Background: an optimization exercise with open tools, aiming at small area and a short achievable clock period. Do not read the settings as production practice.
Where RTL was checked, it was by simulation tests only, not by an equivalence proof against the original.
Not every run is shown, and edits may drop behaviour that the tests do not exercise.
Function not checked in runs 1 to 5: the RTL went through the layout flow alone.
Power and IR drop assume default switching activity.

Fig. 1: run 1, signal wires by layer
The bar under the picture is 100 µm long. Two of the layers only.
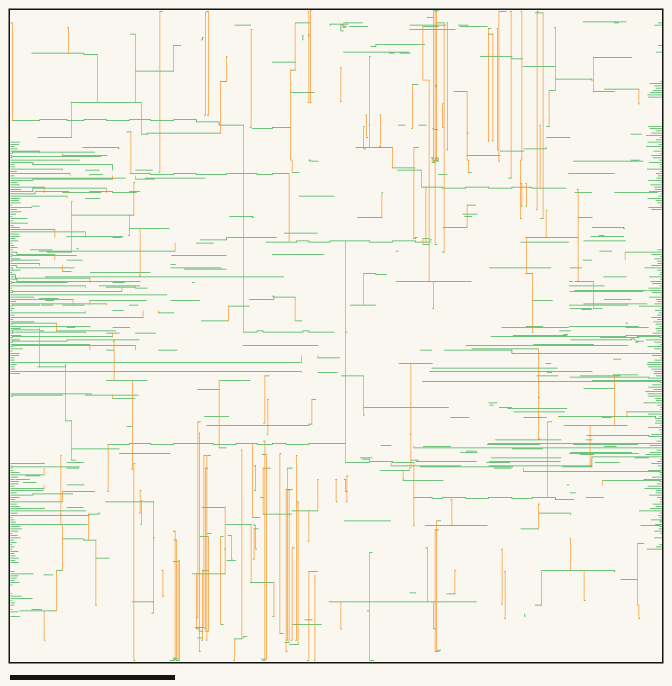
Fig. 2: run 1, the worst timing path
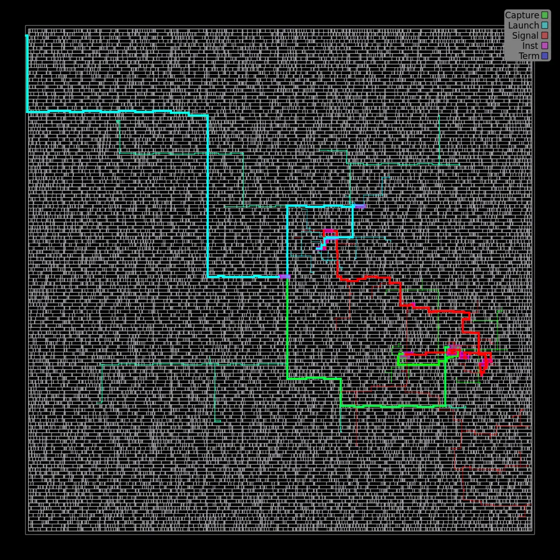
Fig. 3: run 1, floorplan with the power grid
The bar under the picture is 100 µm long. Pins as bars on the die edge.
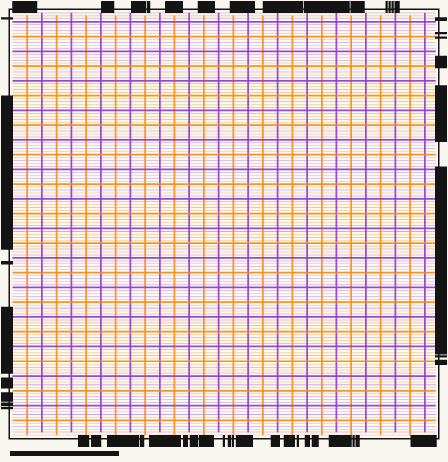
Fig. 4: run 1, cells colored by class
The bar under the picture is 100 µm long. Fill, decap, tap and diode cells in gray.
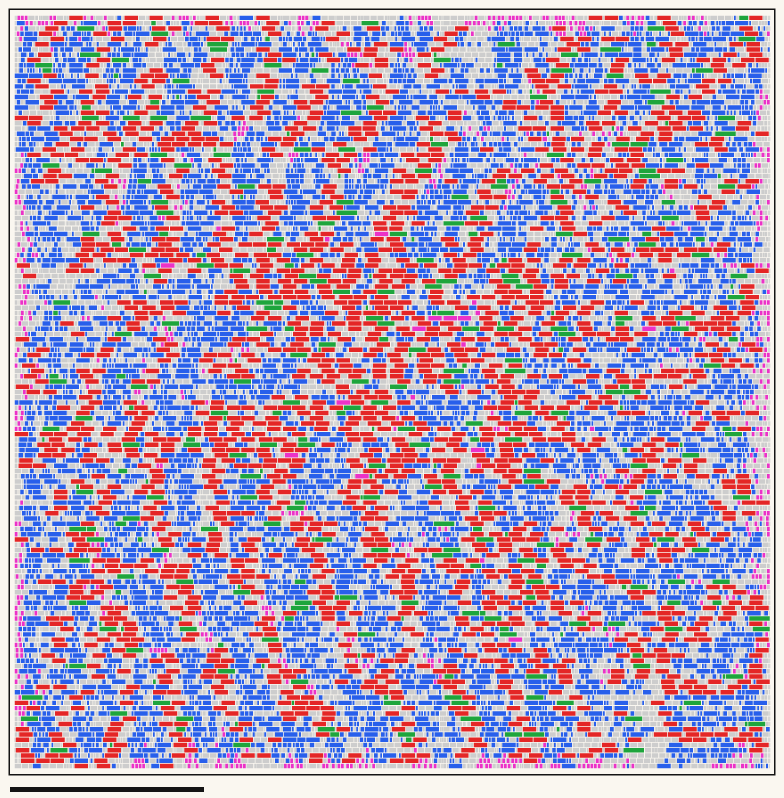
--- flow/design.v ---
module mac_first (
  input  wire [3:0] w,
  input  wire [3:0] i,
  output wire [7:0] lo,
  output wire [0:0] cd,
  output wire c8
);
wire [15:0] pp;
genvar x, y;
generate for (x = 0; x < 4; x = x + 1) begin : gx
  for (y = 0; y < 4; y = y + 1) begin : gy
    assign pp[4*x+y] = w[x] & i[y];
  end
end endgenerate
wire t1 = pp[3] ^ pp[6];
wire t2 = pp[3] & pp[6];
wire t3 = pp[7] ^ pp[10];
wire t4 = pp[7] & pp[10];
wire t5 = pp[2] ^ pp[5];
wire t6 = pp[2] & pp[5];
wire t7 = pp[9] ^ pp[12] ^ t1;
wire t8 = (pp[9] & pp[12]) | (pp[9] & t1) | (pp[12] & t1);
wire t9 = pp[13] ^ t3 ^ t2;
wire t10 = (pp[13] & t3) | (pp[13] & t2) | (t3 & t2);
wire t11 = pp[11] ^ pp[14] ^ t4;
wire t12 = (pp[11] & pp[14]) | (pp[11] & t4) | (pp[14] & t4);
wire t13 = pp[1] ^ pp[4];
wire t14 = pp[1] & pp[4];
wire t15 = pp[8] ^ t5;
wire t16 = pp[8] & t5;
wire t17 = t7 ^ t6;
wire t18 = t7 & t6;
wire t19 = t13 & pp[0];
wire t20 = t18 | (t17 & t16);
wire t21 = t17 & t15;
wire t22 = t16 | (t15 & t14);
wire t23 = t15 & t19;
wire t24 = t20 | (t21 & t14);
wire t25 = t21 & t19;
wire t26 = t15 ^ t14;
wire t27 = t17 ^ t22;
wire t28 = t9 ^ t8;
wire t29 = t9 & t8;
wire t30 = t11 ^ t10;
wire t31 = t11 & t10;
wire t32 = pp[15] ^ t12;
wire t33 = pp[15] & t12;
wire t34 = t31 | (t30 & t29);
wire t35 = t30 & t28;
wire t36 = t33 | (t32 & t34);
wire t37 = t32 & t35;
wire t38 = t30 ^ t29;
wire t39 = t32 ^ t34;
assign lo = {t36, t39, t38, t28, t27, t26, t13, pp[0]};
assign cd = {t24};
assign c8 = 1'b0;
endmodule
module mac_unit (
  input  wire [3:0] w,
  input  wire [3:0] i,
  input  wire [7:0] psum,
  input  wire [0:0] cin,
  output wire [7:0] lo,
  output wire [0:0] cd,
  output wire c8
);
wire [15:0] pp;
genvar x, y;
generate for (x = 0; x < 4; x = x + 1) begin : gx
  for (y = 0; y < 4; y = y + 1) begin : gy
    assign pp[4*x+y] = w[x] & i[y];
  end
end endgenerate
wire t1 = pp[3] ^ pp[6];
wire t2 = pp[3] & pp[6];
wire t3 = pp[7] ^ pp[10] ^ pp[13];
wire t4 = (pp[7] & pp[10]) | (pp[7] & pp[13]) | (pp[10] & pp[13]);
wire t5 = pp[2] ^ pp[5];
wire t6 = pp[2] & pp[5];
wire t7 = pp[9] ^ pp[12] ^ psum[3];
wire t8 = (pp[9] & pp[12]) | (pp[9] & psum[3]) | (pp[12] & psum[3]);
wire t9 = psum[4] ^ cin[0] ^ t3;
wire t10 = (psum[4] & cin[0]) | (psum[4] & t3) | (cin[0] & t3);
wire t11 = pp[11] ^ pp[14] ^ psum[5];
wire t12 = (pp[11] & pp[14]) | (pp[11] & psum[5]) | (pp[14] & psum[5]);
wire t13 = pp[1] ^ pp[4];
wire t14 = pp[1] & pp[4];
wire t15 = pp[8] ^ psum[2] ^ t5;
wire t16 = (pp[8] & psum[2]) | (pp[8] & t5) | (psum[2] & t5);
wire t17 = t1 ^ t7 ^ t6;
wire t18 = (t1 & t7) | (t1 & t6) | (t7 & t6);
wire t19 = t2 ^ t9 ^ t8;
wire t20 = (t2 & t9) | (t2 & t8) | (t9 & t8);
wire t21 = t4 ^ t11 ^ t10;
wire t22 = (t4 & t11) | (t4 & t10) | (t11 & t10);
wire t23 = pp[15] ^ psum[6] ^ t12;
wire t24 = (pp[15] & psum[6]) | (pp[15] & t12) | (psum[6] & t12);
wire t25 = pp[0] ^ psum[0];
wire t26 = pp[0] & psum[0];
wire t27 = psum[1] ^ t13;
wire t28 = psum[1] & t13;
wire t29 = t15 ^ t14;
wire t30 = t15 & t14;
wire t31 = t17 ^ t16;
wire t32 = t17 & t16;
wire t33 = t28 | (t27 & t26);
wire t34 = t27 & t25;
wire t35 = t32 | (t31 & t30);
wire t36 = t31 & t29;
wire t37 = t30 | (t29 & t33);
wire t38 = t29 & t34;
wire t39 = t35 | (t36 & t33);
wire t40 = t36 & t34;
wire t41 = t27 ^ t26;
wire t42 = t29 ^ t33;
wire t43 = t31 ^ t37;
wire t44 = t19 ^ t18;
wire t45 = t19 & t18;
wire t46 = t21 ^ t20;
wire t47 = t21 & t20;
wire t48 = t23 ^ t22;
wire t49 = t23 & t22;
wire t50 = psum[7] ^ t24;
wire t51 = psum[7] & t24;
wire t52 = t47 | (t46 & t45);
wire t53 = t46 & t44;
wire t54 = t51 | (t50 & t49);
wire t55 = t50 & t48;
wire t56 = t49 | (t48 & t52);
wire t57 = t48 & t53;
wire t58 = t54 | (t55 & t52);
wire t59 = t55 & t53;
wire t60 = t46 ^ t45;
wire t61 = t48 ^ t52;
wire t62 = t50 ^ t56;
assign lo = {t62, t61, t60, t44, t43, t42, t41, t25};
assign cd = {t39};
assign c8 = t58;
endmodule
module pe_array (
  input wire [3:0] sw_output_1,
  input wire [3:0] sw_output_2,
  input wire [3:0] sw_output_3,
  input wire [3:0] sw_output_4,
  input wire [3:0] sw_output_5,
  input wire [3:0] sw_output_6,
  input wire [3:0] sw_output_7,
  input wire [3:0] sw_output_8,
  input wire [3:0] sw_output_9,
  input wire [3:0] sw_output_10,
  input wire [3:0] sw_output_11,
  input wire [3:0] sw_output_12,
  input wire [3:0] sw_output_13,
  input wire [3:0] sw_output_14,
  input wire [3:0] sw_output_15,
  input wire [3:0] sw_output_16,
  input wire [3:0] sw_output_17,
  input wire [3:0] sw_output_18,
  input wire [3:0] sw_output_19,
  input wire [3:0] sw_output_20,
  input wire [3:0] sw_output_21,
  input wire [3:0] sw_output_22,
  input wire [3:0] sw_output_23,
  input wire [3:0] sw_output_24,
  input wire [3:0] sw_output_25,
  input wire [3:0] sw_output_26,
  input wire [3:0] sw_output_27,
  input wire [3:0] sw_output_28,
  input wire [3:0] sw_output_29,
  input wire [3:0] sw_output_30,
  input wire [3:0] sw_output_31,
  input wire [3:0] sw_output_32,
  input wire [3:0] sw_output_33,
  input wire [3:0] sw_output_34,
  input wire [3:0] sw_output_35,
  input wire [3:0] sw_output_36,
  input wire [3:0] sw_output_37,
  input wire [3:0] sw_output_38,
  input wire [3:0] sw_output_39,
  input wire [3:0] sw_output_40,
  input wire [3:0] sw_output_41,
  input wire [3:0] sw_output_42,
  input wire [3:0] sw_output_43,
  input wire [3:0] sw_output_44,
  input wire [3:0] sw_output_45,
  input wire [3:0] sw_output_46,
  input wire [3:0] sw_output_47,
  input wire [3:0] sw_output_48,
  input wire [3:0] sw_output_49,
  input wire [3:0] sw_output_50,
  input wire [3:0] sw_output_51,
  input wire [3:0] sw_output_52,
  input wire [3:0] sw_output_53,
  input wire [3:0] sw_output_54,
  input wire [3:0] sw_output_55,
  input wire [3:0] sw_output_56,
  input wire [3:0] sw_output_57,
  input wire [3:0] sw_output_58,
  input wire [3:0] sw_output_59,
  input wire [3:0] sw_output_60,
  input wire [3:0] sw_output_61,
  input wire [3:0] sw_output_62,
  input wire [3:0] sw_output_63,
  input wire [3:0] sw_output_64,
  input wire [3:0] sw_output_65,
  input wire [3:0] sw_output_66,
  input wire [3:0] sw_output_67,
  input wire [3:0] sw_output_68,
  input wire [3:0] sw_output_69,
  input wire [3:0] sw_output_70,
  input wire [3:0] sw_output_71,
  input wire [3:0] sw_output_72,
  input wire [3:0] sw_output_73,
  input wire [3:0] sw_output_74,
  input wire [3:0] sw_output_75,
  input wire [3:0] sw_output_76,
  input wire [3:0] sw_output_77,
  input wire [3:0] sw_output_78,
  input wire [3:0] sw_output_79,
  input wire [3:0] sw_output_80,
  input wire [3:0] sw_output_81,
  input wire [3:0] sw_output_82,
  input wire [3:0] sw_output_83,
  input wire [3:0] sw_output_84,
  input wire [3:0] sw_output_85,
  input wire [3:0] sw_output_86,
  input wire [3:0] sw_output_87,
  input wire [3:0] sw_output_88,
  input wire [3:0] sw_output_89,
  input wire [3:0] sw_output_90,
  input wire [3:0] sw_output_91,
  input wire [3:0] sw_output_92,
  input wire [3:0] sw_output_93,
  input wire [3:0] sw_output_94,
  input wire [3:0] sw_output_95,
  input wire [3:0] sw_output_96,
  input wire [3:0] sw_output_97,
  input wire [3:0] sw_output_98,
  input wire [3:0] sw_output_99,
  input wire [3:0] sw_output_100,
  input wire [3:0] sw_output_101,
  input wire [3:0] sw_output_102,
  input wire [3:0] sw_output_103,
  input wire [3:0] sw_output_104,
  input wire [3:0] sw_output_105,
  input wire [3:0] sw_output_106,
  input wire [3:0] sw_output_107,
  input wire [3:0] sw_output_108,
  input wire [3:0] sw_output_109,
  input wire [3:0] sw_output_110,
  input wire [3:0] sw_output_111,
  input wire [3:0] sw_output_112,
  input wire [3:0] sw_output_113,
  input wire [3:0] sw_output_114,
  input wire [3:0] sw_output_115,
  input wire [3:0] sw_output_116,
  input wire [3:0] sw_output_117,
  input wire [3:0] sw_output_118,
  input wire [3:0] sw_output_119,
  input wire [3:0] sw_output_120,
  input wire [3:0] sw_output_121,
  input wire [3:0] sw_output_122,
  input wire [3:0] sw_output_123,
  input wire [3:0] sw_output_124,
  input wire [3:0] sw_output_125,
  input wire [3:0] sw_output_126,
  input wire [3:0] sw_output_127,
  input wire [3:0] sw_output_128,
  input wire [3:0] sw_output_129,
  input wire [3:0] sw_output_130,
  input wire [3:0] sw_output_131,
  input wire [3:0] sw_output_132,
  input wire [3:0] sw_output_133,
  input wire [3:0] sw_output_134,
  input wire [3:0] sw_output_135,
  input wire [3:0] sw_output_136,
  input wire [3:0] sw_output_137,
  input wire [3:0] sw_output_138,
  input wire [3:0] sw_output_139,
  input wire [3:0] sw_output_140,
  input wire [3:0] sw_output_141,
  input wire [3:0] sw_output_142,
  input wire [3:0] sw_output_143,
  input wire [3:0] sw_output_144,
  input wire [3:0] sw_output_145,
  input wire [3:0] sw_output_146,
  input wire [3:0] sw_output_147,
  input wire [3:0] sw_output_148,
  input wire [3:0] sw_output_149,
  input wire [3:0] sw_output_150,
  input wire [3:0] sw_output_151,
  input wire [3:0] sw_output_152,
  input wire [3:0] sw_output_153,
  input wire [3:0] sw_output_154,
  input wire [3:0] sw_output_155,
  input wire [3:0] sw_output_156,
  input wire [3:0] sw_output_157,
  input wire [3:0] sw_output_158,
  input wire [3:0] sw_output_159,
  input wire [3:0] sw_output_160,
  input wire [3:0] sw_output_161,
  input wire [3:0] sw_output_162,
  input wire clk,
  input wire reset,
  input wire pe_array_enable,
  output wire [11:0] final_output_1,
  output wire [11:0] final_output_2,
  output wire [11:0] final_output_3,
  output wire [11:0] final_output_4,
  output wire [11:0] final_output_5,
  output wire [11:0] final_output_6,
  output wire [11:0] final_output_7,
  output wire [11:0] final_output_8,
  output wire [11:0] final_output_9
);
reg reset_d, reset_dd;
always @(posedge clk) begin
  reset_d <= reset;
  reset_dd <= reset_d;
end
wire keep = ~(reset_d | reset_dd);
wire oclr = reset | reset_d;
wire [7:0] lo_0_0;
wire [0:0] cd_0_0;
wire c8_0_0;
mac_first pe_0_0 (.w(sw_output_1), .i(sw_output_82), .lo(lo_0_0), .cd(cd_0_0), .c8(c8_0_0));
reg [7:0] s_0_0, d_0_0;
reg [0:0] scd_0_0, dcd_0_0;
reg sc8_0_0, dc8_0_0;
always @(posedge clk) begin
  s_0_0 <= lo_0_0;
  scd_0_0 <= cd_0_0;
  sc8_0_0 <= c8_0_0;
  d_0_0 <= s_0_0;
  dcd_0_0 <= scd_0_0;
  dc8_0_0 <= sc8_0_0;
end
wire [7:0] lo_0_1;
wire [0:0] cd_0_1;
wire c8_0_1;
mac_unit pe_0_1 (.w(sw_output_2), .i(sw_output_83), .psum(d_0_0 & {8{keep}}), .cin(dcd_0_0 & {1{keep}}), .lo(lo_0_1), .cd(cd_0_1), .c8(c8_0_1));
reg [7:0] s_0_1, d_0_1;
reg [0:0] scd_0_1, dcd_0_1;
reg sc8_0_1, dc8_0_1;
always @(posedge clk) begin
  s_0_1 <= lo_0_1;
  scd_0_1 <= cd_0_1;
  sc8_0_1 <= c8_0_1;
  d_0_1 <= s_0_1;
  dcd_0_1 <= scd_0_1;
  dc8_0_1 <= sc8_0_1;
end
wire [7:0] lo_0_2;
wire [0:0] cd_0_2;
wire c8_0_2;
mac_unit pe_0_2 (.w(sw_output_3), .i(sw_output_84), .psum(d_0_1 & {8{keep}}), .cin(dcd_0_1 & {1{keep}}), .lo(lo_0_2), .cd(cd_0_2), .c8(c8_0_2));
reg [7:0] s_0_2, d_0_2;
reg [0:0] scd_0_2, dcd_0_2;
reg sc8_0_2, dc8_0_2;
always @(posedge clk) begin
  s_0_2 <= lo_0_2;
  scd_0_2 <= cd_0_2;
  sc8_0_2 <= c8_0_2;
  d_0_2 <= s_0_2;
  dcd_0_2 <= scd_0_2;
  dc8_0_2 <= sc8_0_2;
end
reg [0:0] sh_0_2, dh_0_2;
always @(posedge clk) begin
  sh_0_2 <= (dc8_0_1) & {1{keep}};
  dh_0_2 <= sh_0_2;
end
wire [7:0] lo_0_3;
wire [0:0] cd_0_3;
wire c8_0_3;
mac_unit pe_0_3 (.w(sw_output_4), .i(sw_output_85), .psum(d_0_2 & {8{keep}}), .cin(dcd_0_2 & {1{keep}}), .lo(lo_0_3), .cd(cd_0_3), .c8(c8_0_3));
reg [7:0] s_0_3, d_0_3;
reg [0:0] scd_0_3, dcd_0_3;
reg sc8_0_3, dc8_0_3;
always @(posedge clk) begin
  s_0_3 <= lo_0_3;
  scd_0_3 <= cd_0_3;
  sc8_0_3 <= c8_0_3;
  d_0_3 <= s_0_3;
  dcd_0_3 <= scd_0_3;
  dc8_0_3 <= sc8_0_3;
end
reg [1:0] sh_0_3, dh_0_3;
always @(posedge clk) begin
  sh_0_3 <= (dh_0_2 + dc8_0_2) & {2{keep}};
  dh_0_3 <= sh_0_3;
end
wire [7:0] lo_0_4;
wire [0:0] cd_0_4;
wire c8_0_4;
mac_unit pe_0_4 (.w(sw_output_5), .i(sw_output_86), .psum(d_0_3 & {8{keep}}), .cin(dcd_0_3 & {1{keep}}), .lo(lo_0_4), .cd(cd_0_4), .c8(c8_0_4));
reg [7:0] s_0_4, d_0_4;
reg [0:0] scd_0_4, dcd_0_4;
reg sc8_0_4, dc8_0_4;
always @(posedge clk) begin
  s_0_4 <= lo_0_4;
  scd_0_4 <= cd_0_4;
  sc8_0_4 <= c8_0_4;
  d_0_4 <= s_0_4;
  dcd_0_4 <= scd_0_4;
  dc8_0_4 <= sc8_0_4;
end
reg [1:0] sh_0_4, dh_0_4;
always @(posedge clk) begin
  sh_0_4 <= (dh_0_3 + dc8_0_3) & {2{keep}};
  dh_0_4 <= sh_0_4;
end
wire [7:0] lo_0_5;
wire [0:0] cd_0_5;
wire c8_0_5;
mac_unit pe_0_5 (.w(sw_output_6), .i(sw_output_87), .psum(d_0_4 & {8{keep}}), .cin(dcd_0_4 & {1{keep}}), .lo(lo_0_5), .cd(cd_0_5), .c8(c8_0_5));
reg [7:0] s_0_5, d_0_5;
reg [0:0] scd_0_5, dcd_0_5;
reg sc8_0_5, dc8_0_5;
always @(posedge clk) begin
  s_0_5 <= lo_0_5;
  scd_0_5 <= cd_0_5;
  sc8_0_5 <= c8_0_5;
  d_0_5 <= s_0_5;
  dcd_0_5 <= scd_0_5;
  dc8_0_5 <= sc8_0_5;
end
reg [2:0] sh_0_5, dh_0_5;
always @(posedge clk) begin
  sh_0_5 <= (dh_0_4 + dc8_0_4) & {3{keep}};
  dh_0_5 <= sh_0_5;
end
wire [7:0] lo_0_6;
wire [0:0] cd_0_6;
wire c8_0_6;
mac_unit pe_0_6 (.w(sw_output_7), .i(sw_output_88), .psum(d_0_5 & {8{keep}}), .cin(dcd_0_5 & {1{keep}}), .lo(lo_0_6), .cd(cd_0_6), .c8(c8_0_6));
reg [7:0] s_0_6, d_0_6;
reg [0:0] scd_0_6, dcd_0_6;
reg sc8_0_6, dc8_0_6;
always @(posedge clk) begin
  s_0_6 <= lo_0_6;
  scd_0_6 <= cd_0_6;
  sc8_0_6 <= c8_0_6;
  d_0_6 <= s_0_6;
  dcd_0_6 <= scd_0_6;
  dc8_0_6 <= sc8_0_6;
end
reg [2:0] sh_0_6, dh_0_6;
always @(posedge clk) begin
  sh_0_6 <= (dh_0_5 + dc8_0_5) & {3{keep}};
  dh_0_6 <= sh_0_6;
end
wire [7:0] lo_0_7;
wire [0:0] cd_0_7;
wire c8_0_7;
mac_unit pe_0_7 (.w(sw_output_8), .i(sw_output_89), .psum(d_0_6 & {8{keep}}), .cin(dcd_0_6 & {1{keep}}), .lo(lo_0_7), .cd(cd_0_7), .c8(c8_0_7));
reg [7:0] s_0_7, d_0_7;
reg [0:0] scd_0_7, dcd_0_7;
reg sc8_0_7, dc8_0_7;
always @(posedge clk) begin
  s_0_7 <= lo_0_7;
  scd_0_7 <= cd_0_7;
  sc8_0_7 <= c8_0_7;
  d_0_7 <= s_0_7;
  dcd_0_7 <= scd_0_7;
  dc8_0_7 <= sc8_0_7;
end
reg [2:0] sh_0_7, dh_0_7;
always @(posedge clk) begin
  sh_0_7 <= (dh_0_6 + dc8_0_6) & {3{keep}};
  dh_0_7 <= sh_0_7;
end
wire [7:0] lo_0_8;
wire [0:0] cd_0_8;
wire c8_0_8;
mac_unit pe_0_8 (.w(sw_output_9), .i(sw_output_90), .psum(d_0_7 & {8{keep}}), .cin(dcd_0_7 & {1{keep}}), .lo(lo_0_8), .cd(cd_0_8), .c8(c8_0_8));
reg [7:0] s_0_8, d_0_8;
reg [0:0] scd_0_8, dcd_0_8;
reg sc8_0_8, dc8_0_8;
always @(posedge clk) begin
  s_0_8 <= lo_0_8;
  scd_0_8 <= cd_0_8;
  sc8_0_8 <= c8_0_8;
  d_0_8 <= s_0_8;
  dcd_0_8 <= scd_0_8;
  dc8_0_8 <= sc8_0_8;
end
reg [2:0] sh_0_8, dh_0_8;
always @(posedge clk) begin
  sh_0_8 <= (dh_0_7 + dc8_0_7) & {3{keep}};
  dh_0_8 <= sh_0_8;
end
reg [10:0] o_0;
always @(posedge clk) o_0 <= oclr ? 11'd0 : {sh_0_8, s_0_8} + {sc8_0_8, 8'd0} + (scd_0_8[0] << 4);
assign final_output_1 = {1'b0, o_0 & {11{pe_array_enable}}};
wire [7:0] lo_1_0;
wire [0:0] cd_1_0;
wire c8_1_0;
mac_first pe_1_0 (.w(sw_output_10), .i(sw_output_91), .lo(lo_1_0), .cd(cd_1_0), .c8(c8_1_0));
reg [7:0] s_1_0, d_1_0;
reg [0:0] scd_1_0, dcd_1_0;
reg sc8_1_0, dc8_1_0;
always @(posedge clk) begin
  s_1_0 <= lo_1_0;
  scd_1_0 <= cd_1_0;
  sc8_1_0 <= c8_1_0;
  d_1_0 <= s_1_0;
  dcd_1_0 <= scd_1_0;
  dc8_1_0 <= sc8_1_0;
end
wire [7:0] lo_1_1;
wire [0:0] cd_1_1;
wire c8_1_1;
mac_unit pe_1_1 (.w(sw_output_11), .i(sw_output_92), .psum(d_1_0 & {8{keep}}), .cin(dcd_1_0 & {1{keep}}), .lo(lo_1_1), .cd(cd_1_1), .c8(c8_1_1));
reg [7:0] s_1_1, d_1_1;
reg [0:0] scd_1_1, dcd_1_1;
reg sc8_1_1, dc8_1_1;
always @(posedge clk) begin
  s_1_1 <= lo_1_1;
  scd_1_1 <= cd_1_1;
  sc8_1_1 <= c8_1_1;
  d_1_1 <= s_1_1;
  dcd_1_1 <= scd_1_1;
  dc8_1_1 <= sc8_1_1;
end
wire [7:0] lo_1_2;
wire [0:0] cd_1_2;
wire c8_1_2;
mac_unit pe_1_2 (.w(sw_output_12), .i(sw_output_93), .psum(d_1_1 & {8{keep}}), .cin(dcd_1_1 & {1{keep}}), .lo(lo_1_2), .cd(cd_1_2), .c8(c8_1_2));
reg [7:0] s_1_2, d_1_2;
reg [0:0] scd_1_2, dcd_1_2;
reg sc8_1_2, dc8_1_2;
always @(posedge clk) begin
  s_1_2 <= lo_1_2;
  scd_1_2 <= cd_1_2;
  sc8_1_2 <= c8_1_2;
  d_1_2 <= s_1_2;
  dcd_1_2 <= scd_1_2;
  dc8_1_2 <= sc8_1_2;
end
reg [0:0] sh_1_2, dh_1_2;
always @(posedge clk) begin
  sh_1_2 <= (dc8_1_1) & {1{keep}};
  dh_1_2 <= sh_1_2;
end
wire [7:0] lo_1_3;
wire [0:0] cd_1_3;
wire c8_1_3;
mac_unit pe_1_3 (.w(sw_output_13), .i(sw_output_94), .psum(d_1_2 & {8{keep}}), .cin(dcd_1_2 & {1{keep}}), .lo(lo_1_3), .cd(cd_1_3), .c8(c8_1_3));
reg [7:0] s_1_3, d_1_3;
reg [0:0] scd_1_3, dcd_1_3;
reg sc8_1_3, dc8_1_3;
always @(posedge clk) begin
  s_1_3 <= lo_1_3;
  scd_1_3 <= cd_1_3;
  sc8_1_3 <= c8_1_3;
  d_1_3 <= s_1_3;
  dcd_1_3 <= scd_1_3;
  dc8_1_3 <= sc8_1_3;
end
reg [1:0] sh_1_3, dh_1_3;
always @(posedge clk) begin
  sh_1_3 <= (dh_1_2 + dc8_1_2) & {2{keep}};
  dh_1_3 <= sh_1_3;
end
wire [7:0] lo_1_4;
wire [0:0] cd_1_4;
wire c8_1_4;
mac_unit pe_1_4 (.w(sw_output_14), .i(sw_output_95), .psum(d_1_3 & {8{keep}}), .cin(dcd_1_3 & {1{keep}}), .lo(lo_1_4), .cd(cd_1_4), .c8(c8_1_4));
reg [7:0] s_1_4, d_1_4;
reg [0:0] scd_1_4, dcd_1_4;
reg sc8_1_4, dc8_1_4;
always @(posedge clk) begin
  s_1_4 <= lo_1_4;
  scd_1_4 <= cd_1_4;
  sc8_1_4 <= c8_1_4;
  d_1_4 <= s_1_4;
  dcd_1_4 <= scd_1_4;
  dc8_1_4 <= sc8_1_4;
end
reg [1:0] sh_1_4, dh_1_4;
always @(posedge clk) begin
  sh_1_4 <= (dh_1_3 + dc8_1_3) & {2{keep}};
  dh_1_4 <= sh_1_4;
end
wire [7:0] lo_1_5;
wire [0:0] cd_1_5;
wire c8_1_5;
mac_unit pe_1_5 (.w(sw_output_15), .i(sw_output_96), .psum(d_1_4 & {8{keep}}), .cin(dcd_1_4 & {1{keep}}), .lo(lo_1_5), .cd(cd_1_5), .c8(c8_1_5));
reg [7:0] s_1_5, d_1_5;
reg [0:0] scd_1_5, dcd_1_5;
reg sc8_1_5, dc8_1_5;
always @(posedge clk) begin
  s_1_5 <= lo_1_5;
  scd_1_5 <= cd_1_5;
  sc8_1_5 <= c8_1_5;
  d_1_5 <= s_1_5;
  dcd_1_5 <= scd_1_5;
  dc8_1_5 <= sc8_1_5;
end
reg [2:0] sh_1_5, dh_1_5;
always @(posedge clk) begin
  sh_1_5 <= (dh_1_4 + dc8_1_4) & {3{keep}};
  dh_1_5 <= sh_1_5;
end
wire [7:0] lo_1_6;
wire [0:0] cd_1_6;
wire c8_1_6;
mac_unit pe_1_6 (.w(sw_output_16), .i(sw_output_97), .psum(d_1_5 & {8{keep}}), .cin(dcd_1_5 & {1{keep}}), .lo(lo_1_6), .cd(cd_1_6), .c8(c8_1_6));
reg [7:0] s_1_6, d_1_6;
reg [0:0] scd_1_6, dcd_1_6;
reg sc8_1_6, dc8_1_6;
always @(posedge clk) begin
  s_1_6 <= lo_1_6;
  scd_1_6 <= cd_1_6;
  sc8_1_6 <= c8_1_6;
  d_1_6 <= s_1_6;
  dcd_1_6 <= scd_1_6;
  dc8_1_6 <= sc8_1_6;
end
reg [2:0] sh_1_6, dh_1_6;
always @(posedge clk) begin
  sh_1_6 <= (dh_1_5 + dc8_1_5) & {3{keep}};
  dh_1_6 <= sh_1_6;
end
wire [7:0] lo_1_7;
wire [0:0] cd_1_7;
wire c8_1_7;
mac_unit pe_1_7 (.w(sw_output_17), .i(sw_output_98), .psum(d_1_6 & {8{keep}}), .cin(dcd_1_6 & {1{keep}}), .lo(lo_1_7), .cd(cd_1_7), .c8(c8_1_7));
reg [7:0] s_1_7, d_1_7;
reg [0:0] scd_1_7, dcd_1_7;
reg sc8_1_7, dc8_1_7;
always @(posedge clk) begin
  s_1_7 <= lo_1_7;
  scd_1_7 <= cd_1_7;
  sc8_1_7 <= c8_1_7;
  d_1_7 <= s_1_7;
  dcd_1_7 <= scd_1_7;
  dc8_1_7 <= sc8_1_7;
end
reg [2:0] sh_1_7, dh_1_7;
always @(posedge clk) begin
  sh_1_7 <= (dh_1_6 + dc8_1_6) & {3{keep}};
  dh_1_7 <= sh_1_7;
end
wire [7:0] lo_1_8;
wire [0:0] cd_1_8;
wire c8_1_8;
mac_unit pe_1_8 (.w(sw_output_18), .i(sw_output_99), .psum(d_1_7 & {8{keep}}), .cin(dcd_1_7 & {1{keep}}), .lo(lo_1_8), .cd(cd_1_8), .c8(c8_1_8));
reg [7:0] s_1_8, d_1_8;
reg [0:0] scd_1_8, dcd_1_8;
reg sc8_1_8, dc8_1_8;
always @(posedge clk) begin
  s_1_8 <= lo_1_8;
  scd_1_8 <= cd_1_8;
  sc8_1_8 <= c8_1_8;
  d_1_8 <= s_1_8;
  dcd_1_8 <= scd_1_8;
  dc8_1_8 <= sc8_1_8;
end
reg [2:0] sh_1_8, dh_1_8;
always @(posedge clk) begin
  sh_1_8 <= (dh_1_7 + dc8_1_7) & {3{keep}};
  dh_1_8 <= sh_1_8;
end
reg [10:0] o_1;
always @(posedge clk) o_1 <= oclr ? 11'd0 : {sh_1_8, s_1_8} + {sc8_1_8, 8'd0} + (scd_1_8[0] << 4);
assign final_output_2 = {1'b0, o_1 & {11{pe_array_enable}}};
wire [7:0] lo_2_0;
wire [0:0] cd_2_0;
wire c8_2_0;
mac_first pe_2_0 (.w(sw_output_19), .i(sw_output_100), .lo(lo_2_0), .cd(cd_2_0), .c8(c8_2_0));
reg [7:0] s_2_0, d_2_0;
reg [0:0] scd_2_0, dcd_2_0;
reg sc8_2_0, dc8_2_0;
always @(posedge clk) begin
  s_2_0 <= lo_2_0;
  scd_2_0 <= cd_2_0;
  sc8_2_0 <= c8_2_0;
  d_2_0 <= s_2_0;
  dcd_2_0 <= scd_2_0;
  dc8_2_0 <= sc8_2_0;
end
wire [7:0] lo_2_1;
wire [0:0] cd_2_1;
wire c8_2_1;
mac_unit pe_2_1 (.w(sw_output_20), .i(sw_output_101), .psum(d_2_0 & {8{keep}}), .cin(dcd_2_0 & {1{keep}}), .lo(lo_2_1), .cd(cd_2_1), .c8(c8_2_1));
reg [7:0] s_2_1, d_2_1;
reg [0:0] scd_2_1, dcd_2_1;
reg sc8_2_1, dc8_2_1;
always @(posedge clk) begin
  s_2_1 <= lo_2_1;
  scd_2_1 <= cd_2_1;
  sc8_2_1 <= c8_2_1;
  d_2_1 <= s_2_1;
  dcd_2_1 <= scd_2_1;
  dc8_2_1 <= sc8_2_1;
end
wire [7:0] lo_2_2;
wire [0:0] cd_2_2;
wire c8_2_2;
mac_unit pe_2_2 (.w(sw_output_21), .i(sw_output_102), .psum(d_2_1 & {8{keep}}), .cin(dcd_2_1 & {1{keep}}), .lo(lo_2_2), .cd(cd_2_2), .c8(c8_2_2));
reg [7:0] s_2_2, d_2_2;
reg [0:0] scd_2_2, dcd_2_2;
reg sc8_2_2, dc8_2_2;
always @(posedge clk) begin
  s_2_2 <= lo_2_2;
  scd_2_2 <= cd_2_2;
  sc8_2_2 <= c8_2_2;
  d_2_2 <= s_2_2;
  dcd_2_2 <= scd_2_2;
  dc8_2_2 <= sc8_2_2;
end
reg [0:0] sh_2_2, dh_2_2;
always @(posedge clk) begin
  sh_2_2 <= (dc8_2_1) & {1{keep}};
  dh_2_2 <= sh_2_2;
end
wire [7:0] lo_2_3;
wire [0:0] cd_2_3;
wire c8_2_3;
mac_unit pe_2_3 (.w(sw_output_22), .i(sw_output_103), .psum(d_2_2 & {8{keep}}), .cin(dcd_2_2 & {1{keep}}), .lo(lo_2_3), .cd(cd_2_3), .c8(c8_2_3));
reg [7:0] s_2_3, d_2_3;
reg [0:0] scd_2_3, dcd_2_3;
reg sc8_2_3, dc8_2_3;
always @(posedge clk) begin
  s_2_3 <= lo_2_3;
  scd_2_3 <= cd_2_3;
  sc8_2_3 <= c8_2_3;
  d_2_3 <= s_2_3;
  dcd_2_3 <= scd_2_3;
  dc8_2_3 <= sc8_2_3;
end
reg [1:0] sh_2_3, dh_2_3;
always @(posedge clk) begin
  sh_2_3 <= (dh_2_2 + dc8_2_2) & {2{keep}};
  dh_2_3 <= sh_2_3;
end
wire [7:0] lo_2_4;
wire [0:0] cd_2_4;
wire c8_2_4;
mac_unit pe_2_4 (.w(sw_output_23), .i(sw_output_104), .psum(d_2_3 & {8{keep}}), .cin(dcd_2_3 & {1{keep}}), .lo(lo_2_4), .cd(cd_2_4), .c8(c8_2_4));
reg [7:0] s_2_4, d_2_4;
reg [0:0] scd_2_4, dcd_2_4;
reg sc8_2_4, dc8_2_4;
always @(posedge clk) begin
  s_2_4 <= lo_2_4;
  scd_2_4 <= cd_2_4;
  sc8_2_4 <= c8_2_4;
  d_2_4 <= s_2_4;
  dcd_2_4 <= scd_2_4;
  dc8_2_4 <= sc8_2_4;
end
reg [1:0] sh_2_4, dh_2_4;
always @(posedge clk) begin
  sh_2_4 <= (dh_2_3 + dc8_2_3) & {2{keep}};
  dh_2_4 <= sh_2_4;
end
wire [7:0] lo_2_5;
wire [0:0] cd_2_5;
wire c8_2_5;
mac_unit pe_2_5 (.w(sw_output_24), .i(sw_output_105), .psum(d_2_4 & {8{keep}}), .cin(dcd_2_4 & {1{keep}}), .lo(lo_2_5), .cd(cd_2_5), .c8(c8_2_5));
reg [7:0] s_2_5, d_2_5;
reg [0:0] scd_2_5, dcd_2_5;
reg sc8_2_5, dc8_2_5;
always @(posedge clk) begin
  s_2_5 <= lo_2_5;
  scd_2_5 <= cd_2_5;
  sc8_2_5 <= c8_2_5;
  d_2_5 <= s_2_5;
  dcd_2_5 <= scd_2_5;
  dc8_2_5 <= sc8_2_5;
end
reg [2:0] sh_2_5, dh_2_5;
always @(posedge clk) begin
  sh_2_5 <= (dh_2_4 + dc8_2_4) & {3{keep}};
  dh_2_5 <= sh_2_5;
end
wire [7:0] lo_2_6;
wire [0:0] cd_2_6;
wire c8_2_6;
mac_unit pe_2_6 (.w(sw_output_25), .i(sw_output_106), .psum(d_2_5 & {8{keep}}), .cin(dcd_2_5 & {1{keep}}), .lo(lo_2_6), .cd(cd_2_6), .c8(c8_2_6));
reg [7:0] s_2_6, d_2_6;
reg [0:0] scd_2_6, dcd_2_6;
reg sc8_2_6, dc8_2_6;
always @(posedge clk) begin
  s_2_6 <= lo_2_6;
  scd_2_6 <= cd_2_6;
  sc8_2_6 <= c8_2_6;
  d_2_6 <= s_2_6;
  dcd_2_6 <= scd_2_6;
  dc8_2_6 <= sc8_2_6;
end
reg [2:0] sh_2_6, dh_2_6;
always @(posedge clk) begin
  sh_2_6 <= (dh_2_5 + dc8_2_5) & {3{keep}};
  dh_2_6 <= sh_2_6;
end
wire [7:0] lo_2_7;
wire [0:0] cd_2_7;
wire c8_2_7;
mac_unit pe_2_7 (.w(sw_output_26), .i(sw_output_107), .psum(d_2_6 & {8{keep}}), .cin(dcd_2_6 & {1{keep}}), .lo(lo_2_7), .cd(cd_2_7), .c8(c8_2_7));
reg [7:0] s_2_7, d_2_7;
reg [0:0] scd_2_7, dcd_2_7;
reg sc8_2_7, dc8_2_7;
always @(posedge clk) begin
  s_2_7 <= lo_2_7;
  scd_2_7 <= cd_2_7;
  sc8_2_7 <= c8_2_7;
  d_2_7 <= s_2_7;
  dcd_2_7 <= scd_2_7;
  dc8_2_7 <= sc8_2_7;
end
reg [2:0] sh_2_7, dh_2_7;
always @(posedge clk) begin
  sh_2_7 <= (dh_2_6 + dc8_2_6) & {3{keep}};
  dh_2_7 <= sh_2_7;
end
wire [7:0] lo_2_8;
wire [0:0] cd_2_8;
wire c8_2_8;
mac_unit pe_2_8 (.w(sw_output_27), .i(sw_output_108), .psum(d_2_7 & {8{keep}}), .cin(dcd_2_7 & {1{keep}}), .lo(lo_2_8), .cd(cd_2_8), .c8(c8_2_8));
reg [7:0] s_2_8, d_2_8;
reg [0:0] scd_2_8, dcd_2_8;
reg sc8_2_8, dc8_2_8;
always @(posedge clk) begin
  s_2_8 <= lo_2_8;
  scd_2_8 <= cd_2_8;
  sc8_2_8 <= c8_2_8;
  d_2_8 <= s_2_8;
  dcd_2_8 <= scd_2_8;
  dc8_2_8 <= sc8_2_8;
end
reg [2:0] sh_2_8, dh_2_8;
always @(posedge clk) begin
  sh_2_8 <= (dh_2_7 + dc8_2_7) & {3{keep}};
  dh_2_8 <= sh_2_8;
end
reg [10:0] o_2;
always @(posedge clk) o_2 <= oclr ? 11'd0 : {sh_2_8, s_2_8} + {sc8_2_8, 8'd0} + (scd_2_8[0] << 4);
assign final_output_3 = {1'b0, o_2 & {11{pe_array_enable}}};
wire [7:0] lo_3_0;
wire [0:0] cd_3_0;
wire c8_3_0;
mac_first pe_3_0 (.w(sw_output_28), .i(sw_output_109), .lo(lo_3_0), .cd(cd_3_0), .c8(c8_3_0));
reg [7:0] s_3_0, d_3_0;
reg [0:0] scd_3_0, dcd_3_0;
reg sc8_3_0, dc8_3_0;
always @(posedge clk) begin
  s_3_0 <= lo_3_0;
  scd_3_0 <= cd_3_0;
  sc8_3_0 <= c8_3_0;
  d_3_0 <= s_3_0;
  dcd_3_0 <= scd_3_0;
  dc8_3_0 <= sc8_3_0;
end
wire [7:0] lo_3_1;
wire [0:0] cd_3_1;
wire c8_3_1;
mac_unit pe_3_1 (.w(sw_output_29), .i(sw_output_110), .psum(d_3_0 & {8{keep}}), .cin(dcd_3_0 & {1{keep}}), .lo(lo_3_1), .cd(cd_3_1), .c8(c8_3_1));
reg [7:0] s_3_1, d_3_1;
reg [0:0] scd_3_1, dcd_3_1;
reg sc8_3_1, dc8_3_1;
always @(posedge clk) begin
  s_3_1 <= lo_3_1;
  scd_3_1 <= cd_3_1;
  sc8_3_1 <= c8_3_1;
  d_3_1 <= s_3_1;
  dcd_3_1 <= scd_3_1;
  dc8_3_1 <= sc8_3_1;
end
wire [7:0] lo_3_2;
wire [0:0] cd_3_2;
wire c8_3_2;
mac_unit pe_3_2 (.w(sw_output_30), .i(sw_output_111), .psum(d_3_1 & {8{keep}}), .cin(dcd_3_1 & {1{keep}}), .lo(lo_3_2), .cd(cd_3_2), .c8(c8_3_2));
reg [7:0] s_3_2, d_3_2;
reg [0:0] scd_3_2, dcd_3_2;
reg sc8_3_2, dc8_3_2;
always @(posedge clk) begin
  s_3_2 <= lo_3_2;
  scd_3_2 <= cd_3_2;
  sc8_3_2 <= c8_3_2;
  d_3_2 <= s_3_2;
  dcd_3_2 <= scd_3_2;
  dc8_3_2 <= sc8_3_2;
end
reg [0:0] sh_3_2, dh_3_2;
always @(posedge clk) begin
  sh_3_2 <= (dc8_3_1) & {1{keep}};
  dh_3_2 <= sh_3_2;
end
wire [7:0] lo_3_3;
wire [0:0] cd_3_3;
wire c8_3_3;
mac_unit pe_3_3 (.w(sw_output_31), .i(sw_output_112), .psum(d_3_2 & {8{keep}}), .cin(dcd_3_2 & {1{keep}}), .lo(lo_3_3), .cd(cd_3_3), .c8(c8_3_3));
reg [7:0] s_3_3, d_3_3;
reg [0:0] scd_3_3, dcd_3_3;
reg sc8_3_3, dc8_3_3;
always @(posedge clk) begin
  s_3_3 <= lo_3_3;
  scd_3_3 <= cd_3_3;
  sc8_3_3 <= c8_3_3;
  d_3_3 <= s_3_3;
  dcd_3_3 <= scd_3_3;
  dc8_3_3 <= sc8_3_3;
end
reg [1:0] sh_3_3, dh_3_3;
always @(posedge clk) begin
  sh_3_3 <= (dh_3_2 + dc8_3_2) & {2{keep}};
  dh_3_3 <= sh_3_3;
end
wire [7:0] lo_3_4;
wire [0:0] cd_3_4;
wire c8_3_4;
mac_unit pe_3_4 (.w(sw_output_32), .i(sw_output_113), .psum(d_3_3 & {8{keep}}), .cin(dcd_3_3 & {1{keep}}), .lo(lo_3_4), .cd(cd_3_4), .c8(c8_3_4));
reg [7:0] s_3_4, d_3_4;
reg [0:0] scd_3_4, dcd_3_4;
reg sc8_3_4, dc8_3_4;
always @(posedge clk) begin
  s_3_4 <= lo_3_4;
  scd_3_4 <= cd_3_4;
  sc8_3_4 <= c8_3_4;
  d_3_4 <= s_3_4;
  dcd_3_4 <= scd_3_4;
  dc8_3_4 <= sc8_3_4;
end
reg [1:0] sh_3_4, dh_3_4;
always @(posedge clk) begin
  sh_3_4 <= (dh_3_3 + dc8_3_3) & {2{keep}};
  dh_3_4 <= sh_3_4;
end
wire [7:0] lo_3_5;
wire [0:0] cd_3_5;
wire c8_3_5;
mac_unit pe_3_5 (.w(sw_output_33), .i(sw_output_114), .psum(d_3_4 & {8{keep}}), .cin(dcd_3_4 & {1{keep}}), .lo(lo_3_5), .cd(cd_3_5), .c8(c8_3_5));
reg [7:0] s_3_5, d_3_5;
reg [0:0] scd_3_5, dcd_3_5;
reg sc8_3_5, dc8_3_5;
always @(posedge clk) begin
  s_3_5 <= lo_3_5;
  scd_3_5 <= cd_3_5;
  sc8_3_5 <= c8_3_5;
  d_3_5 <= s_3_5;
  dcd_3_5 <= scd_3_5;
  dc8_3_5 <= sc8_3_5;
end
reg [2:0] sh_3_5, dh_3_5;
always @(posedge clk) begin
  sh_3_5 <= (dh_3_4 + dc8_3_4) & {3{keep}};
  dh_3_5 <= sh_3_5;
end
wire [7:0] lo_3_6;
wire [0:0] cd_3_6;
wire c8_3_6;
mac_unit pe_3_6 (.w(sw_output_34), .i(sw_output_115), .psum(d_3_5 & {8{keep}}), .cin(dcd_3_5 & {1{keep}}), .lo(lo_3_6), .cd(cd_3_6), .c8(c8_3_6));
reg [7:0] s_3_6, d_3_6;
reg [0:0] scd_3_6, dcd_3_6;
reg sc8_3_6, dc8_3_6;
always @(posedge clk) begin
  s_3_6 <= lo_3_6;
  scd_3_6 <= cd_3_6;
  sc8_3_6 <= c8_3_6;
  d_3_6 <= s_3_6;
  dcd_3_6 <= scd_3_6;
  dc8_3_6 <= sc8_3_6;
end
reg [2:0] sh_3_6, dh_3_6;
always @(posedge clk) begin
  sh_3_6 <= (dh_3_5 + dc8_3_5) & {3{keep}};
  dh_3_6 <= sh_3_6;
end
wire [7:0] lo_3_7;
wire [0:0] cd_3_7;
wire c8_3_7;
mac_unit pe_3_7 (.w(sw_output_35), .i(sw_output_116), .psum(d_3_6 & {8{keep}}), .cin(dcd_3_6 & {1{keep}}), .lo(lo_3_7), .cd(cd_3_7), .c8(c8_3_7));
reg [7:0] s_3_7, d_3_7;
reg [0:0] scd_3_7, dcd_3_7;
reg sc8_3_7, dc8_3_7;
always @(posedge clk) begin
  s_3_7 <= lo_3_7;
  scd_3_7 <= cd_3_7;
  sc8_3_7 <= c8_3_7;
  d_3_7 <= s_3_7;
  dcd_3_7 <= scd_3_7;
  dc8_3_7 <= sc8_3_7;
end
reg [2:0] sh_3_7, dh_3_7;
always @(posedge clk) begin
  sh_3_7 <= (dh_3_6 + dc8_3_6) & {3{keep}};
  dh_3_7 <= sh_3_7;
end
wire [7:0] lo_3_8;
wire [0:0] cd_3_8;
wire c8_3_8;
mac_unit pe_3_8 (.w(sw_output_36), .i(sw_output_117), .psum(d_3_7 & {8{keep}}), .cin(dcd_3_7 & {1{keep}}), .lo(lo_3_8), .cd(cd_3_8), .c8(c8_3_8));
reg [7:0] s_3_8, d_3_8;
reg [0:0] scd_3_8, dcd_3_8;
reg sc8_3_8, dc8_3_8;
always @(posedge clk) begin
  s_3_8 <= lo_3_8;
  scd_3_8 <= cd_3_8;
  sc8_3_8 <= c8_3_8;
  d_3_8 <= s_3_8;
  dcd_3_8 <= scd_3_8;
  dc8_3_8 <= sc8_3_8;
end
reg [2:0] sh_3_8, dh_3_8;
always @(posedge clk) begin
  sh_3_8 <= (dh_3_7 + dc8_3_7) & {3{keep}};
  dh_3_8 <= sh_3_8;
end
reg [10:0] o_3;
always @(posedge clk) o_3 <= oclr ? 11'd0 : {sh_3_8, s_3_8} + {sc8_3_8, 8'd0} + (scd_3_8[0] << 4);
assign final_output_4 = {1'b0, o_3 & {11{pe_array_enable}}};
wire [7:0] lo_4_0;
wire [0:0] cd_4_0;
wire c8_4_0;
mac_first pe_4_0 (.w(sw_output_37), .i(sw_output_118), .lo(lo_4_0), .cd(cd_4_0), .c8(c8_4_0));
reg [7:0] s_4_0, d_4_0;
reg [0:0] scd_4_0, dcd_4_0;
reg sc8_4_0, dc8_4_0;
always @(posedge clk) begin
  s_4_0 <= lo_4_0;
  scd_4_0 <= cd_4_0;
  sc8_4_0 <= c8_4_0;
  d_4_0 <= s_4_0;
  dcd_4_0 <= scd_4_0;
  dc8_4_0 <= sc8_4_0;
end
wire [7:0] lo_4_1;
wire [0:0] cd_4_1;
wire c8_4_1;
mac_unit pe_4_1 (.w(sw_output_38), .i(sw_output_119), .psum(d_4_0 & {8{keep}}), .cin(dcd_4_0 & {1{keep}}), .lo(lo_4_1), .cd(cd_4_1), .c8(c8_4_1));
reg [7:0] s_4_1, d_4_1;
reg [0:0] scd_4_1, dcd_4_1;
reg sc8_4_1, dc8_4_1;
always @(posedge clk) begin
  s_4_1 <= lo_4_1;
  scd_4_1 <= cd_4_1;
  sc8_4_1 <= c8_4_1;
  d_4_1 <= s_4_1;
  dcd_4_1 <= scd_4_1;
  dc8_4_1 <= sc8_4_1;
end
wire [7:0] lo_4_2;
wire [0:0] cd_4_2;
wire c8_4_2;
mac_unit pe_4_2 (.w(sw_output_39), .i(sw_output_120), .psum(d_4_1 & {8{keep}}), .cin(dcd_4_1 & {1{keep}}), .lo(lo_4_2), .cd(cd_4_2), .c8(c8_4_2));
reg [7:0] s_4_2, d_4_2;
reg [0:0] scd_4_2, dcd_4_2;
reg sc8_4_2, dc8_4_2;
always @(posedge clk) begin
  s_4_2 <= lo_4_2;
  scd_4_2 <= cd_4_2;
  sc8_4_2 <= c8_4_2;
  d_4_2 <= s_4_2;
  dcd_4_2 <= scd_4_2;
  dc8_4_2 <= sc8_4_2;
end
reg [0:0] sh_4_2, dh_4_2;
always @(posedge clk) begin
  sh_4_2 <= (dc8_4_1) & {1{keep}};
  dh_4_2 <= sh_4_2;
end
wire [7:0] lo_4_3;
wire [0:0] cd_4_3;
wire c8_4_3;
mac_unit pe_4_3 (.w(sw_output_40), .i(sw_output_121), .psum(d_4_2 & {8{keep}}), .cin(dcd_4_2 & {1{keep}}), .lo(lo_4_3), .cd(cd_4_3), .c8(c8_4_3));
reg [7:0] s_4_3, d_4_3;
reg [0:0] scd_4_3, dcd_4_3;
reg sc8_4_3, dc8_4_3;
always @(posedge clk) begin
  s_4_3 <= lo_4_3;
  scd_4_3 <= cd_4_3;
  sc8_4_3 <= c8_4_3;
  d_4_3 <= s_4_3;
  dcd_4_3 <= scd_4_3;
  dc8_4_3 <= sc8_4_3;
end
reg [1:0] sh_4_3, dh_4_3;
always @(posedge clk) begin
  sh_4_3 <= (dh_4_2 + dc8_4_2) & {2{keep}};
  dh_4_3 <= sh_4_3;
end
wire [7:0] lo_4_4;
wire [0:0] cd_4_4;
wire c8_4_4;
mac_unit pe_4_4 (.w(sw_output_41), .i(sw_output_122), .psum(d_4_3 & {8{keep}}), .cin(dcd_4_3 & {1{keep}}), .lo(lo_4_4), .cd(cd_4_4), .c8(c8_4_4));
reg [7:0] s_4_4, d_4_4;
reg [0:0] scd_4_4, dcd_4_4;
reg sc8_4_4, dc8_4_4;
always @(posedge clk) begin
  s_4_4 <= lo_4_4;
  scd_4_4 <= cd_4_4;
  sc8_4_4 <= c8_4_4;
  d_4_4 <= s_4_4;
  dcd_4_4 <= scd_4_4;
  dc8_4_4 <= sc8_4_4;
end
reg [1:0] sh_4_4, dh_4_4;
always @(posedge clk) begin
  sh_4_4 <= (dh_4_3 + dc8_4_3) & {2{keep}};
  dh_4_4 <= sh_4_4;
end
wire [7:0] lo_4_5;
wire [0:0] cd_4_5;
wire c8_4_5;
mac_unit pe_4_5 (.w(sw_output_42), .i(sw_output_123), .psum(d_4_4 & {8{keep}}), .cin(dcd_4_4 & {1{keep}}), .lo(lo_4_5), .cd(cd_4_5), .c8(c8_4_5));
reg [7:0] s_4_5, d_4_5;
reg [0:0] scd_4_5, dcd_4_5;
reg sc8_4_5, dc8_4_5;
always @(posedge clk) begin
  s_4_5 <= lo_4_5;
  scd_4_5 <= cd_4_5;
  sc8_4_5 <= c8_4_5;
  d_4_5 <= s_4_5;
  dcd_4_5 <= scd_4_5;
  dc8_4_5 <= sc8_4_5;
end
reg [2:0] sh_4_5, dh_4_5;
always @(posedge clk) begin
  sh_4_5 <= (dh_4_4 + dc8_4_4) & {3{keep}};
  dh_4_5 <= sh_4_5;
end
wire [7:0] lo_4_6;
wire [0:0] cd_4_6;
wire c8_4_6;
mac_unit pe_4_6 (.w(sw_output_43), .i(sw_output_124), .psum(d_4_5 & {8{keep}}), .cin(dcd_4_5 & {1{keep}}), .lo(lo_4_6), .cd(cd_4_6), .c8(c8_4_6));
reg [7:0] s_4_6, d_4_6;
reg [0:0] scd_4_6, dcd_4_6;
reg sc8_4_6, dc8_4_6;
always @(posedge clk) begin
  s_4_6 <= lo_4_6;
  scd_4_6 <= cd_4_6;
  sc8_4_6 <= c8_4_6;
  d_4_6 <= s_4_6;
  dcd_4_6 <= scd_4_6;
  dc8_4_6 <= sc8_4_6;
end
reg [2:0] sh_4_6, dh_4_6;
always @(posedge clk) begin
  sh_4_6 <= (dh_4_5 + dc8_4_5) & {3{keep}};
  dh_4_6 <= sh_4_6;
end
wire [7:0] lo_4_7;
wire [0:0] cd_4_7;
wire c8_4_7;
mac_unit pe_4_7 (.w(sw_output_44), .i(sw_output_125), .psum(d_4_6 & {8{keep}}), .cin(dcd_4_6 & {1{keep}}), .lo(lo_4_7), .cd(cd_4_7), .c8(c8_4_7));
reg [7:0] s_4_7, d_4_7;
reg [0:0] scd_4_7, dcd_4_7;
reg sc8_4_7, dc8_4_7;
always @(posedge clk) begin
  s_4_7 <= lo_4_7;
  scd_4_7 <= cd_4_7;
  sc8_4_7 <= c8_4_7;
  d_4_7 <= s_4_7;
  dcd_4_7 <= scd_4_7;
  dc8_4_7 <= sc8_4_7;
end
reg [2:0] sh_4_7, dh_4_7;
always @(posedge clk) begin
  sh_4_7 <= (dh_4_6 + dc8_4_6) & {3{keep}};
  dh_4_7 <= sh_4_7;
end
wire [7:0] lo_4_8;
wire [0:0] cd_4_8;
wire c8_4_8;
mac_unit pe_4_8 (.w(sw_output_45), .i(sw_output_126), .psum(d_4_7 & {8{keep}}), .cin(dcd_4_7 & {1{keep}}), .lo(lo_4_8), .cd(cd_4_8), .c8(c8_4_8));
reg [7:0] s_4_8, d_4_8;
reg [0:0] scd_4_8, dcd_4_8;
reg sc8_4_8, dc8_4_8;
always @(posedge clk) begin
  s_4_8 <= lo_4_8;
  scd_4_8 <= cd_4_8;
  sc8_4_8 <= c8_4_8;
  d_4_8 <= s_4_8;
  dcd_4_8 <= scd_4_8;
  dc8_4_8 <= sc8_4_8;
end
reg [2:0] sh_4_8, dh_4_8;
always @(posedge clk) begin
  sh_4_8 <= (dh_4_7 + dc8_4_7) & {3{keep}};
  dh_4_8 <= sh_4_8;
end
reg [10:0] o_4;
always @(posedge clk) o_4 <= oclr ? 11'd0 : {sh_4_8, s_4_8} + {sc8_4_8, 8'd0} + (scd_4_8[0] << 4);
assign final_output_5 = {1'b0, o_4 & {11{pe_array_enable}}};
wire [7:0] lo_5_0;
wire [0:0] cd_5_0;
wire c8_5_0;
mac_first pe_5_0 (.w(sw_output_46), .i(sw_output_127), .lo(lo_5_0), .cd(cd_5_0), .c8(c8_5_0));
reg [7:0] s_5_0, d_5_0;
reg [0:0] scd_5_0, dcd_5_0;
reg sc8_5_0, dc8_5_0;
always @(posedge clk) begin
  s_5_0 <= lo_5_0;
  scd_5_0 <= cd_5_0;
  sc8_5_0 <= c8_5_0;
  d_5_0 <= s_5_0;
  dcd_5_0 <= scd_5_0;
  dc8_5_0 <= sc8_5_0;
end
wire [7:0] lo_5_1;
wire [0:0] cd_5_1;
wire c8_5_1;
mac_unit pe_5_1 (.w(sw_output_47), .i(sw_output_128), .psum(d_5_0 & {8{keep}}), .cin(dcd_5_0 & {1{keep}}), .lo(lo_5_1), .cd(cd_5_1), .c8(c8_5_1));
reg [7:0] s_5_1, d_5_1;
reg [0:0] scd_5_1, dcd_5_1;
reg sc8_5_1, dc8_5_1;
always @(posedge clk) begin
  s_5_1 <= lo_5_1;
  scd_5_1 <= cd_5_1;
  sc8_5_1 <= c8_5_1;
  d_5_1 <= s_5_1;
  dcd_5_1 <= scd_5_1;
  dc8_5_1 <= sc8_5_1;
end
wire [7:0] lo_5_2;
wire [0:0] cd_5_2;
wire c8_5_2;
mac_unit pe_5_2 (.w(sw_output_48), .i(sw_output_129), .psum(d_5_1 & {8{keep}}), .cin(dcd_5_1 & {1{keep}}), .lo(lo_5_2), .cd(cd_5_2), .c8(c8_5_2));
reg [7:0] s_5_2, d_5_2;
reg [0:0] scd_5_2, dcd_5_2;
reg sc8_5_2, dc8_5_2;
always @(posedge clk) begin
  s_5_2 <= lo_5_2;
  scd_5_2 <= cd_5_2;
  sc8_5_2 <= c8_5_2;
  d_5_2 <= s_5_2;
  dcd_5_2 <= scd_5_2;
  dc8_5_2 <= sc8_5_2;
end
reg [0:0] sh_5_2, dh_5_2;
always @(posedge clk) begin
  sh_5_2 <= (dc8_5_1) & {1{keep}};
  dh_5_2 <= sh_5_2;
end
wire [7:0] lo_5_3;
wire [0:0] cd_5_3;
wire c8_5_3;
mac_unit pe_5_3 (.w(sw_output_49), .i(sw_output_130), .psum(d_5_2 & {8{keep}}), .cin(dcd_5_2 & {1{keep}}), .lo(lo_5_3), .cd(cd_5_3), .c8(c8_5_3));
reg [7:0] s_5_3, d_5_3;
reg [0:0] scd_5_3, dcd_5_3;
reg sc8_5_3, dc8_5_3;
always @(posedge clk) begin
  s_5_3 <= lo_5_3;
  scd_5_3 <= cd_5_3;
  sc8_5_3 <= c8_5_3;
  d_5_3 <= s_5_3;
  dcd_5_3 <= scd_5_3;
  dc8_5_3 <= sc8_5_3;
end
reg [1:0] sh_5_3, dh_5_3;
always @(posedge clk) begin
  sh_5_3 <= (dh_5_2 + dc8_5_2) & {2{keep}};
  dh_5_3 <= sh_5_3;
end
wire [7:0] lo_5_4;
wire [0:0] cd_5_4;
wire c8_5_4;
mac_unit pe_5_4 (.w(sw_output_50), .i(sw_output_131), .psum(d_5_3 & {8{keep}}), .cin(dcd_5_3 & {1{keep}}), .lo(lo_5_4), .cd(cd_5_4), .c8(c8_5_4));
reg [7:0] s_5_4, d_5_4;
reg [0:0] scd_5_4, dcd_5_4;
reg sc8_5_4, dc8_5_4;
always @(posedge clk) begin
  s_5_4 <= lo_5_4;
  scd_5_4 <= cd_5_4;
  sc8_5_4 <= c8_5_4;
  d_5_4 <= s_5_4;
  dcd_5_4 <= scd_5_4;
  dc8_5_4 <= sc8_5_4;
end
reg [1:0] sh_5_4, dh_5_4;
always @(posedge clk) begin
  sh_5_4 <= (dh_5_3 + dc8_5_3) & {2{keep}};
  dh_5_4 <= sh_5_4;
end
wire [7:0] lo_5_5;
wire [0:0] cd_5_5;
wire c8_5_5;
mac_unit pe_5_5 (.w(sw_output_51), .i(sw_output_132), .psum(d_5_4 & {8{keep}}), .cin(dcd_5_4 & {1{keep}}), .lo(lo_5_5), .cd(cd_5_5), .c8(c8_5_5));
reg [7:0] s_5_5, d_5_5;
reg [0:0] scd_5_5, dcd_5_5;
reg sc8_5_5, dc8_5_5;
always @(posedge clk) begin
  s_5_5 <= lo_5_5;
  scd_5_5 <= cd_5_5;
  sc8_5_5 <= c8_5_5;
  d_5_5 <= s_5_5;
  dcd_5_5 <= scd_5_5;
  dc8_5_5 <= sc8_5_5;
end
reg [2:0] sh_5_5, dh_5_5;
always @(posedge clk) begin
  sh_5_5 <= (dh_5_4 + dc8_5_4) & {3{keep}};
  dh_5_5 <= sh_5_5;
end
wire [7:0] lo_5_6;
wire [0:0] cd_5_6;
wire c8_5_6;
mac_unit pe_5_6 (.w(sw_output_52), .i(sw_output_133), .psum(d_5_5 & {8{keep}}), .cin(dcd_5_5 & {1{keep}}), .lo(lo_5_6), .cd(cd_5_6), .c8(c8_5_6));
reg [7:0] s_5_6, d_5_6;
reg [0:0] scd_5_6, dcd_5_6;
reg sc8_5_6, dc8_5_6;
always @(posedge clk) begin
  s_5_6 <= lo_5_6;
  scd_5_6 <= cd_5_6;
  sc8_5_6 <= c8_5_6;
  d_5_6 <= s_5_6;
  dcd_5_6 <= scd_5_6;
  dc8_5_6 <= sc8_5_6;
end
reg [2:0] sh_5_6, dh_5_6;
always @(posedge clk) begin
  sh_5_6 <= (dh_5_5 + dc8_5_5) & {3{keep}};
  dh_5_6 <= sh_5_6;
end
wire [7:0] lo_5_7;
wire [0:0] cd_5_7;
wire c8_5_7;
mac_unit pe_5_7 (.w(sw_output_53), .i(sw_output_134), .psum(d_5_6 & {8{keep}}), .cin(dcd_5_6 & {1{keep}}), .lo(lo_5_7), .cd(cd_5_7), .c8(c8_5_7));
reg [7:0] s_5_7, d_5_7;
reg [0:0] scd_5_7, dcd_5_7;
reg sc8_5_7, dc8_5_7;
always @(posedge clk) begin
  s_5_7 <= lo_5_7;
  scd_5_7 <= cd_5_7;
  sc8_5_7 <= c8_5_7;
  d_5_7 <= s_5_7;
  dcd_5_7 <= scd_5_7;
  dc8_5_7 <= sc8_5_7;
end
reg [2:0] sh_5_7, dh_5_7;
always @(posedge clk) begin
  sh_5_7 <= (dh_5_6 + dc8_5_6) & {3{keep}};
  dh_5_7 <= sh_5_7;
end
wire [7:0] lo_5_8;
wire [0:0] cd_5_8;
wire c8_5_8;
mac_unit pe_5_8 (.w(sw_output_54), .i(sw_output_135), .psum(d_5_7 & {8{keep}}), .cin(dcd_5_7 & {1{keep}}), .lo(lo_5_8), .cd(cd_5_8), .c8(c8_5_8));
reg [7:0] s_5_8, d_5_8;
reg [0:0] scd_5_8, dcd_5_8;
reg sc8_5_8, dc8_5_8;
always @(posedge clk) begin
  s_5_8 <= lo_5_8;
  scd_5_8 <= cd_5_8;
  sc8_5_8 <= c8_5_8;
  d_5_8 <= s_5_8;
  dcd_5_8 <= scd_5_8;
  dc8_5_8 <= sc8_5_8;
end
reg [2:0] sh_5_8, dh_5_8;
always @(posedge clk) begin
  sh_5_8 <= (dh_5_7 + dc8_5_7) & {3{keep}};
  dh_5_8 <= sh_5_8;
end
reg [10:0] o_5;
always @(posedge clk) o_5 <= oclr ? 11'd0 : {sh_5_8, s_5_8} + {sc8_5_8, 8'd0} + (scd_5_8[0] << 4);
assign final_output_6 = {1'b0, o_5 & {11{pe_array_enable}}};
wire [7:0] lo_6_0;
wire [0:0] cd_6_0;
wire c8_6_0;
mac_first pe_6_0 (.w(sw_output_55), .i(sw_output_136), .lo(lo_6_0), .cd(cd_6_0), .c8(c8_6_0));
reg [7:0] s_6_0, d_6_0;
reg [0:0] scd_6_0, dcd_6_0;
reg sc8_6_0, dc8_6_0;
always @(posedge clk) begin
  s_6_0 <= lo_6_0;
  scd_6_0 <= cd_6_0;
  sc8_6_0 <= c8_6_0;
  d_6_0 <= s_6_0;
  dcd_6_0 <= scd_6_0;
  dc8_6_0 <= sc8_6_0;
end
wire [7:0] lo_6_1;
wire [0:0] cd_6_1;
wire c8_6_1;
mac_unit pe_6_1 (.w(sw_output_56), .i(sw_output_137), .psum(d_6_0 & {8{keep}}), .cin(dcd_6_0 & {1{keep}}), .lo(lo_6_1), .cd(cd_6_1), .c8(c8_6_1));
reg [7:0] s_6_1, d_6_1;
reg [0:0] scd_6_1, dcd_6_1;
reg sc8_6_1, dc8_6_1;
always @(posedge clk) begin
  s_6_1 <= lo_6_1;
  scd_6_1 <= cd_6_1;
  sc8_6_1 <= c8_6_1;
  d_6_1 <= s_6_1;
  dcd_6_1 <= scd_6_1;
  dc8_6_1 <= sc8_6_1;
end
wire [7:0] lo_6_2;
wire [0:0] cd_6_2;
wire c8_6_2;
mac_unit pe_6_2 (.w(sw_output_57), .i(sw_output_138), .psum(d_6_1 & {8{keep}}), .cin(dcd_6_1 & {1{keep}}), .lo(lo_6_2), .cd(cd_6_2), .c8(c8_6_2));
reg [7:0] s_6_2, d_6_2;
reg [0:0] scd_6_2, dcd_6_2;
reg sc8_6_2, dc8_6_2;
always @(posedge clk) begin
  s_6_2 <= lo_6_2;
  scd_6_2 <= cd_6_2;
  sc8_6_2 <= c8_6_2;
  d_6_2 <= s_6_2;
  dcd_6_2 <= scd_6_2;
  dc8_6_2 <= sc8_6_2;
end
reg [0:0] sh_6_2, dh_6_2;
always @(posedge clk) begin
  sh_6_2 <= (dc8_6_1) & {1{keep}};
  dh_6_2 <= sh_6_2;
end
wire [7:0] lo_6_3;
wire [0:0] cd_6_3;
wire c8_6_3;
mac_unit pe_6_3 (.w(sw_output_58), .i(sw_output_139), .psum(d_6_2 & {8{keep}}), .cin(dcd_6_2 & {1{keep}}), .lo(lo_6_3), .cd(cd_6_3), .c8(c8_6_3));
reg [7:0] s_6_3, d_6_3;
reg [0:0] scd_6_3, dcd_6_3;
reg sc8_6_3, dc8_6_3;
always @(posedge clk) begin
  s_6_3 <= lo_6_3;
  scd_6_3 <= cd_6_3;
  sc8_6_3 <= c8_6_3;
  d_6_3 <= s_6_3;
  dcd_6_3 <= scd_6_3;
  dc8_6_3 <= sc8_6_3;
end
reg [1:0] sh_6_3, dh_6_3;
always @(posedge clk) begin
  sh_6_3 <= (dh_6_2 + dc8_6_2) & {2{keep}};
  dh_6_3 <= sh_6_3;
end
wire [7:0] lo_6_4;
wire [0:0] cd_6_4;
wire c8_6_4;
mac_unit pe_6_4 (.w(sw_output_59), .i(sw_output_140), .psum(d_6_3 & {8{keep}}), .cin(dcd_6_3 & {1{keep}}), .lo(lo_6_4), .cd(cd_6_4), .c8(c8_6_4));
reg [7:0] s_6_4, d_6_4;
reg [0:0] scd_6_4, dcd_6_4;
reg sc8_6_4, dc8_6_4;
always @(posedge clk) begin
  s_6_4 <= lo_6_4;
  scd_6_4 <= cd_6_4;
  sc8_6_4 <= c8_6_4;
  d_6_4 <= s_6_4;
  dcd_6_4 <= scd_6_4;
  dc8_6_4 <= sc8_6_4;
end
reg [1:0] sh_6_4, dh_6_4;
always @(posedge clk) begin
  sh_6_4 <= (dh_6_3 + dc8_6_3) & {2{keep}};
  dh_6_4 <= sh_6_4;
end
wire [7:0] lo_6_5;
wire [0:0] cd_6_5;
wire c8_6_5;
mac_unit pe_6_5 (.w(sw_output_60), .i(sw_output_141), .psum(d_6_4 & {8{keep}}), .cin(dcd_6_4 & {1{keep}}), .lo(lo_6_5), .cd(cd_6_5), .c8(c8_6_5));
reg [7:0] s_6_5, d_6_5;
reg [0:0] scd_6_5, dcd_6_5;
reg sc8_6_5, dc8_6_5;
always @(posedge clk) begin
  s_6_5 <= lo_6_5;
  scd_6_5 <= cd_6_5;
  sc8_6_5 <= c8_6_5;
  d_6_5 <= s_6_5;
  dcd_6_5 <= scd_6_5;
  dc8_6_5 <= sc8_6_5;
end
reg [2:0] sh_6_5, dh_6_5;
always @(posedge clk) begin
  sh_6_5 <= (dh_6_4 + dc8_6_4) & {3{keep}};
  dh_6_5 <= sh_6_5;
end
wire [7:0] lo_6_6;
wire [0:0] cd_6_6;
wire c8_6_6;
mac_unit pe_6_6 (.w(sw_output_61), .i(sw_output_142), .psum(d_6_5 & {8{keep}}), .cin(dcd_6_5 & {1{keep}}), .lo(lo_6_6), .cd(cd_6_6), .c8(c8_6_6));
reg [7:0] s_6_6, d_6_6;
reg [0:0] scd_6_6, dcd_6_6;
reg sc8_6_6, dc8_6_6;
always @(posedge clk) begin
  s_6_6 <= lo_6_6;
  scd_6_6 <= cd_6_6;
  sc8_6_6 <= c8_6_6;
  d_6_6 <= s_6_6;
  dcd_6_6 <= scd_6_6;
  dc8_6_6 <= sc8_6_6;
end
reg [2:0] sh_6_6, dh_6_6;
always @(posedge clk) begin
  sh_6_6 <= (dh_6_5 + dc8_6_5) & {3{keep}};
  dh_6_6 <= sh_6_6;
end
wire [7:0] lo_6_7;
wire [0:0] cd_6_7;
wire c8_6_7;
mac_unit pe_6_7 (.w(sw_output_62), .i(sw_output_143), .psum(d_6_6 & {8{keep}}), .cin(dcd_6_6 & {1{keep}}), .lo(lo_6_7), .cd(cd_6_7), .c8(c8_6_7));
reg [7:0] s_6_7, d_6_7;
reg [0:0] scd_6_7, dcd_6_7;
reg sc8_6_7, dc8_6_7;
always @(posedge clk) begin
  s_6_7 <= lo_6_7;
  scd_6_7 <= cd_6_7;
  sc8_6_7 <= c8_6_7;
  d_6_7 <= s_6_7;
  dcd_6_7 <= scd_6_7;
  dc8_6_7 <= sc8_6_7;
end
reg [2:0] sh_6_7, dh_6_7;
always @(posedge clk) begin
  sh_6_7 <= (dh_6_6 + dc8_6_6) & {3{keep}};
  dh_6_7 <= sh_6_7;
end
wire [7:0] lo_6_8;
wire [0:0] cd_6_8;
wire c8_6_8;
mac_unit pe_6_8 (.w(sw_output_63), .i(sw_output_144), .psum(d_6_7 & {8{keep}}), .cin(dcd_6_7 & {1{keep}}), .lo(lo_6_8), .cd(cd_6_8), .c8(c8_6_8));
reg [7:0] s_6_8, d_6_8;
reg [0:0] scd_6_8, dcd_6_8;
reg sc8_6_8, dc8_6_8;
always @(posedge clk) begin
  s_6_8 <= lo_6_8;
  scd_6_8 <= cd_6_8;
  sc8_6_8 <= c8_6_8;
  d_6_8 <= s_6_8;
  dcd_6_8 <= scd_6_8;
  dc8_6_8 <= sc8_6_8;
end
reg [2:0] sh_6_8, dh_6_8;
always @(posedge clk) begin
  sh_6_8 <= (dh_6_7 + dc8_6_7) & {3{keep}};
  dh_6_8 <= sh_6_8;
end
reg [10:0] o_6;
always @(posedge clk) o_6 <= oclr ? 11'd0 : {sh_6_8, s_6_8} + {sc8_6_8, 8'd0} + (scd_6_8[0] << 4);
assign final_output_7 = {1'b0, o_6 & {11{pe_array_enable}}};
wire [7:0] lo_7_0;
wire [0:0] cd_7_0;
wire c8_7_0;
mac_first pe_7_0 (.w(sw_output_64), .i(sw_output_145), .lo(lo_7_0), .cd(cd_7_0), .c8(c8_7_0));
reg [7:0] s_7_0, d_7_0;
reg [0:0] scd_7_0, dcd_7_0;
reg sc8_7_0, dc8_7_0;
always @(posedge clk) begin
  s_7_0 <= lo_7_0;
  scd_7_0 <= cd_7_0;
  sc8_7_0 <= c8_7_0;
  d_7_0 <= s_7_0;
  dcd_7_0 <= scd_7_0;
  dc8_7_0 <= sc8_7_0;
end
wire [7:0] lo_7_1;
wire [0:0] cd_7_1;
wire c8_7_1;
mac_unit pe_7_1 (.w(sw_output_65), .i(sw_output_146), .psum(d_7_0 & {8{keep}}), .cin(dcd_7_0 & {1{keep}}), .lo(lo_7_1), .cd(cd_7_1), .c8(c8_7_1));
reg [7:0] s_7_1, d_7_1;
reg [0:0] scd_7_1, dcd_7_1;
reg sc8_7_1, dc8_7_1;
always @(posedge clk) begin
  s_7_1 <= lo_7_1;
  scd_7_1 <= cd_7_1;
  sc8_7_1 <= c8_7_1;
  d_7_1 <= s_7_1;
  dcd_7_1 <= scd_7_1;
  dc8_7_1 <= sc8_7_1;
end
wire [7:0] lo_7_2;
wire [0:0] cd_7_2;
wire c8_7_2;
mac_unit pe_7_2 (.w(sw_output_66), .i(sw_output_147), .psum(d_7_1 & {8{keep}}), .cin(dcd_7_1 & {1{keep}}), .lo(lo_7_2), .cd(cd_7_2), .c8(c8_7_2));
reg [7:0] s_7_2, d_7_2;
reg [0:0] scd_7_2, dcd_7_2;
reg sc8_7_2, dc8_7_2;
always @(posedge clk) begin
  s_7_2 <= lo_7_2;
  scd_7_2 <= cd_7_2;
  sc8_7_2 <= c8_7_2;
  d_7_2 <= s_7_2;
  dcd_7_2 <= scd_7_2;
  dc8_7_2 <= sc8_7_2;
end
reg [0:0] sh_7_2, dh_7_2;
always @(posedge clk) begin
  sh_7_2 <= (dc8_7_1) & {1{keep}};
  dh_7_2 <= sh_7_2;
end
wire [7:0] lo_7_3;
wire [0:0] cd_7_3;
wire c8_7_3;
mac_unit pe_7_3 (.w(sw_output_67), .i(sw_output_148), .psum(d_7_2 & {8{keep}}), .cin(dcd_7_2 & {1{keep}}), .lo(lo_7_3), .cd(cd_7_3), .c8(c8_7_3));
reg [7:0] s_7_3, d_7_3;
reg [0:0] scd_7_3, dcd_7_3;
reg sc8_7_3, dc8_7_3;
always @(posedge clk) begin
  s_7_3 <= lo_7_3;
  scd_7_3 <= cd_7_3;
  sc8_7_3 <= c8_7_3;
  d_7_3 <= s_7_3;
  dcd_7_3 <= scd_7_3;
  dc8_7_3 <= sc8_7_3;
end
reg [1:0] sh_7_3, dh_7_3;
always @(posedge clk) begin
  sh_7_3 <= (dh_7_2 + dc8_7_2) & {2{keep}};
  dh_7_3 <= sh_7_3;
end
wire [7:0] lo_7_4;
wire [0:0] cd_7_4;
wire c8_7_4;
mac_unit pe_7_4 (.w(sw_output_68), .i(sw_output_149), .psum(d_7_3 & {8{keep}}), .cin(dcd_7_3 & {1{keep}}), .lo(lo_7_4), .cd(cd_7_4), .c8(c8_7_4));
reg [7:0] s_7_4, d_7_4;
reg [0:0] scd_7_4, dcd_7_4;
reg sc8_7_4, dc8_7_4;
always @(posedge clk) begin
  s_7_4 <= lo_7_4;
  scd_7_4 <= cd_7_4;
  sc8_7_4 <= c8_7_4;
  d_7_4 <= s_7_4;
  dcd_7_4 <= scd_7_4;
  dc8_7_4 <= sc8_7_4;
end
reg [1:0] sh_7_4, dh_7_4;
always @(posedge clk) begin
  sh_7_4 <= (dh_7_3 + dc8_7_3) & {2{keep}};
  dh_7_4 <= sh_7_4;
end
wire [7:0] lo_7_5;
wire [0:0] cd_7_5;
wire c8_7_5;
mac_unit pe_7_5 (.w(sw_output_69), .i(sw_output_150), .psum(d_7_4 & {8{keep}}), .cin(dcd_7_4 & {1{keep}}), .lo(lo_7_5), .cd(cd_7_5), .c8(c8_7_5));
reg [7:0] s_7_5, d_7_5;
reg [0:0] scd_7_5, dcd_7_5;
reg sc8_7_5, dc8_7_5;
always @(posedge clk) begin
  s_7_5 <= lo_7_5;
  scd_7_5 <= cd_7_5;
  sc8_7_5 <= c8_7_5;
  d_7_5 <= s_7_5;
  dcd_7_5 <= scd_7_5;
  dc8_7_5 <= sc8_7_5;
end
reg [2:0] sh_7_5, dh_7_5;
always @(posedge clk) begin
  sh_7_5 <= (dh_7_4 + dc8_7_4) & {3{keep}};
  dh_7_5 <= sh_7_5;
end
wire [7:0] lo_7_6;
wire [0:0] cd_7_6;
wire c8_7_6;
mac_unit pe_7_6 (.w(sw_output_70), .i(sw_output_151), .psum(d_7_5 & {8{keep}}), .cin(dcd_7_5 & {1{keep}}), .lo(lo_7_6), .cd(cd_7_6), .c8(c8_7_6));
reg [7:0] s_7_6, d_7_6;
reg [0:0] scd_7_6, dcd_7_6;
reg sc8_7_6, dc8_7_6;
always @(posedge clk) begin
  s_7_6 <= lo_7_6;
  scd_7_6 <= cd_7_6;
  sc8_7_6 <= c8_7_6;
  d_7_6 <= s_7_6;
  dcd_7_6 <= scd_7_6;
  dc8_7_6 <= sc8_7_6;
end
reg [2:0] sh_7_6, dh_7_6;
always @(posedge clk) begin
  sh_7_6 <= (dh_7_5 + dc8_7_5) & {3{keep}};
  dh_7_6 <= sh_7_6;
end
wire [7:0] lo_7_7;
wire [0:0] cd_7_7;
wire c8_7_7;
mac_unit pe_7_7 (.w(sw_output_71), .i(sw_output_152), .psum(d_7_6 & {8{keep}}), .cin(dcd_7_6 & {1{keep}}), .lo(lo_7_7), .cd(cd_7_7), .c8(c8_7_7));
reg [7:0] s_7_7, d_7_7;
reg [0:0] scd_7_7, dcd_7_7;
reg sc8_7_7, dc8_7_7;
always @(posedge clk) begin
  s_7_7 <= lo_7_7;
  scd_7_7 <= cd_7_7;
  sc8_7_7 <= c8_7_7;
  d_7_7 <= s_7_7;
  dcd_7_7 <= scd_7_7;
  dc8_7_7 <= sc8_7_7;
end
reg [2:0] sh_7_7, dh_7_7;
always @(posedge clk) begin
  sh_7_7 <= (dh_7_6 + dc8_7_6) & {3{keep}};
  dh_7_7 <= sh_7_7;
end
wire [7:0] lo_7_8;
wire [0:0] cd_7_8;
wire c8_7_8;
mac_unit pe_7_8 (.w(sw_output_72), .i(sw_output_153), .psum(d_7_7 & {8{keep}}), .cin(dcd_7_7 & {1{keep}}), .lo(lo_7_8), .cd(cd_7_8), .c8(c8_7_8));
reg [7:0] s_7_8, d_7_8;
reg [0:0] scd_7_8, dcd_7_8;
reg sc8_7_8, dc8_7_8;
always @(posedge clk) begin
  s_7_8 <= lo_7_8;
  scd_7_8 <= cd_7_8;
  sc8_7_8 <= c8_7_8;
  d_7_8 <= s_7_8;
  dcd_7_8 <= scd_7_8;
  dc8_7_8 <= sc8_7_8;
end
reg [2:0] sh_7_8, dh_7_8;
always @(posedge clk) begin
  sh_7_8 <= (dh_7_7 + dc8_7_7) & {3{keep}};
  dh_7_8 <= sh_7_8;
end
reg [10:0] o_7;
always @(posedge clk) o_7 <= oclr ? 11'd0 : {sh_7_8, s_7_8} + {sc8_7_8, 8'd0} + (scd_7_8[0] << 4);
assign final_output_8 = {1'b0, o_7 & {11{pe_array_enable}}};
wire [7:0] lo_8_0;
wire [0:0] cd_8_0;
wire c8_8_0;
mac_first pe_8_0 (.w(sw_output_73), .i(sw_output_154), .lo(lo_8_0), .cd(cd_8_0), .c8(c8_8_0));
reg [7:0] s_8_0, d_8_0;
reg [0:0] scd_8_0, dcd_8_0;
reg sc8_8_0, dc8_8_0;
always @(posedge clk) begin
  s_8_0 <= lo_8_0;
  scd_8_0 <= cd_8_0;
  sc8_8_0 <= c8_8_0;
  d_8_0 <= s_8_0;
  dcd_8_0 <= scd_8_0;
  dc8_8_0 <= sc8_8_0;
end
wire [7:0] lo_8_1;
wire [0:0] cd_8_1;
wire c8_8_1;
mac_unit pe_8_1 (.w(sw_output_74), .i(sw_output_155), .psum(d_8_0 & {8{keep}}), .cin(dcd_8_0 & {1{keep}}), .lo(lo_8_1), .cd(cd_8_1), .c8(c8_8_1));
reg [7:0] s_8_1, d_8_1;
reg [0:0] scd_8_1, dcd_8_1;
reg sc8_8_1, dc8_8_1;
always @(posedge clk) begin
  s_8_1 <= lo_8_1;
  scd_8_1 <= cd_8_1;
  sc8_8_1 <= c8_8_1;
  d_8_1 <= s_8_1;
  dcd_8_1 <= scd_8_1;
  dc8_8_1 <= sc8_8_1;
end
wire [7:0] lo_8_2;
wire [0:0] cd_8_2;
wire c8_8_2;
mac_unit pe_8_2 (.w(sw_output_75), .i(sw_output_156), .psum(d_8_1 & {8{keep}}), .cin(dcd_8_1 & {1{keep}}), .lo(lo_8_2), .cd(cd_8_2), .c8(c8_8_2));
reg [7:0] s_8_2, d_8_2;
reg [0:0] scd_8_2, dcd_8_2;
reg sc8_8_2, dc8_8_2;
always @(posedge clk) begin
  s_8_2 <= lo_8_2;
  scd_8_2 <= cd_8_2;
  sc8_8_2 <= c8_8_2;
  d_8_2 <= s_8_2;
  dcd_8_2 <= scd_8_2;
  dc8_8_2 <= sc8_8_2;
end
reg [0:0] sh_8_2, dh_8_2;
always @(posedge clk) begin
  sh_8_2 <= (dc8_8_1) & {1{keep}};
  dh_8_2 <= sh_8_2;
end
wire [7:0] lo_8_3;
wire [0:0] cd_8_3;
wire c8_8_3;
mac_unit pe_8_3 (.w(sw_output_76), .i(sw_output_157), .psum(d_8_2 & {8{keep}}), .cin(dcd_8_2 & {1{keep}}), .lo(lo_8_3), .cd(cd_8_3), .c8(c8_8_3));
reg [7:0] s_8_3, d_8_3;
reg [0:0] scd_8_3, dcd_8_3;
reg sc8_8_3, dc8_8_3;
always @(posedge clk) begin
  s_8_3 <= lo_8_3;
  scd_8_3 <= cd_8_3;
  sc8_8_3 <= c8_8_3;
  d_8_3 <= s_8_3;
  dcd_8_3 <= scd_8_3;
  dc8_8_3 <= sc8_8_3;
end
reg [1:0] sh_8_3, dh_8_3;
always @(posedge clk) begin
  sh_8_3 <= (dh_8_2 + dc8_8_2) & {2{keep}};
  dh_8_3 <= sh_8_3;
end
wire [7:0] lo_8_4;
wire [0:0] cd_8_4;
wire c8_8_4;
mac_unit pe_8_4 (.w(sw_output_77), .i(sw_output_158), .psum(d_8_3 & {8{keep}}), .cin(dcd_8_3 & {1{keep}}), .lo(lo_8_4), .cd(cd_8_4), .c8(c8_8_4));
reg [7:0] s_8_4, d_8_4;
reg [0:0] scd_8_4, dcd_8_4;
reg sc8_8_4, dc8_8_4;
always @(posedge clk) begin
  s_8_4 <= lo_8_4;
  scd_8_4 <= cd_8_4;
  sc8_8_4 <= c8_8_4;
  d_8_4 <= s_8_4;
  dcd_8_4 <= scd_8_4;
  dc8_8_4 <= sc8_8_4;
end
reg [1:0] sh_8_4, dh_8_4;
always @(posedge clk) begin
  sh_8_4 <= (dh_8_3 + dc8_8_3) & {2{keep}};
  dh_8_4 <= sh_8_4;
end
wire [7:0] lo_8_5;
wire [0:0] cd_8_5;
wire c8_8_5;
mac_unit pe_8_5 (.w(sw_output_78), .i(sw_output_159), .psum(d_8_4 & {8{keep}}), .cin(dcd_8_4 & {1{keep}}), .lo(lo_8_5), .cd(cd_8_5), .c8(c8_8_5));
reg [7:0] s_8_5, d_8_5;
reg [0:0] scd_8_5, dcd_8_5;
reg sc8_8_5, dc8_8_5;
always @(posedge clk) begin
  s_8_5 <= lo_8_5;
  scd_8_5 <= cd_8_5;
  sc8_8_5 <= c8_8_5;
  d_8_5 <= s_8_5;
  dcd_8_5 <= scd_8_5;
  dc8_8_5 <= sc8_8_5;
end
reg [2:0] sh_8_5, dh_8_5;
always @(posedge clk) begin
  sh_8_5 <= (dh_8_4 + dc8_8_4) & {3{keep}};
  dh_8_5 <= sh_8_5;
end
wire [7:0] lo_8_6;
wire [0:0] cd_8_6;
wire c8_8_6;
mac_unit pe_8_6 (.w(sw_output_79), .i(sw_output_160), .psum(d_8_5 & {8{keep}}), .cin(dcd_8_5 & {1{keep}}), .lo(lo_8_6), .cd(cd_8_6), .c8(c8_8_6));
reg [7:0] s_8_6, d_8_6;
reg [0:0] scd_8_6, dcd_8_6;
reg sc8_8_6, dc8_8_6;
always @(posedge clk) begin
  s_8_6 <= lo_8_6;
  scd_8_6 <= cd_8_6;
  sc8_8_6 <= c8_8_6;
  d_8_6 <= s_8_6;
  dcd_8_6 <= scd_8_6;
  dc8_8_6 <= sc8_8_6;
end
reg [2:0] sh_8_6, dh_8_6;
always @(posedge clk) begin
  sh_8_6 <= (dh_8_5 + dc8_8_5) & {3{keep}};
  dh_8_6 <= sh_8_6;
end
wire [7:0] lo_8_7;
wire [0:0] cd_8_7;
wire c8_8_7;
mac_unit pe_8_7 (.w(sw_output_80), .i(sw_output_161), .psum(d_8_6 & {8{keep}}), .cin(dcd_8_6 & {1{keep}}), .lo(lo_8_7), .cd(cd_8_7), .c8(c8_8_7));
reg [7:0] s_8_7, d_8_7;
reg [0:0] scd_8_7, dcd_8_7;
reg sc8_8_7, dc8_8_7;
always @(posedge clk) begin
  s_8_7 <= lo_8_7;
  scd_8_7 <= cd_8_7;
  sc8_8_7 <= c8_8_7;
  d_8_7 <= s_8_7;
  dcd_8_7 <= scd_8_7;
  dc8_8_7 <= sc8_8_7;
end
reg [2:0] sh_8_7, dh_8_7;
always @(posedge clk) begin
  sh_8_7 <= (dh_8_6 + dc8_8_6) & {3{keep}};
  dh_8_7 <= sh_8_7;
end
wire [7:0] lo_8_8;
wire [0:0] cd_8_8;
wire c8_8_8;
mac_unit pe_8_8 (.w(sw_output_81), .i(sw_output_162), .psum(d_8_7 & {8{keep}}), .cin(dcd_8_7 & {1{keep}}), .lo(lo_8_8), .cd(cd_8_8), .c8(c8_8_8));
reg [7:0] s_8_8, d_8_8;
reg [0:0] scd_8_8, dcd_8_8;
reg sc8_8_8, dc8_8_8;
always @(posedge clk) begin
  s_8_8 <= lo_8_8;
  scd_8_8 <= cd_8_8;
  sc8_8_8 <= c8_8_8;
  d_8_8 <= s_8_8;
  dcd_8_8 <= scd_8_8;
  dc8_8_8 <= sc8_8_8;
end
reg [2:0] sh_8_8, dh_8_8;
always @(posedge clk) begin
  sh_8_8 <= (dh_8_7 + dc8_8_7) & {3{keep}};
  dh_8_8 <= sh_8_8;
end
reg [10:0] o_8;
always @(posedge clk) o_8 <= oclr ? 11'd0 : {sh_8_8, s_8_8} + {sc8_8_8, 8'd0} + (scd_8_8[0] << 4);
assign final_output_9 = {1'b0, o_8 & {11{pe_array_enable}}};
endmodule
--- flow/flow/run.sh ---
#!/bin/bash
# Standard layout, with plain buffers (instead of delay cells) on the ports.
set -euo pipefail
bash standard.sh "BUFFER_PORTS_ARGS=-buffer_cell sky130_fd_sc_hd__buf_2" finish > standard_flow.log 2>&1
--- flow/standard.sh ---
#!/bin/bash
# synth_recipe.tcl (not shown) runs the flow's synth.tcl, then flattens the netlist and writes it again
# the make line also repeats each setting of config.mk as NAME=value (left out here)
make -C /OpenROAD-flow-scripts/flow DESIGN_CONFIG=/design/flow/config.mk WORK_HOME=/design/flow/orfs CLKGATE_MAP_FILE= SYNTH_SCRIPT=/design/flow/synth_recipe.tcl "${@:-finish}"
--- flow/config.mk ---
export PLATFORM = sky130hd
export DESIGN_NAME = pe_array
export DESIGN_NICKNAME = pe_array
export VERILOG_FILES = /design/flow/design.v
export SDC_FILE = /design/flow/constraint.sdc
export NUM_CORES = 4
export LEC_CHECK = 0
export CAP_MARGIN = 20
export CORE_MARGIN = 2
export CORE_UTILIZATION = 60
export SLEW_MARGIN = 20
--- flow/constraint.sdc ---
create_clock -name core_clock -period 4.5 [get_ports {clk}]
set_input_delay 0.9000 -clock core_clock [delete_from_list [all_inputs] [get_ports {clk}]]
set_output_delay 0.9000 -clock core_clock [all_outputs]
set_load 0.01 [all_outputs]
==> report_table.html, run 1 <==
<table>
<tr><th>Metric</th><th>Value</th></tr>
<tr><th colspan="2">Synth</th></tr>
<tr><td>Mean Syn Cell Area</td><td>11.2 µm²</td></tr>
<tr><td>Count of mapped cells out of synthesis</td><td>8128</td></tr>
<tr><td>Library cell with the highest instance count after synthesis</td><td>sky130_fd_sc_hd__dfxtp_1</td></tr>
<tr><td>Arithmetic-cell share of the synthesized area counting full adders, half adders and majority gates</td><td>roughly 33%</td></tr>
<tr><td>Biggest area consumer among synthesized cells</td><td>sky130_fd_sc_hd__dfxtp_1</td></tr>
<tr><td>Number of enable flip-flop cells after synthesis</td><td>0</td></tr>
<tr><td>Count of synthesis-stage warnings from yosys</td><td>1</td></tr>
<tr><th colspan="2">Clock tree</th></tr>
<tr><td>Maximum clock path buffer count</td><td>3</td></tr>
<tr><td>CTS Buf Count</td><td>194</td></tr>
<tr><td>Maximum level of the CTS H-tree</td><td>4</td></tr>
<tr><td>TritonCTS clock tree</td><td>built</td></tr>
<tr><th colspan="2">Power and ir drop</th></tr>
<tr><td>Seq pwr</td><td>0.0219 W</td></tr>
<tr><td>Power density normalized to cell area</td><td>about 450 mW/mm²</td></tr>
<tr><th colspan="2">Die</th></tr>
<tr><td>Initial Utilization</td><td>60.3%</td></tr>
<tr><td>Die outline width</td><td>394 µm</td></tr>
<tr><th colspan="2">Timing</th></tr>
<tr><td>Setup repair after global routing missed its margin</td><td>no</td></tr>
<tr><td>Worst max-slew margin expressed relative to the limit</td><td>slightly above 40%</td></tr>
<tr><th colspan="2">Outcome</th></tr>
<tr><td>Outcome</td><td>timing/DRC/antenna clean</td></tr>
<tr><th colspan="2">Critical path</th></tr>
<tr><td>Worst setup path startpoint</td><td>reset_d$_DFF_P_</td></tr>
<tr><td>Last element of the critical path</td><td>s_8_4[6]$_DFF_P_</td></tr>
<tr><td>Critical path depth</td><td>12</td></tr>
<tr><td>WS Path Type</td><td>flop to flop</td></tr>
<tr><td>Top cell by count, worst path</td><td>sky130_fd_sc_hd__fa_1</td></tr>
<tr><th colspan="2">Final layout</th></tr>
<tr><td>Share of final layout cell area taken by clock buffers and inverters</td><td>6.66%</td></tr>
<tr><td>Combined flip-flop and latch cell area</td><td>0.0379 mm²</td></tr>
<tr><td>Total inserted antenna cells</td><td>69</td></tr>
<tr><th colspan="2">Routing</th></tr>
<tr><td>Wire length on met3</td><td>11.1 mm</td></tr>
<tr><th colspan="2">Worst hold path</th></tr>
<tr><td>Launch instance of the worst min-delay path</td><td>s_3_1[5]$_DFF_P_</td></tr>
<tr><th colspan="2">Global route</th></tr>
<tr><td>Global routing met3 resource utilization</td><td>approximately 6%</td></tr>
</table>
Back to the opening pictures, Fig. 1:
metal 3 -> green  # wire length 11100 µm
metal 4 -> orange  # wire length 7380 µm

Back to the opening pictures, Fig. 2:
setup ws final: 0.765 ns
final-layout setup total negative slack: 0 ns

Back to the opening pictures, Fig. 3:
VSS -> orange
VDD -> purple
met5 straps = 28
signal pins = 759
rows = 143

Back to the opening pictures, Fig. 4:
other buffers and delay cells -> magenta  # cells 772, share of their area 4.0%
combinational and other logic -> blue  # cells 6124, share of their area 52%
flops -> red  # cells 1892, share of their area 37%
clock drivers and dummy loads -> green  # cells 361, share of their area 6.8%

run 1: stage by stage:
step | util, % | power [W] | worst slack (ns)
4_1_cts | 68.7 | 0.0479 | 0.755
5_1_grt | 68.8 | 0.0503 | 0.528
6_report | 68.8 | 0.0472 | 0.765
3_3_place_gp | 64.1 | 0.0303 | 0.447
2_1_floorplan | - | 0.0281 | 0.811
3_5_place_dp | 64.1 | 0.0308 | 0.424
run 1: placed cells by master (no fill, tap or decap), types with 162 or more instances in the layout:
cell type,n
sky130_fd_sc_hd__dfxtp_1,1892
sky130_fd_sc_hd__and2_1,1620
sky130_fd_sc_hd__inv_1,1332
sky130_fd_sc_hd__fa_1,990
sky130_fd_sc_hd__ha_1,828
sky130_fd_sc_hd__buf_2,749
sky130_fd_sc_hd__nand2_1,612
sky130_fd_sc_hd__xnor2_1,198
sky130_fd_sc_hd__clkbuf_16,195
sky130_fd_sc_hd__a21o_1,162
run 1: flip-flops by register name, indices dropped and copies added (netlist names), 11 cells and up:
signal and flops:
o_6 11, o_1 11, o_2 11, o_8 11
o_0 11, o_7 11, o_3 11, o_4 11
o_5 11
==> run 2: a larger rewrite; changed files in full <==
==> flow/design.v <==
module mac_first (
  input  wire [3:0] w,
  input  wire [3:0] i,
  output wire [7:0] lo,
  output wire [1:0] cd,
  output wire c8
);
wire [15:0] pp;
genvar x, y;
generate for (x = 0; x < 4; x = x + 1) begin : gx
  for (y = 0; y < 4; y = y + 1) begin : gy
    assign pp[4*x+y] = w[x] & i[y];
  end
end endgenerate
wire t1 = pp[3] ^ pp[6];
wire t2 = pp[3] & pp[6];
wire t3 = pp[7] ^ pp[10];
wire t4 = pp[7] & pp[10];
wire t5 = pp[2] ^ pp[5];
wire t6 = pp[2] & pp[5];
wire t7 = pp[9] ^ pp[12] ^ t1;
wire t8 = (pp[9] & pp[12]) | (pp[9] & t1) | (pp[12] & t1);
wire t9 = pp[13] ^ t3 ^ t2;
wire t10 = (pp[13] & t3) | (pp[13] & t2) | (t3 & t2);
wire t11 = pp[11] ^ pp[14] ^ t4;
wire t12 = (pp[11] & pp[14]) | (pp[11] & t4) | (pp[14] & t4);
wire t13 = pp[1] ^ pp[4];
wire t14 = pp[1] & pp[4];
wire t15 = pp[8] ^ t5 ^ t14;
wire t16 = (pp[8] & t5) | (pp[8] & t14) | (t5 & t14);
wire t17 = t7 ^ t6;
wire t18 = t7 & t6;
wire t19 = t9 ^ t8 ^ t18;
wire t20 = (t9 & t8) | (t9 & t18) | (t8 & t18);
wire t21 = t11 ^ t10 ^ t20;
wire t22 = (t11 & t10) | (t11 & t20) | (t10 & t20);
wire t23 = pp[15] ^ t12;
wire t24 = pp[15] & t12;
assign lo = {t24, t23, t21, t19, t17, t15, t13, pp[0]};
assign cd = {t22, t16};
assign c8 = 1'b0;
endmodule
module mac_unit (
  input  wire [3:0] w,
  input  wire [3:0] i,
  input  wire [7:0] psum,
  input  wire [1:0] cin,
  output wire [7:0] lo,
  output wire [1:0] cd,
  output wire c8
);
wire [15:0] pp;
genvar x, y;
generate for (x = 0; x < 4; x = x + 1) begin : gx
  for (y = 0; y < 4; y = y + 1) begin : gy
    assign pp[4*x+y] = w[x] & i[y];
  end
end endgenerate
wire t1 = pp[3] ^ pp[6] ^ pp[9];
wire t2 = (pp[3] & pp[6]) | (pp[3] & pp[9]) | (pp[6] & pp[9]);
wire t3 = pp[7] ^ pp[10];
wire t4 = pp[7] & pp[10];
wire t5 = pp[2] ^ pp[5];
wire t6 = pp[2] & pp[5];
wire t7 = pp[12] ^ psum[3] ^ cin[0];
wire t8 = (pp[12] & psum[3]) | (pp[12] & cin[0]) | (psum[3] & cin[0]);
wire t9 = pp[13] ^ psum[4] ^ t3;
wire t10 = (pp[13] & psum[4]) | (pp[13] & t3) | (psum[4] & t3);
wire t11 = pp[11] ^ pp[14] ^ psum[5];
wire t12 = (pp[11] & pp[14]) | (pp[11] & psum[5]) | (pp[14] & psum[5]);
wire t13 = pp[15] ^ psum[6];
wire t14 = pp[15] & psum[6];
wire t15 = pp[1] ^ pp[4];
wire t16 = pp[1] & pp[4];
wire t17 = pp[8] ^ psum[2] ^ t5;
wire t18 = (pp[8] & psum[2]) | (pp[8] & t5) | (psum[2] & t5);
wire t19 = t1 ^ t7 ^ t6;
wire t20 = (t1 & t7) | (t1 & t6) | (t7 & t6);
wire t21 = t2 ^ t9 ^ t8;
wire t22 = (t2 & t9) | (t2 & t8) | (t9 & t8);
wire t23 = t4 ^ t11 ^ t10;
wire t24 = (t4 & t11) | (t4 & t10) | (t11 & t10);
wire t25 = cin[1] ^ t13 ^ t12;
wire t26 = (cin[1] & t13) | (cin[1] & t12) | (t13 & t12);
wire t27 = psum[7] ^ t14;
wire t28 = psum[7] & t14;
wire t29 = pp[0] ^ psum[0];
wire t30 = pp[0] & psum[0];
wire t31 = psum[1] ^ t15 ^ t30;
wire t32 = (psum[1] & t15) | (psum[1] & t30) | (t15 & t30);
wire t33 = t17 ^ t16 ^ t32;
wire t34 = (t17 & t16) | (t17 & t32) | (t16 & t32);
wire t35 = t19 ^ t18;
wire t36 = t19 & t18;
wire t37 = t21 ^ t20 ^ t36;
wire t38 = (t21 & t20) | (t21 & t36) | (t20 & t36);
wire t39 = t23 ^ t22 ^ t38;
wire t40 = (t23 & t22) | (t23 & t38) | (t22 & t38);
wire t41 = t25 ^ t24;
wire t42 = t25 & t24;
wire t43 = t27 ^ t26 ^ t42;
wire t44 = (t27 & t26) | (t27 & t42) | (t26 & t42);
assign lo = {t43, t41, t39, t37, t35, t33, t31, t29};
assign cd = {t40, t34};
assign c8 = t44 | t28;
endmodule
module pe_array (
  input wire [3:0] sw_output_1,
  input wire [3:0] sw_output_2,
  input wire [3:0] sw_output_3,
  input wire [3:0] sw_output_4,
  input wire [3:0] sw_output_5,
  input wire [3:0] sw_output_6,
  input wire [3:0] sw_output_7,
  input wire [3:0] sw_output_8,
  input wire [3:0] sw_output_9,
  input wire [3:0] sw_output_10,
  input wire [3:0] sw_output_11,
  input wire [3:0] sw_output_12,
  input wire [3:0] sw_output_13,
  input wire [3:0] sw_output_14,
  input wire [3:0] sw_output_15,
  input wire [3:0] sw_output_16,
  input wire [3:0] sw_output_17,
  input wire [3:0] sw_output_18,
  input wire [3:0] sw_output_19,
  input wire [3:0] sw_output_20,
  input wire [3:0] sw_output_21,
  input wire [3:0] sw_output_22,
  input wire [3:0] sw_output_23,
  input wire [3:0] sw_output_24,
  input wire [3:0] sw_output_25,
  input wire [3:0] sw_output_26,
  input wire [3:0] sw_output_27,
  input wire [3:0] sw_output_28,
  input wire [3:0] sw_output_29,
  input wire [3:0] sw_output_30,
  input wire [3:0] sw_output_31,
  input wire [3:0] sw_output_32,
  input wire [3:0] sw_output_33,
  input wire [3:0] sw_output_34,
  input wire [3:0] sw_output_35,
  input wire [3:0] sw_output_36,
  input wire [3:0] sw_output_37,
  input wire [3:0] sw_output_38,
  input wire [3:0] sw_output_39,
  input wire [3:0] sw_output_40,
  input wire [3:0] sw_output_41,
  input wire [3:0] sw_output_42,
  input wire [3:0] sw_output_43,
  input wire [3:0] sw_output_44,
  input wire [3:0] sw_output_45,
  input wire [3:0] sw_output_46,
  input wire [3:0] sw_output_47,
  input wire [3:0] sw_output_48,
  input wire [3:0] sw_output_49,
  input wire [3:0] sw_output_50,
  input wire [3:0] sw_output_51,
  input wire [3:0] sw_output_52,
  input wire [3:0] sw_output_53,
  input wire [3:0] sw_output_54,
  input wire [3:0] sw_output_55,
  input wire [3:0] sw_output_56,
  input wire [3:0] sw_output_57,
  input wire [3:0] sw_output_58,
  input wire [3:0] sw_output_59,
  input wire [3:0] sw_output_60,
  input wire [3:0] sw_output_61,
  input wire [3:0] sw_output_62,
  input wire [3:0] sw_output_63,
  input wire [3:0] sw_output_64,
  input wire [3:0] sw_output_65,
  input wire [3:0] sw_output_66,
  input wire [3:0] sw_output_67,
  input wire [3:0] sw_output_68,
  input wire [3:0] sw_output_69,
  input wire [3:0] sw_output_70,
  input wire [3:0] sw_output_71,
  input wire [3:0] sw_output_72,
  input wire [3:0] sw_output_73,
  input wire [3:0] sw_output_74,
  input wire [3:0] sw_output_75,
  input wire [3:0] sw_output_76,
  input wire [3:0] sw_output_77,
  input wire [3:0] sw_output_78,
  input wire [3:0] sw_output_79,
  input wire [3:0] sw_output_80,
  input wire [3:0] sw_output_81,
  input wire [3:0] sw_output_82,
  input wire [3:0] sw_output_83,
  input wire [3:0] sw_output_84,
  input wire [3:0] sw_output_85,
  input wire [3:0] sw_output_86,
  input wire [3:0] sw_output_87,
  input wire [3:0] sw_output_88,
  input wire [3:0] sw_output_89,
  input wire [3:0] sw_output_90,
  input wire [3:0] sw_output_91,
  input wire [3:0] sw_output_92,
  input wire [3:0] sw_output_93,
  input wire [3:0] sw_output_94,
  input wire [3:0] sw_output_95,
  input wire [3:0] sw_output_96,
  input wire [3:0] sw_output_97,
  input wire [3:0] sw_output_98,
  input wire [3:0] sw_output_99,
  input wire [3:0] sw_output_100,
  input wire [3:0] sw_output_101,
  input wire [3:0] sw_output_102,
  input wire [3:0] sw_output_103,
  input wire [3:0] sw_output_104,
  input wire [3:0] sw_output_105,
  input wire [3:0] sw_output_106,
  input wire [3:0] sw_output_107,
  input wire [3:0] sw_output_108,
  input wire [3:0] sw_output_109,
  input wire [3:0] sw_output_110,
  input wire [3:0] sw_output_111,
  input wire [3:0] sw_output_112,
  input wire [3:0] sw_output_113,
  input wire [3:0] sw_output_114,
  input wire [3:0] sw_output_115,
  input wire [3:0] sw_output_116,
  input wire [3:0] sw_output_117,
  input wire [3:0] sw_output_118,
  input wire [3:0] sw_output_119,
  input wire [3:0] sw_output_120,
  input wire [3:0] sw_output_121,
  input wire [3:0] sw_output_122,
  input wire [3:0] sw_output_123,
  input wire [3:0] sw_output_124,
  input wire [3:0] sw_output_125,
  input wire [3:0] sw_output_126,
  input wire [3:0] sw_output_127,
  input wire [3:0] sw_output_128,
  input wire [3:0] sw_output_129,
  input wire [3:0] sw_output_130,
  input wire [3:0] sw_output_131,
  input wire [3:0] sw_output_132,
  input wire [3:0] sw_output_133,
  input wire [3:0] sw_output_134,
  input wire [3:0] sw_output_135,
  input wire [3:0] sw_output_136,
  input wire [3:0] sw_output_137,
  input wire [3:0] sw_output_138,
  input wire [3:0] sw_output_139,
  input wire [3:0] sw_output_140,
  input wire [3:0] sw_output_141,
  input wire [3:0] sw_output_142,
  input wire [3:0] sw_output_143,
  input wire [3:0] sw_output_144,
  input wire [3:0] sw_output_145,
  input wire [3:0] sw_output_146,
  input wire [3:0] sw_output_147,
  input wire [3:0] sw_output_148,
  input wire [3:0] sw_output_149,
  input wire [3:0] sw_output_150,
  input wire [3:0] sw_output_151,
  input wire [3:0] sw_output_152,
  input wire [3:0] sw_output_153,
  input wire [3:0] sw_output_154,
  input wire [3:0] sw_output_155,
  input wire [3:0] sw_output_156,
  input wire [3:0] sw_output_157,
  input wire [3:0] sw_output_158,
  input wire [3:0] sw_output_159,
  input wire [3:0] sw_output_160,
  input wire [3:0] sw_output_161,
  input wire [3:0] sw_output_162,
  input wire clk,
  input wire reset,
  input wire pe_array_enable,
  output wire [11:0] final_output_1,
  output wire [11:0] final_output_2,
  output wire [11:0] final_output_3,
  output wire [11:0] final_output_4,
  output wire [11:0] final_output_5,
  output wire [11:0] final_output_6,
  output wire [11:0] final_output_7,
  output wire [11:0] final_output_8,
  output wire [11:0] final_output_9
);
reg reset_d, reset_dd;
always @(posedge clk) begin
  reset_d <= reset;
  reset_dd <= reset_d;
end
wire dclr = reset | reset_d;
wire oclr = reset | reset_d;
wire [7:0] lo_0_0;
wire [1:0] cd_0_0;
wire c8_0_0;
mac_first pe_0_0 (.w(sw_output_1), .i(sw_output_82), .lo(lo_0_0), .cd(cd_0_0), .c8(c8_0_0));
reg [7:0] s_0_0, d_0_0;
reg [1:0] scd_0_0, dcd_0_0;
reg sc8_0_0, dc8_0_0;
always @(posedge clk) begin
  s_0_0 <= lo_0_0;
  scd_0_0 <= cd_0_0;
  sc8_0_0 <= c8_0_0;
  d_0_0 <= dclr ? 8'd0 : s_0_0;
  dcd_0_0 <= dclr ? 2'd0 : scd_0_0;
  dc8_0_0 <= dclr ? 1'b0 : sc8_0_0;
end
wire [7:0] lo_0_1;
wire [1:0] cd_0_1;
wire c8_0_1;
mac_unit pe_0_1 (.w(sw_output_2), .i(sw_output_83), .psum(d_0_0), .cin(dcd_0_0), .lo(lo_0_1), .cd(cd_0_1), .c8(c8_0_1));
reg [7:0] s_0_1, d_0_1;
reg [1:0] scd_0_1, dcd_0_1;
reg sc8_0_1, dc8_0_1;
always @(posedge clk) begin
  s_0_1 <= lo_0_1;
  scd_0_1 <= cd_0_1;
  sc8_0_1 <= c8_0_1;
  d_0_1 <= dclr ? 8'd0 : s_0_1;
  dcd_0_1 <= dclr ? 2'd0 : scd_0_1;
  dc8_0_1 <= dclr ? 1'b0 : sc8_0_1;
end
wire [7:0] lo_0_2;
wire [1:0] cd_0_2;
wire c8_0_2;
mac_unit pe_0_2 (.w(sw_output_3), .i(sw_output_84), .psum(d_0_1), .cin(dcd_0_1), .lo(lo_0_2), .cd(cd_0_2), .c8(c8_0_2));
reg [7:0] s_0_2, d_0_2;
reg [1:0] scd_0_2, dcd_0_2;
reg sc8_0_2, dc8_0_2;
always @(posedge clk) begin
  s_0_2 <= lo_0_2;
  scd_0_2 <= cd_0_2;
  sc8_0_2 <= c8_0_2;
  d_0_2 <= dclr ? 8'd0 : s_0_2;
  dcd_0_2 <= dclr ? 2'd0 : scd_0_2;
  dc8_0_2 <= dclr ? 1'b0 : sc8_0_2;
end
reg [0:0] sh_0_2, dh_0_2;
always @(posedge clk) begin
  sh_0_2 <= dc8_0_1;
  dh_0_2 <= dclr ? 1'd0 : sh_0_2;
end
wire [7:0] lo_0_3;
wire [1:0] cd_0_3;
wire c8_0_3;
mac_unit pe_0_3 (.w(sw_output_4), .i(sw_output_85), .psum(d_0_2), .cin(dcd_0_2), .lo(lo_0_3), .cd(cd_0_3), .c8(c8_0_3));
reg [7:0] s_0_3, d_0_3;
reg [1:0] scd_0_3, dcd_0_3;
reg sc8_0_3, dc8_0_3;
always @(posedge clk) begin
  s_0_3 <= lo_0_3;
  scd_0_3 <= cd_0_3;
  sc8_0_3 <= c8_0_3;
  d_0_3 <= dclr ? 8'd0 : s_0_3;
  dcd_0_3 <= dclr ? 2'd0 : scd_0_3;
  dc8_0_3 <= dclr ? 1'b0 : sc8_0_3;
end
reg [1:0] sh_0_3, dh_0_3;
always @(posedge clk) begin
  sh_0_3 <= dh_0_2 + dc8_0_2;
  dh_0_3 <= dclr ? 2'd0 : sh_0_3;
end
wire [7:0] lo_0_4;
wire [1:0] cd_0_4;
wire c8_0_4;
mac_unit pe_0_4 (.w(sw_output_5), .i(sw_output_86), .psum(d_0_3), .cin(dcd_0_3), .lo(lo_0_4), .cd(cd_0_4), .c8(c8_0_4));
reg [7:0] s_0_4, d_0_4;
reg [1:0] scd_0_4, dcd_0_4;
reg sc8_0_4, dc8_0_4;
always @(posedge clk) begin
  s_0_4 <= lo_0_4;
  scd_0_4 <= cd_0_4;
  sc8_0_4 <= c8_0_4;
  d_0_4 <= dclr ? 8'd0 : s_0_4;
  dcd_0_4 <= dclr ? 2'd0 : scd_0_4;
  dc8_0_4 <= dclr ? 1'b0 : sc8_0_4;
end
reg [1:0] sh_0_4, dh_0_4;
always @(posedge clk) begin
  sh_0_4 <= dh_0_3 + dc8_0_3;
  dh_0_4 <= dclr ? 2'd0 : sh_0_4;
end
wire [7:0] lo_0_5;
wire [1:0] cd_0_5;
wire c8_0_5;
mac_unit pe_0_5 (.w(sw_output_6), .i(sw_output_87), .psum(d_0_4), .cin(dcd_0_4), .lo(lo_0_5), .cd(cd_0_5), .c8(c8_0_5));
reg [7:0] s_0_5, d_0_5;
reg [1:0] scd_0_5, dcd_0_5;
reg sc8_0_5, dc8_0_5;
always @(posedge clk) begin
  s_0_5 <= lo_0_5;
  scd_0_5 <= cd_0_5;
  sc8_0_5 <= c8_0_5;
  d_0_5 <= dclr ? 8'd0 : s_0_5;
  dcd_0_5 <= dclr ? 2'd0 : scd_0_5;
  dc8_0_5 <= dclr ? 1'b0 : sc8_0_5;
end
reg [2:0] sh_0_5, dh_0_5;
always @(posedge clk) begin
  sh_0_5 <= dh_0_4 + dc8_0_4;
  dh_0_5 <= dclr ? 3'd0 : sh_0_5;
end
wire [7:0] lo_0_6;
wire [1:0] cd_0_6;
wire c8_0_6;
mac_unit pe_0_6 (.w(sw_output_7), .i(sw_output_88), .psum(d_0_5), .cin(dcd_0_5), .lo(lo_0_6), .cd(cd_0_6), .c8(c8_0_6));
reg [7:0] s_0_6, d_0_6;
reg [1:0] scd_0_6, dcd_0_6;
reg sc8_0_6, dc8_0_6;
always @(posedge clk) begin
  s_0_6 <= lo_0_6;
  scd_0_6 <= cd_0_6;
  sc8_0_6 <= c8_0_6;
  d_0_6 <= dclr ? 8'd0 : s_0_6;
  dcd_0_6 <= dclr ? 2'd0 : scd_0_6;
  dc8_0_6 <= dclr ? 1'b0 : sc8_0_6;
end
reg [2:0] sh_0_6, dh_0_6;
always @(posedge clk) begin
  sh_0_6 <= dh_0_5 + dc8_0_5;
  dh_0_6 <= dclr ? 3'd0 : sh_0_6;
end
wire [7:0] lo_0_7;
wire [1:0] cd_0_7;
wire c8_0_7;
mac_unit pe_0_7 (.w(sw_output_8), .i(sw_output_89), .psum(d_0_6), .cin(dcd_0_6), .lo(lo_0_7), .cd(cd_0_7), .c8(c8_0_7));
reg [7:0] s_0_7, d_0_7;
reg [1:0] scd_0_7, dcd_0_7;
reg sc8_0_7, dc8_0_7;
always @(posedge clk) begin
  s_0_7 <= lo_0_7;
  scd_0_7 <= cd_0_7;
  sc8_0_7 <= c8_0_7;
  d_0_7 <= dclr ? 8'd0 : s_0_7;
  dcd_0_7 <= dclr ? 2'd0 : scd_0_7;
  dc8_0_7 <= dclr ? 1'b0 : sc8_0_7;
end
reg [2:0] sh_0_7, dh_0_7;
always @(posedge clk) begin
  sh_0_7 <= dh_0_6 + dc8_0_6;
  dh_0_7 <= dclr ? 3'd0 : sh_0_7;
end
wire [7:0] lo_0_8;
wire [1:0] cd_0_8;
wire c8_0_8;
mac_unit pe_0_8 (.w(sw_output_9), .i(sw_output_90), .psum(d_0_7), .cin(dcd_0_7), .lo(lo_0_8), .cd(cd_0_8), .c8(c8_0_8));
reg [7:0] s_0_8, d_0_8;
reg [1:0] scd_0_8, dcd_0_8;
reg sc8_0_8, dc8_0_8;
always @(posedge clk) begin
  s_0_8 <= lo_0_8;
  scd_0_8 <= cd_0_8;
  sc8_0_8 <= c8_0_8;
  d_0_8 <= dclr ? 8'd0 : s_0_8;
  dcd_0_8 <= dclr ? 2'd0 : scd_0_8;
  dc8_0_8 <= dclr ? 1'b0 : sc8_0_8;
end
reg [2:0] sh_0_8, dh_0_8;
always @(posedge clk) begin
  sh_0_8 <= dh_0_7 + dc8_0_7;
  dh_0_8 <= dclr ? 3'd0 : sh_0_8;
end
reg [10:0] o_0;
always @(posedge clk) o_0 <= oclr ? 11'd0 : {sh_0_8, s_0_8} + {sc8_0_8, 8'd0} + (scd_0_8[0] << 3) + (scd_0_8[1] << 6);
assign final_output_1 = {1'b0, o_0 & {11{pe_array_enable}}};
wire [7:0] lo_1_0;
wire [1:0] cd_1_0;
wire c8_1_0;
mac_first pe_1_0 (.w(sw_output_10), .i(sw_output_91), .lo(lo_1_0), .cd(cd_1_0), .c8(c8_1_0));
reg [7:0] s_1_0, d_1_0;
reg [1:0] scd_1_0, dcd_1_0;
reg sc8_1_0, dc8_1_0;
always @(posedge clk) begin
  s_1_0 <= lo_1_0;
  scd_1_0 <= cd_1_0;
  sc8_1_0 <= c8_1_0;
  d_1_0 <= dclr ? 8'd0 : s_1_0;
  dcd_1_0 <= dclr ? 2'd0 : scd_1_0;
  dc8_1_0 <= dclr ? 1'b0 : sc8_1_0;
end
wire [7:0] lo_1_1;
wire [1:0] cd_1_1;
wire c8_1_1;
mac_unit pe_1_1 (.w(sw_output_11), .i(sw_output_92), .psum(d_1_0), .cin(dcd_1_0), .lo(lo_1_1), .cd(cd_1_1), .c8(c8_1_1));
reg [7:0] s_1_1, d_1_1;
reg [1:0] scd_1_1, dcd_1_1;
reg sc8_1_1, dc8_1_1;
always @(posedge clk) begin
  s_1_1 <= lo_1_1;
  scd_1_1 <= cd_1_1;
  sc8_1_1 <= c8_1_1;
  d_1_1 <= dclr ? 8'd0 : s_1_1;
  dcd_1_1 <= dclr ? 2'd0 : scd_1_1;
  dc8_1_1 <= dclr ? 1'b0 : sc8_1_1;
end
wire [7:0] lo_1_2;
wire [1:0] cd_1_2;
wire c8_1_2;
mac_unit pe_1_2 (.w(sw_output_12), .i(sw_output_93), .psum(d_1_1), .cin(dcd_1_1), .lo(lo_1_2), .cd(cd_1_2), .c8(c8_1_2));
reg [7:0] s_1_2, d_1_2;
reg [1:0] scd_1_2, dcd_1_2;
reg sc8_1_2, dc8_1_2;
always @(posedge clk) begin
  s_1_2 <= lo_1_2;
  scd_1_2 <= cd_1_2;
  sc8_1_2 <= c8_1_2;
  d_1_2 <= dclr ? 8'd0 : s_1_2;
  dcd_1_2 <= dclr ? 2'd0 : scd_1_2;
  dc8_1_2 <= dclr ? 1'b0 : sc8_1_2;
end
reg [0:0] sh_1_2, dh_1_2;
always @(posedge clk) begin
  sh_1_2 <= dc8_1_1;
  dh_1_2 <= dclr ? 1'd0 : sh_1_2;
end
wire [7:0] lo_1_3;
wire [1:0] cd_1_3;
wire c8_1_3;
mac_unit pe_1_3 (.w(sw_output_13), .i(sw_output_94), .psum(d_1_2), .cin(dcd_1_2), .lo(lo_1_3), .cd(cd_1_3), .c8(c8_1_3));
reg [7:0] s_1_3, d_1_3;
reg [1:0] scd_1_3, dcd_1_3;
reg sc8_1_3, dc8_1_3;
always @(posedge clk) begin
  s_1_3 <= lo_1_3;
  scd_1_3 <= cd_1_3;
  sc8_1_3 <= c8_1_3;
  d_1_3 <= dclr ? 8'd0 : s_1_3;
  dcd_1_3 <= dclr ? 2'd0 : scd_1_3;
  dc8_1_3 <= dclr ? 1'b0 : sc8_1_3;
end
reg [1:0] sh_1_3, dh_1_3;
always @(posedge clk) begin
  sh_1_3 <= dh_1_2 + dc8_1_2;
  dh_1_3 <= dclr ? 2'd0 : sh_1_3;
end
wire [7:0] lo_1_4;
wire [1:0] cd_1_4;
wire c8_1_4;
mac_unit pe_1_4 (.w(sw_output_14), .i(sw_output_95), .psum(d_1_3), .cin(dcd_1_3), .lo(lo_1_4), .cd(cd_1_4), .c8(c8_1_4));
reg [7:0] s_1_4, d_1_4;
reg [1:0] scd_1_4, dcd_1_4;
reg sc8_1_4, dc8_1_4;
always @(posedge clk) begin
  s_1_4 <= lo_1_4;
  scd_1_4 <= cd_1_4;
  sc8_1_4 <= c8_1_4;
  d_1_4 <= dclr ? 8'd0 : s_1_4;
  dcd_1_4 <= dclr ? 2'd0 : scd_1_4;
  dc8_1_4 <= dclr ? 1'b0 : sc8_1_4;
end
reg [1:0] sh_1_4, dh_1_4;
always @(posedge clk) begin
  sh_1_4 <= dh_1_3 + dc8_1_3;
  dh_1_4 <= dclr ? 2'd0 : sh_1_4;
end
wire [7:0] lo_1_5;
wire [1:0] cd_1_5;
wire c8_1_5;
mac_unit pe_1_5 (.w(sw_output_15), .i(sw_output_96), .psum(d_1_4), .cin(dcd_1_4), .lo(lo_1_5), .cd(cd_1_5), .c8(c8_1_5));
reg [7:0] s_1_5, d_1_5;
reg [1:0] scd_1_5, dcd_1_5;
reg sc8_1_5, dc8_1_5;
always @(posedge clk) begin
  s_1_5 <= lo_1_5;
  scd_1_5 <= cd_1_5;
  sc8_1_5 <= c8_1_5;
  d_1_5 <= dclr ? 8'd0 : s_1_5;
  dcd_1_5 <= dclr ? 2'd0 : scd_1_5;
  dc8_1_5 <= dclr ? 1'b0 : sc8_1_5;
end
reg [2:0] sh_1_5, dh_1_5;
always @(posedge clk) begin
  sh_1_5 <= dh_1_4 + dc8_1_4;
  dh_1_5 <= dclr ? 3'd0 : sh_1_5;
end
wire [7:0] lo_1_6;
wire [1:0] cd_1_6;
wire c8_1_6;
mac_unit pe_1_6 (.w(sw_output_16), .i(sw_output_97), .psum(d_1_5), .cin(dcd_1_5), .lo(lo_1_6), .cd(cd_1_6), .c8(c8_1_6));
reg [7:0] s_1_6, d_1_6;
reg [1:0] scd_1_6, dcd_1_6;
reg sc8_1_6, dc8_1_6;
always @(posedge clk) begin
  s_1_6 <= lo_1_6;
  scd_1_6 <= cd_1_6;
  sc8_1_6 <= c8_1_6;
  d_1_6 <= dclr ? 8'd0 : s_1_6;
  dcd_1_6 <= dclr ? 2'd0 : scd_1_6;
  dc8_1_6 <= dclr ? 1'b0 : sc8_1_6;
end
reg [2:0] sh_1_6, dh_1_6;
always @(posedge clk) begin
  sh_1_6 <= dh_1_5 + dc8_1_5;
  dh_1_6 <= dclr ? 3'd0 : sh_1_6;
end
wire [7:0] lo_1_7;
wire [1:0] cd_1_7;
wire c8_1_7;
mac_unit pe_1_7 (.w(sw_output_17), .i(sw_output_98), .psum(d_1_6), .cin(dcd_1_6), .lo(lo_1_7), .cd(cd_1_7), .c8(c8_1_7));
reg [7:0] s_1_7, d_1_7;
reg [1:0] scd_1_7, dcd_1_7;
reg sc8_1_7, dc8_1_7;
always @(posedge clk) begin
  s_1_7 <= lo_1_7;
  scd_1_7 <= cd_1_7;
  sc8_1_7 <= c8_1_7;
  d_1_7 <= dclr ? 8'd0 : s_1_7;
  dcd_1_7 <= dclr ? 2'd0 : scd_1_7;
  dc8_1_7 <= dclr ? 1'b0 : sc8_1_7;
end
reg [2:0] sh_1_7, dh_1_7;
always @(posedge clk) begin
  sh_1_7 <= dh_1_6 + dc8_1_6;
  dh_1_7 <= dclr ? 3'd0 : sh_1_7;
end
wire [7:0] lo_1_8;
wire [1:0] cd_1_8;
wire c8_1_8;
mac_unit pe_1_8 (.w(sw_output_18), .i(sw_output_99), .psum(d_1_7), .cin(dcd_1_7), .lo(lo_1_8), .cd(cd_1_8), .c8(c8_1_8));
reg [7:0] s_1_8, d_1_8;
reg [1:0] scd_1_8, dcd_1_8;
reg sc8_1_8, dc8_1_8;
always @(posedge clk) begin
  s_1_8 <= lo_1_8;
  scd_1_8 <= cd_1_8;
  sc8_1_8 <= c8_1_8;
  d_1_8 <= dclr ? 8'd0 : s_1_8;
  dcd_1_8 <= dclr ? 2'd0 : scd_1_8;
  dc8_1_8 <= dclr ? 1'b0 : sc8_1_8;
end
reg [2:0] sh_1_8, dh_1_8;
always @(posedge clk) begin
  sh_1_8 <= dh_1_7 + dc8_1_7;
  dh_1_8 <= dclr ? 3'd0 : sh_1_8;
end
reg [10:0] o_1;
always @(posedge clk) o_1 <= oclr ? 11'd0 : {sh_1_8, s_1_8} + {sc8_1_8, 8'd0} + (scd_1_8[0] << 3) + (scd_1_8[1] << 6);
assign final_output_2 = {1'b0, o_1 & {11{pe_array_enable}}};
wire [7:0] lo_2_0;
wire [1:0] cd_2_0;
wire c8_2_0;
mac_first pe_2_0 (.w(sw_output_19), .i(sw_output_100), .lo(lo_2_0), .cd(cd_2_0), .c8(c8_2_0));
reg [7:0] s_2_0, d_2_0;
reg [1:0] scd_2_0, dcd_2_0;
reg sc8_2_0, dc8_2_0;
always @(posedge clk) begin
  s_2_0 <= lo_2_0;
  scd_2_0 <= cd_2_0;
  sc8_2_0 <= c8_2_0;
  d_2_0 <= dclr ? 8'd0 : s_2_0;
  dcd_2_0 <= dclr ? 2'd0 : scd_2_0;
  dc8_2_0 <= dclr ? 1'b0 : sc8_2_0;
end
wire [7:0] lo_2_1;
wire [1:0] cd_2_1;
wire c8_2_1;
mac_unit pe_2_1 (.w(sw_output_20), .i(sw_output_101), .psum(d_2_0), .cin(dcd_2_0), .lo(lo_2_1), .cd(cd_2_1), .c8(c8_2_1));
reg [7:0] s_2_1, d_2_1;
reg [1:0] scd_2_1, dcd_2_1;
reg sc8_2_1, dc8_2_1;
always @(posedge clk) begin
  s_2_1 <= lo_2_1;
  scd_2_1 <= cd_2_1;
  sc8_2_1 <= c8_2_1;
  d_2_1 <= dclr ? 8'd0 : s_2_1;
  dcd_2_1 <= dclr ? 2'd0 : scd_2_1;
  dc8_2_1 <= dclr ? 1'b0 : sc8_2_1;
end
wire [7:0] lo_2_2;
wire [1:0] cd_2_2;
wire c8_2_2;
mac_unit pe_2_2 (.w(sw_output_21), .i(sw_output_102), .psum(d_2_1), .cin(dcd_2_1), .lo(lo_2_2), .cd(cd_2_2), .c8(c8_2_2));
reg [7:0] s_2_2, d_2_2;
reg [1:0] scd_2_2, dcd_2_2;
reg sc8_2_2, dc8_2_2;
always @(posedge clk) begin
  s_2_2 <= lo_2_2;
  scd_2_2 <= cd_2_2;
  sc8_2_2 <= c8_2_2;
  d_2_2 <= dclr ? 8'd0 : s_2_2;
  dcd_2_2 <= dclr ? 2'd0 : scd_2_2;
  dc8_2_2 <= dclr ? 1'b0 : sc8_2_2;
end
reg [0:0] sh_2_2, dh_2_2;
always @(posedge clk) begin
  sh_2_2 <= dc8_2_1;
  dh_2_2 <= dclr ? 1'd0 : sh_2_2;
end
wire [7:0] lo_2_3;
wire [1:0] cd_2_3;
wire c8_2_3;
mac_unit pe_2_3 (.w(sw_output_22), .i(sw_output_103), .psum(d_2_2), .cin(dcd_2_2), .lo(lo_2_3), .cd(cd_2_3), .c8(c8_2_3));
reg [7:0] s_2_3, d_2_3;
reg [1:0] scd_2_3, dcd_2_3;
reg sc8_2_3, dc8_2_3;
always @(posedge clk) begin
  s_2_3 <= lo_2_3;
  scd_2_3 <= cd_2_3;
  sc8_2_3 <= c8_2_3;
  d_2_3 <= dclr ? 8'd0 : s_2_3;
  dcd_2_3 <= dclr ? 2'd0 : scd_2_3;
  dc8_2_3 <= dclr ? 1'b0 : sc8_2_3;
end
reg [1:0] sh_2_3, dh_2_3;
always @(posedge clk) begin
  sh_2_3 <= dh_2_2 + dc8_2_2;
  dh_2_3 <= dclr ? 2'd0 : sh_2_3;
end
wire [7:0] lo_2_4;
wire [1:0] cd_2_4;
wire c8_2_4;
mac_unit pe_2_4 (.w(sw_output_23), .i(sw_output_104), .psum(d_2_3), .cin(dcd_2_3), .lo(lo_2_4), .cd(cd_2_4), .c8(c8_2_4));
reg [7:0] s_2_4, d_2_4;
reg [1:0] scd_2_4, dcd_2_4;
reg sc8_2_4, dc8_2_4;
always @(posedge clk) begin
  s_2_4 <= lo_2_4;
  scd_2_4 <= cd_2_4;
  sc8_2_4 <= c8_2_4;
  d_2_4 <= dclr ? 8'd0 : s_2_4;
  dcd_2_4 <= dclr ? 2'd0 : scd_2_4;
  dc8_2_4 <= dclr ? 1'b0 : sc8_2_4;
end
reg [1:0] sh_2_4, dh_2_4;
always @(posedge clk) begin
  sh_2_4 <= dh_2_3 + dc8_2_3;
  dh_2_4 <= dclr ? 2'd0 : sh_2_4;
end
wire [7:0] lo_2_5;
wire [1:0] cd_2_5;
wire c8_2_5;
mac_unit pe_2_5 (.w(sw_output_24), .i(sw_output_105), .psum(d_2_4), .cin(dcd_2_4), .lo(lo_2_5), .cd(cd_2_5), .c8(c8_2_5));
reg [7:0] s_2_5, d_2_5;
reg [1:0] scd_2_5, dcd_2_5;
reg sc8_2_5, dc8_2_5;
always @(posedge clk) begin
  s_2_5 <= lo_2_5;
  scd_2_5 <= cd_2_5;
  sc8_2_5 <= c8_2_5;
  d_2_5 <= dclr ? 8'd0 : s_2_5;
  dcd_2_5 <= dclr ? 2'd0 : scd_2_5;
  dc8_2_5 <= dclr ? 1'b0 : sc8_2_5;
end
reg [2:0] sh_2_5, dh_2_5;
always @(posedge clk) begin
  sh_2_5 <= dh_2_4 + dc8_2_4;
  dh_2_5 <= dclr ? 3'd0 : sh_2_5;
end
wire [7:0] lo_2_6;
wire [1:0] cd_2_6;
wire c8_2_6;
mac_unit pe_2_6 (.w(sw_output_25), .i(sw_output_106), .psum(d_2_5), .cin(dcd_2_5), .lo(lo_2_6), .cd(cd_2_6), .c8(c8_2_6));
reg [7:0] s_2_6, d_2_6;
reg [1:0] scd_2_6, dcd_2_6;
reg sc8_2_6, dc8_2_6;
always @(posedge clk) begin
  s_2_6 <= lo_2_6;
  scd_2_6 <= cd_2_6;
  sc8_2_6 <= c8_2_6;
  d_2_6 <= dclr ? 8'd0 : s_2_6;
  dcd_2_6 <= dclr ? 2'd0 : scd_2_6;
  dc8_2_6 <= dclr ? 1'b0 : sc8_2_6;
end
reg [2:0] sh_2_6, dh_2_6;
always @(posedge clk) begin
  sh_2_6 <= dh_2_5 + dc8_2_5;
  dh_2_6 <= dclr ? 3'd0 : sh_2_6;
end
wire [7:0] lo_2_7;
wire [1:0] cd_2_7;
wire c8_2_7;
mac_unit pe_2_7 (.w(sw_output_26), .i(sw_output_107), .psum(d_2_6), .cin(dcd_2_6), .lo(lo_2_7), .cd(cd_2_7), .c8(c8_2_7));
reg [7:0] s_2_7, d_2_7;
reg [1:0] scd_2_7, dcd_2_7;
reg sc8_2_7, dc8_2_7;
always @(posedge clk) begin
  s_2_7 <= lo_2_7;
  scd_2_7 <= cd_2_7;
  sc8_2_7 <= c8_2_7;
  d_2_7 <= dclr ? 8'd0 : s_2_7;
  dcd_2_7 <= dclr ? 2'd0 : scd_2_7;
  dc8_2_7 <= dclr ? 1'b0 : sc8_2_7;
end
reg [2:0] sh_2_7, dh_2_7;
always @(posedge clk) begin
  sh_2_7 <= dh_2_6 + dc8_2_6;
  dh_2_7 <= dclr ? 3'd0 : sh_2_7;
end
wire [7:0] lo_2_8;
wire [1:0] cd_2_8;
wire c8_2_8;
mac_unit pe_2_8 (.w(sw_output_27), .i(sw_output_108), .psum(d_2_7), .cin(dcd_2_7), .lo(lo_2_8), .cd(cd_2_8), .c8(c8_2_8));
reg [7:0] s_2_8, d_2_8;
reg [1:0] scd_2_8, dcd_2_8;
reg sc8_2_8, dc8_2_8;
always @(posedge clk) begin
  s_2_8 <= lo_2_8;
  scd_2_8 <= cd_2_8;
  sc8_2_8 <= c8_2_8;
  d_2_8 <= dclr ? 8'd0 : s_2_8;
  dcd_2_8 <= dclr ? 2'd0 : scd_2_8;
  dc8_2_8 <= dclr ? 1'b0 : sc8_2_8;
end
reg [2:0] sh_2_8, dh_2_8;
always @(posedge clk) begin
  sh_2_8 <= dh_2_7 + dc8_2_7;
  dh_2_8 <= dclr ? 3'd0 : sh_2_8;
end
reg [10:0] o_2;
always @(posedge clk) o_2 <= oclr ? 11'd0 : {sh_2_8, s_2_8} + {sc8_2_8, 8'd0} + (scd_2_8[0] << 3) + (scd_2_8[1] << 6);
assign final_output_3 = {1'b0, o_2 & {11{pe_array_enable}}};
wire [7:0] lo_3_0;
wire [1:0] cd_3_0;
wire c8_3_0;
mac_first pe_3_0 (.w(sw_output_28), .i(sw_output_109), .lo(lo_3_0), .cd(cd_3_0), .c8(c8_3_0));
reg [7:0] s_3_0, d_3_0;
reg [1:0] scd_3_0, dcd_3_0;
reg sc8_3_0, dc8_3_0;
always @(posedge clk) begin
  s_3_0 <= lo_3_0;
  scd_3_0 <= cd_3_0;
  sc8_3_0 <= c8_3_0;
  d_3_0 <= dclr ? 8'd0 : s_3_0;
  dcd_3_0 <= dclr ? 2'd0 : scd_3_0;
  dc8_3_0 <= dclr ? 1'b0 : sc8_3_0;
end
wire [7:0] lo_3_1;
wire [1:0] cd_3_1;
wire c8_3_1;
mac_unit pe_3_1 (.w(sw_output_29), .i(sw_output_110), .psum(d_3_0), .cin(dcd_3_0), .lo(lo_3_1), .cd(cd_3_1), .c8(c8_3_1));
reg [7:0] s_3_1, d_3_1;
reg [1:0] scd_3_1, dcd_3_1;
reg sc8_3_1, dc8_3_1;
always @(posedge clk) begin
  s_3_1 <= lo_3_1;
  scd_3_1 <= cd_3_1;
  sc8_3_1 <= c8_3_1;
  d_3_1 <= dclr ? 8'd0 : s_3_1;
  dcd_3_1 <= dclr ? 2'd0 : scd_3_1;
  dc8_3_1 <= dclr ? 1'b0 : sc8_3_1;
end
wire [7:0] lo_3_2;
wire [1:0] cd_3_2;
wire c8_3_2;
mac_unit pe_3_2 (.w(sw_output_30), .i(sw_output_111), .psum(d_3_1), .cin(dcd_3_1), .lo(lo_3_2), .cd(cd_3_2), .c8(c8_3_2));
reg [7:0] s_3_2, d_3_2;
reg [1:0] scd_3_2, dcd_3_2;
reg sc8_3_2, dc8_3_2;
always @(posedge clk) begin
  s_3_2 <= lo_3_2;
  scd_3_2 <= cd_3_2;
  sc8_3_2 <= c8_3_2;
  d_3_2 <= dclr ? 8'd0 : s_3_2;
  dcd_3_2 <= dclr ? 2'd0 : scd_3_2;
  dc8_3_2 <= dclr ? 1'b0 : sc8_3_2;
end
reg [0:0] sh_3_2, dh_3_2;
always @(posedge clk) begin
  sh_3_2 <= dc8_3_1;
  dh_3_2 <= dclr ? 1'd0 : sh_3_2;
end
wire [7:0] lo_3_3;
wire [1:0] cd_3_3;
wire c8_3_3;
mac_unit pe_3_3 (.w(sw_output_31), .i(sw_output_112), .psum(d_3_2), .cin(dcd_3_2), .lo(lo_3_3), .cd(cd_3_3), .c8(c8_3_3));
reg [7:0] s_3_3, d_3_3;
reg [1:0] scd_3_3, dcd_3_3;
reg sc8_3_3, dc8_3_3;
always @(posedge clk) begin
  s_3_3 <= lo_3_3;
  scd_3_3 <= cd_3_3;
  sc8_3_3 <= c8_3_3;
  d_3_3 <= dclr ? 8'd0 : s_3_3;
  dcd_3_3 <= dclr ? 2'd0 : scd_3_3;
  dc8_3_3 <= dclr ? 1'b0 : sc8_3_3;
end
reg [1:0] sh_3_3, dh_3_3;
always @(posedge clk) begin
  sh_3_3 <= dh_3_2 + dc8_3_2;
  dh_3_3 <= dclr ? 2'd0 : sh_3_3;
end
wire [7:0] lo_3_4;
wire [1:0] cd_3_4;
wire c8_3_4;
mac_unit pe_3_4 (.w(sw_output_32), .i(sw_output_113), .psum(d_3_3), .cin(dcd_3_3), .lo(lo_3_4), .cd(cd_3_4), .c8(c8_3_4));
reg [7:0] s_3_4, d_3_4;
reg [1:0] scd_3_4, dcd_3_4;
reg sc8_3_4, dc8_3_4;
always @(posedge clk) begin
  s_3_4 <= lo_3_4;
  scd_3_4 <= cd_3_4;
  sc8_3_4 <= c8_3_4;
  d_3_4 <= dclr ? 8'd0 : s_3_4;
  dcd_3_4 <= dclr ? 2'd0 : scd_3_4;
  dc8_3_4 <= dclr ? 1'b0 : sc8_3_4;
end
reg [1:0] sh_3_4, dh_3_4;
always @(posedge clk) begin
  sh_3_4 <= dh_3_3 + dc8_3_3;
  dh_3_4 <= dclr ? 2'd0 : sh_3_4;
end
wire [7:0] lo_3_5;
wire [1:0] cd_3_5;
wire c8_3_5;
mac_unit pe_3_5 (.w(sw_output_33), .i(sw_output_114), .psum(d_3_4), .cin(dcd_3_4), .lo(lo_3_5), .cd(cd_3_5), .c8(c8_3_5));
reg [7:0] s_3_5, d_3_5;
reg [1:0] scd_3_5, dcd_3_5;
reg sc8_3_5, dc8_3_5;
always @(posedge clk) begin
  s_3_5 <= lo_3_5;
  scd_3_5 <= cd_3_5;
  sc8_3_5 <= c8_3_5;
  d_3_5 <= dclr ? 8'd0 : s_3_5;
  dcd_3_5 <= dclr ? 2'd0 : scd_3_5;
  dc8_3_5 <= dclr ? 1'b0 : sc8_3_5;
end
reg [2:0] sh_3_5, dh_3_5;
always @(posedge clk) begin
  sh_3_5 <= dh_3_4 + dc8_3_4;
  dh_3_5 <= dclr ? 3'd0 : sh_3_5;
end
wire [7:0] lo_3_6;
wire [1:0] cd_3_6;
wire c8_3_6;
mac_unit pe_3_6 (.w(sw_output_34), .i(sw_output_115), .psum(d_3_5), .cin(dcd_3_5), .lo(lo_3_6), .cd(cd_3_6), .c8(c8_3_6));
reg [7:0] s_3_6, d_3_6;
reg [1:0] scd_3_6, dcd_3_6;
reg sc8_3_6, dc8_3_6;
always @(posedge clk) begin
  s_3_6 <= lo_3_6;
  scd_3_6 <= cd_3_6;
  sc8_3_6 <= c8_3_6;
  d_3_6 <= dclr ? 8'd0 : s_3_6;
  dcd_3_6 <= dclr ? 2'd0 : scd_3_6;
  dc8_3_6 <= dclr ? 1'b0 : sc8_3_6;
end
reg [2:0] sh_3_6, dh_3_6;
always @(posedge clk) begin
  sh_3_6 <= dh_3_5 + dc8_3_5;
  dh_3_6 <= dclr ? 3'd0 : sh_3_6;
end
wire [7:0] lo_3_7;
wire [1:0] cd_3_7;
wire c8_3_7;
mac_unit pe_3_7 (.w(sw_output_35), .i(sw_output_116), .psum(d_3_6), .cin(dcd_3_6), .lo(lo_3_7), .cd(cd_3_7), .c8(c8_3_7));
reg [7:0] s_3_7, d_3_7;
reg [1:0] scd_3_7, dcd_3_7;
reg sc8_3_7, dc8_3_7;
always @(posedge clk) begin
  s_3_7 <= lo_3_7;
  scd_3_7 <= cd_3_7;
  sc8_3_7 <= c8_3_7;
  d_3_7 <= dclr ? 8'd0 : s_3_7;
  dcd_3_7 <= dclr ? 2'd0 : scd_3_7;
  dc8_3_7 <= dclr ? 1'b0 : sc8_3_7;
end
reg [2:0] sh_3_7, dh_3_7;
always @(posedge clk) begin
  sh_3_7 <= dh_3_6 + dc8_3_6;
  dh_3_7 <= dclr ? 3'd0 : sh_3_7;
end
wire [7:0] lo_3_8;
wire [1:0] cd_3_8;
wire c8_3_8;
mac_unit pe_3_8 (.w(sw_output_36), .i(sw_output_117), .psum(d_3_7), .cin(dcd_3_7), .lo(lo_3_8), .cd(cd_3_8), .c8(c8_3_8));
reg [7:0] s_3_8, d_3_8;
reg [1:0] scd_3_8, dcd_3_8;
reg sc8_3_8, dc8_3_8;
always @(posedge clk) begin
  s_3_8 <= lo_3_8;
  scd_3_8 <= cd_3_8;
  sc8_3_8 <= c8_3_8;
  d_3_8 <= dclr ? 8'd0 : s_3_8;
  dcd_3_8 <= dclr ? 2'd0 : scd_3_8;
  dc8_3_8 <= dclr ? 1'b0 : sc8_3_8;
end
reg [2:0] sh_3_8, dh_3_8;
always @(posedge clk) begin
  sh_3_8 <= dh_3_7 + dc8_3_7;
  dh_3_8 <= dclr ? 3'd0 : sh_3_8;
end
reg [10:0] o_3;
always @(posedge clk) o_3 <= oclr ? 11'd0 : {sh_3_8, s_3_8} + {sc8_3_8, 8'd0} + (scd_3_8[0] << 3) + (scd_3_8[1] << 6);
assign final_output_4 = {1'b0, o_3 & {11{pe_array_enable}}};
wire [7:0] lo_4_0;
wire [1:0] cd_4_0;
wire c8_4_0;
mac_first pe_4_0 (.w(sw_output_37), .i(sw_output_118), .lo(lo_4_0), .cd(cd_4_0), .c8(c8_4_0));
reg [7:0] s_4_0, d_4_0;
reg [1:0] scd_4_0, dcd_4_0;
reg sc8_4_0, dc8_4_0;
always @(posedge clk) begin
  s_4_0 <= lo_4_0;
  scd_4_0 <= cd_4_0;
  sc8_4_0 <= c8_4_0;
  d_4_0 <= dclr ? 8'd0 : s_4_0;
  dcd_4_0 <= dclr ? 2'd0 : scd_4_0;
  dc8_4_0 <= dclr ? 1'b0 : sc8_4_0;
end
wire [7:0] lo_4_1;
wire [1:0] cd_4_1;
wire c8_4_1;
mac_unit pe_4_1 (.w(sw_output_38), .i(sw_output_119), .psum(d_4_0), .cin(dcd_4_0), .lo(lo_4_1), .cd(cd_4_1), .c8(c8_4_1));
reg [7:0] s_4_1, d_4_1;
reg [1:0] scd_4_1, dcd_4_1;
reg sc8_4_1, dc8_4_1;
always @(posedge clk) begin
  s_4_1 <= lo_4_1;
  scd_4_1 <= cd_4_1;
  sc8_4_1 <= c8_4_1;
  d_4_1 <= dclr ? 8'd0 : s_4_1;
  dcd_4_1 <= dclr ? 2'd0 : scd_4_1;
  dc8_4_1 <= dclr ? 1'b0 : sc8_4_1;
end
wire [7:0] lo_4_2;
wire [1:0] cd_4_2;
wire c8_4_2;
mac_unit pe_4_2 (.w(sw_output_39), .i(sw_output_120), .psum(d_4_1), .cin(dcd_4_1), .lo(lo_4_2), .cd(cd_4_2), .c8(c8_4_2));
reg [7:0] s_4_2, d_4_2;
reg [1:0] scd_4_2, dcd_4_2;
reg sc8_4_2, dc8_4_2;
always @(posedge clk) begin
  s_4_2 <= lo_4_2;
  scd_4_2 <= cd_4_2;
  sc8_4_2 <= c8_4_2;
  d_4_2 <= dclr ? 8'd0 : s_4_2;
  dcd_4_2 <= dclr ? 2'd0 : scd_4_2;
  dc8_4_2 <= dclr ? 1'b0 : sc8_4_2;
end
reg [0:0] sh_4_2, dh_4_2;
always @(posedge clk) begin
  sh_4_2 <= dc8_4_1;
  dh_4_2 <= dclr ? 1'd0 : sh_4_2;
end
wire [7:0] lo_4_3;
wire [1:0] cd_4_3;
wire c8_4_3;
mac_unit pe_4_3 (.w(sw_output_40), .i(sw_output_121), .psum(d_4_2), .cin(dcd_4_2), .lo(lo_4_3), .cd(cd_4_3), .c8(c8_4_3));
reg [7:0] s_4_3, d_4_3;
reg [1:0] scd_4_3, dcd_4_3;
reg sc8_4_3, dc8_4_3;
always @(posedge clk) begin
  s_4_3 <= lo_4_3;
  scd_4_3 <= cd_4_3;
  sc8_4_3 <= c8_4_3;
  d_4_3 <= dclr ? 8'd0 : s_4_3;
  dcd_4_3 <= dclr ? 2'd0 : scd_4_3;
  dc8_4_3 <= dclr ? 1'b0 : sc8_4_3;
end
reg [1:0] sh_4_3, dh_4_3;
always @(posedge clk) begin
  sh_4_3 <= dh_4_2 + dc8_4_2;
  dh_4_3 <= dclr ? 2'd0 : sh_4_3;
end
wire [7:0] lo_4_4;
wire [1:0] cd_4_4;
wire c8_4_4;
mac_unit pe_4_4 (.w(sw_output_41), .i(sw_output_122), .psum(d_4_3), .cin(dcd_4_3), .lo(lo_4_4), .cd(cd_4_4), .c8(c8_4_4));
reg [7:0] s_4_4, d_4_4;
reg [1:0] scd_4_4, dcd_4_4;
reg sc8_4_4, dc8_4_4;
always @(posedge clk) begin
  s_4_4 <= lo_4_4;
  scd_4_4 <= cd_4_4;
  sc8_4_4 <= c8_4_4;
  d_4_4 <= dclr ? 8'd0 : s_4_4;
  dcd_4_4 <= dclr ? 2'd0 : scd_4_4;
  dc8_4_4 <= dclr ? 1'b0 : sc8_4_4;
end
reg [1:0] sh_4_4, dh_4_4;
always @(posedge clk) begin
  sh_4_4 <= dh_4_3 + dc8_4_3;
  dh_4_4 <= dclr ? 2'd0 : sh_4_4;
end
wire [7:0] lo_4_5;
wire [1:0] cd_4_5;
wire c8_4_5;
mac_unit pe_4_5 (.w(sw_output_42), .i(sw_output_123), .psum(d_4_4), .cin(dcd_4_4), .lo(lo_4_5), .cd(cd_4_5), .c8(c8_4_5));
reg [7:0] s_4_5, d_4_5;
reg [1:0] scd_4_5, dcd_4_5;
reg sc8_4_5, dc8_4_5;
always @(posedge clk) begin
  s_4_5 <= lo_4_5;
  scd_4_5 <= cd_4_5;
  sc8_4_5 <= c8_4_5;
  d_4_5 <= dclr ? 8'd0 : s_4_5;
  dcd_4_5 <= dclr ? 2'd0 : scd_4_5;
  dc8_4_5 <= dclr ? 1'b0 : sc8_4_5;
end
reg [2:0] sh_4_5, dh_4_5;
always @(posedge clk) begin
  sh_4_5 <= dh_4_4 + dc8_4_4;
  dh_4_5 <= dclr ? 3'd0 : sh_4_5;
end
wire [7:0] lo_4_6;
wire [1:0] cd_4_6;
wire c8_4_6;
mac_unit pe_4_6 (.w(sw_output_43), .i(sw_output_124), .psum(d_4_5), .cin(dcd_4_5), .lo(lo_4_6), .cd(cd_4_6), .c8(c8_4_6));
reg [7:0] s_4_6, d_4_6;
reg [1:0] scd_4_6, dcd_4_6;
reg sc8_4_6, dc8_4_6;
always @(posedge clk) begin
  s_4_6 <= lo_4_6;
  scd_4_6 <= cd_4_6;
  sc8_4_6 <= c8_4_6;
  d_4_6 <= dclr ? 8'd0 : s_4_6;
  dcd_4_6 <= dclr ? 2'd0 : scd_4_6;
  dc8_4_6 <= dclr ? 1'b0 : sc8_4_6;
end
reg [2:0] sh_4_6, dh_4_6;
always @(posedge clk) begin
  sh_4_6 <= dh_4_5 + dc8_4_5;
  dh_4_6 <= dclr ? 3'd0 : sh_4_6;
end
wire [7:0] lo_4_7;
wire [1:0] cd_4_7;
wire c8_4_7;
mac_unit pe_4_7 (.w(sw_output_44), .i(sw_output_125), .psum(d_4_6), .cin(dcd_4_6), .lo(lo_4_7), .cd(cd_4_7), .c8(c8_4_7));
reg [7:0] s_4_7, d_4_7;
reg [1:0] scd_4_7, dcd_4_7;
reg sc8_4_7, dc8_4_7;
always @(posedge clk) begin
  s_4_7 <= lo_4_7;
  scd_4_7 <= cd_4_7;
  sc8_4_7 <= c8_4_7;
  d_4_7 <= dclr ? 8'd0 : s_4_7;
  dcd_4_7 <= dclr ? 2'd0 : scd_4_7;
  dc8_4_7 <= dclr ? 1'b0 : sc8_4_7;
end
reg [2:0] sh_4_7, dh_4_7;
always @(posedge clk) begin
  sh_4_7 <= dh_4_6 + dc8_4_6;
  dh_4_7 <= dclr ? 3'd0 : sh_4_7;
end
wire [7:0] lo_4_8;
wire [1:0] cd_4_8;
wire c8_4_8;
mac_unit pe_4_8 (.w(sw_output_45), .i(sw_output_126), .psum(d_4_7), .cin(dcd_4_7), .lo(lo_4_8), .cd(cd_4_8), .c8(c8_4_8));
reg [7:0] s_4_8, d_4_8;
reg [1:0] scd_4_8, dcd_4_8;
reg sc8_4_8, dc8_4_8;
always @(posedge clk) begin
  s_4_8 <= lo_4_8;
  scd_4_8 <= cd_4_8;
  sc8_4_8 <= c8_4_8;
  d_4_8 <= dclr ? 8'd0 : s_4_8;
  dcd_4_8 <= dclr ? 2'd0 : scd_4_8;
  dc8_4_8 <= dclr ? 1'b0 : sc8_4_8;
end
reg [2:0] sh_4_8, dh_4_8;
always @(posedge clk) begin
  sh_4_8 <= dh_4_7 + dc8_4_7;
  dh_4_8 <= dclr ? 3'd0 : sh_4_8;
end
reg [10:0] o_4;
always @(posedge clk) o_4 <= oclr ? 11'd0 : {sh_4_8, s_4_8} + {sc8_4_8, 8'd0} + (scd_4_8[0] << 3) + (scd_4_8[1] << 6);
assign final_output_5 = {1'b0, o_4 & {11{pe_array_enable}}};
wire [7:0] lo_5_0;
wire [1:0] cd_5_0;
wire c8_5_0;
mac_first pe_5_0 (.w(sw_output_46), .i(sw_output_127), .lo(lo_5_0), .cd(cd_5_0), .c8(c8_5_0));
reg [7:0] s_5_0, d_5_0;
reg [1:0] scd_5_0, dcd_5_0;
reg sc8_5_0, dc8_5_0;
always @(posedge clk) begin
  s_5_0 <= lo_5_0;
  scd_5_0 <= cd_5_0;
  sc8_5_0 <= c8_5_0;
  d_5_0 <= dclr ? 8'd0 : s_5_0;
  dcd_5_0 <= dclr ? 2'd0 : scd_5_0;
  dc8_5_0 <= dclr ? 1'b0 : sc8_5_0;
end
wire [7:0] lo_5_1;
wire [1:0] cd_5_1;
wire c8_5_1;
mac_unit pe_5_1 (.w(sw_output_47), .i(sw_output_128), .psum(d_5_0), .cin(dcd_5_0), .lo(lo_5_1), .cd(cd_5_1), .c8(c8_5_1));
reg [7:0] s_5_1, d_5_1;
reg [1:0] scd_5_1, dcd_5_1;
reg sc8_5_1, dc8_5_1;
always @(posedge clk) begin
  s_5_1 <= lo_5_1;
  scd_5_1 <= cd_5_1;
  sc8_5_1 <= c8_5_1;
  d_5_1 <= dclr ? 8'd0 : s_5_1;
  dcd_5_1 <= dclr ? 2'd0 : scd_5_1;
  dc8_5_1 <= dclr ? 1'b0 : sc8_5_1;
end
wire [7:0] lo_5_2;
wire [1:0] cd_5_2;
wire c8_5_2;
mac_unit pe_5_2 (.w(sw_output_48), .i(sw_output_129), .psum(d_5_1), .cin(dcd_5_1), .lo(lo_5_2), .cd(cd_5_2), .c8(c8_5_2));
reg [7:0] s_5_2, d_5_2;
reg [1:0] scd_5_2, dcd_5_2;
reg sc8_5_2, dc8_5_2;
always @(posedge clk) begin
  s_5_2 <= lo_5_2;
  scd_5_2 <= cd_5_2;
  sc8_5_2 <= c8_5_2;
  d_5_2 <= dclr ? 8'd0 : s_5_2;
  dcd_5_2 <= dclr ? 2'd0 : scd_5_2;
  dc8_5_2 <= dclr ? 1'b0 : sc8_5_2;
end
reg [0:0] sh_5_2, dh_5_2;
always @(posedge clk) begin
  sh_5_2 <= dc8_5_1;
  dh_5_2 <= dclr ? 1'd0 : sh_5_2;
end
wire [7:0] lo_5_3;
wire [1:0] cd_5_3;
wire c8_5_3;
mac_unit pe_5_3 (.w(sw_output_49), .i(sw_output_130), .psum(d_5_2), .cin(dcd_5_2), .lo(lo_5_3), .cd(cd_5_3), .c8(c8_5_3));
reg [7:0] s_5_3, d_5_3;
reg [1:0] scd_5_3, dcd_5_3;
reg sc8_5_3, dc8_5_3;
always @(posedge clk) begin
  s_5_3 <= lo_5_3;
  scd_5_3 <= cd_5_3;
  sc8_5_3 <= c8_5_3;
  d_5_3 <= dclr ? 8'd0 : s_5_3;
  dcd_5_3 <= dclr ? 2'd0 : scd_5_3;
  dc8_5_3 <= dclr ? 1'b0 : sc8_5_3;
end
reg [1:0] sh_5_3, dh_5_3;
always @(posedge clk) begin
  sh_5_3 <= dh_5_2 + dc8_5_2;
  dh_5_3 <= dclr ? 2'd0 : sh_5_3;
end
wire [7:0] lo_5_4;
wire [1:0] cd_5_4;
wire c8_5_4;
mac_unit pe_5_4 (.w(sw_output_50), .i(sw_output_131), .psum(d_5_3), .cin(dcd_5_3), .lo(lo_5_4), .cd(cd_5_4), .c8(c8_5_4));
reg [7:0] s_5_4, d_5_4;
reg [1:0] scd_5_4, dcd_5_4;
reg sc8_5_4, dc8_5_4;
always @(posedge clk) begin
  s_5_4 <= lo_5_4;
  scd_5_4 <= cd_5_4;
  sc8_5_4 <= c8_5_4;
  d_5_4 <= dclr ? 8'd0 : s_5_4;
  dcd_5_4 <= dclr ? 2'd0 : scd_5_4;
  dc8_5_4 <= dclr ? 1'b0 : sc8_5_4;
end
reg [1:0] sh_5_4, dh_5_4;
always @(posedge clk) begin
  sh_5_4 <= dh_5_3 + dc8_5_3;
  dh_5_4 <= dclr ? 2'd0 : sh_5_4;
end
wire [7:0] lo_5_5;
wire [1:0] cd_5_5;
wire c8_5_5;
mac_unit pe_5_5 (.w(sw_output_51), .i(sw_output_132), .psum(d_5_4), .cin(dcd_5_4), .lo(lo_5_5), .cd(cd_5_5), .c8(c8_5_5));
reg [7:0] s_5_5, d_5_5;
reg [1:0] scd_5_5, dcd_5_5;
reg sc8_5_5, dc8_5_5;
always @(posedge clk) begin
  s_5_5 <= lo_5_5;
  scd_5_5 <= cd_5_5;
  sc8_5_5 <= c8_5_5;
  d_5_5 <= dclr ? 8'd0 : s_5_5;
  dcd_5_5 <= dclr ? 2'd0 : scd_5_5;
  dc8_5_5 <= dclr ? 1'b0 : sc8_5_5;
end
reg [2:0] sh_5_5, dh_5_5;
always @(posedge clk) begin
  sh_5_5 <= dh_5_4 + dc8_5_4;
  dh_5_5 <= dclr ? 3'd0 : sh_5_5;
end
wire [7:0] lo_5_6;
wire [1:0] cd_5_6;
wire c8_5_6;
mac_unit pe_5_6 (.w(sw_output_52), .i(sw_output_133), .psum(d_5_5), .cin(dcd_5_5), .lo(lo_5_6), .cd(cd_5_6), .c8(c8_5_6));
reg [7:0] s_5_6, d_5_6;
reg [1:0] scd_5_6, dcd_5_6;
reg sc8_5_6, dc8_5_6;
always @(posedge clk) begin
  s_5_6 <= lo_5_6;
  scd_5_6 <= cd_5_6;
  sc8_5_6 <= c8_5_6;
  d_5_6 <= dclr ? 8'd0 : s_5_6;
  dcd_5_6 <= dclr ? 2'd0 : scd_5_6;
  dc8_5_6 <= dclr ? 1'b0 : sc8_5_6;
end
reg [2:0] sh_5_6, dh_5_6;
always @(posedge clk) begin
  sh_5_6 <= dh_5_5 + dc8_5_5;
  dh_5_6 <= dclr ? 3'd0 : sh_5_6;
end
wire [7:0] lo_5_7;
wire [1:0] cd_5_7;
wire c8_5_7;
mac_unit pe_5_7 (.w(sw_output_53), .i(sw_output_134), .psum(d_5_6), .cin(dcd_5_6), .lo(lo_5_7), .cd(cd_5_7), .c8(c8_5_7));
reg [7:0] s_5_7, d_5_7;
reg [1:0] scd_5_7, dcd_5_7;
reg sc8_5_7, dc8_5_7;
always @(posedge clk) begin
  s_5_7 <= lo_5_7;
  scd_5_7 <= cd_5_7;
  sc8_5_7 <= c8_5_7;
  d_5_7 <= dclr ? 8'd0 : s_5_7;
  dcd_5_7 <= dclr ? 2'd0 : scd_5_7;
  dc8_5_7 <= dclr ? 1'b0 : sc8_5_7;
end
reg [2:0] sh_5_7, dh_5_7;
always @(posedge clk) begin
  sh_5_7 <= dh_5_6 + dc8_5_6;
  dh_5_7 <= dclr ? 3'd0 : sh_5_7;
end
wire [7:0] lo_5_8;
wire [1:0] cd_5_8;
wire c8_5_8;
mac_unit pe_5_8 (.w(sw_output_54), .i(sw_output_135), .psum(d_5_7), .cin(dcd_5_7), .lo(lo_5_8), .cd(cd_5_8), .c8(c8_5_8));
reg [7:0] s_5_8, d_5_8;
reg [1:0] scd_5_8, dcd_5_8;
reg sc8_5_8, dc8_5_8;
always @(posedge clk) begin
  s_5_8 <= lo_5_8;
  scd_5_8 <= cd_5_8;
  sc8_5_8 <= c8_5_8;
  d_5_8 <= dclr ? 8'd0 : s_5_8;
  dcd_5_8 <= dclr ? 2'd0 : scd_5_8;
  dc8_5_8 <= dclr ? 1'b0 : sc8_5_8;
end
reg [2:0] sh_5_8, dh_5_8;
always @(posedge clk) begin
  sh_5_8 <= dh_5_7 + dc8_5_7;
  dh_5_8 <= dclr ? 3'd0 : sh_5_8;
end
reg [10:0] o_5;
always @(posedge clk) o_5 <= oclr ? 11'd0 : {sh_5_8, s_5_8} + {sc8_5_8, 8'd0} + (scd_5_8[0] << 3) + (scd_5_8[1] << 6);
assign final_output_6 = {1'b0, o_5 & {11{pe_array_enable}}};
wire [7:0] lo_6_0;
wire [1:0] cd_6_0;
wire c8_6_0;
mac_first pe_6_0 (.w(sw_output_55), .i(sw_output_136), .lo(lo_6_0), .cd(cd_6_0), .c8(c8_6_0));
reg [7:0] s_6_0, d_6_0;
reg [1:0] scd_6_0, dcd_6_0;
reg sc8_6_0, dc8_6_0;
always @(posedge clk) begin
  s_6_0 <= lo_6_0;
  scd_6_0 <= cd_6_0;
  sc8_6_0 <= c8_6_0;
  d_6_0 <= dclr ? 8'd0 : s_6_0;
  dcd_6_0 <= dclr ? 2'd0 : scd_6_0;
  dc8_6_0 <= dclr ? 1'b0 : sc8_6_0;
end
wire [7:0] lo_6_1;
wire [1:0] cd_6_1;
wire c8_6_1;
mac_unit pe_6_1 (.w(sw_output_56), .i(sw_output_137), .psum(d_6_0), .cin(dcd_6_0), .lo(lo_6_1), .cd(cd_6_1), .c8(c8_6_1));
reg [7:0] s_6_1, d_6_1;
reg [1:0] scd_6_1, dcd_6_1;
reg sc8_6_1, dc8_6_1;
always @(posedge clk) begin
  s_6_1 <= lo_6_1;
  scd_6_1 <= cd_6_1;
  sc8_6_1 <= c8_6_1;
  d_6_1 <= dclr ? 8'd0 : s_6_1;
  dcd_6_1 <= dclr ? 2'd0 : scd_6_1;
  dc8_6_1 <= dclr ? 1'b0 : sc8_6_1;
end
wire [7:0] lo_6_2;
wire [1:0] cd_6_2;
wire c8_6_2;
mac_unit pe_6_2 (.w(sw_output_57), .i(sw_output_138), .psum(d_6_1), .cin(dcd_6_1), .lo(lo_6_2), .cd(cd_6_2), .c8(c8_6_2));
reg [7:0] s_6_2, d_6_2;
reg [1:0] scd_6_2, dcd_6_2;
reg sc8_6_2, dc8_6_2;
always @(posedge clk) begin
  s_6_2 <= lo_6_2;
  scd_6_2 <= cd_6_2;
  sc8_6_2 <= c8_6_2;
  d_6_2 <= dclr ? 8'd0 : s_6_2;
  dcd_6_2 <= dclr ? 2'd0 : scd_6_2;
  dc8_6_2 <= dclr ? 1'b0 : sc8_6_2;
end
reg [0:0] sh_6_2, dh_6_2;
always @(posedge clk) begin
  sh_6_2 <= dc8_6_1;
  dh_6_2 <= dclr ? 1'd0 : sh_6_2;
end
wire [7:0] lo_6_3;
wire [1:0] cd_6_3;
wire c8_6_3;
mac_unit pe_6_3 (.w(sw_output_58), .i(sw_output_139), .psum(d_6_2), .cin(dcd_6_2), .lo(lo_6_3), .cd(cd_6_3), .c8(c8_6_3));
reg [7:0] s_6_3, d_6_3;
reg [1:0] scd_6_3, dcd_6_3;
reg sc8_6_3, dc8_6_3;
always @(posedge clk) begin
  s_6_3 <= lo_6_3;
  scd_6_3 <= cd_6_3;
  sc8_6_3 <= c8_6_3;
  d_6_3 <= dclr ? 8'd0 : s_6_3;
  dcd_6_3 <= dclr ? 2'd0 : scd_6_3;
  dc8_6_3 <= dclr ? 1'b0 : sc8_6_3;
end
reg [1:0] sh_6_3, dh_6_3;
always @(posedge clk) begin
  sh_6_3 <= dh_6_2 + dc8_6_2;
  dh_6_3 <= dclr ? 2'd0 : sh_6_3;
end
wire [7:0] lo_6_4;
wire [1:0] cd_6_4;
wire c8_6_4;
mac_unit pe_6_4 (.w(sw_output_59), .i(sw_output_140), .psum(d_6_3), .cin(dcd_6_3), .lo(lo_6_4), .cd(cd_6_4), .c8(c8_6_4));
reg [7:0] s_6_4, d_6_4;
reg [1:0] scd_6_4, dcd_6_4;
reg sc8_6_4, dc8_6_4;
always @(posedge clk) begin
  s_6_4 <= lo_6_4;
  scd_6_4 <= cd_6_4;
  sc8_6_4 <= c8_6_4;
  d_6_4 <= dclr ? 8'd0 : s_6_4;
  dcd_6_4 <= dclr ? 2'd0 : scd_6_4;
  dc8_6_4 <= dclr ? 1'b0 : sc8_6_4;
end
reg [1:0] sh_6_4, dh_6_4;
always @(posedge clk) begin
  sh_6_4 <= dh_6_3 + dc8_6_3;
  dh_6_4 <= dclr ? 2'd0 : sh_6_4;
end
wire [7:0] lo_6_5;
wire [1:0] cd_6_5;
wire c8_6_5;
mac_unit pe_6_5 (.w(sw_output_60), .i(sw_output_141), .psum(d_6_4), .cin(dcd_6_4), .lo(lo_6_5), .cd(cd_6_5), .c8(c8_6_5));
reg [7:0] s_6_5, d_6_5;
reg [1:0] scd_6_5, dcd_6_5;
reg sc8_6_5, dc8_6_5;
always @(posedge clk) begin
  s_6_5 <= lo_6_5;
  scd_6_5 <= cd_6_5;
  sc8_6_5 <= c8_6_5;
  d_6_5 <= dclr ? 8'd0 : s_6_5;
  dcd_6_5 <= dclr ? 2'd0 : scd_6_5;
  dc8_6_5 <= dclr ? 1'b0 : sc8_6_5;
end
reg [2:0] sh_6_5, dh_6_5;
always @(posedge clk) begin
  sh_6_5 <= dh_6_4 + dc8_6_4;
  dh_6_5 <= dclr ? 3'd0 : sh_6_5;
end
wire [7:0] lo_6_6;
wire [1:0] cd_6_6;
wire c8_6_6;
mac_unit pe_6_6 (.w(sw_output_61), .i(sw_output_142), .psum(d_6_5), .cin(dcd_6_5), .lo(lo_6_6), .cd(cd_6_6), .c8(c8_6_6));
reg [7:0] s_6_6, d_6_6;
reg [1:0] scd_6_6, dcd_6_6;
reg sc8_6_6, dc8_6_6;
always @(posedge clk) begin
  s_6_6 <= lo_6_6;
  scd_6_6 <= cd_6_6;
  sc8_6_6 <= c8_6_6;
  d_6_6 <= dclr ? 8'd0 : s_6_6;
  dcd_6_6 <= dclr ? 2'd0 : scd_6_6;
  dc8_6_6 <= dclr ? 1'b0 : sc8_6_6;
end
reg [2:0] sh_6_6, dh_6_6;
always @(posedge clk) begin
  sh_6_6 <= dh_6_5 + dc8_6_5;
  dh_6_6 <= dclr ? 3'd0 : sh_6_6;
end
wire [7:0] lo_6_7;
wire [1:0] cd_6_7;
wire c8_6_7;
mac_unit pe_6_7 (.w(sw_output_62), .i(sw_output_143), .psum(d_6_6), .cin(dcd_6_6), .lo(lo_6_7), .cd(cd_6_7), .c8(c8_6_7));
reg [7:0] s_6_7, d_6_7;
reg [1:0] scd_6_7, dcd_6_7;
reg sc8_6_7, dc8_6_7;
always @(posedge clk) begin
  s_6_7 <= lo_6_7;
  scd_6_7 <= cd_6_7;
  sc8_6_7 <= c8_6_7;
  d_6_7 <= dclr ? 8'd0 : s_6_7;
  dcd_6_7 <= dclr ? 2'd0 : scd_6_7;
  dc8_6_7 <= dclr ? 1'b0 : sc8_6_7;
end
reg [2:0] sh_6_7, dh_6_7;
always @(posedge clk) begin
  sh_6_7 <= dh_6_6 + dc8_6_6;
  dh_6_7 <= dclr ? 3'd0 : sh_6_7;
end
wire [7:0] lo_6_8;
wire [1:0] cd_6_8;
wire c8_6_8;
mac_unit pe_6_8 (.w(sw_output_63), .i(sw_output_144), .psum(d_6_7), .cin(dcd_6_7), .lo(lo_6_8), .cd(cd_6_8), .c8(c8_6_8));
reg [7:0] s_6_8, d_6_8;
reg [1:0] scd_6_8, dcd_6_8;
reg sc8_6_8, dc8_6_8;
always @(posedge clk) begin
  s_6_8 <= lo_6_8;
  scd_6_8 <= cd_6_8;
  sc8_6_8 <= c8_6_8;
  d_6_8 <= dclr ? 8'd0 : s_6_8;
  dcd_6_8 <= dclr ? 2'd0 : scd_6_8;
  dc8_6_8 <= dclr ? 1'b0 : sc8_6_8;
end
reg [2:0] sh_6_8, dh_6_8;
always @(posedge clk) begin
  sh_6_8 <= dh_6_7 + dc8_6_7;
  dh_6_8 <= dclr ? 3'd0 : sh_6_8;
end
reg [10:0] o_6;
always @(posedge clk) o_6 <= oclr ? 11'd0 : {sh_6_8, s_6_8} + {sc8_6_8, 8'd0} + (scd_6_8[0] << 3) + (scd_6_8[1] << 6);
assign final_output_7 = {1'b0, o_6 & {11{pe_array_enable}}};
wire [7:0] lo_7_0;
wire [1:0] cd_7_0;
wire c8_7_0;
mac_first pe_7_0 (.w(sw_output_64), .i(sw_output_145), .lo(lo_7_0), .cd(cd_7_0), .c8(c8_7_0));
reg [7:0] s_7_0, d_7_0;
reg [1:0] scd_7_0, dcd_7_0;
reg sc8_7_0, dc8_7_0;
always @(posedge clk) begin
  s_7_0 <= lo_7_0;
  scd_7_0 <= cd_7_0;
  sc8_7_0 <= c8_7_0;
  d_7_0 <= dclr ? 8'd0 : s_7_0;
  dcd_7_0 <= dclr ? 2'd0 : scd_7_0;
  dc8_7_0 <= dclr ? 1'b0 : sc8_7_0;
end
wire [7:0] lo_7_1;
wire [1:0] cd_7_1;
wire c8_7_1;
mac_unit pe_7_1 (.w(sw_output_65), .i(sw_output_146), .psum(d_7_0), .cin(dcd_7_0), .lo(lo_7_1), .cd(cd_7_1), .c8(c8_7_1));
reg [7:0] s_7_1, d_7_1;
reg [1:0] scd_7_1, dcd_7_1;
reg sc8_7_1, dc8_7_1;
always @(posedge clk) begin
  s_7_1 <= lo_7_1;
  scd_7_1 <= cd_7_1;
  sc8_7_1 <= c8_7_1;
  d_7_1 <= dclr ? 8'd0 : s_7_1;
  dcd_7_1 <= dclr ? 2'd0 : scd_7_1;
  dc8_7_1 <= dclr ? 1'b0 : sc8_7_1;
end
wire [7:0] lo_7_2;
wire [1:0] cd_7_2;
wire c8_7_2;
mac_unit pe_7_2 (.w(sw_output_66), .i(sw_output_147), .psum(d_7_1), .cin(dcd_7_1), .lo(lo_7_2), .cd(cd_7_2), .c8(c8_7_2));
reg [7:0] s_7_2, d_7_2;
reg [1:0] scd_7_2, dcd_7_2;
reg sc8_7_2, dc8_7_2;
always @(posedge clk) begin
  s_7_2 <= lo_7_2;
  scd_7_2 <= cd_7_2;
  sc8_7_2 <= c8_7_2;
  d_7_2 <= dclr ? 8'd0 : s_7_2;
  dcd_7_2 <= dclr ? 2'd0 : scd_7_2;
  dc8_7_2 <= dclr ? 1'b0 : sc8_7_2;
end
reg [0:0] sh_7_2, dh_7_2;
always @(posedge clk) begin
  sh_7_2 <= dc8_7_1;
  dh_7_2 <= dclr ? 1'd0 : sh_7_2;
end
wire [7:0] lo_7_3;
wire [1:0] cd_7_3;
wire c8_7_3;
mac_unit pe_7_3 (.w(sw_output_67), .i(sw_output_148), .psum(d_7_2), .cin(dcd_7_2), .lo(lo_7_3), .cd(cd_7_3), .c8(c8_7_3));
reg [7:0] s_7_3, d_7_3;
reg [1:0] scd_7_3, dcd_7_3;
reg sc8_7_3, dc8_7_3;
always @(posedge clk) begin
  s_7_3 <= lo_7_3;
  scd_7_3 <= cd_7_3;
  sc8_7_3 <= c8_7_3;
  d_7_3 <= dclr ? 8'd0 : s_7_3;
  dcd_7_3 <= dclr ? 2'd0 : scd_7_3;
  dc8_7_3 <= dclr ? 1'b0 : sc8_7_3;
end
reg [1:0] sh_7_3, dh_7_3;
always @(posedge clk) begin
  sh_7_3 <= dh_7_2 + dc8_7_2;
  dh_7_3 <= dclr ? 2'd0 : sh_7_3;
end
wire [7:0] lo_7_4;
wire [1:0] cd_7_4;
wire c8_7_4;
mac_unit pe_7_4 (.w(sw_output_68), .i(sw_output_149), .psum(d_7_3), .cin(dcd_7_3), .lo(lo_7_4), .cd(cd_7_4), .c8(c8_7_4));
reg [7:0] s_7_4, d_7_4;
reg [1:0] scd_7_4, dcd_7_4;
reg sc8_7_4, dc8_7_4;
always @(posedge clk) begin
  s_7_4 <= lo_7_4;
  scd_7_4 <= cd_7_4;
  sc8_7_4 <= c8_7_4;
  d_7_4 <= dclr ? 8'd0 : s_7_4;
  dcd_7_4 <= dclr ? 2'd0 : scd_7_4;
  dc8_7_4 <= dclr ? 1'b0 : sc8_7_4;
end
reg [1:0] sh_7_4, dh_7_4;
always @(posedge clk) begin
  sh_7_4 <= dh_7_3 + dc8_7_3;
  dh_7_4 <= dclr ? 2'd0 : sh_7_4;
end
wire [7:0] lo_7_5;
wire [1:0] cd_7_5;
wire c8_7_5;
mac_unit pe_7_5 (.w(sw_output_69), .i(sw_output_150), .psum(d_7_4), .cin(dcd_7_4), .lo(lo_7_5), .cd(cd_7_5), .c8(c8_7_5));
reg [7:0] s_7_5, d_7_5;
reg [1:0] scd_7_5, dcd_7_5;
reg sc8_7_5, dc8_7_5;
always @(posedge clk) begin
  s_7_5 <= lo_7_5;
  scd_7_5 <= cd_7_5;
  sc8_7_5 <= c8_7_5;
  d_7_5 <= dclr ? 8'd0 : s_7_5;
  dcd_7_5 <= dclr ? 2'd0 : scd_7_5;
  dc8_7_5 <= dclr ? 1'b0 : sc8_7_5;
end
reg [2:0] sh_7_5, dh_7_5;
always @(posedge clk) begin
  sh_7_5 <= dh_7_4 + dc8_7_4;
  dh_7_5 <= dclr ? 3'd0 : sh_7_5;
end
wire [7:0] lo_7_6;
wire [1:0] cd_7_6;
wire c8_7_6;
mac_unit pe_7_6 (.w(sw_output_70), .i(sw_output_151), .psum(d_7_5), .cin(dcd_7_5), .lo(lo_7_6), .cd(cd_7_6), .c8(c8_7_6));
reg [7:0] s_7_6, d_7_6;
reg [1:0] scd_7_6, dcd_7_6;
reg sc8_7_6, dc8_7_6;
always @(posedge clk) begin
  s_7_6 <= lo_7_6;
  scd_7_6 <= cd_7_6;
  sc8_7_6 <= c8_7_6;
  d_7_6 <= dclr ? 8'd0 : s_7_6;
  dcd_7_6 <= dclr ? 2'd0 : scd_7_6;
  dc8_7_6 <= dclr ? 1'b0 : sc8_7_6;
end
reg [2:0] sh_7_6, dh_7_6;
always @(posedge clk) begin
  sh_7_6 <= dh_7_5 + dc8_7_5;
  dh_7_6 <= dclr ? 3'd0 : sh_7_6;
end
wire [7:0] lo_7_7;
wire [1:0] cd_7_7;
wire c8_7_7;
mac_unit pe_7_7 (.w(sw_output_71), .i(sw_output_152), .psum(d_7_6), .cin(dcd_7_6), .lo(lo_7_7), .cd(cd_7_7), .c8(c8_7_7));
reg [7:0] s_7_7, d_7_7;
reg [1:0] scd_7_7, dcd_7_7;
reg sc8_7_7, dc8_7_7;
always @(posedge clk) begin
  s_7_7 <= lo_7_7;
  scd_7_7 <= cd_7_7;
  sc8_7_7 <= c8_7_7;
  d_7_7 <= dclr ? 8'd0 : s_7_7;
  dcd_7_7 <= dclr ? 2'd0 : scd_7_7;
  dc8_7_7 <= dclr ? 1'b0 : sc8_7_7;
end
reg [2:0] sh_7_7, dh_7_7;
always @(posedge clk) begin
  sh_7_7 <= dh_7_6 + dc8_7_6;
  dh_7_7 <= dclr ? 3'd0 : sh_7_7;
end
wire [7:0] lo_7_8;
wire [1:0] cd_7_8;
wire c8_7_8;
mac_unit pe_7_8 (.w(sw_output_72), .i(sw_output_153), .psum(d_7_7), .cin(dcd_7_7), .lo(lo_7_8), .cd(cd_7_8), .c8(c8_7_8));
reg [7:0] s_7_8, d_7_8;
reg [1:0] scd_7_8, dcd_7_8;
reg sc8_7_8, dc8_7_8;
always @(posedge clk) begin
  s_7_8 <= lo_7_8;
  scd_7_8 <= cd_7_8;
  sc8_7_8 <= c8_7_8;
  d_7_8 <= dclr ? 8'd0 : s_7_8;
  dcd_7_8 <= dclr ? 2'd0 : scd_7_8;
  dc8_7_8 <= dclr ? 1'b0 : sc8_7_8;
end
reg [2:0] sh_7_8, dh_7_8;
always @(posedge clk) begin
  sh_7_8 <= dh_7_7 + dc8_7_7;
  dh_7_8 <= dclr ? 3'd0 : sh_7_8;
end
reg [10:0] o_7;
always @(posedge clk) o_7 <= oclr ? 11'd0 : {sh_7_8, s_7_8} + {sc8_7_8, 8'd0} + (scd_7_8[0] << 3) + (scd_7_8[1] << 6);
assign final_output_8 = {1'b0, o_7 & {11{pe_array_enable}}};
wire [7:0] lo_8_0;
wire [1:0] cd_8_0;
wire c8_8_0;
mac_first pe_8_0 (.w(sw_output_73), .i(sw_output_154), .lo(lo_8_0), .cd(cd_8_0), .c8(c8_8_0));
reg [7:0] s_8_0, d_8_0;
reg [1:0] scd_8_0, dcd_8_0;
reg sc8_8_0, dc8_8_0;
always @(posedge clk) begin
  s_8_0 <= lo_8_0;
  scd_8_0 <= cd_8_0;
  sc8_8_0 <= c8_8_0;
  d_8_0 <= dclr ? 8'd0 : s_8_0;
  dcd_8_0 <= dclr ? 2'd0 : scd_8_0;
  dc8_8_0 <= dclr ? 1'b0 : sc8_8_0;
end
wire [7:0] lo_8_1;
wire [1:0] cd_8_1;
wire c8_8_1;
mac_unit pe_8_1 (.w(sw_output_74), .i(sw_output_155), .psum(d_8_0), .cin(dcd_8_0), .lo(lo_8_1), .cd(cd_8_1), .c8(c8_8_1));
reg [7:0] s_8_1, d_8_1;
reg [1:0] scd_8_1, dcd_8_1;
reg sc8_8_1, dc8_8_1;
always @(posedge clk) begin
  s_8_1 <= lo_8_1;
  scd_8_1 <= cd_8_1;
  sc8_8_1 <= c8_8_1;
  d_8_1 <= dclr ? 8'd0 : s_8_1;
  dcd_8_1 <= dclr ? 2'd0 : scd_8_1;
  dc8_8_1 <= dclr ? 1'b0 : sc8_8_1;
end
wire [7:0] lo_8_2;
wire [1:0] cd_8_2;
wire c8_8_2;
mac_unit pe_8_2 (.w(sw_output_75), .i(sw_output_156), .psum(d_8_1), .cin(dcd_8_1), .lo(lo_8_2), .cd(cd_8_2), .c8(c8_8_2));
reg [7:0] s_8_2, d_8_2;
reg [1:0] scd_8_2, dcd_8_2;
reg sc8_8_2, dc8_8_2;
always @(posedge clk) begin
  s_8_2 <= lo_8_2;
  scd_8_2 <= cd_8_2;
  sc8_8_2 <= c8_8_2;
  d_8_2 <= dclr ? 8'd0 : s_8_2;
  dcd_8_2 <= dclr ? 2'd0 : scd_8_2;
  dc8_8_2 <= dclr ? 1'b0 : sc8_8_2;
end
reg [0:0] sh_8_2, dh_8_2;
always @(posedge clk) begin
  sh_8_2 <= dc8_8_1;
  dh_8_2 <= dclr ? 1'd0 : sh_8_2;
end
wire [7:0] lo_8_3;
wire [1:0] cd_8_3;
wire c8_8_3;
mac_unit pe_8_3 (.w(sw_output_76), .i(sw_output_157), .psum(d_8_2), .cin(dcd_8_2), .lo(lo_8_3), .cd(cd_8_3), .c8(c8_8_3));
reg [7:0] s_8_3, d_8_3;
reg [1:0] scd_8_3, dcd_8_3;
reg sc8_8_3, dc8_8_3;
always @(posedge clk) begin
  s_8_3 <= lo_8_3;
  scd_8_3 <= cd_8_3;
  sc8_8_3 <= c8_8_3;
  d_8_3 <= dclr ? 8'd0 : s_8_3;
  dcd_8_3 <= dclr ? 2'd0 : scd_8_3;
  dc8_8_3 <= dclr ? 1'b0 : sc8_8_3;
end
reg [1:0] sh_8_3, dh_8_3;
always @(posedge clk) begin
  sh_8_3 <= dh_8_2 + dc8_8_2;
  dh_8_3 <= dclr ? 2'd0 : sh_8_3;
end
wire [7:0] lo_8_4;
wire [1:0] cd_8_4;
wire c8_8_4;
mac_unit pe_8_4 (.w(sw_output_77), .i(sw_output_158), .psum(d_8_3), .cin(dcd_8_3), .lo(lo_8_4), .cd(cd_8_4), .c8(c8_8_4));
reg [7:0] s_8_4, d_8_4;
reg [1:0] scd_8_4, dcd_8_4;
reg sc8_8_4, dc8_8_4;
always @(posedge clk) begin
  s_8_4 <= lo_8_4;
  scd_8_4 <= cd_8_4;
  sc8_8_4 <= c8_8_4;
  d_8_4 <= dclr ? 8'd0 : s_8_4;
  dcd_8_4 <= dclr ? 2'd0 : scd_8_4;
  dc8_8_4 <= dclr ? 1'b0 : sc8_8_4;
end
reg [1:0] sh_8_4, dh_8_4;
always @(posedge clk) begin
  sh_8_4 <= dh_8_3 + dc8_8_3;
  dh_8_4 <= dclr ? 2'd0 : sh_8_4;
end
wire [7:0] lo_8_5;
wire [1:0] cd_8_5;
wire c8_8_5;
mac_unit pe_8_5 (.w(sw_output_78), .i(sw_output_159), .psum(d_8_4), .cin(dcd_8_4), .lo(lo_8_5), .cd(cd_8_5), .c8(c8_8_5));
reg [7:0] s_8_5, d_8_5;
reg [1:0] scd_8_5, dcd_8_5;
reg sc8_8_5, dc8_8_5;
always @(posedge clk) begin
  s_8_5 <= lo_8_5;
  scd_8_5 <= cd_8_5;
  sc8_8_5 <= c8_8_5;
  d_8_5 <= dclr ? 8'd0 : s_8_5;
  dcd_8_5 <= dclr ? 2'd0 : scd_8_5;
  dc8_8_5 <= dclr ? 1'b0 : sc8_8_5;
end
reg [2:0] sh_8_5, dh_8_5;
always @(posedge clk) begin
  sh_8_5 <= dh_8_4 + dc8_8_4;
  dh_8_5 <= dclr ? 3'd0 : sh_8_5;
end
wire [7:0] lo_8_6;
wire [1:0] cd_8_6;
wire c8_8_6;
mac_unit pe_8_6 (.w(sw_output_79), .i(sw_output_160), .psum(d_8_5), .cin(dcd_8_5), .lo(lo_8_6), .cd(cd_8_6), .c8(c8_8_6));
reg [7:0] s_8_6, d_8_6;
reg [1:0] scd_8_6, dcd_8_6;
reg sc8_8_6, dc8_8_6;
always @(posedge clk) begin
  s_8_6 <= lo_8_6;
  scd_8_6 <= cd_8_6;
  sc8_8_6 <= c8_8_6;
  d_8_6 <= dclr ? 8'd0 : s_8_6;
  dcd_8_6 <= dclr ? 2'd0 : scd_8_6;
  dc8_8_6 <= dclr ? 1'b0 : sc8_8_6;
end
reg [2:0] sh_8_6, dh_8_6;
always @(posedge clk) begin
  sh_8_6 <= dh_8_5 + dc8_8_5;
  dh_8_6 <= dclr ? 3'd0 : sh_8_6;
end
wire [7:0] lo_8_7;
wire [1:0] cd_8_7;
wire c8_8_7;
mac_unit pe_8_7 (.w(sw_output_80), .i(sw_output_161), .psum(d_8_6), .cin(dcd_8_6), .lo(lo_8_7), .cd(cd_8_7), .c8(c8_8_7));
reg [7:0] s_8_7, d_8_7;
reg [1:0] scd_8_7, dcd_8_7;
reg sc8_8_7, dc8_8_7;
always @(posedge clk) begin
  s_8_7 <= lo_8_7;
  scd_8_7 <= cd_8_7;
  sc8_8_7 <= c8_8_7;
  d_8_7 <= dclr ? 8'd0 : s_8_7;
  dcd_8_7 <= dclr ? 2'd0 : scd_8_7;
  dc8_8_7 <= dclr ? 1'b0 : sc8_8_7;
end
reg [2:0] sh_8_7, dh_8_7;
always @(posedge clk) begin
  sh_8_7 <= dh_8_6 + dc8_8_6;
  dh_8_7 <= dclr ? 3'd0 : sh_8_7;
end
wire [7:0] lo_8_8;
wire [1:0] cd_8_8;
wire c8_8_8;
mac_unit pe_8_8 (.w(sw_output_81), .i(sw_output_162), .psum(d_8_7), .cin(dcd_8_7), .lo(lo_8_8), .cd(cd_8_8), .c8(c8_8_8));
reg [7:0] s_8_8, d_8_8;
reg [1:0] scd_8_8, dcd_8_8;
reg sc8_8_8, dc8_8_8;
always @(posedge clk) begin
  s_8_8 <= lo_8_8;
  scd_8_8 <= cd_8_8;
  sc8_8_8 <= c8_8_8;
  d_8_8 <= dclr ? 8'd0 : s_8_8;
  dcd_8_8 <= dclr ? 2'd0 : scd_8_8;
  dc8_8_8 <= dclr ? 1'b0 : sc8_8_8;
end
reg [2:0] sh_8_8, dh_8_8;
always @(posedge clk) begin
  sh_8_8 <= dh_8_7 + dc8_8_7;
  dh_8_8 <= dclr ? 3'd0 : sh_8_8;
end
reg [10:0] o_8;
always @(posedge clk) o_8 <= oclr ? 11'd0 : {sh_8_8, s_8_8} + {sc8_8_8, 8'd0} + (scd_8_8[0] << 3) + (scd_8_8[1] << 6);
assign final_output_9 = {1'b0, o_8 & {11{pe_array_enable}}};
endmodule
Fig. 5: run 2, cells colored by class
The bar under the picture is 100 µm long. Fill, decap, tap and diode cells in gray.
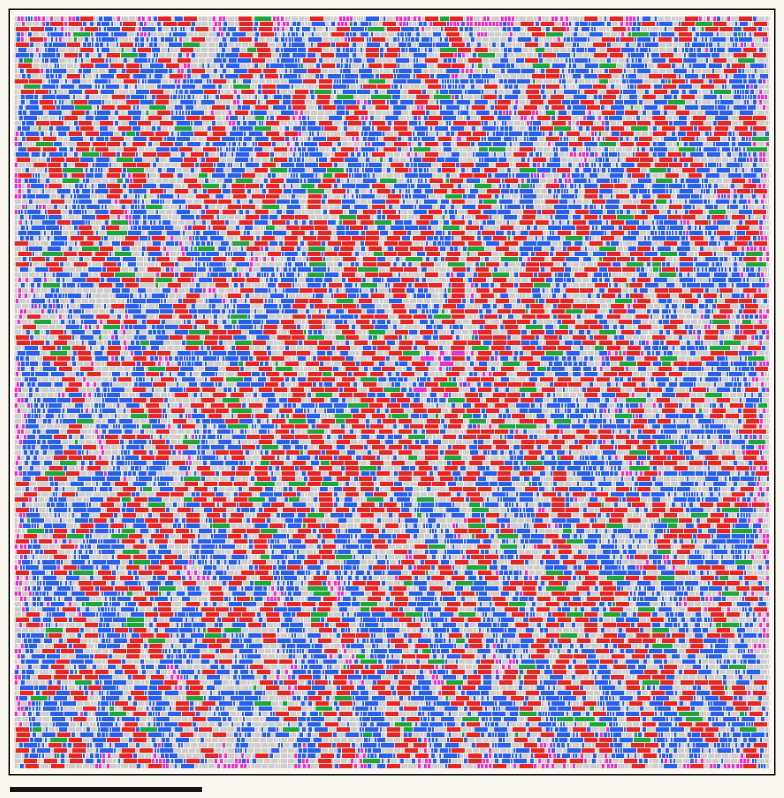
combinational and other logic -> blue  # cells 5852, share of their area 50%
other buffers and delay cells -> magenta  # cells 758, share of their area 3.7%
flops -> red  # cells 2044, share of their area 40%
clock drivers and dummy loads -> green  # cells 389, share of their area 7.1%

Fig. 6: run 2, floorplan with the power grid
The bar under the picture is 100 µm long. Pins as bars on the die edge.
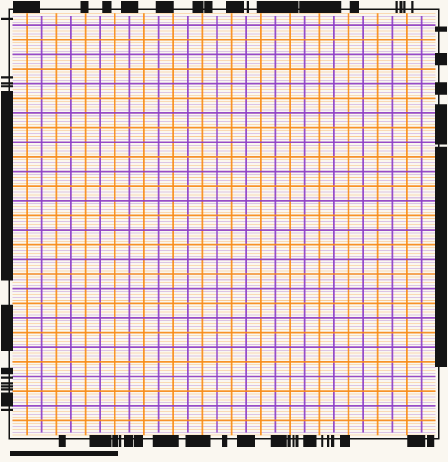
VSS -> orange
VDD -> purple
met5 straps = 28
rows = 144
met1 rails = 145
met4 straps = 28

==> run 2 against run 1 <==
Sequential power barely moved. Synthesized area rose by 1.6%. Critical path type is now primary input to output port. Combinational power fell by 19%. Clock power increased by 6%. Highest routed layer unchanged. Fmax up 22%. Clock skew shrank 0.017 ns. Utilization rose by 0.24 points. Critical path depth shrank 9. Non-clock buffer count shrank 14. Critical endpoint is now final_output_5[10]. Via count fell by 2.4%. Still clean. Worst setup slack improved by 0.67 ns.
==> report_table.html, run 2 <==
<table>
<tr><th>Metric</th><th>Value</th></tr>
<tr><th colspan="2">Power and ir drop</th></tr>
<tr><td>Power density normalized to cell area</td><td>436 mW/mm²</td></tr>
<tr><td>Post-layout power</td><td>between 0.04 and 0.05 W</td></tr>
<tr><th colspan="2">Synth</th></tr>
<tr><td>Arithmetic-cell share of the synthesized area counting full adders, half adders and majority gates</td><td>33.1%</td></tr>
<tr><td>Count of synthesis-stage warnings from yosys</td><td>1</td></tr>
<tr><td>Number of enable flip-flop cells after synthesis</td><td>0</td></tr>
<tr><td>Count of mapped cells out of synthesis</td><td>8025</td></tr>
<tr><td>Biggest area consumer among synthesized cells</td><td>sky130_fd_sc_hd__dfxtp_1</td></tr>
<tr><td>Mean Syn Cell Area</td><td>11.6 µm²</td></tr>
<tr><td>Library cell with the highest instance count after synthesis</td><td>sky130_fd_sc_hd__dfxtp_1</td></tr>
<tr><th colspan="2">Die</th></tr>
<tr><td>Number of top-level design ports</td><td>roughly 760</td></tr>
<tr><td>Initial Utilization</td><td>60.4%</td></tr>
<tr><td>Die outline width</td><td>398 µm</td></tr>
<tr><th colspan="2">Job</th></tr>
<tr><td>Max Cap Viol</td><td>0</td></tr>
<tr><th colspan="2">Timing</th></tr>
<tr><td>Setup ws final</td><td>~1.4 ns</td></tr>
<tr><td>Worst max-slew margin expressed relative to the limit</td><td>31.3%</td></tr>
<tr><td>Count of endpoints failing setup in the final report</td><td>0</td></tr>
<tr><td>Setup repair after global routing missed its margin</td><td>no</td></tr>
<tr><th colspan="2">Clock tree</th></tr>
<tr><td>Maximum level of the CTS H-tree</td><td>4</td></tr>
<tr><td>Maximum clock path buffer count</td><td>3</td></tr>
<tr><td>TritonCTS clock tree</td><td>built</td></tr>
<tr><td>CTS Buf Count</td><td>208</td></tr>
<tr><th colspan="2">Critical path</th></tr>
<tr><td>Critical path's slowest cell</td><td>sky130_fd_sc_hd__buf_4</td></tr>
<tr><td>WS Path Type</td><td>primary input to output port</td></tr>
<tr><th colspan="2">Global route</th></tr>
<tr><td>Global routing met3 resource utilization</td><td>roughly 7%</td></tr>
<tr><td>Pin count of the biggest net entering global routing</td><td>272</td></tr>
<tr><th colspan="2">Outcome</th></tr>
<tr><td>Outcome</td><td>timing/DRC/antenna clean</td></tr>
<tr><th colspan="2">Final layout</th></tr>
<tr><td>Most common cell after layout, fill and taps aside</td><td>sky130_fd_sc_hd__dfxtp_1</td></tr>
<tr><td>Most frequent cells in the layout</td><td>sky130_fd_sc_hd__dfxtp_1 (2043), sky130_fd_sc_hd__and2_1 (1845), sky130_fd_sc_hd__inv_1 (1368), sky130_fd_sc_hd__fa_1 (1062), sky130_fd_sc_hd__ha_1 (756)</td></tr>
<tr><td>Share of cells above drive strength 1</td><td>13.1%</td></tr>
<tr><th colspan="2">Routing</th></tr>
<tr><td>Wire length on met3</td><td>about 13 mm</td></tr>
<tr><td># DRC</td><td>0</td></tr>
<tr><td>Sum of routed wire segments on met1</td><td>71.7 mm</td></tr>
<tr><td>Number of DRC violations after detailed-routing iteration 0</td><td>~1800</td></tr>
</table>
Fig. 7: run 2, routed clock nets over the placement
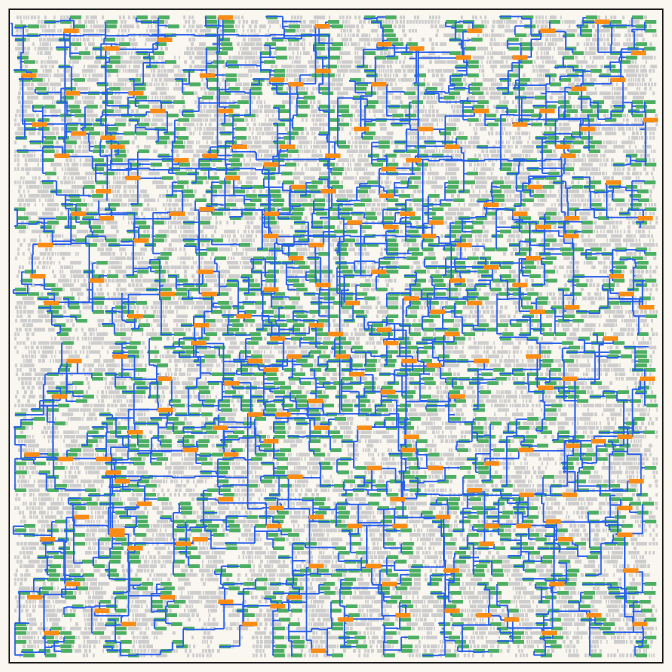
clock wires -> blue  # length 23.2 mm
flip-flops -> green  # count 2044
clock drivers -> orange  # count 208
routed clock nets = 209
flops lie = spread over the die

Fig. 8: run 2, signal wires by layer
The bar under the picture is 100 µm long. Two of the layers only.
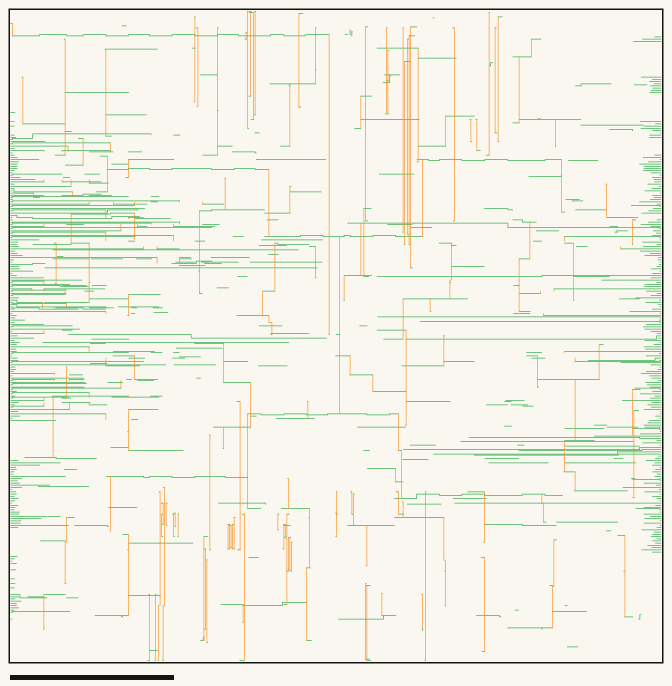
metal 3 -> green  # wire length 12800 µm
metal 4 -> orange  # wire length 5680 µm

## run 2: report_power, final
group	internal, W	switching [W]
Clock	0.0108	0.00718
Combinational	0.00306	0.00373
Sequential	0.0209	0.000734
## run 2: worst paths after layout
check	from	end	slack, ns	depth (start not counted)
max reg2reg	dcd_3_7[0]$_SDFF_PP0_	s_3_8[5]$_DFF_P_	1.83	5
min	dc8_8_1$_SDFF_PP0_	sh_8_2$_DFF_P_	0.33	0
max	pe_array_enable	final_output_5[10]	1.44	3
min reg2reg	dc8_8_1$_SDFF_PP0_	sh_8_2$_DFF_P_	0.33	0
## run 2: area by class of cell
cell class	instances	area, µm²
Fill cell	11655	47600
Multi-Input combinational cell	4484	46300
Sequential cell	2044	40900
Clock buffer	302	6050
Inverter	1368	5130
Timing Repair Buffer	758	3870
Tap cell	2044	2560
Clock inverter	87	1250
Antenna cell	58	145
## run 2: through the flow
step / util (%) / instances / instance area (µm²)
after global routing: 69.0 / 11130 / 106000
after global placement: 64.2 / 10698 / 98800
after CTS: 69.0 / 11087 / 106000
after detailed placement: 64.2 / 10698 / 98800
final: 69.0 / 11145 / 106000
after floorplan: - / 8033 / 93000
--- run 3 (diff from run 2) ---
--- a/flow/config.mk
+++ b/flow/config.mk
@@ -8,4 +8,5 @@
 export CAP_MARGIN = 20
 export CORE_MARGIN = 2
 export CORE_UTILIZATION = 60
+export SETUP_SLACK_MARGIN = 1.3
 export SLEW_MARGIN = 20
Fig. 9: run 3, signal wires by layer
The bar under the picture is 100 µm long. Two of the layers only.
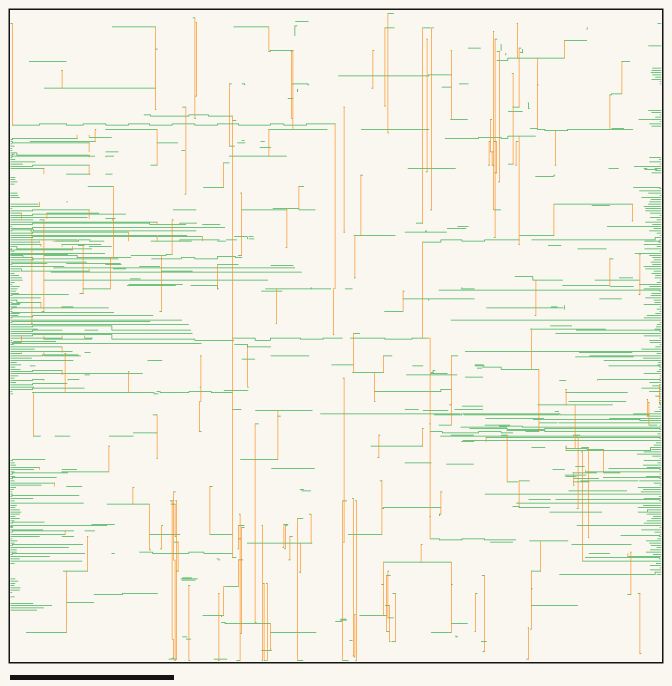
metal 4 -> orange  # wire length 5750 µm
metal 3 -> green  # wire length 13100 µm

Fig. 10: run 3, the worst timing path
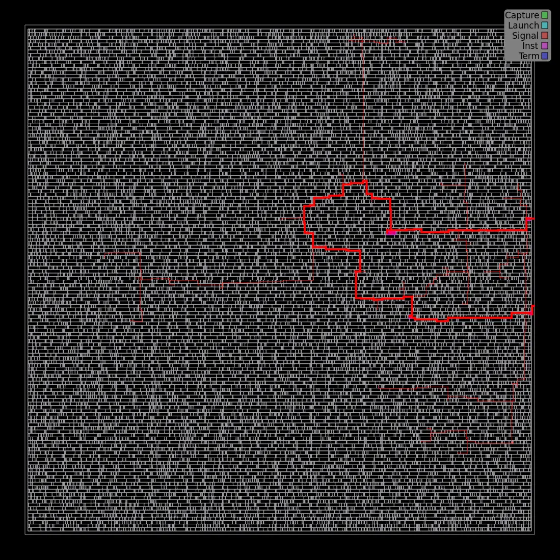
post-route minimum period: 3.05 ns
count of placed standard cells in the final layout, fillers left out: 11144
setup ws final: 1.45 ns
final design utilization: 69.7%

==> run 3 against run 2 <==
Still clean. Sequential power about the same. Hold slack about the same. Combinational power increased by 2.9%. Clock power about the same. Cell area increased by 1.0%. Worst setup slack improved by 0.012 ns. Flip-flop and latch count unchanged. Wire length increased by 5.1%. Count of clock-buffer cells in the layout decreased by 17.
==> report_table.html, run 3 <==
<table>
<tr><th>Metric</th><th>Value</th></tr>
<tr><th colspan="2">Outcome</th></tr>
<tr><td>Outcome</td><td>timing/DRC/antenna clean</td></tr>
<tr><th colspan="2">Final layout</th></tr>
<tr><td>Total area of multi-input combinational cells</td><td>around 0.047 mm²</td></tr>
<tr><td>Most frequent cells in the layout</td><td>sky130_fd_sc_hd__dfxtp_1 (2043), sky130_fd_sc_hd__and2_1 (1753), sky130_fd_sc_hd__inv_1 (1323), sky130_fd_sc_hd__fa_1 (990), sky130_fd_sc_hd__buf_2 (748)</td></tr>
<tr><td>Share of final layout cell area taken by clock buffers and inverters</td><td>6.82%</td></tr>
<tr><td>Non-clock inverter total of the final layout</td><td>approximately 1400</td></tr>
<tr><td>Share of cell area taken by flip-flops and latches</td><td>38.1%</td></tr>
<tr><td>Cell class with the largest area share</td><td>multi-input gates</td></tr>
<tr><td>Data-path buffer share of cell area in the final layout</td><td>under 10%</td></tr>
<tr><td>Seq cells</td><td>2044</td></tr>
<tr><td>Finished Cell Area</td><td>0.107 mm²</td></tr>
<tr><td>Number of multi-input combinational cells in the layout</td><td>roughly 4500</td></tr>
<tr><td>Share of cells above drive strength 1</td><td>15.9%</td></tr>
<tr><td>Most common cell after layout, fill and taps aside</td><td>sky130_fd_sc_hd__dfxtp_1</td></tr>
<tr><td>Fillers</td><td>11573</td></tr>
<tr><td>Total inserted antenna cells</td><td>73</td></tr>
<tr><th colspan="2">Routing</th></tr>
<tr><td># DRC</td><td>0</td></tr>
<tr><td>Sum of routed wire segments on met1</td><td>71.7 mm</td></tr>
<tr><td>Number of DRC violations after detailed-routing iteration 0</td><td>between 1500 and 2000</td></tr>
<tr><th colspan="2">Synth</th></tr>
<tr><td>Biggest area consumer among synthesized cells</td><td>sky130_fd_sc_hd__dfxtp_1</td></tr>
<tr><td>Count of synthesis-stage warnings from yosys</td><td>1</td></tr>
<tr><td>Mean Syn Cell Area</td><td>11.6 µm²</td></tr>
<tr><td>Library cell with the highest instance count after synthesis</td><td>sky130_fd_sc_hd__dfxtp_1</td></tr>
<tr><td>Count of mapped cells out of synthesis</td><td>roughly 8000</td></tr>
<tr><td>Number of enable flip-flop cells after synthesis</td><td>0</td></tr>
<tr><th colspan="2">Power and ir drop</th></tr>
<tr><td>Post-layout power</td><td>0.0467 W</td></tr>
<tr><td>Power density normalized to cell area</td><td>435 mW/mm²</td></tr>
<tr><th colspan="2">Timing</th></tr>
<tr><td>Count of endpoints failing setup in the final report</td><td>0</td></tr>
<tr><td>Final-layout setup total negative slack</td><td>0 ns</td></tr>
<tr><td>Worst max-slew margin expressed relative to the limit</td><td>between 40 and 50%</td></tr>
<tr><td>Setup repair after global routing missed its margin</td><td>no</td></tr>
<tr><th colspan="2">Clock tree</th></tr>
<tr><td>TritonCTS clock tree</td><td>built</td></tr>
<tr><td>Maximum clock path buffer count</td><td>3</td></tr>
<tr><td>Maximum level of the CTS H-tree</td><td>4</td></tr>
<tr><td>CTS Buf Count</td><td>206</td></tr>
<tr><th colspan="2">Global route</th></tr>
<tr><td>Pin count of the biggest net entering global routing</td><td>257</td></tr>
<tr><td>Global routing met3 resource utilization</td><td>under 10%</td></tr>
<tr><th colspan="2">Die</th></tr>
<tr><td>Number of tap instances</td><td>2044</td></tr>
<tr><td>Die outline width</td><td>398 µm</td></tr>
<tr><td>Number of top-level design ports</td><td>759</td></tr>
<tr><th colspan="2">Placed design</th></tr>
<tr><td>Worst slack, placed</td><td>0.962 ns</td></tr>
<tr><th colspan="2">Critical path</th></tr>
<tr><td>Critical path's slowest cell</td><td>sky130_fd_sc_hd__buf_4</td></tr>
<tr><td>WS Path Type</td><td>primary input to output port</td></tr>
</table>
Fig. 11: run 3, routed clock nets over the placement
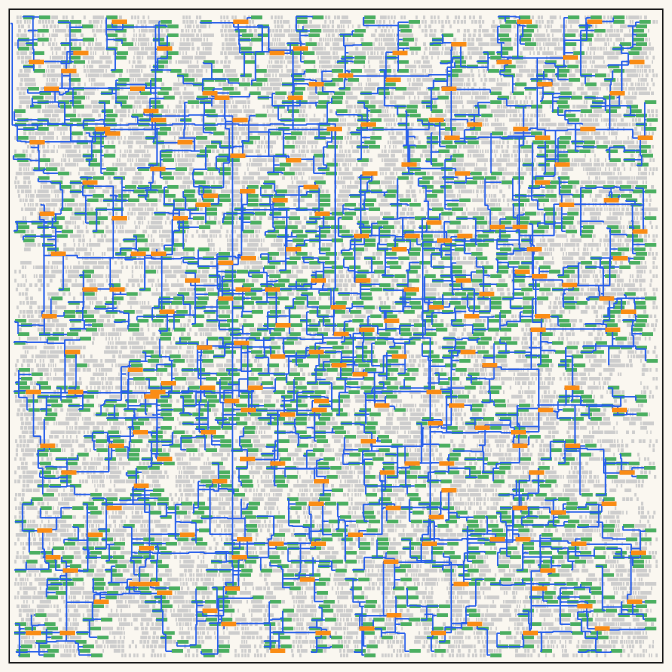
flip-flops -> green  # count 2044
clock drivers -> orange  # count 206
clock wires -> blue  # length 22.8 mm
flops lie = spread over the die

Fig. 12: run 3, floorplan with the power grid
The bar under the picture is 100 µm long. Pins as bars on the die edge.
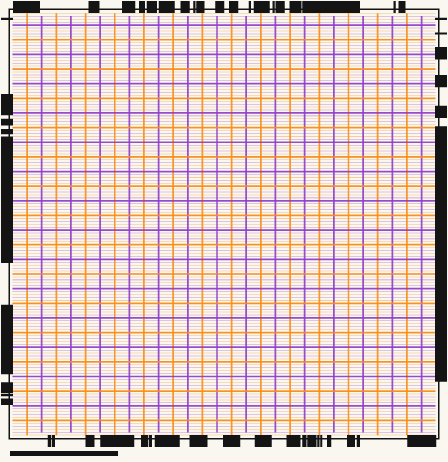
VSS -> orange
VDD -> purple
rows = 144
met4 straps = 28
signal pins = 759
met5 straps = 28
met1 rails = 145

==> run 3: where the power goes <==
part / internal [W] / switching, W
clock: 0.0110 / 0.00708
combinational: 0.00317 / 0.00382
sequential: 0.0209 / 0.000788
==> run 3: path summary, 6_finish.rpt <==
| check | from | end | slack [ns] | cells after the start |
|---|---|---|---|---|
| setup / recovery | pe_array_enable | final_output_7[4] | 1.45 | 4 |
| hold reg to reg | dc8_3_1$_SDFF_PP0_ | sh_3_2$_DFF_P_ | 0.33 | 0 |
| setup reg to reg | d_4_7[5]$_SDFF_PP0_ | sc8_4_8$_DFF_P_ | 1.81 | 7 |
| hold / removal | dc8_3_1$_SDFF_PP0_ | sh_3_2$_DFF_P_ | 0.33 | 0 |
==> run 3: worst reg2reg max path: stages (launching register included) <==
cell and delay [ns]:
sky130_fd_sc_hd__dfxtp_1 0.31, sky130_fd_sc_hd__inv_1 0.14, sky130_fd_sc_hd__fa_1 0.57, sky130_fd_sc_hd__inv_1 0.05, sky130_fd_sc_hd__fa_1 0.54, sky130_fd_sc_hd__ha_1 0.29, sky130_fd_sc_hd__fa_1 0.41, sky130_fd_sc_hd__or2_2 0.27
--- run 4 (diff from run 3) ---
--- a/flow/config.mk
+++ b/flow/config.mk
@@ -8,5 +8,5 @@
 export CAP_MARGIN = 20
 export CORE_MARGIN = 2
 export CORE_UTILIZATION = 60
-export SETUP_SLACK_MARGIN = 1.3
+export SETUP_SLACK_MARGIN = 2.0
 export SLEW_MARGIN = 20
Fig. 13: run 4, floorplan with the power grid
The bar under the picture is 100 µm long. Pins as bars on the die edge.
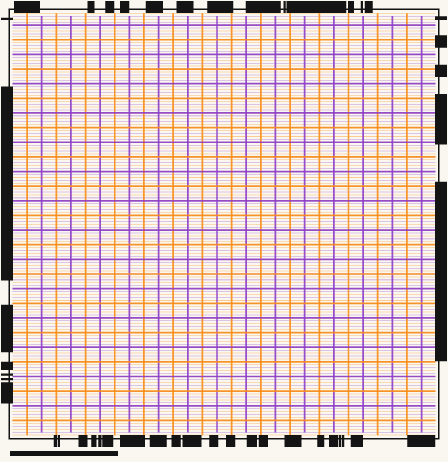
VSS -> orange
VDD -> purple
signal pins = 759
met1 rails = 145
met4 straps = 28

Fig. 14: run 4, routed clock nets over the placement
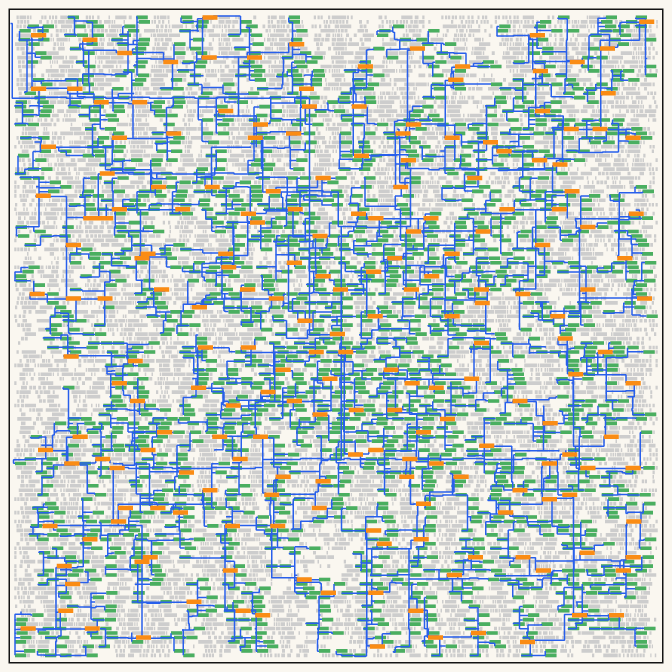
clock wires -> blue  # length 22.4 mm
flip-flops -> green  # count 2044
clock drivers -> orange  # count 207
routed clock nets = 208

==> run 4 against run 3 <==
Still clean. Utilization is 1.6 points higher. Worst setup slack better by 0.43 ns. Combinational power is about 10% higher. Sequential power hardly changed. Global-route usage is 0.16 points lower. Count of clock-buffer cells in the layout is 4 higher. Wire length is 0.53% higher. Critical path type is now primary input to flop.
==> report_table.html, run 4 <==
<table>
<tr><th>Metric</th><th>Value</th></tr>
<tr><th colspan="2">Final layout</th></tr>
<tr><td>Non-clock inverter total of the final layout</td><td>1368</td></tr>
<tr><td>Total area of multi-input combinational cells</td><td>0.0498 mm²</td></tr>
<tr><td>Non-clock buffers</td><td>between 700 and 800</td></tr>
<tr><td>Seq cells</td><td>2044</td></tr>
<tr><td>Most frequent cells in the layout</td><td>sky130_fd_sc_hd__dfxtp_1 (2038), sky130_fd_sc_hd__and2_1 (1668), sky130_fd_sc_hd__inv_1 (1258), sky130_fd_sc_hd__fa_1 (706), sky130_fd_sc_hd__buf_2 (696)</td></tr>
<tr><td>Fillers</td><td>11201</td></tr>
<tr><td>Most common cell after layout, fill and taps aside</td><td>sky130_fd_sc_hd__dfxtp_1</td></tr>
<tr><td>Multi-input gate share of total cell area</td><td>45.4%</td></tr>
<tr><td>Number of multi-input combinational cells in the layout</td><td>4484</td></tr>
<tr><td>Combined flip-flop and latch cell area</td><td>0.0409 mm²</td></tr>
<tr><td>Finished Cell Area</td><td>0.110 mm²</td></tr>
<tr><td>Data-path buffer share of cell area in the final layout</td><td>3.87%</td></tr>
<tr><td>Share of cells above drive strength 1</td><td>23.5%</td></tr>
<tr><td>Number of clock buffer instances in the layout</td><td>about 290</td></tr>
<tr><td>Share of final layout cell area taken by clock buffers and inverters</td><td>6.34%</td></tr>
<tr><th colspan="2">Timing</th></tr>
<tr><td>Post-route minimum period</td><td>about 2.6 ns</td></tr>
<tr><td>Count of endpoints failing setup in the final report</td><td>0</td></tr>
<tr><td>Setup repair after global routing missed its margin</td><td>yes</td></tr>
<tr><th colspan="2">Critical path</th></tr>
<tr><td>Critical path's slowest cell</td><td>sky130_fd_sc_hd__fa_2</td></tr>
<tr><td>Bufs and invs on worst path</td><td>3</td></tr>
<tr><td>Top cell by count, worst path</td><td>sky130_fd_sc_hd__fa_2</td></tr>
<tr><th colspan="2">Job</th></tr>
<tr><td>Max Cap Viol</td><td>0</td></tr>
<tr><th colspan="2">Routing</th></tr>
<tr><td>Sum of routed wire segments on met1</td><td>73.5 mm</td></tr>
<tr><td># DRC</td><td>0</td></tr>
<tr><td>Number of DRC violations after detailed-routing iteration 0</td><td>1893</td></tr>
<tr><th colspan="2">Clock tree</th></tr>
<tr><td>CTS Buf Count</td><td>~210</td></tr>
<tr><td>Number of sinks on the clock net</td><td>2044</td></tr>
<tr><td>Maximum level of the CTS H-tree</td><td>4</td></tr>
<tr><td>TritonCTS clock tree</td><td>built</td></tr>
<tr><td>Maximum clock path buffer count</td><td>3</td></tr>
<tr><th colspan="2">Synth</th></tr>
<tr><td>Number of enable flip-flop cells after synthesis</td><td>0</td></tr>
<tr><td>Mean Syn Cell Area</td><td>between 10 and 15 µm²</td></tr>
<tr><td>Biggest area consumer among synthesized cells</td><td>sky130_fd_sc_hd__dfxtp_1</td></tr>
<tr><td>Count of mapped cells out of synthesis</td><td>approximately 8000</td></tr>
<tr><td>Count of synthesis-stage warnings from yosys</td><td>1</td></tr>
<tr><th colspan="2">Die</th></tr>
<tr><td>Initial Utilization</td><td>60.4%</td></tr>
<tr><td>Number of tap instances</td><td>2044</td></tr>
<tr><td>Number of top-level design ports</td><td>759</td></tr>
<tr><th colspan="2">Global route</th></tr>
<tr><td>Global routing met3 resource utilization</td><td>6.17%</td></tr>
<tr><td>Pin count of the biggest net entering global routing</td><td>252</td></tr>
<tr><th colspan="2">Placed design</th></tr>
<tr><td>Placement-stage cell area</td><td>roughly 0.10 mm²</td></tr>
<tr><th colspan="2">Outcome</th></tr>
<tr><td>Outcome</td><td>timing/DRC/antenna clean</td></tr>
<tr><th colspan="2">Power and ir drop</th></tr>
<tr><td>Power density normalized to cell area</td><td>424 mW/mm²</td></tr>
</table>
Fig. 15: run 4, the worst timing path
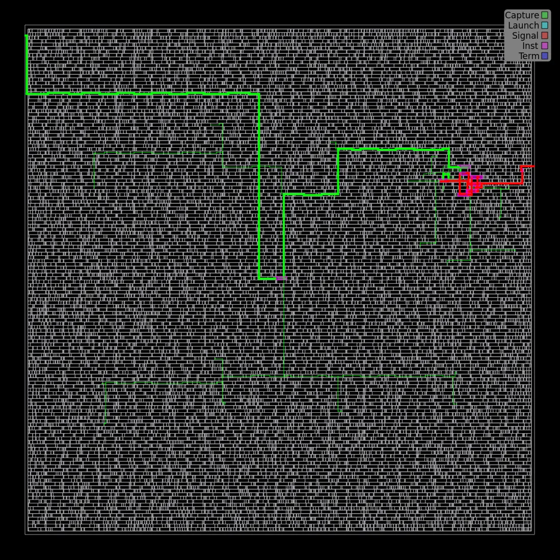
setup ws final: 1.88 ns
final design utilization: 71.4%
count of placed standard cells in the final layout, fillers left out: 11138

Fig. 16: run 4, cells colored by class
The bar under the picture is 100 µm long. Fill, decap, tap and diode cells in gray.
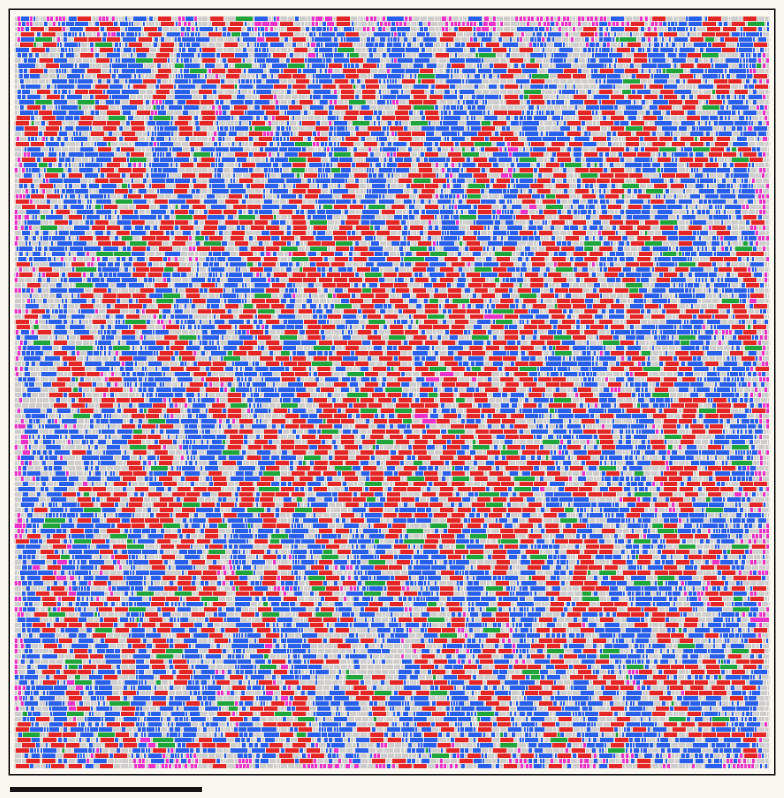
combinational and other logic -> blue  # cells 5852, share of their area 51%
clock drivers and dummy loads -> green  # cells 375, share of their area 6.5%
flops -> red  # cells 2044, share of their area 38%
other buffers and delay cells -> magenta  # cells 765, share of their area 4.0%

[run 4: cell counts after synthesis]
Identical to the previous run, type by type.
[run 4: worst paths after layout]
path,from,end,slack [ns],cells after the start
worst max-delay path,sw_output_162[2],s_8_8[5]$_DFF_P_,1.88,9
worst min-delay path,dc8_6_1$_SDFF_PP0_,sh_6_2$_DFF_P_,0.32,0
worst max register to register,d_8_7[3]$_SDFF_PP0_,s_8_8[5]$_DFF_P_,1.96,5
worst min register to register,dc8_6_1$_SDFF_PP0_,sh_6_2$_DFF_P_,0.32,0
[run 4: report_power, final]
part	switching (W)	internal, W
Combinational	0.00411	0.00358
Sequential	0.000778	0.0209
Clock	0.00704	0.0102
Total	0.0119	0.0347
[run 4: logic make-up after synthesis]
group                      count (synthesis)  synth area share [%]
AOI/OAI and AO/OA                         45                 0.364
xor gates and xnor gates                  63                 0.594
adders and majority gates               1818                  33.1
buffers and inverters                   1505                  6.17
DFF                                     2044                  44.0
muxes                                     27                 0.291
other                                      1               0.00404
and+or+nand+nor                         2522                  15.5
--- run 5 (diff from run 4) ---
--- a/flow/design.v
+++ b/flow/design.v
@@ -12,32 +12,32 @@
     assign pp[4*x+y] = w[x] & i[y];
   end
 end endgenerate
-wire t1 = pp[3] ^ pp[6];
-wire t2 = pp[3] & pp[6];
-wire t3 = pp[7] ^ pp[10];
-wire t4 = pp[7] & pp[10];
-wire t5 = pp[2] ^ pp[5];
-wire t6 = pp[2] & pp[5];
-wire t7 = pp[9] ^ pp[12] ^ t1;
-wire t8 = (pp[9] & pp[12]) | (pp[9] & t1) | (pp[12] & t1);
-wire t9 = pp[13] ^ t3 ^ t2;
-wire t10 = (pp[13] & t3) | (pp[13] & t2) | (t3 & t2);
-wire t11 = pp[11] ^ pp[14] ^ t4;
-wire t12 = (pp[11] & pp[14]) | (pp[11] & t4) | (pp[14] & t4);
-wire t13 = pp[1] ^ pp[4];
-wire t14 = pp[1] & pp[4];
-wire t15 = pp[8] ^ t5 ^ t14;
-wire t16 = (pp[8] & t5) | (pp[8] & t14) | (t5 & t14);
-wire t17 = t7 ^ t6;
-wire t18 = t7 & t6;
-wire t19 = t9 ^ t8 ^ t18;
-wire t20 = (t9 & t8) | (t9 & t18) | (t8 & t18);
-wire t21 = t11 ^ t10 ^ t20;
-wire t22 = (t11 & t10) | (t11 & t20) | (t10 & t20);
-wire t23 = pp[15] ^ t12;
-wire t24 = pp[15] & t12;
-assign lo = {t24, t23, t21, t19, t17, t15, t13, pp[0]};
-assign cd = {t22, t16};
+wire t1s, t1c;
+ha u1 (.a(pp[3]), .b(pp[6]), .s(t1s), .co(t1c));
+wire t2s, t2c;
+ha u2 (.a(pp[7]), .b(pp[10]), .s(t2s), .co(t2c));
+wire t3s, t3c;
+ha u3 (.a(pp[2]), .b(pp[5]), .s(t3s), .co(t3c));
+wire t4s, t4c;
+fa u4 (.a(pp[9]), .b(pp[12]), .c(t1s), .s(t4s), .co(t4c));
+wire t5s, t5c;
+fa u5 (.a(pp[13]), .b(t2s), .c(t1c), .s(t5s), .co(t5c));
+wire t6s, t6c;
+fa u6 (.a(pp[11]), .b(pp[14]), .c(t2c), .s(t6s), .co(t6c));
+wire t7s, t7c;
+ha u7 (.a(pp[1]), .b(pp[4]), .s(t7s), .co(t7c));
+wire t8s, t8c;
+fa u8 (.a(pp[8]), .b(t3s), .c(t7c), .s(t8s), .co(t8c));
+wire t9s, t9c;
+ha u9 (.a(t4s), .b(t3c), .s(t9s), .co(t9c));
+wire t10s, t10c;
+fa u10 (.a(t5s), .b(t4c), .c(t9c), .s(t10s), .co(t10c));
+wire t11s, t11c;
+fa u11 (.a(t6s), .b(t5c), .c(t10c), .s(t11s), .co(t11c));
+wire t12s, t12c;
+ha u12 (.a(pp[15]), .b(t6c), .s(t12s), .co(t12c));
+assign lo = {t12c, t12s, t11s, t10s, t9s, t8s, t7s, pp[0]};
+assign cd = {t11c, t8c};
 assign c8 = 1'b0;
 endmodule
 module mac_unit (
@@ -56,53 +56,61 @@
     assign pp[4*x+y] = w[x] & i[y];
   end
 end endgenerate
-wire t1 = pp[3] ^ pp[6] ^ pp[9];
-wire t2 = (pp[3] & pp[6]) | (pp[3] & pp[9]) | (pp[6] & pp[9]);
-wire t3 = pp[7] ^ pp[10];
-wire t4 = pp[7] & pp[10];
-wire t5 = pp[2] ^ pp[5];
-wire t6 = pp[2] & pp[5];
-wire t7 = pp[12] ^ psum[3] ^ cin[0];
-wire t8 = (pp[12] & psum[3]) | (pp[12] & cin[0]) | (psum[3] & cin[0]);
-wire t9 = pp[13] ^ psum[4] ^ t3;
-wire t10 = (pp[13] & psum[4]) | (pp[13] & t3) | (psum[4] & t3);
-wire t11 = pp[11] ^ pp[14] ^ psum[5];
-wire t12 = (pp[11] & pp[14]) | (pp[11] & psum[5]) | (pp[14] & psum[5]);
-wire t13 = pp[15] ^ psum[6];
-wire t14 = pp[15] & psum[6];
-wire t15 = pp[1] ^ pp[4];
-wire t16 = pp[1] & pp[4];
-wire t17 = pp[8] ^ psum[2] ^ t5;
-wire t18 = (pp[8] & psum[2]) | (pp[8] & t5) | (psum[2] & t5);
-wire t19 = t1 ^ t7 ^ t6;
-wire t20 = (t1 & t7) | (t1 & t6) | (t7 & t6);
-wire t21 = t2 ^ t9 ^ t8;
-wire t22 = (t2 & t9) | (t2 & t8) | (t9 & t8);
-wire t23 = t4 ^ t11 ^ t10;
-wire t24 = (t4 & t11) | (t4 & t10) | (t11 & t10);
-wire t25 = cin[1] ^ t13 ^ t12;
-wire t26 = (cin[1] & t13) | (cin[1] & t12) | (t13 & t12);
-wire t27 = psum[7] ^ t14;
-wire t28 = psum[7] & t14;
-wire t29 = pp[0] ^ psum[0];
-wire t30 = pp[0] & psum[0];
-wire t31 = psum[1] ^ t15 ^ t30;
-wire t32 = (psum[1] & t15) | (psum[1] & t30) | (t15 & t30);
-wire t33 = t17 ^ t16 ^ t32;
-wire t34 = (t17 & t16) | (t17 & t32) | (t16 & t32);
-wire t35 = t19 ^ t18;
-wire t36 = t19 & t18;
-wire t37 = t21 ^ t20 ^ t36;
-wire t38 = (t21 & t20) | (t21 & t36) | (t20 & t36);
-wire t39 = t23 ^ t22 ^ t38;
-wire t40 = (t23 & t22) | (t23 & t38) | (t22 & t38);
-wire t41 = t25 ^ t24;
-wire t42 = t25 & t24;
-wire t43 = t27 ^ t26 ^ t42;
-wire t44 = (t27 & t26) | (t27 & t42) | (t26 & t42);
-assign lo = {t43, t41, t39, t37, t35, t33, t31, t29};
-assign cd = {t40, t34};
-assign c8 = t44 | t28;
+wire t1s, t1c;
+fa u1 (.a(pp[3]), .b(pp[6]), .c(pp[9]), .s(t1s), .co(t1c));
+wire t2s, t2c;
+ha u2 (.a(pp[7]), .b(pp[10]), .s(t2s), .co(t2c));
+wire t3s, t3c;
+ha u3 (.a(pp[2]), .b(pp[5]), .s(t3s), .co(t3c));
+wire t4s, t4c;
+fa u4 (.a(pp[12]), .b(psum[3]), .c(cin[0]), .s(t4s), .co(t4c));
+wire t5s, t5c;
+fa u5 (.a(pp[13]), .b(psum[4]), .c(t2s), .s(t5s), .co(t5c));
+wire t6s, t6c;
+fa u6 (.a(pp[11]), .b(pp[14]), .c(psum[5]), .s(t6s), .co(t6c));
+wire t7s, t7c;
+ha u7 (.a(pp[15]), .b(psum[6]), .s(t7s), .co(t7c));
+wire t8s, t8c;
+ha u8 (.a(pp[1]), .b(pp[4]), .s(t8s), .co(t8c));
+wire t9s, t9c;
+fa u9 (.a(pp[8]), .b(psum[2]), .c(t3s), .s(t9s), .co(t9c));
+wire t10s, t10c;
+fa u10 (.a(t1s), .b(t4s), .c(t3c), .s(t10s), .co(t10c));
+wire t11s, t11c;
+fa u11 (.a(t1c), .b(t5s), .c(t4c), .s(t11s), .co(t11c));
+wire t12s, t12c;
+fa u12 (.a(t2c), .b(t6s), .c(t5c), .s(t12s), .co(t12c));
+wire t13s, t13c;
+fa u13 (.a(cin[1]), .b(t7s), .c(t6c), .s(t13s), .co(t13c));
+wire t14s, t14c;
+ha u14 (.a(psum[7]), .b(t7c), .s(t14s), .co(t14c));
+wire t15s, t15c;
+ha u15 (.a(pp[0]), .b(psum[0]), .s(t15s), .co(t15c));
+wire t16s, t16c;
+fa u16 (.a(psum[1]), .b(t8s), .c(t15c), .s(t16s), .co(t16c));
+wire t17s, t17c;
+fa u17 (.a(t9s), .b(t8c), .c(t16c), .s(t17s), .co(t17c));
+wire t18s, t18c;
+ha u18 (.a(t10s), .b(t9c), .s(t18s), .co(t18c));
+wire t19s, t19c;
+fa u19 (.a(t11s), .b(t10c), .c(t18c), .s(t19s), .co(t19c));
+wire t20s, t20c;
+fa u20 (.a(t12s), .b(t11c), .c(t19c), .s(t20s), .co(t20c));
+wire t21s, t21c;
+ha u21 (.a(t13s), .b(t12c), .s(t21s), .co(t21c));
+wire t22s, t22c;
+fa u22 (.a(t14s), .b(t13c), .c(t21c), .s(t22s), .co(t22c));
+assign lo = {t22s, t21s, t20s, t19s, t18s, t17s, t16s, t15s};
+assign cd = {t20c, t17c};
+assign c8 = t22c | t14c;
+endmodule
+module fa (input wire a, input wire b, input wire c, output wire s, output wire co);
+assign s = a ^ b ^ c;
+assign co = (a & b) | (a & c) | (b & c);
+endmodule
+module ha (input wire a, input wire b, output wire s, output wire co);
+assign s = a ^ b;
+assign co = a & b;
 endmodule
 module pe_array (
   input wire [3:0] sw_output_1,
--- a/flow/config.mk
+++ b/flow/config.mk
@@ -10,3 +10,4 @@
 export CORE_UTILIZATION = 60
 export SETUP_SLACK_MARGIN = 2.0
 export SLEW_MARGIN = 20
+export SYNTH_HIERARCHICAL = 1
Fig. 17: run 5, the worst timing path
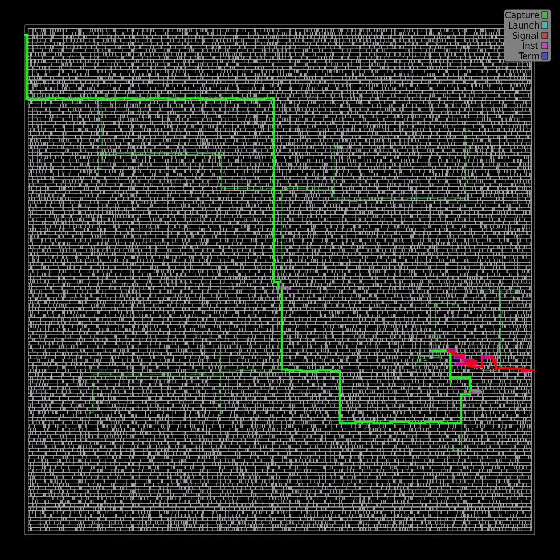
post-route minimum period: 2.61 ns
count of placed standard cells in the final layout, fillers left out: 9827

Fig. 18: run 5, floorplan with the power grid
The bar under the picture is 100 µm long. Pins as bars on the die edge.
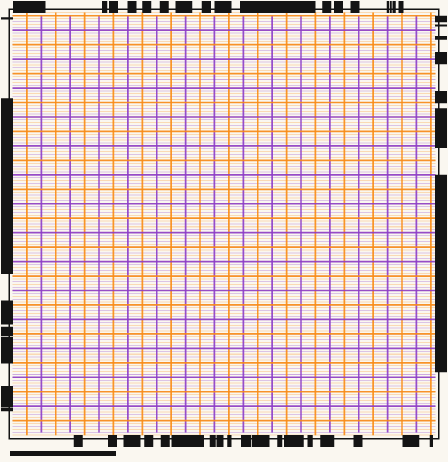
VDD -> purple
VSS -> orange
signal pins = 759
met4 straps = 29
met5 straps = 29
met1 rails = 147
rows = 146

==> run 5 against run 4 <==
Highest routed layer unchanged. Still clean on timing, DRC and antenna. Global-route usage decreased by 1.2 points. Sequential share of layout area increased by 1.4 points. Register-to-register slack improved by 0.02 ns. Worst setup slack improved by 0.0088 ns. Hold slack got worse by 0.00083 ns. Critical path depth decreased by 2. Synthesized area increased by 2.5%. Flip-flop and latch count unchanged. Via count decreased by 9.3%. Fmax increased by 0.34%. Largest cell class unchanged. Count of clock-buffer cells in the layout increased by 10. Die area increased by 2.5%.
==> report_table.html, run 5 <==
<table>
<tr><th>Metric</th><th>Value</th></tr>
<tr><th colspan="2">Die</th></tr>
<tr><td>Die outline width</td><td>between 400 and 500 µm</td></tr>
<tr><td>Initial Utilization</td><td>around three fifths</td></tr>
<tr><th colspan="2">Placed design</th></tr>
<tr><td>Number of instances in the placed design</td><td>about 9400</td></tr>
<tr><td>Placement-stage cell area</td><td>0.0977 mm²</td></tr>
<tr><td>Worst slack, placed</td><td>1.09 ns</td></tr>
<tr><th colspan="2">Critical path</th></tr>
<tr><td>Bufs and invs on worst path</td><td>1</td></tr>
<tr><td>WS Path Type</td><td>primary input to flop</td></tr>
<tr><td>Critical path's slowest cell</td><td>sky130_fd_sc_hd__fa_1</td></tr>
<tr><td>R2R Path Start</td><td>dcd_6_4[0]$_SDFF_PP0_</td></tr>
<tr><td>Setup slack on the worst flop-to-flop path</td><td>1.98 ns</td></tr>
<tr><td>Number of cells on the worst reg-to-reg path</td><td>5</td></tr>
<tr><td>RR Endpoint</td><td>s_6_5[5]$_DFF_P_</td></tr>
<tr><th colspan="2">Worst hold path</th></tr>
<tr><td>Worst Hold Path EP</td><td>s_6_0[0]$_DFF_P_</td></tr>
<tr><td>Launch instance of the worst min-delay path</td><td>sw_output_136[0]</td></tr>
<tr><td>Worst hold path cell count</td><td>2</td></tr>
<tr><th colspan="2">Synth</th></tr>
<tr><td>Count of mapped cells out of synthesis</td><td>~7500</td></tr>
<tr><td>Mean Syn Cell Area</td><td>around 13 µm²</td></tr>
<tr><th colspan="2">Global route</th></tr>
<tr><td>Pin count of the biggest net entering global routing</td><td>170</td></tr>
<tr><th colspan="2">Clock tree</th></tr>
<tr><td>Clock-pin slew of the registers on the worst-case setup and hold paths</td><td>~0.060 ns</td></tr>
<tr><td>CTS Buf Count</td><td>~210</td></tr>
<tr><td>Maximum level of the CTS H-tree</td><td>4</td></tr>
<tr><td>Maximum clock path buffer count</td><td>3</td></tr>
<tr><th colspan="2">Routing</th></tr>
<tr><td># DRC</td><td>0</td></tr>
<tr><td>Number of DRC violations after detailed-routing iteration 0</td><td>1754</td></tr>
<tr><th colspan="2">Final layout</th></tr>
<tr><td>Finished Cell Area</td><td>0.106 mm²</td></tr>
<tr><td>Most common cell after layout, fill and taps aside</td><td>sky130_fd_sc_hd__and2_1</td></tr>
<tr><td>Final design utilization</td><td>67.0%</td></tr>
<tr><td>Share of cells above drive strength 1</td><td>approximately a quarter</td></tr>
<tr><td>Most frequent cells in the layout</td><td>sky130_fd_sc_hd__and2_1 (2091), sky130_fd_sc_hd__dfxtp_1 (2029), sky130_fd_sc_hd__fa_1 (807), sky130_fd_sc_hd__buf_2 (640), sky130_fd_sc_hd__ha_1 (522)</td></tr>
<tr><th colspan="2">Power and ir drop</th></tr>
<tr><td>Power density normalized to cell area</td><td>436 mW/mm²</td></tr>
<tr><td>P_comb</td><td>a little over 0.007 W</td></tr>
<tr><td>Part of the total power dissipated in combinational logic</td><td>15.3%</td></tr>
<tr><td>Clk pwr share</td><td>between 30% and 40%</td></tr>
<tr><td>Cell internal pwr</td><td>0.0347 W</td></tr>
<tr><td>Switching share of power</td><td>around 25%</td></tr>
<tr><td>Share of power burned in registers</td><td>47.2%</td></tr>
<tr><td>Net switching power</td><td>0.0115 W</td></tr>
<tr><td>Power drawn by the clock network</td><td>0.0174 W</td></tr>
<tr><td>Seq pwr</td><td>0.0218 W</td></tr>
<tr><td>Static Leakage</td><td>49.1 nW</td></tr>
<tr><th colspan="2">Job</th></tr>
<tr><td>Max Cap Viol</td><td>0</td></tr>
<tr><th colspan="2">Timing</th></tr>
<tr><td>Final-layout setup total negative slack</td><td>0 ns</td></tr>
<tr><td>Setup repair after global routing missed its margin</td><td>yes</td></tr>
<tr><td>Worst max-slew margin expressed relative to the limit</td><td>48.9%</td></tr>
<tr><td>Setup ws final</td><td>approximately 1.9 ns</td></tr>
<tr><th colspan="2">Outcome</th></tr>
<tr><td>Outcome</td><td>timing/DRC/antenna clean</td></tr>
</table>
Fig. 19: run 5, routed clock nets over the placement
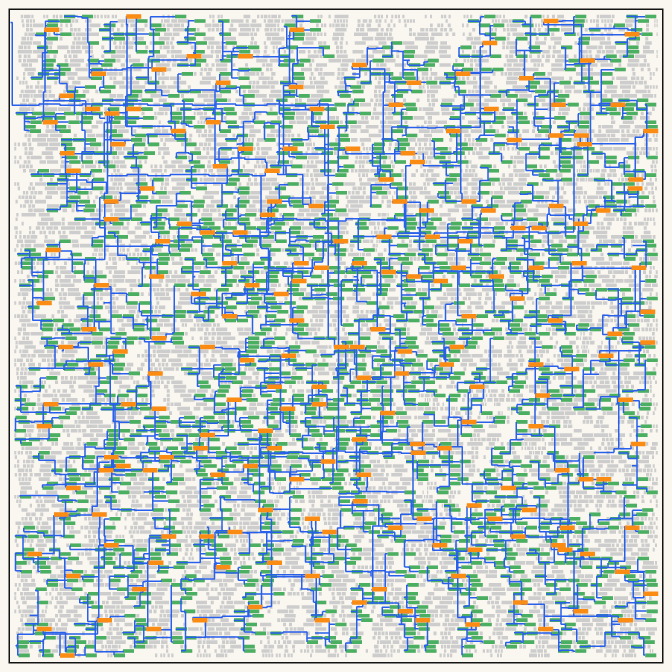
flip-flops -> green  # count 2044
clock drivers -> orange  # count 208
clock wires -> blue  # length 23.1 mm
flops lie = spread over the die

Fig. 20: run 5, cells colored by class
The bar under the picture is 100 µm long. Fill, decap, tap and diode cells in gray.
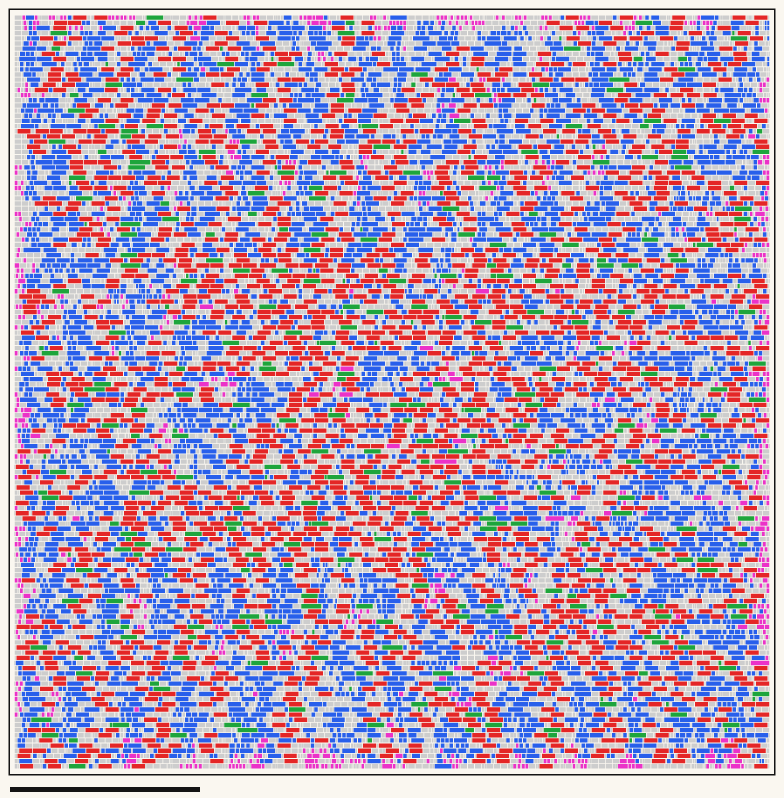
combinational and other logic -> blue  # cells 4511, share of their area 49%
other buffers and delay cells -> magenta  # cells 781, share of their area 4.7%
flops -> red  # cells 2044, share of their area 40%
clock drivers and dummy loads -> green  # cells 377, share of their area 6.8%

==> run 5: what timing repair did <==
action                                  4_1_cts  5_1_grt
gates cloned                                  2        0
endpoints found under the setup margin      139       87
buffers inserted                              1       13
gates resized for setup                      58      203
pin swaps                                    97      389
hold endpoints to repair                      0        0
==> run 5: worst max-delay path by stage <==
stage / start / end / depth (start not counted)
after floorplan: sw_output_3[2] / s_0_2[5]$_DFF_P_ / 7
after global placement: sw_output_13[3] / s_1_3[5]$_DFF_P_ / 7
after detailed placement: sw_output_13[2] / s_1_3[5]$_DFF_P_ / 7
after CTS: sw_output_12[2] / s_1_2[5]$_DFF_P_ / 7
after global routing: sw_output_93[3] / s_1_2[5]$_DFF_P_ / 7
final: sw_output_93[3] / s_1_2[5]$_DFF_P_ / 7
==> run 5: final cells by class <==
class	count	area [µm²]
clock inverter	78	998
clock buffer	299	6040
timing repair buffer	781	4860
inverter	9	33.8
tap	2072	2590
multi-input combinational	4502	50300
sequential	2044	41000
antenna	42	105
fill	11660	52200
==> run 5: routing by layer <==
layer	up-vias	share of wire (%)	GRT usage, %
met4	76	3.9	8.73
met2	949	48	37.4
met5	-	0.27	0
met1	23317	41	27.6
li1	22860	-	-
met3	407	6.4	6.20
--- run 6 (diff from run 5) ---
--- a/flow/design.v
+++ b/flow/design.v
@@ -13,31 +13,27 @@
   end
 end endgenerate
 wire t1s, t1c;
-ha u1 (.a(pp[3]), .b(pp[6]), .s(t1s), .co(t1c));
+ha u1 (.a(pp[1]), .b(pp[4]), .s(t1s), .co(t1c));
 wire t2s, t2c;
-ha u2 (.a(pp[7]), .b(pp[10]), .s(t2s), .co(t2c));
+fa u2 (.a(pp[2]), .b(pp[5]), .c(pp[8]), .s(t2s), .co(t2c));
 wire t3s, t3c;
-ha u3 (.a(pp[2]), .b(pp[5]), .s(t3s), .co(t3c));
+ha u3 (.a(t1c), .b(t2s), .s(t3s), .co(t3c));
 wire t4s, t4c;
-fa u4 (.a(pp[9]), .b(pp[12]), .c(t1s), .s(t4s), .co(t4c));
+fa u4 (.a(pp[3]), .b(pp[6]), .c(pp[9]), .s(t4s), .co(t4c));
 wire t5s, t5c;
-fa u5 (.a(pp[13]), .b(t2s), .c(t1c), .s(t5s), .co(t5c));
+fa u5 (.a(pp[12]), .b(t2c), .c(t4s), .s(t5s), .co(t5c));
 wire t6s, t6c;
-fa u6 (.a(pp[11]), .b(pp[14]), .c(t2c), .s(t6s), .co(t6c));
+fa u6 (.a(pp[7]), .b(pp[10]), .c(pp[13]), .s(t6s), .co(t6c));
 wire t7s, t7c;
-ha u7 (.a(pp[1]), .b(pp[4]), .s(t7s), .co(t7c));
+fa u7 (.a(t4c), .b(t6s), .c(t5c), .s(t7s), .co(t7c));
 wire t8s, t8c;
-fa u8 (.a(pp[8]), .b(t3s), .c(t7c), .s(t8s), .co(t8c));
+fa u8 (.a(pp[11]), .b(pp[14]), .c(t6c), .s(t8s), .co(t8c));
 wire t9s, t9c;
-ha u9 (.a(t4s), .b(t3c), .s(t9s), .co(t9c));
+ha u9 (.a(t8s), .b(t7c), .s(t9s), .co(t9c));
 wire t10s, t10c;
-fa u10 (.a(t5s), .b(t4c), .c(t9c), .s(t10s), .co(t10c));
-wire t11s, t11c;
-fa u11 (.a(t6s), .b(t5c), .c(t10c), .s(t11s), .co(t11c));
-wire t12s, t12c;
-ha u12 (.a(pp[15]), .b(t6c), .s(t12s), .co(t12c));
-assign lo = {t12c, t12s, t11s, t10s, t9s, t8s, t7s, pp[0]};
-assign cd = {t11c, t8c};
+ha u10 (.a(pp[15]), .b(t8c), .s(t10s), .co(t10c));
+assign lo = {t10c, t10s, t9s, t7s, t3c, t3s, t1s, pp[0]};
+assign cd = {t9c, t5s};
 assign c8 = 1'b0;
 endmodule
 module mac_unit (
@@ -57,52 +53,48 @@
   end
 end endgenerate
 wire t1s, t1c;
-fa u1 (.a(pp[3]), .b(pp[6]), .c(pp[9]), .s(t1s), .co(t1c));
+ha u1 (.a(psum[0]), .b(pp[0]), .s(t1s), .co(t1c));
 wire t2s, t2c;
-ha u2 (.a(pp[7]), .b(pp[10]), .s(t2s), .co(t2c));
+fa u2 (.a(psum[1]), .b(pp[1]), .c(pp[4]), .s(t2s), .co(t2c));
 wire t3s, t3c;
-ha u3 (.a(pp[2]), .b(pp[5]), .s(t3s), .co(t3c));
+ha u3 (.a(t1c), .b(t2s), .s(t3s), .co(t3c));
 wire t4s, t4c;
-fa u4 (.a(pp[12]), .b(psum[3]), .c(cin[0]), .s(t4s), .co(t4c));
+fa u4 (.a(psum[2]), .b(pp[2]), .c(pp[5]), .s(t4s), .co(t4c));
 wire t5s, t5c;
-fa u5 (.a(pp[13]), .b(psum[4]), .c(t2s), .s(t5s), .co(t5c));
+fa u5 (.a(pp[8]), .b(t2c), .c(t4s), .s(t5s), .co(t5c));
 wire t6s, t6c;
-fa u6 (.a(pp[11]), .b(pp[14]), .c(psum[5]), .s(t6s), .co(t6c));
+ha u6 (.a(t3c), .b(t5s), .s(t6s), .co(t6c));
 wire t7s, t7c;
-ha u7 (.a(pp[15]), .b(psum[6]), .s(t7s), .co(t7c));
+fa u7 (.a(psum[3]), .b(cin[0]), .c(pp[3]), .s(t7s), .co(t7c));
 wire t8s, t8c;
-ha u8 (.a(pp[1]), .b(pp[4]), .s(t8s), .co(t8c));
+fa u8 (.a(pp[6]), .b(pp[9]), .c(pp[12]), .s(t8s), .co(t8c));
 wire t9s, t9c;
-fa u9 (.a(pp[8]), .b(psum[2]), .c(t3s), .s(t9s), .co(t9c));
+fa u9 (.a(t4c), .b(t7s), .c(t8s), .s(t9s), .co(t9c));
 wire t10s, t10c;
-fa u10 (.a(t1s), .b(t4s), .c(t3c), .s(t10s), .co(t10c));
+ha u10 (.a(t5c), .b(t9s), .s(t10s), .co(t10c));
 wire t11s, t11c;
-fa u11 (.a(t1c), .b(t5s), .c(t4c), .s(t11s), .co(t11c));
+fa u11 (.a(psum[4]), .b(pp[7]), .c(pp[10]), .s(t11s), .co(t11c));
 wire t12s, t12c;
-fa u12 (.a(t2c), .b(t6s), .c(t5c), .s(t12s), .co(t12c));
+fa u12 (.a(pp[13]), .b(t7c), .c(t8c), .s(t12s), .co(t12c));
 wire t13s, t13c;
-fa u13 (.a(cin[1]), .b(t7s), .c(t6c), .s(t13s), .co(t13c));
+fa u13 (.a(t11s), .b(t9c), .c(t12s), .s(t13s), .co(t13c));
 wire t14s, t14c;
-ha u14 (.a(psum[7]), .b(t7c), .s(t14s), .co(t14c));
+ha u14 (.a(t10c), .b(t13s), .s(t14s), .co(t14c));
 wire t15s, t15c;
-ha u15 (.a(pp[0]), .b(psum[0]), .s(t15s), .co(t15c));
+fa u15 (.a(psum[5]), .b(pp[11]), .c(pp[14]), .s(t15s), .co(t15c));
 wire t16s, t16c;
-fa u16 (.a(psum[1]), .b(t8s), .c(t15c), .s(t16s), .co(t16c));
+fa u16 (.a(t11c), .b(t15s), .c(t12c), .s(t16s), .co(t16c));
 wire t17s, t17c;
-fa u17 (.a(t9s), .b(t8c), .c(t16c), .s(t17s), .co(t17c));
+fa u17 (.a(t13c), .b(t16s), .c(t14c), .s(t17s), .co(t17c));
 wire t18s, t18c;
-ha u18 (.a(t10s), .b(t9c), .s(t18s), .co(t18c));
+fa u18 (.a(psum[6]), .b(cin[1]), .c(pp[15]), .s(t18s), .co(t18c));
 wire t19s, t19c;
-fa u19 (.a(t11s), .b(t10c), .c(t18c), .s(t19s), .co(t19c));
+fa u19 (.a(t15c), .b(t18s), .c(t16c), .s(t19s), .co(t19c));
 wire t20s, t20c;
-fa u20 (.a(t12s), .b(t11c), .c(t19c), .s(t20s), .co(t20c));
-wire t21s, t21c;
-ha u21 (.a(t13s), .b(t12c), .s(t21s), .co(t21c));
-wire t22s, t22c;
-fa u22 (.a(t14s), .b(t13c), .c(t21c), .s(t22s), .co(t22c));
-assign lo = {t22s, t21s, t20s, t19s, t18s, t17s, t16s, t15s};
-assign cd = {t20c, t17c};
-assign c8 = t22c | t14c;
+fa u20 (.a(psum[7]), .b(t18c), .c(t19c), .s(t20s), .co(t20c));
+assign lo = {t20s, t19s, t17s, t14s, t6c, t6s, t3s, t1s};
+assign cd = {t17c, t10s};
+assign c8 = t20c;
 endmodule
 module fa (input wire a, input wire b, input wire c, output wire s, output wire co);
 assign s = a ^ b ^ c;
@@ -288,13 +280,10 @@
   output wire [11:0] final_output_8,
   output wire [11:0] final_output_9
 );
-reg reset_d, reset_dd;
-always @(posedge clk) begin
-  reset_d <= reset;
-  reset_dd <= reset_d;
-end
+reg reset_d;
+always @(posedge clk) reset_d <= reset;
 wire dclr = reset | reset_d;
-wire oclr = reset | reset_d;
+wire oclr = dclr;
 wire [7:0] lo_0_0;
 wire [1:0] cd_0_0;
 wire c8_0_0;
--- a/flow/config.mk
+++ b/flow/config.mk
@@ -8,6 +8,7 @@
 export CAP_MARGIN = 20
 export CORE_MARGIN = 2
 export CORE_UTILIZATION = 60
+export CTS_BUF_LIST = sky130_fd_sc_hd__clkbuf_4
 export SETUP_SLACK_MARGIN = 2.0
 export SLEW_MARGIN = 20
 export SYNTH_HIERARCHICAL = 1
Fig. 21: run 6, signal wires by layer
The bar under the picture is 100 µm long. Two of the layers only.
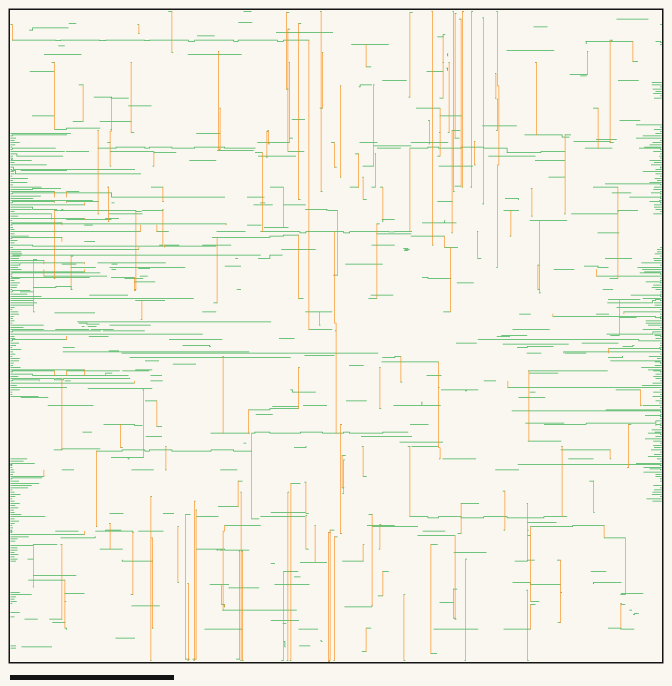
metal 3 -> green  # wire length 10500 µm
metal 4 -> orange  # wire length 6410 µm

Fig. 22: run 6, floorplan with the power grid
The bar under the picture is 100 µm long. Pins as bars on the die edge.
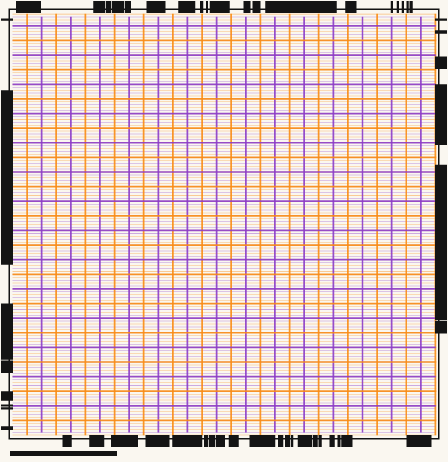
VSS -> orange
VDD -> purple
rows = 144
met5 straps = 28
signal pins = 759
met4 straps = 29
met1 rails = 145

==> run 6 against run 5 <==
Hold slack worse by 0.11 ns. Fmax down 8.3%. Still clean on timing, DRC and antenna. Sequential power about the same. Wire length down 0.94%. Via count up 3.4%. Worst setup slack worse by 0.23 ns. Cell area up 1.2%. Critical path depth down 3.
==> report_table.html, run 6 <==
<table>
<tr><th>Metric</th><th>Value</th></tr>
<tr><th colspan="2">Power and ir drop</th></tr>
<tr><td>Static Leakage</td><td>48.2 nW</td></tr>
<tr><td>Post-layout power</td><td>0.0451 W</td></tr>
<tr><td>Power density normalized to cell area</td><td>421 mW/mm²</td></tr>
<tr><th colspan="2">Die</th></tr>
<tr><td>Die outline width</td><td>398 µm</td></tr>
<tr><td>Initial Utilization</td><td>roughly three fifths</td></tr>
<tr><td>DIE AREA</td><td>0.159 mm²</td></tr>
<tr><td>Number of tap instances</td><td>2044</td></tr>
<tr><td>Number of top-level design ports</td><td>759</td></tr>
<tr><td>Number of standard-cell rows in the floorplan</td><td>between 100 and 150</td></tr>
<tr><th colspan="2">Final layout</th></tr>
<tr><td>Total inserted antenna cells</td><td>62</td></tr>
<tr><td>Cell class with the largest area share</td><td>multi-input gates</td></tr>
<tr><td>Share of cells above drive strength 1</td><td>32.1%</td></tr>
<tr><td>Combined flip-flop and latch cell area</td><td>a little over 0.04 mm²</td></tr>
<tr><td>Seq cells</td><td>2044</td></tr>
<tr><td>Number of multi-input combinational cells in the layout</td><td>4268</td></tr>
<tr><td>Most frequent cells in the layout</td><td>sky130_fd_sc_hd__and2_1 (2163), sky130_fd_sc_hd__dfxtp_1 (1993), sky130_fd_sc_hd__clkbuf_4 (775), sky130_fd_sc_hd__fa_2 (662), sky130_fd_sc_hd__buf_2 (652)</td></tr>
<tr><td>Data-path buffer share of cell area in the final layout</td><td>slightly below 7%</td></tr>
<tr><td>Multi-input gate share of total cell area</td><td>between 40 and 50%</td></tr>
<tr><td>Total area of multi-input combinational cells</td><td>0.0497 mm²</td></tr>
<tr><td>Number of clock buffer instances in the layout</td><td>775</td></tr>
<tr><td>Fillers</td><td>11550</td></tr>
<tr><td>Most common cell after layout, fill and taps aside</td><td>sky130_fd_sc_hd__and2_1</td></tr>
<tr><td>Non-clock inverter total of the final layout</td><td>9</td></tr>
<tr><td>Share of final layout cell area taken by clock buffers and inverters</td><td>6.01%</td></tr>
<tr><td>Non-clock buffers</td><td>1023</td></tr>
<tr><td>Share of cell area taken by flip-flops and latches</td><td>38.3%</td></tr>
<tr><th colspan="2">Synth</th></tr>
<tr><td>Count of mapped cells out of synthesis</td><td>7259</td></tr>
<tr><td>Mean Syn Cell Area</td><td>12.8 µm²</td></tr>
<tr><td>Count of synthesis-stage warnings from yosys</td><td>7</td></tr>
<tr><th colspan="2">Clock tree</th></tr>
<tr><td>Buffers inserted during post-CTS setup optimization</td><td>0</td></tr>
<tr><td>Number of sinks on the clock net</td><td>2044</td></tr>
<tr><td>Clock-pin slew of the registers on the worst-case setup and hold paths</td><td>0.06 ns</td></tr>
<tr><td>CTS Buf Count</td><td>around 560</td></tr>
<tr><td>Number of hold buffers added after cts</td><td>255</td></tr>
<tr><td>Maximum level of the CTS H-tree</td><td>6</td></tr>
<tr><td>Maximum clock path buffer count</td><td>4</td></tr>
<tr><td>TritonCTS clock tree</td><td>built</td></tr>
<tr><td>Resized Gates After CTS</td><td>~210</td></tr>
<tr><th colspan="2">Routing</th></tr>
<tr><td>Number of DRC violations after detailed-routing iteration 0</td><td>1445</td></tr>
<tr><td>ANT nets after route</td><td>0</td></tr>
<tr><td># DRC</td><td>0</td></tr>
<tr><th colspan="2">Outcome</th></tr>
<tr><td>Outcome</td><td>timing/DRC/antenna clean</td></tr>
<tr><th colspan="2">Placed design</th></tr>
<tr><td>Quantity of I/O buffers inserted on ports</td><td>between 700 and 800</td></tr>
<tr><td>Worst slack, placed</td><td>1.15 ns</td></tr>
<tr><td>Detailed Place HPWL</td><td>between 100 and 150 mm</td></tr>
<tr><th colspan="2">Timing</th></tr>
<tr><td>Final-report max-slew violation count</td><td>0</td></tr>
<tr><td>Final-layout setup total negative slack</td><td>0 ns</td></tr>
<tr><td>Setup repair after global routing missed its margin</td><td>yes</td></tr>
<tr><td>Count of endpoints failing setup in the final report</td><td>0</td></tr>
<tr><td>Worst max-slew margin expressed relative to the limit</td><td>30.7%</td></tr>
<tr><th colspan="2">Critical path</th></tr>
<tr><td>Setup slack on the worst flop-to-flop path</td><td>2.00 ns</td></tr>
<tr><td>Top cell by count, worst path</td><td>sky130_fd_sc_hd__buf_6</td></tr>
<tr><td>Bufs and invs on worst path</td><td>3</td></tr>
<tr><td>Critical path's slowest cell</td><td>sky130_fd_sc_hd__clkbuf_8</td></tr>
<tr><td>WS Path Type</td><td>primary input to output port</td></tr>
<tr><th colspan="2">Global route</th></tr>
<tr><td>Overflow left after global routing</td><td>0</td></tr>
<tr><td>Pin count of the biggest net entering global routing</td><td>275</td></tr>
<tr><td>First-pass GRT wire length</td><td>281 mm</td></tr>
<tr><td>GRT Total Usage</td><td>22.7%</td></tr>
<tr><th colspan="2">Job</th></tr>
<tr><td>Max Cap Viol</td><td>0</td></tr>
</table>
Fig. 23: run 6, cells colored by class
The bar under the picture is 100 µm long. Fill, decap, tap and diode cells in gray.
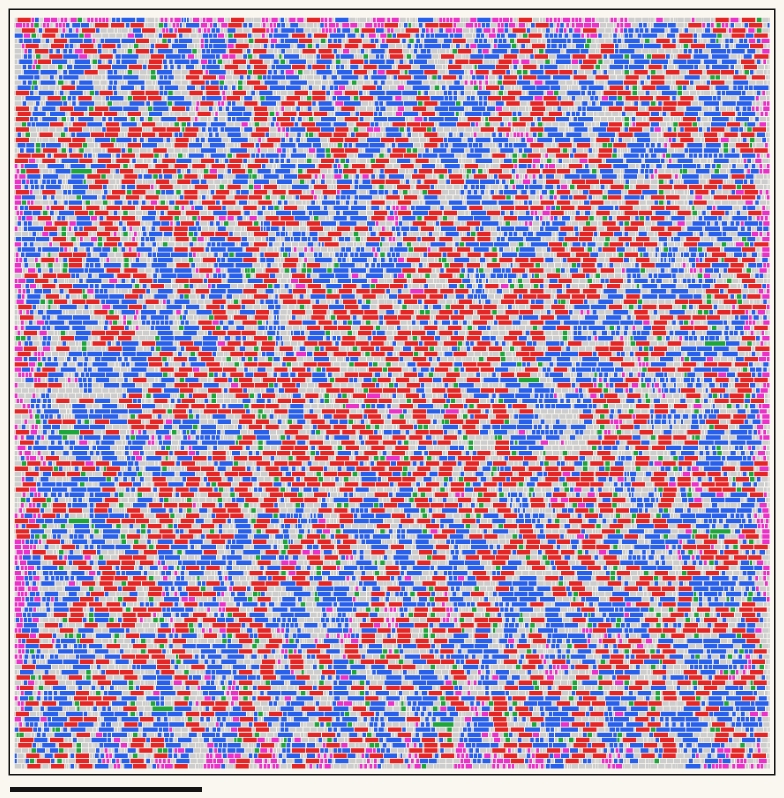
other buffers and delay cells -> magenta  # cells 1023, share of their area 6.9%
combinational and other logic -> blue  # cells 4277, share of their area 48%
flops -> red  # cells 2044, share of their area 39%
clock drivers and dummy loads -> green  # cells 876, share of their area 6.2%

Fig. 24: run 6, the worst timing path
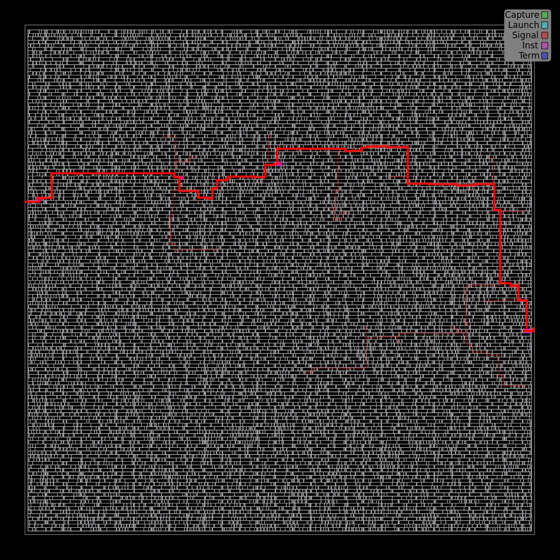
setup ws final: 1.66 ns
count of placed standard cells in the final layout, fillers left out: 10326
post-route minimum period: 2.84 ns
final design utilization: 69.4%

## run 6: stage by stage
step                      hold WS [ns]  instances  area, µm²
after global placement           0.312       9124      96800
after global routing            0.0651      10314     107000
after floorplan                  0.310       7267      97600
final                            0.203      10326     107000
after detailed placement         0.315       9124      96800
after CTS                     0.000623      10255     106000
## run 6: worst paths after layout
| kind | startpoint | end | cells past startpoint |
|---|---|---|---|
| max | pe_array_enable | final_output_8[1] | 4 |
| min | sw_output_161[0] | s_8_7[1]$_DFF_P_ | 4 |
| max reg2reg | d_4_1[3]$_SDFF_PP0_ | s_4_2[5]$_DFF_P_ | 5 |
| min reg2reg | dc8_4_1$_SDFF_PP0_ | sh_4_2$_DFF_P_ | 0 |
## run 6: layer usage
metal	GRT usage [%]	wire length [µm]	share of wire, %
met5	0	360	0.21
met4	10.8	6410	3.7
met3	6.84	10500	6.0
met2	38.0	86900	50
met1	26.8	70300	40
## run 6: power breakdown
group          internal (W)  switching (W)  total [W]  leakage [nW]
logic               0.00414        0.00376    0.00790          27.5
clock network       0.00830        0.00712     0.0154          3.88
registers            0.0209       0.000921     0.0218          16.8
total                0.0333         0.0118     0.0451          48.2
--- run 7 (diff from run 6) ---
--- a/flow/config.mk
+++ b/flow/config.mk
@@ -8,7 +8,6 @@
 export CAP_MARGIN = 20
 export CORE_MARGIN = 2
 export CORE_UTILIZATION = 60
-export CTS_BUF_LIST = sky130_fd_sc_hd__clkbuf_4
 export SETUP_SLACK_MARGIN = 2.0
 export SLEW_MARGIN = 20
 export SYNTH_HIERARCHICAL = 1
Fig. 25: run 7, signal wires by layer
The bar under the picture is 100 µm long. Two of the layers only.
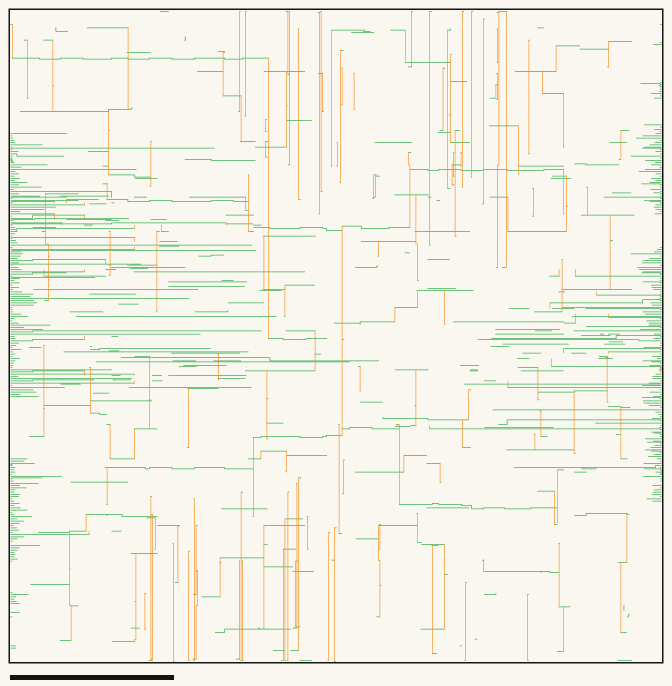
metal 4 -> orange  # wire length 6490 µm
metal 3 -> green  # wire length 11100 µm

Fig. 26: run 7, routed clock nets over the placement
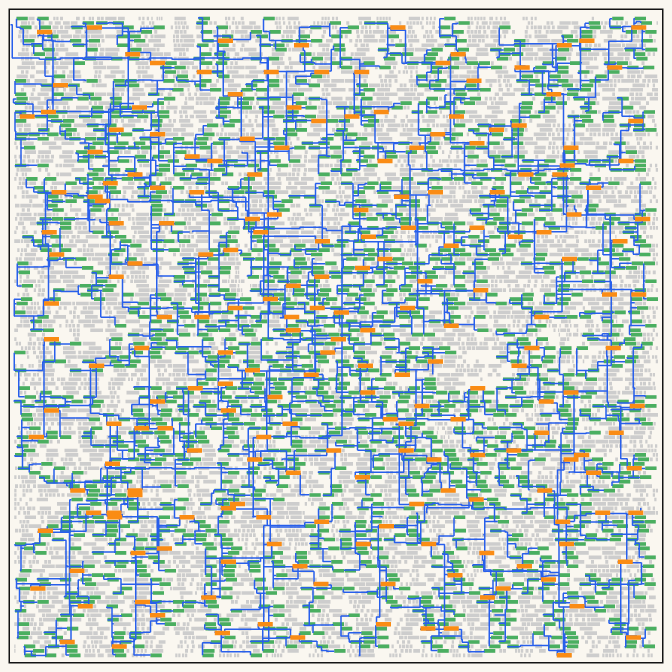
flip-flops -> green  # count 2044
clock drivers -> orange  # count 210
clock wires -> blue  # length 23.0 mm
flops lie = spread over the die

==> run 7 against run 6 <==
Count of clock-buffer cells in the layout shrank 476. Critical endpoint is now s_4_4[5]$_DFF_P_. Critical path type is now primary input to flop. Global-route usage shrank 0.45 points. Largest cell class unchanged. Synthesized cell count is the same. Die area is the same. Fmax grew 11%. Clock skew shrank 0.039 ns. Still clean on timing, DRC and antenna. Cell count shrank 7.3%. Clock power grew 18%. Highest routed layer unchanged. Sequential power is essentially flat.
==> report_table.html, run 7 <==
<table>
<tr><th>Metric</th><th>Value</th></tr>
<tr><th colspan="2">Worst hold path</th></tr>
<tr><td>Worst hold path cell count</td><td>0</td></tr>
<tr><td>Worst Hold Path EP</td><td>sh_5_2$_DFF_P_</td></tr>
<tr><td>Launch instance of the worst min-delay path</td><td>dc8_5_1$_SDFF_PP0_</td></tr>
<tr><th colspan="2">Outcome</th></tr>
<tr><td>Outcome</td><td>timing/DRC/antenna clean</td></tr>
<tr><th colspan="2">Synth</th></tr>
<tr><td>Mean Syn Cell Area</td><td>12.8 µm²</td></tr>
<tr><td>Count of mapped cells out of synthesis</td><td>7259</td></tr>
<tr><th colspan="2">Final layout</th></tr>
<tr><td>Number of multi-input combinational cells in the layout</td><td>4268</td></tr>
<tr><td>Cell class with the largest area share</td><td>multi-input gates</td></tr>
<tr><td>Most frequent cells in the layout</td><td>sky130_fd_sc_hd__and2_1 (2201), sky130_fd_sc_hd__dfxtp_1 (2033), sky130_fd_sc_hd__buf_2 (670), sky130_fd_sc_hd__fa_2 (663), sky130_fd_sc_hd__fa_1 (471)</td></tr>
<tr><td>Data-path buffer share of cell area in the final layout</td><td>4.37%</td></tr>
<tr><td>Share of cell area taken by flip-flops and latches</td><td>between 30% and 40%</td></tr>
<tr><td>Share of cells above drive strength 1</td><td>28.1%</td></tr>
<tr><td>Non-clock buffers</td><td>slightly below 800</td></tr>
<tr><td>Most common cell after layout, fill and taps aside</td><td>sky130_fd_sc_hd__and2_1</td></tr>
<tr><td>Multi-input gate share of total cell area</td><td>a little under half</td></tr>
<tr><td>Fillers</td><td>11378</td></tr>
<tr><td>Combined flip-flop and latch cell area</td><td>approximately 0.041 mm²</td></tr>
<tr><td>Total area of multi-input combinational cells</td><td>0.0496 mm²</td></tr>
<tr><td>Non-clock inverter total of the final layout</td><td>9</td></tr>
<tr><th colspan="2">Global route</th></tr>
<tr><td>First-pass GRT wire length</td><td>273 mm</td></tr>
<tr><td>GRT Total Usage</td><td>22.3%</td></tr>
<tr><td>Pin count of the biggest net entering global routing</td><td>275</td></tr>
<tr><th colspan="2">Critical path</th></tr>
<tr><td>Critical path depth</td><td>7</td></tr>
<tr><td>Last element of the critical path</td><td>s_4_4[5]$_DFF_P_</td></tr>
<tr><td>Number of cells on the worst reg-to-reg path</td><td>5</td></tr>
<tr><td>RR Endpoint</td><td>s_4_4[5]$_DFF_P_</td></tr>
<tr><td>Worst setup path startpoint</td><td>sw_output_122[3]</td></tr>
<tr><td>R2R Path Start</td><td>dcd_4_3[0]$_SDFF_PP0_</td></tr>
<tr><td>Critical path's slowest cell</td><td>sky130_fd_sc_hd__fa_2</td></tr>
<tr><td>Bufs and invs on worst path</td><td>1</td></tr>
<tr><td>Top cell by count, worst path</td><td>sky130_fd_sc_hd__fa_2</td></tr>
<tr><td>Setup slack on the worst flop-to-flop path</td><td>2.00 ns</td></tr>
<tr><th colspan="2">Die</th></tr>
<tr><td>Number of tap instances</td><td>2044</td></tr>
<tr><td>Die outline width</td><td>398 µm</td></tr>
<tr><td>Initial Utilization</td><td>60.5%</td></tr>
<tr><td>DIE AREA</td><td>0.159 mm²</td></tr>
<tr><td>Number of standard-cell rows in the floorplan</td><td>144</td></tr>
<tr><td>Number of top-level design ports</td><td>759</td></tr>
<tr><th colspan="2">Timing</th></tr>
<tr><td>Final-report max-slew violation count</td><td>0</td></tr>
<tr><td>Fmax</td><td>390 MHz</td></tr>
<tr><td>Count of endpoints failing setup in the final report</td><td>0</td></tr>
<tr><td>Setup repair after global routing missed its margin</td><td>yes</td></tr>
<tr><td>Final-layout setup total negative slack</td><td>0 ns</td></tr>
<tr><th colspan="2">Placed design</th></tr>
<tr><td>Quantity of I/O buffers inserted on ports</td><td>~750</td></tr>
<tr><td>Detailed Place HPWL</td><td>132 mm</td></tr>
<tr><th colspan="2">Clock tree</th></tr>
<tr><td>Maximum level of the CTS H-tree</td><td>4</td></tr>
<tr><td>Clock-pin slew of the registers on the worst-case setup and hold paths</td><td>roughly 0.06 ns</td></tr>
<tr><td>CTS Buf Count</td><td>210</td></tr>
<tr><td>TritonCTS clock tree</td><td>built</td></tr>
<tr><td>Maximum clock path buffer count</td><td>3</td></tr>
<tr><th colspan="2">Routing</th></tr>
<tr><td>Met2 WL post-DR</td><td>84.3 mm</td></tr>
<tr><td>Sum of routed wire segments on met1</td><td>68.6 mm</td></tr>
<tr><td>ANT nets after route</td><td>0</td></tr>
<tr><td>Wire length on met3</td><td>11.1 mm</td></tr>
<tr><th colspan="2">Power and ir drop</th></tr>
<tr><td>IR drop worst, VDD</td><td>0.357 mV</td></tr>
<tr><td>Static Leakage</td><td>between 40 and 50 nW</td></tr>
<tr><td>Power density normalized to cell area</td><td>452 mW/mm²</td></tr>
<tr><td>Post-layout power</td><td>0.0476 W</td></tr>
<tr><th colspan="2">Job</th></tr>
<tr><td>Max Cap Viol</td><td>0</td></tr>
</table>
Fig. 27: run 7, cells colored by class
The bar under the picture is 100 µm long. Fill, decap, tap and diode cells in gray.
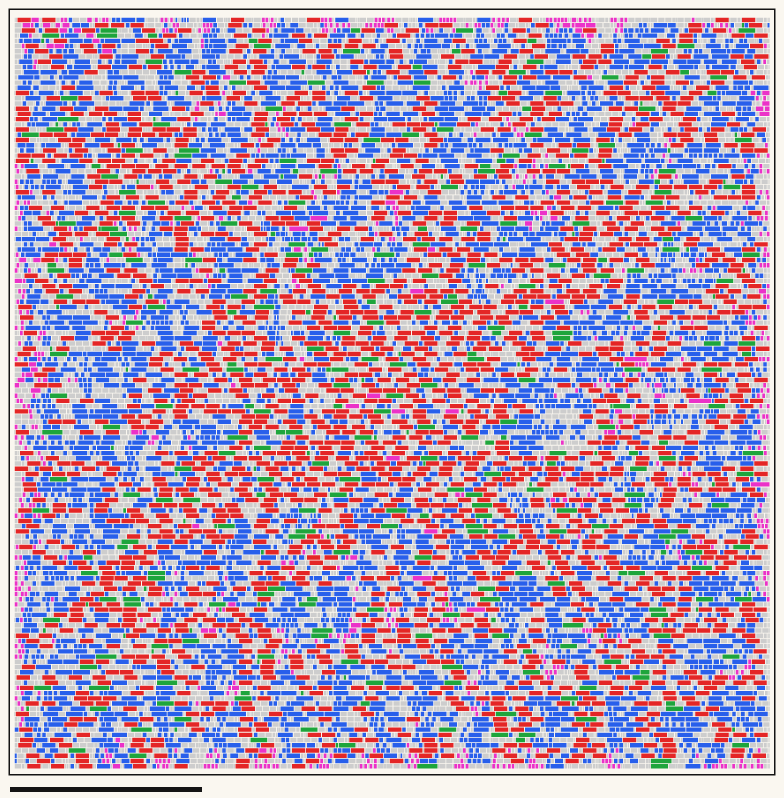
flops -> red  # cells 2044, share of their area 40%
other buffers and delay cells -> magenta  # cells 769, share of their area 4.5%
clock drivers and dummy loads -> green  # cells 386, share of their area 7.2%
combinational and other logic -> blue  # cells 4277, share of their area 48%

Fig. 28: run 7, the worst timing path
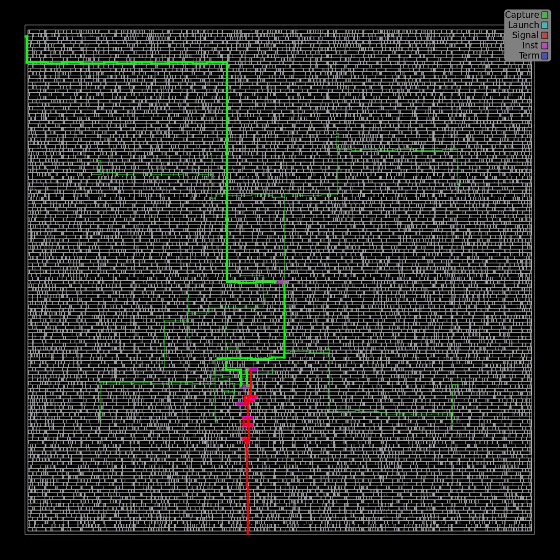
count of placed standard cells in the final layout, fillers left out: 9573
post-route minimum period: 2.57 ns
setup ws final: 1.93 ns

-- run 7: through the flow --
stage	area [µm²]	cells	hold WS (ns)	setup WS, ns	utilization [%]
floorplan	97600	7267	0.310	1.28	-
global placement	96800	9124	0.312	1.17	62.8
detailed placement	96800	9124	0.315	1.15	62.8
CTS	105000	9516	0.287	2.00	67.8
global route	105000	9558	0.320	1.96	68.2
finish	105000	9573	0.323	1.93	68.2
-- run 7: per-layer routing --
metal	up-vias	global-route usage, %
met4	64	8.65
met1	22922	27.2
met5	-	0
li1	21923	-
met3	414	6.10
met2	881	37.6
-- run 7: what timing repair did --
item	in CTS	in global routing
resized for setup	75	171
gates cloned	6	1
endpoints found under the setup margin	105	54
setup buffers	0	3
pin swaps	24	134
hold buffers	0	0
-- run 7: worst register-to-register path: cells and delay by family, from the launching register on --
family     cells  cell delay [ns]
fa+ha+maj      5             2.11
flops          1             0.34
-- run 7: power by group --
group          total, W  internal (W)  switching [W]
clock            0.0181        0.0111        0.00704
combinational   0.00769       0.00397        0.00372
sequential       0.0218        0.0209       0.000921

## separate check: timing with driven ports
The flow's constraints put no driver on any port. The routed layouts listed below were extracted and timed again, unchanged, in two steps. Step 1 assumes that a clkbuf_16 drives the clock port and a buf_2 every other input. Step 2 also shifts input and output timing later by t, the mid clock arrival at the registers, as if the neighbouring blocks saw the same clock. Three values: ideal, step 1, step 2; two values: the first two.
| run | t (ns) | setup slack, ns | worst register clock-pin slew, ns | worst slew at a driven data input, ns |
|---|---|---|---|---|
| run 1 | 0.869 | 0.765 / 0.765 / 0.394 | 0.07 / 0.07 | 0.19 |
| run 2 | 0.893 | 1.437 / 1.411 / 0.842 | 0.07 / 0.07 | 0.17 |
| run 3 | 0.889 | 1.450 / 1.425 / 0.916 | 0.06 / 0.06 | 0.17 |
| run 4 | 0.871 | 1.882 / 1.684 / 1.033 | 0.07 / 0.07 | 0.36 |
| run 5 | 0.895 | 1.891 / 1.636 / 1.028 | 0.07 / 0.07 | 0.38 |
| run 6 | 1.335 | 1.656 / 1.618 / 0.590 | 0.07 / 0.07 | 0.16 |
| run 7 | 0.870 | 1.934 / 1.703 / 1.088 | 0.06 / 0.06 | 0.33 |
After both steps setup and hold are still met in every run listed. For run 6, which loses most, drivers alone change the setup slack by -0.038 ns; drivers and shift together by -1.066 ns.
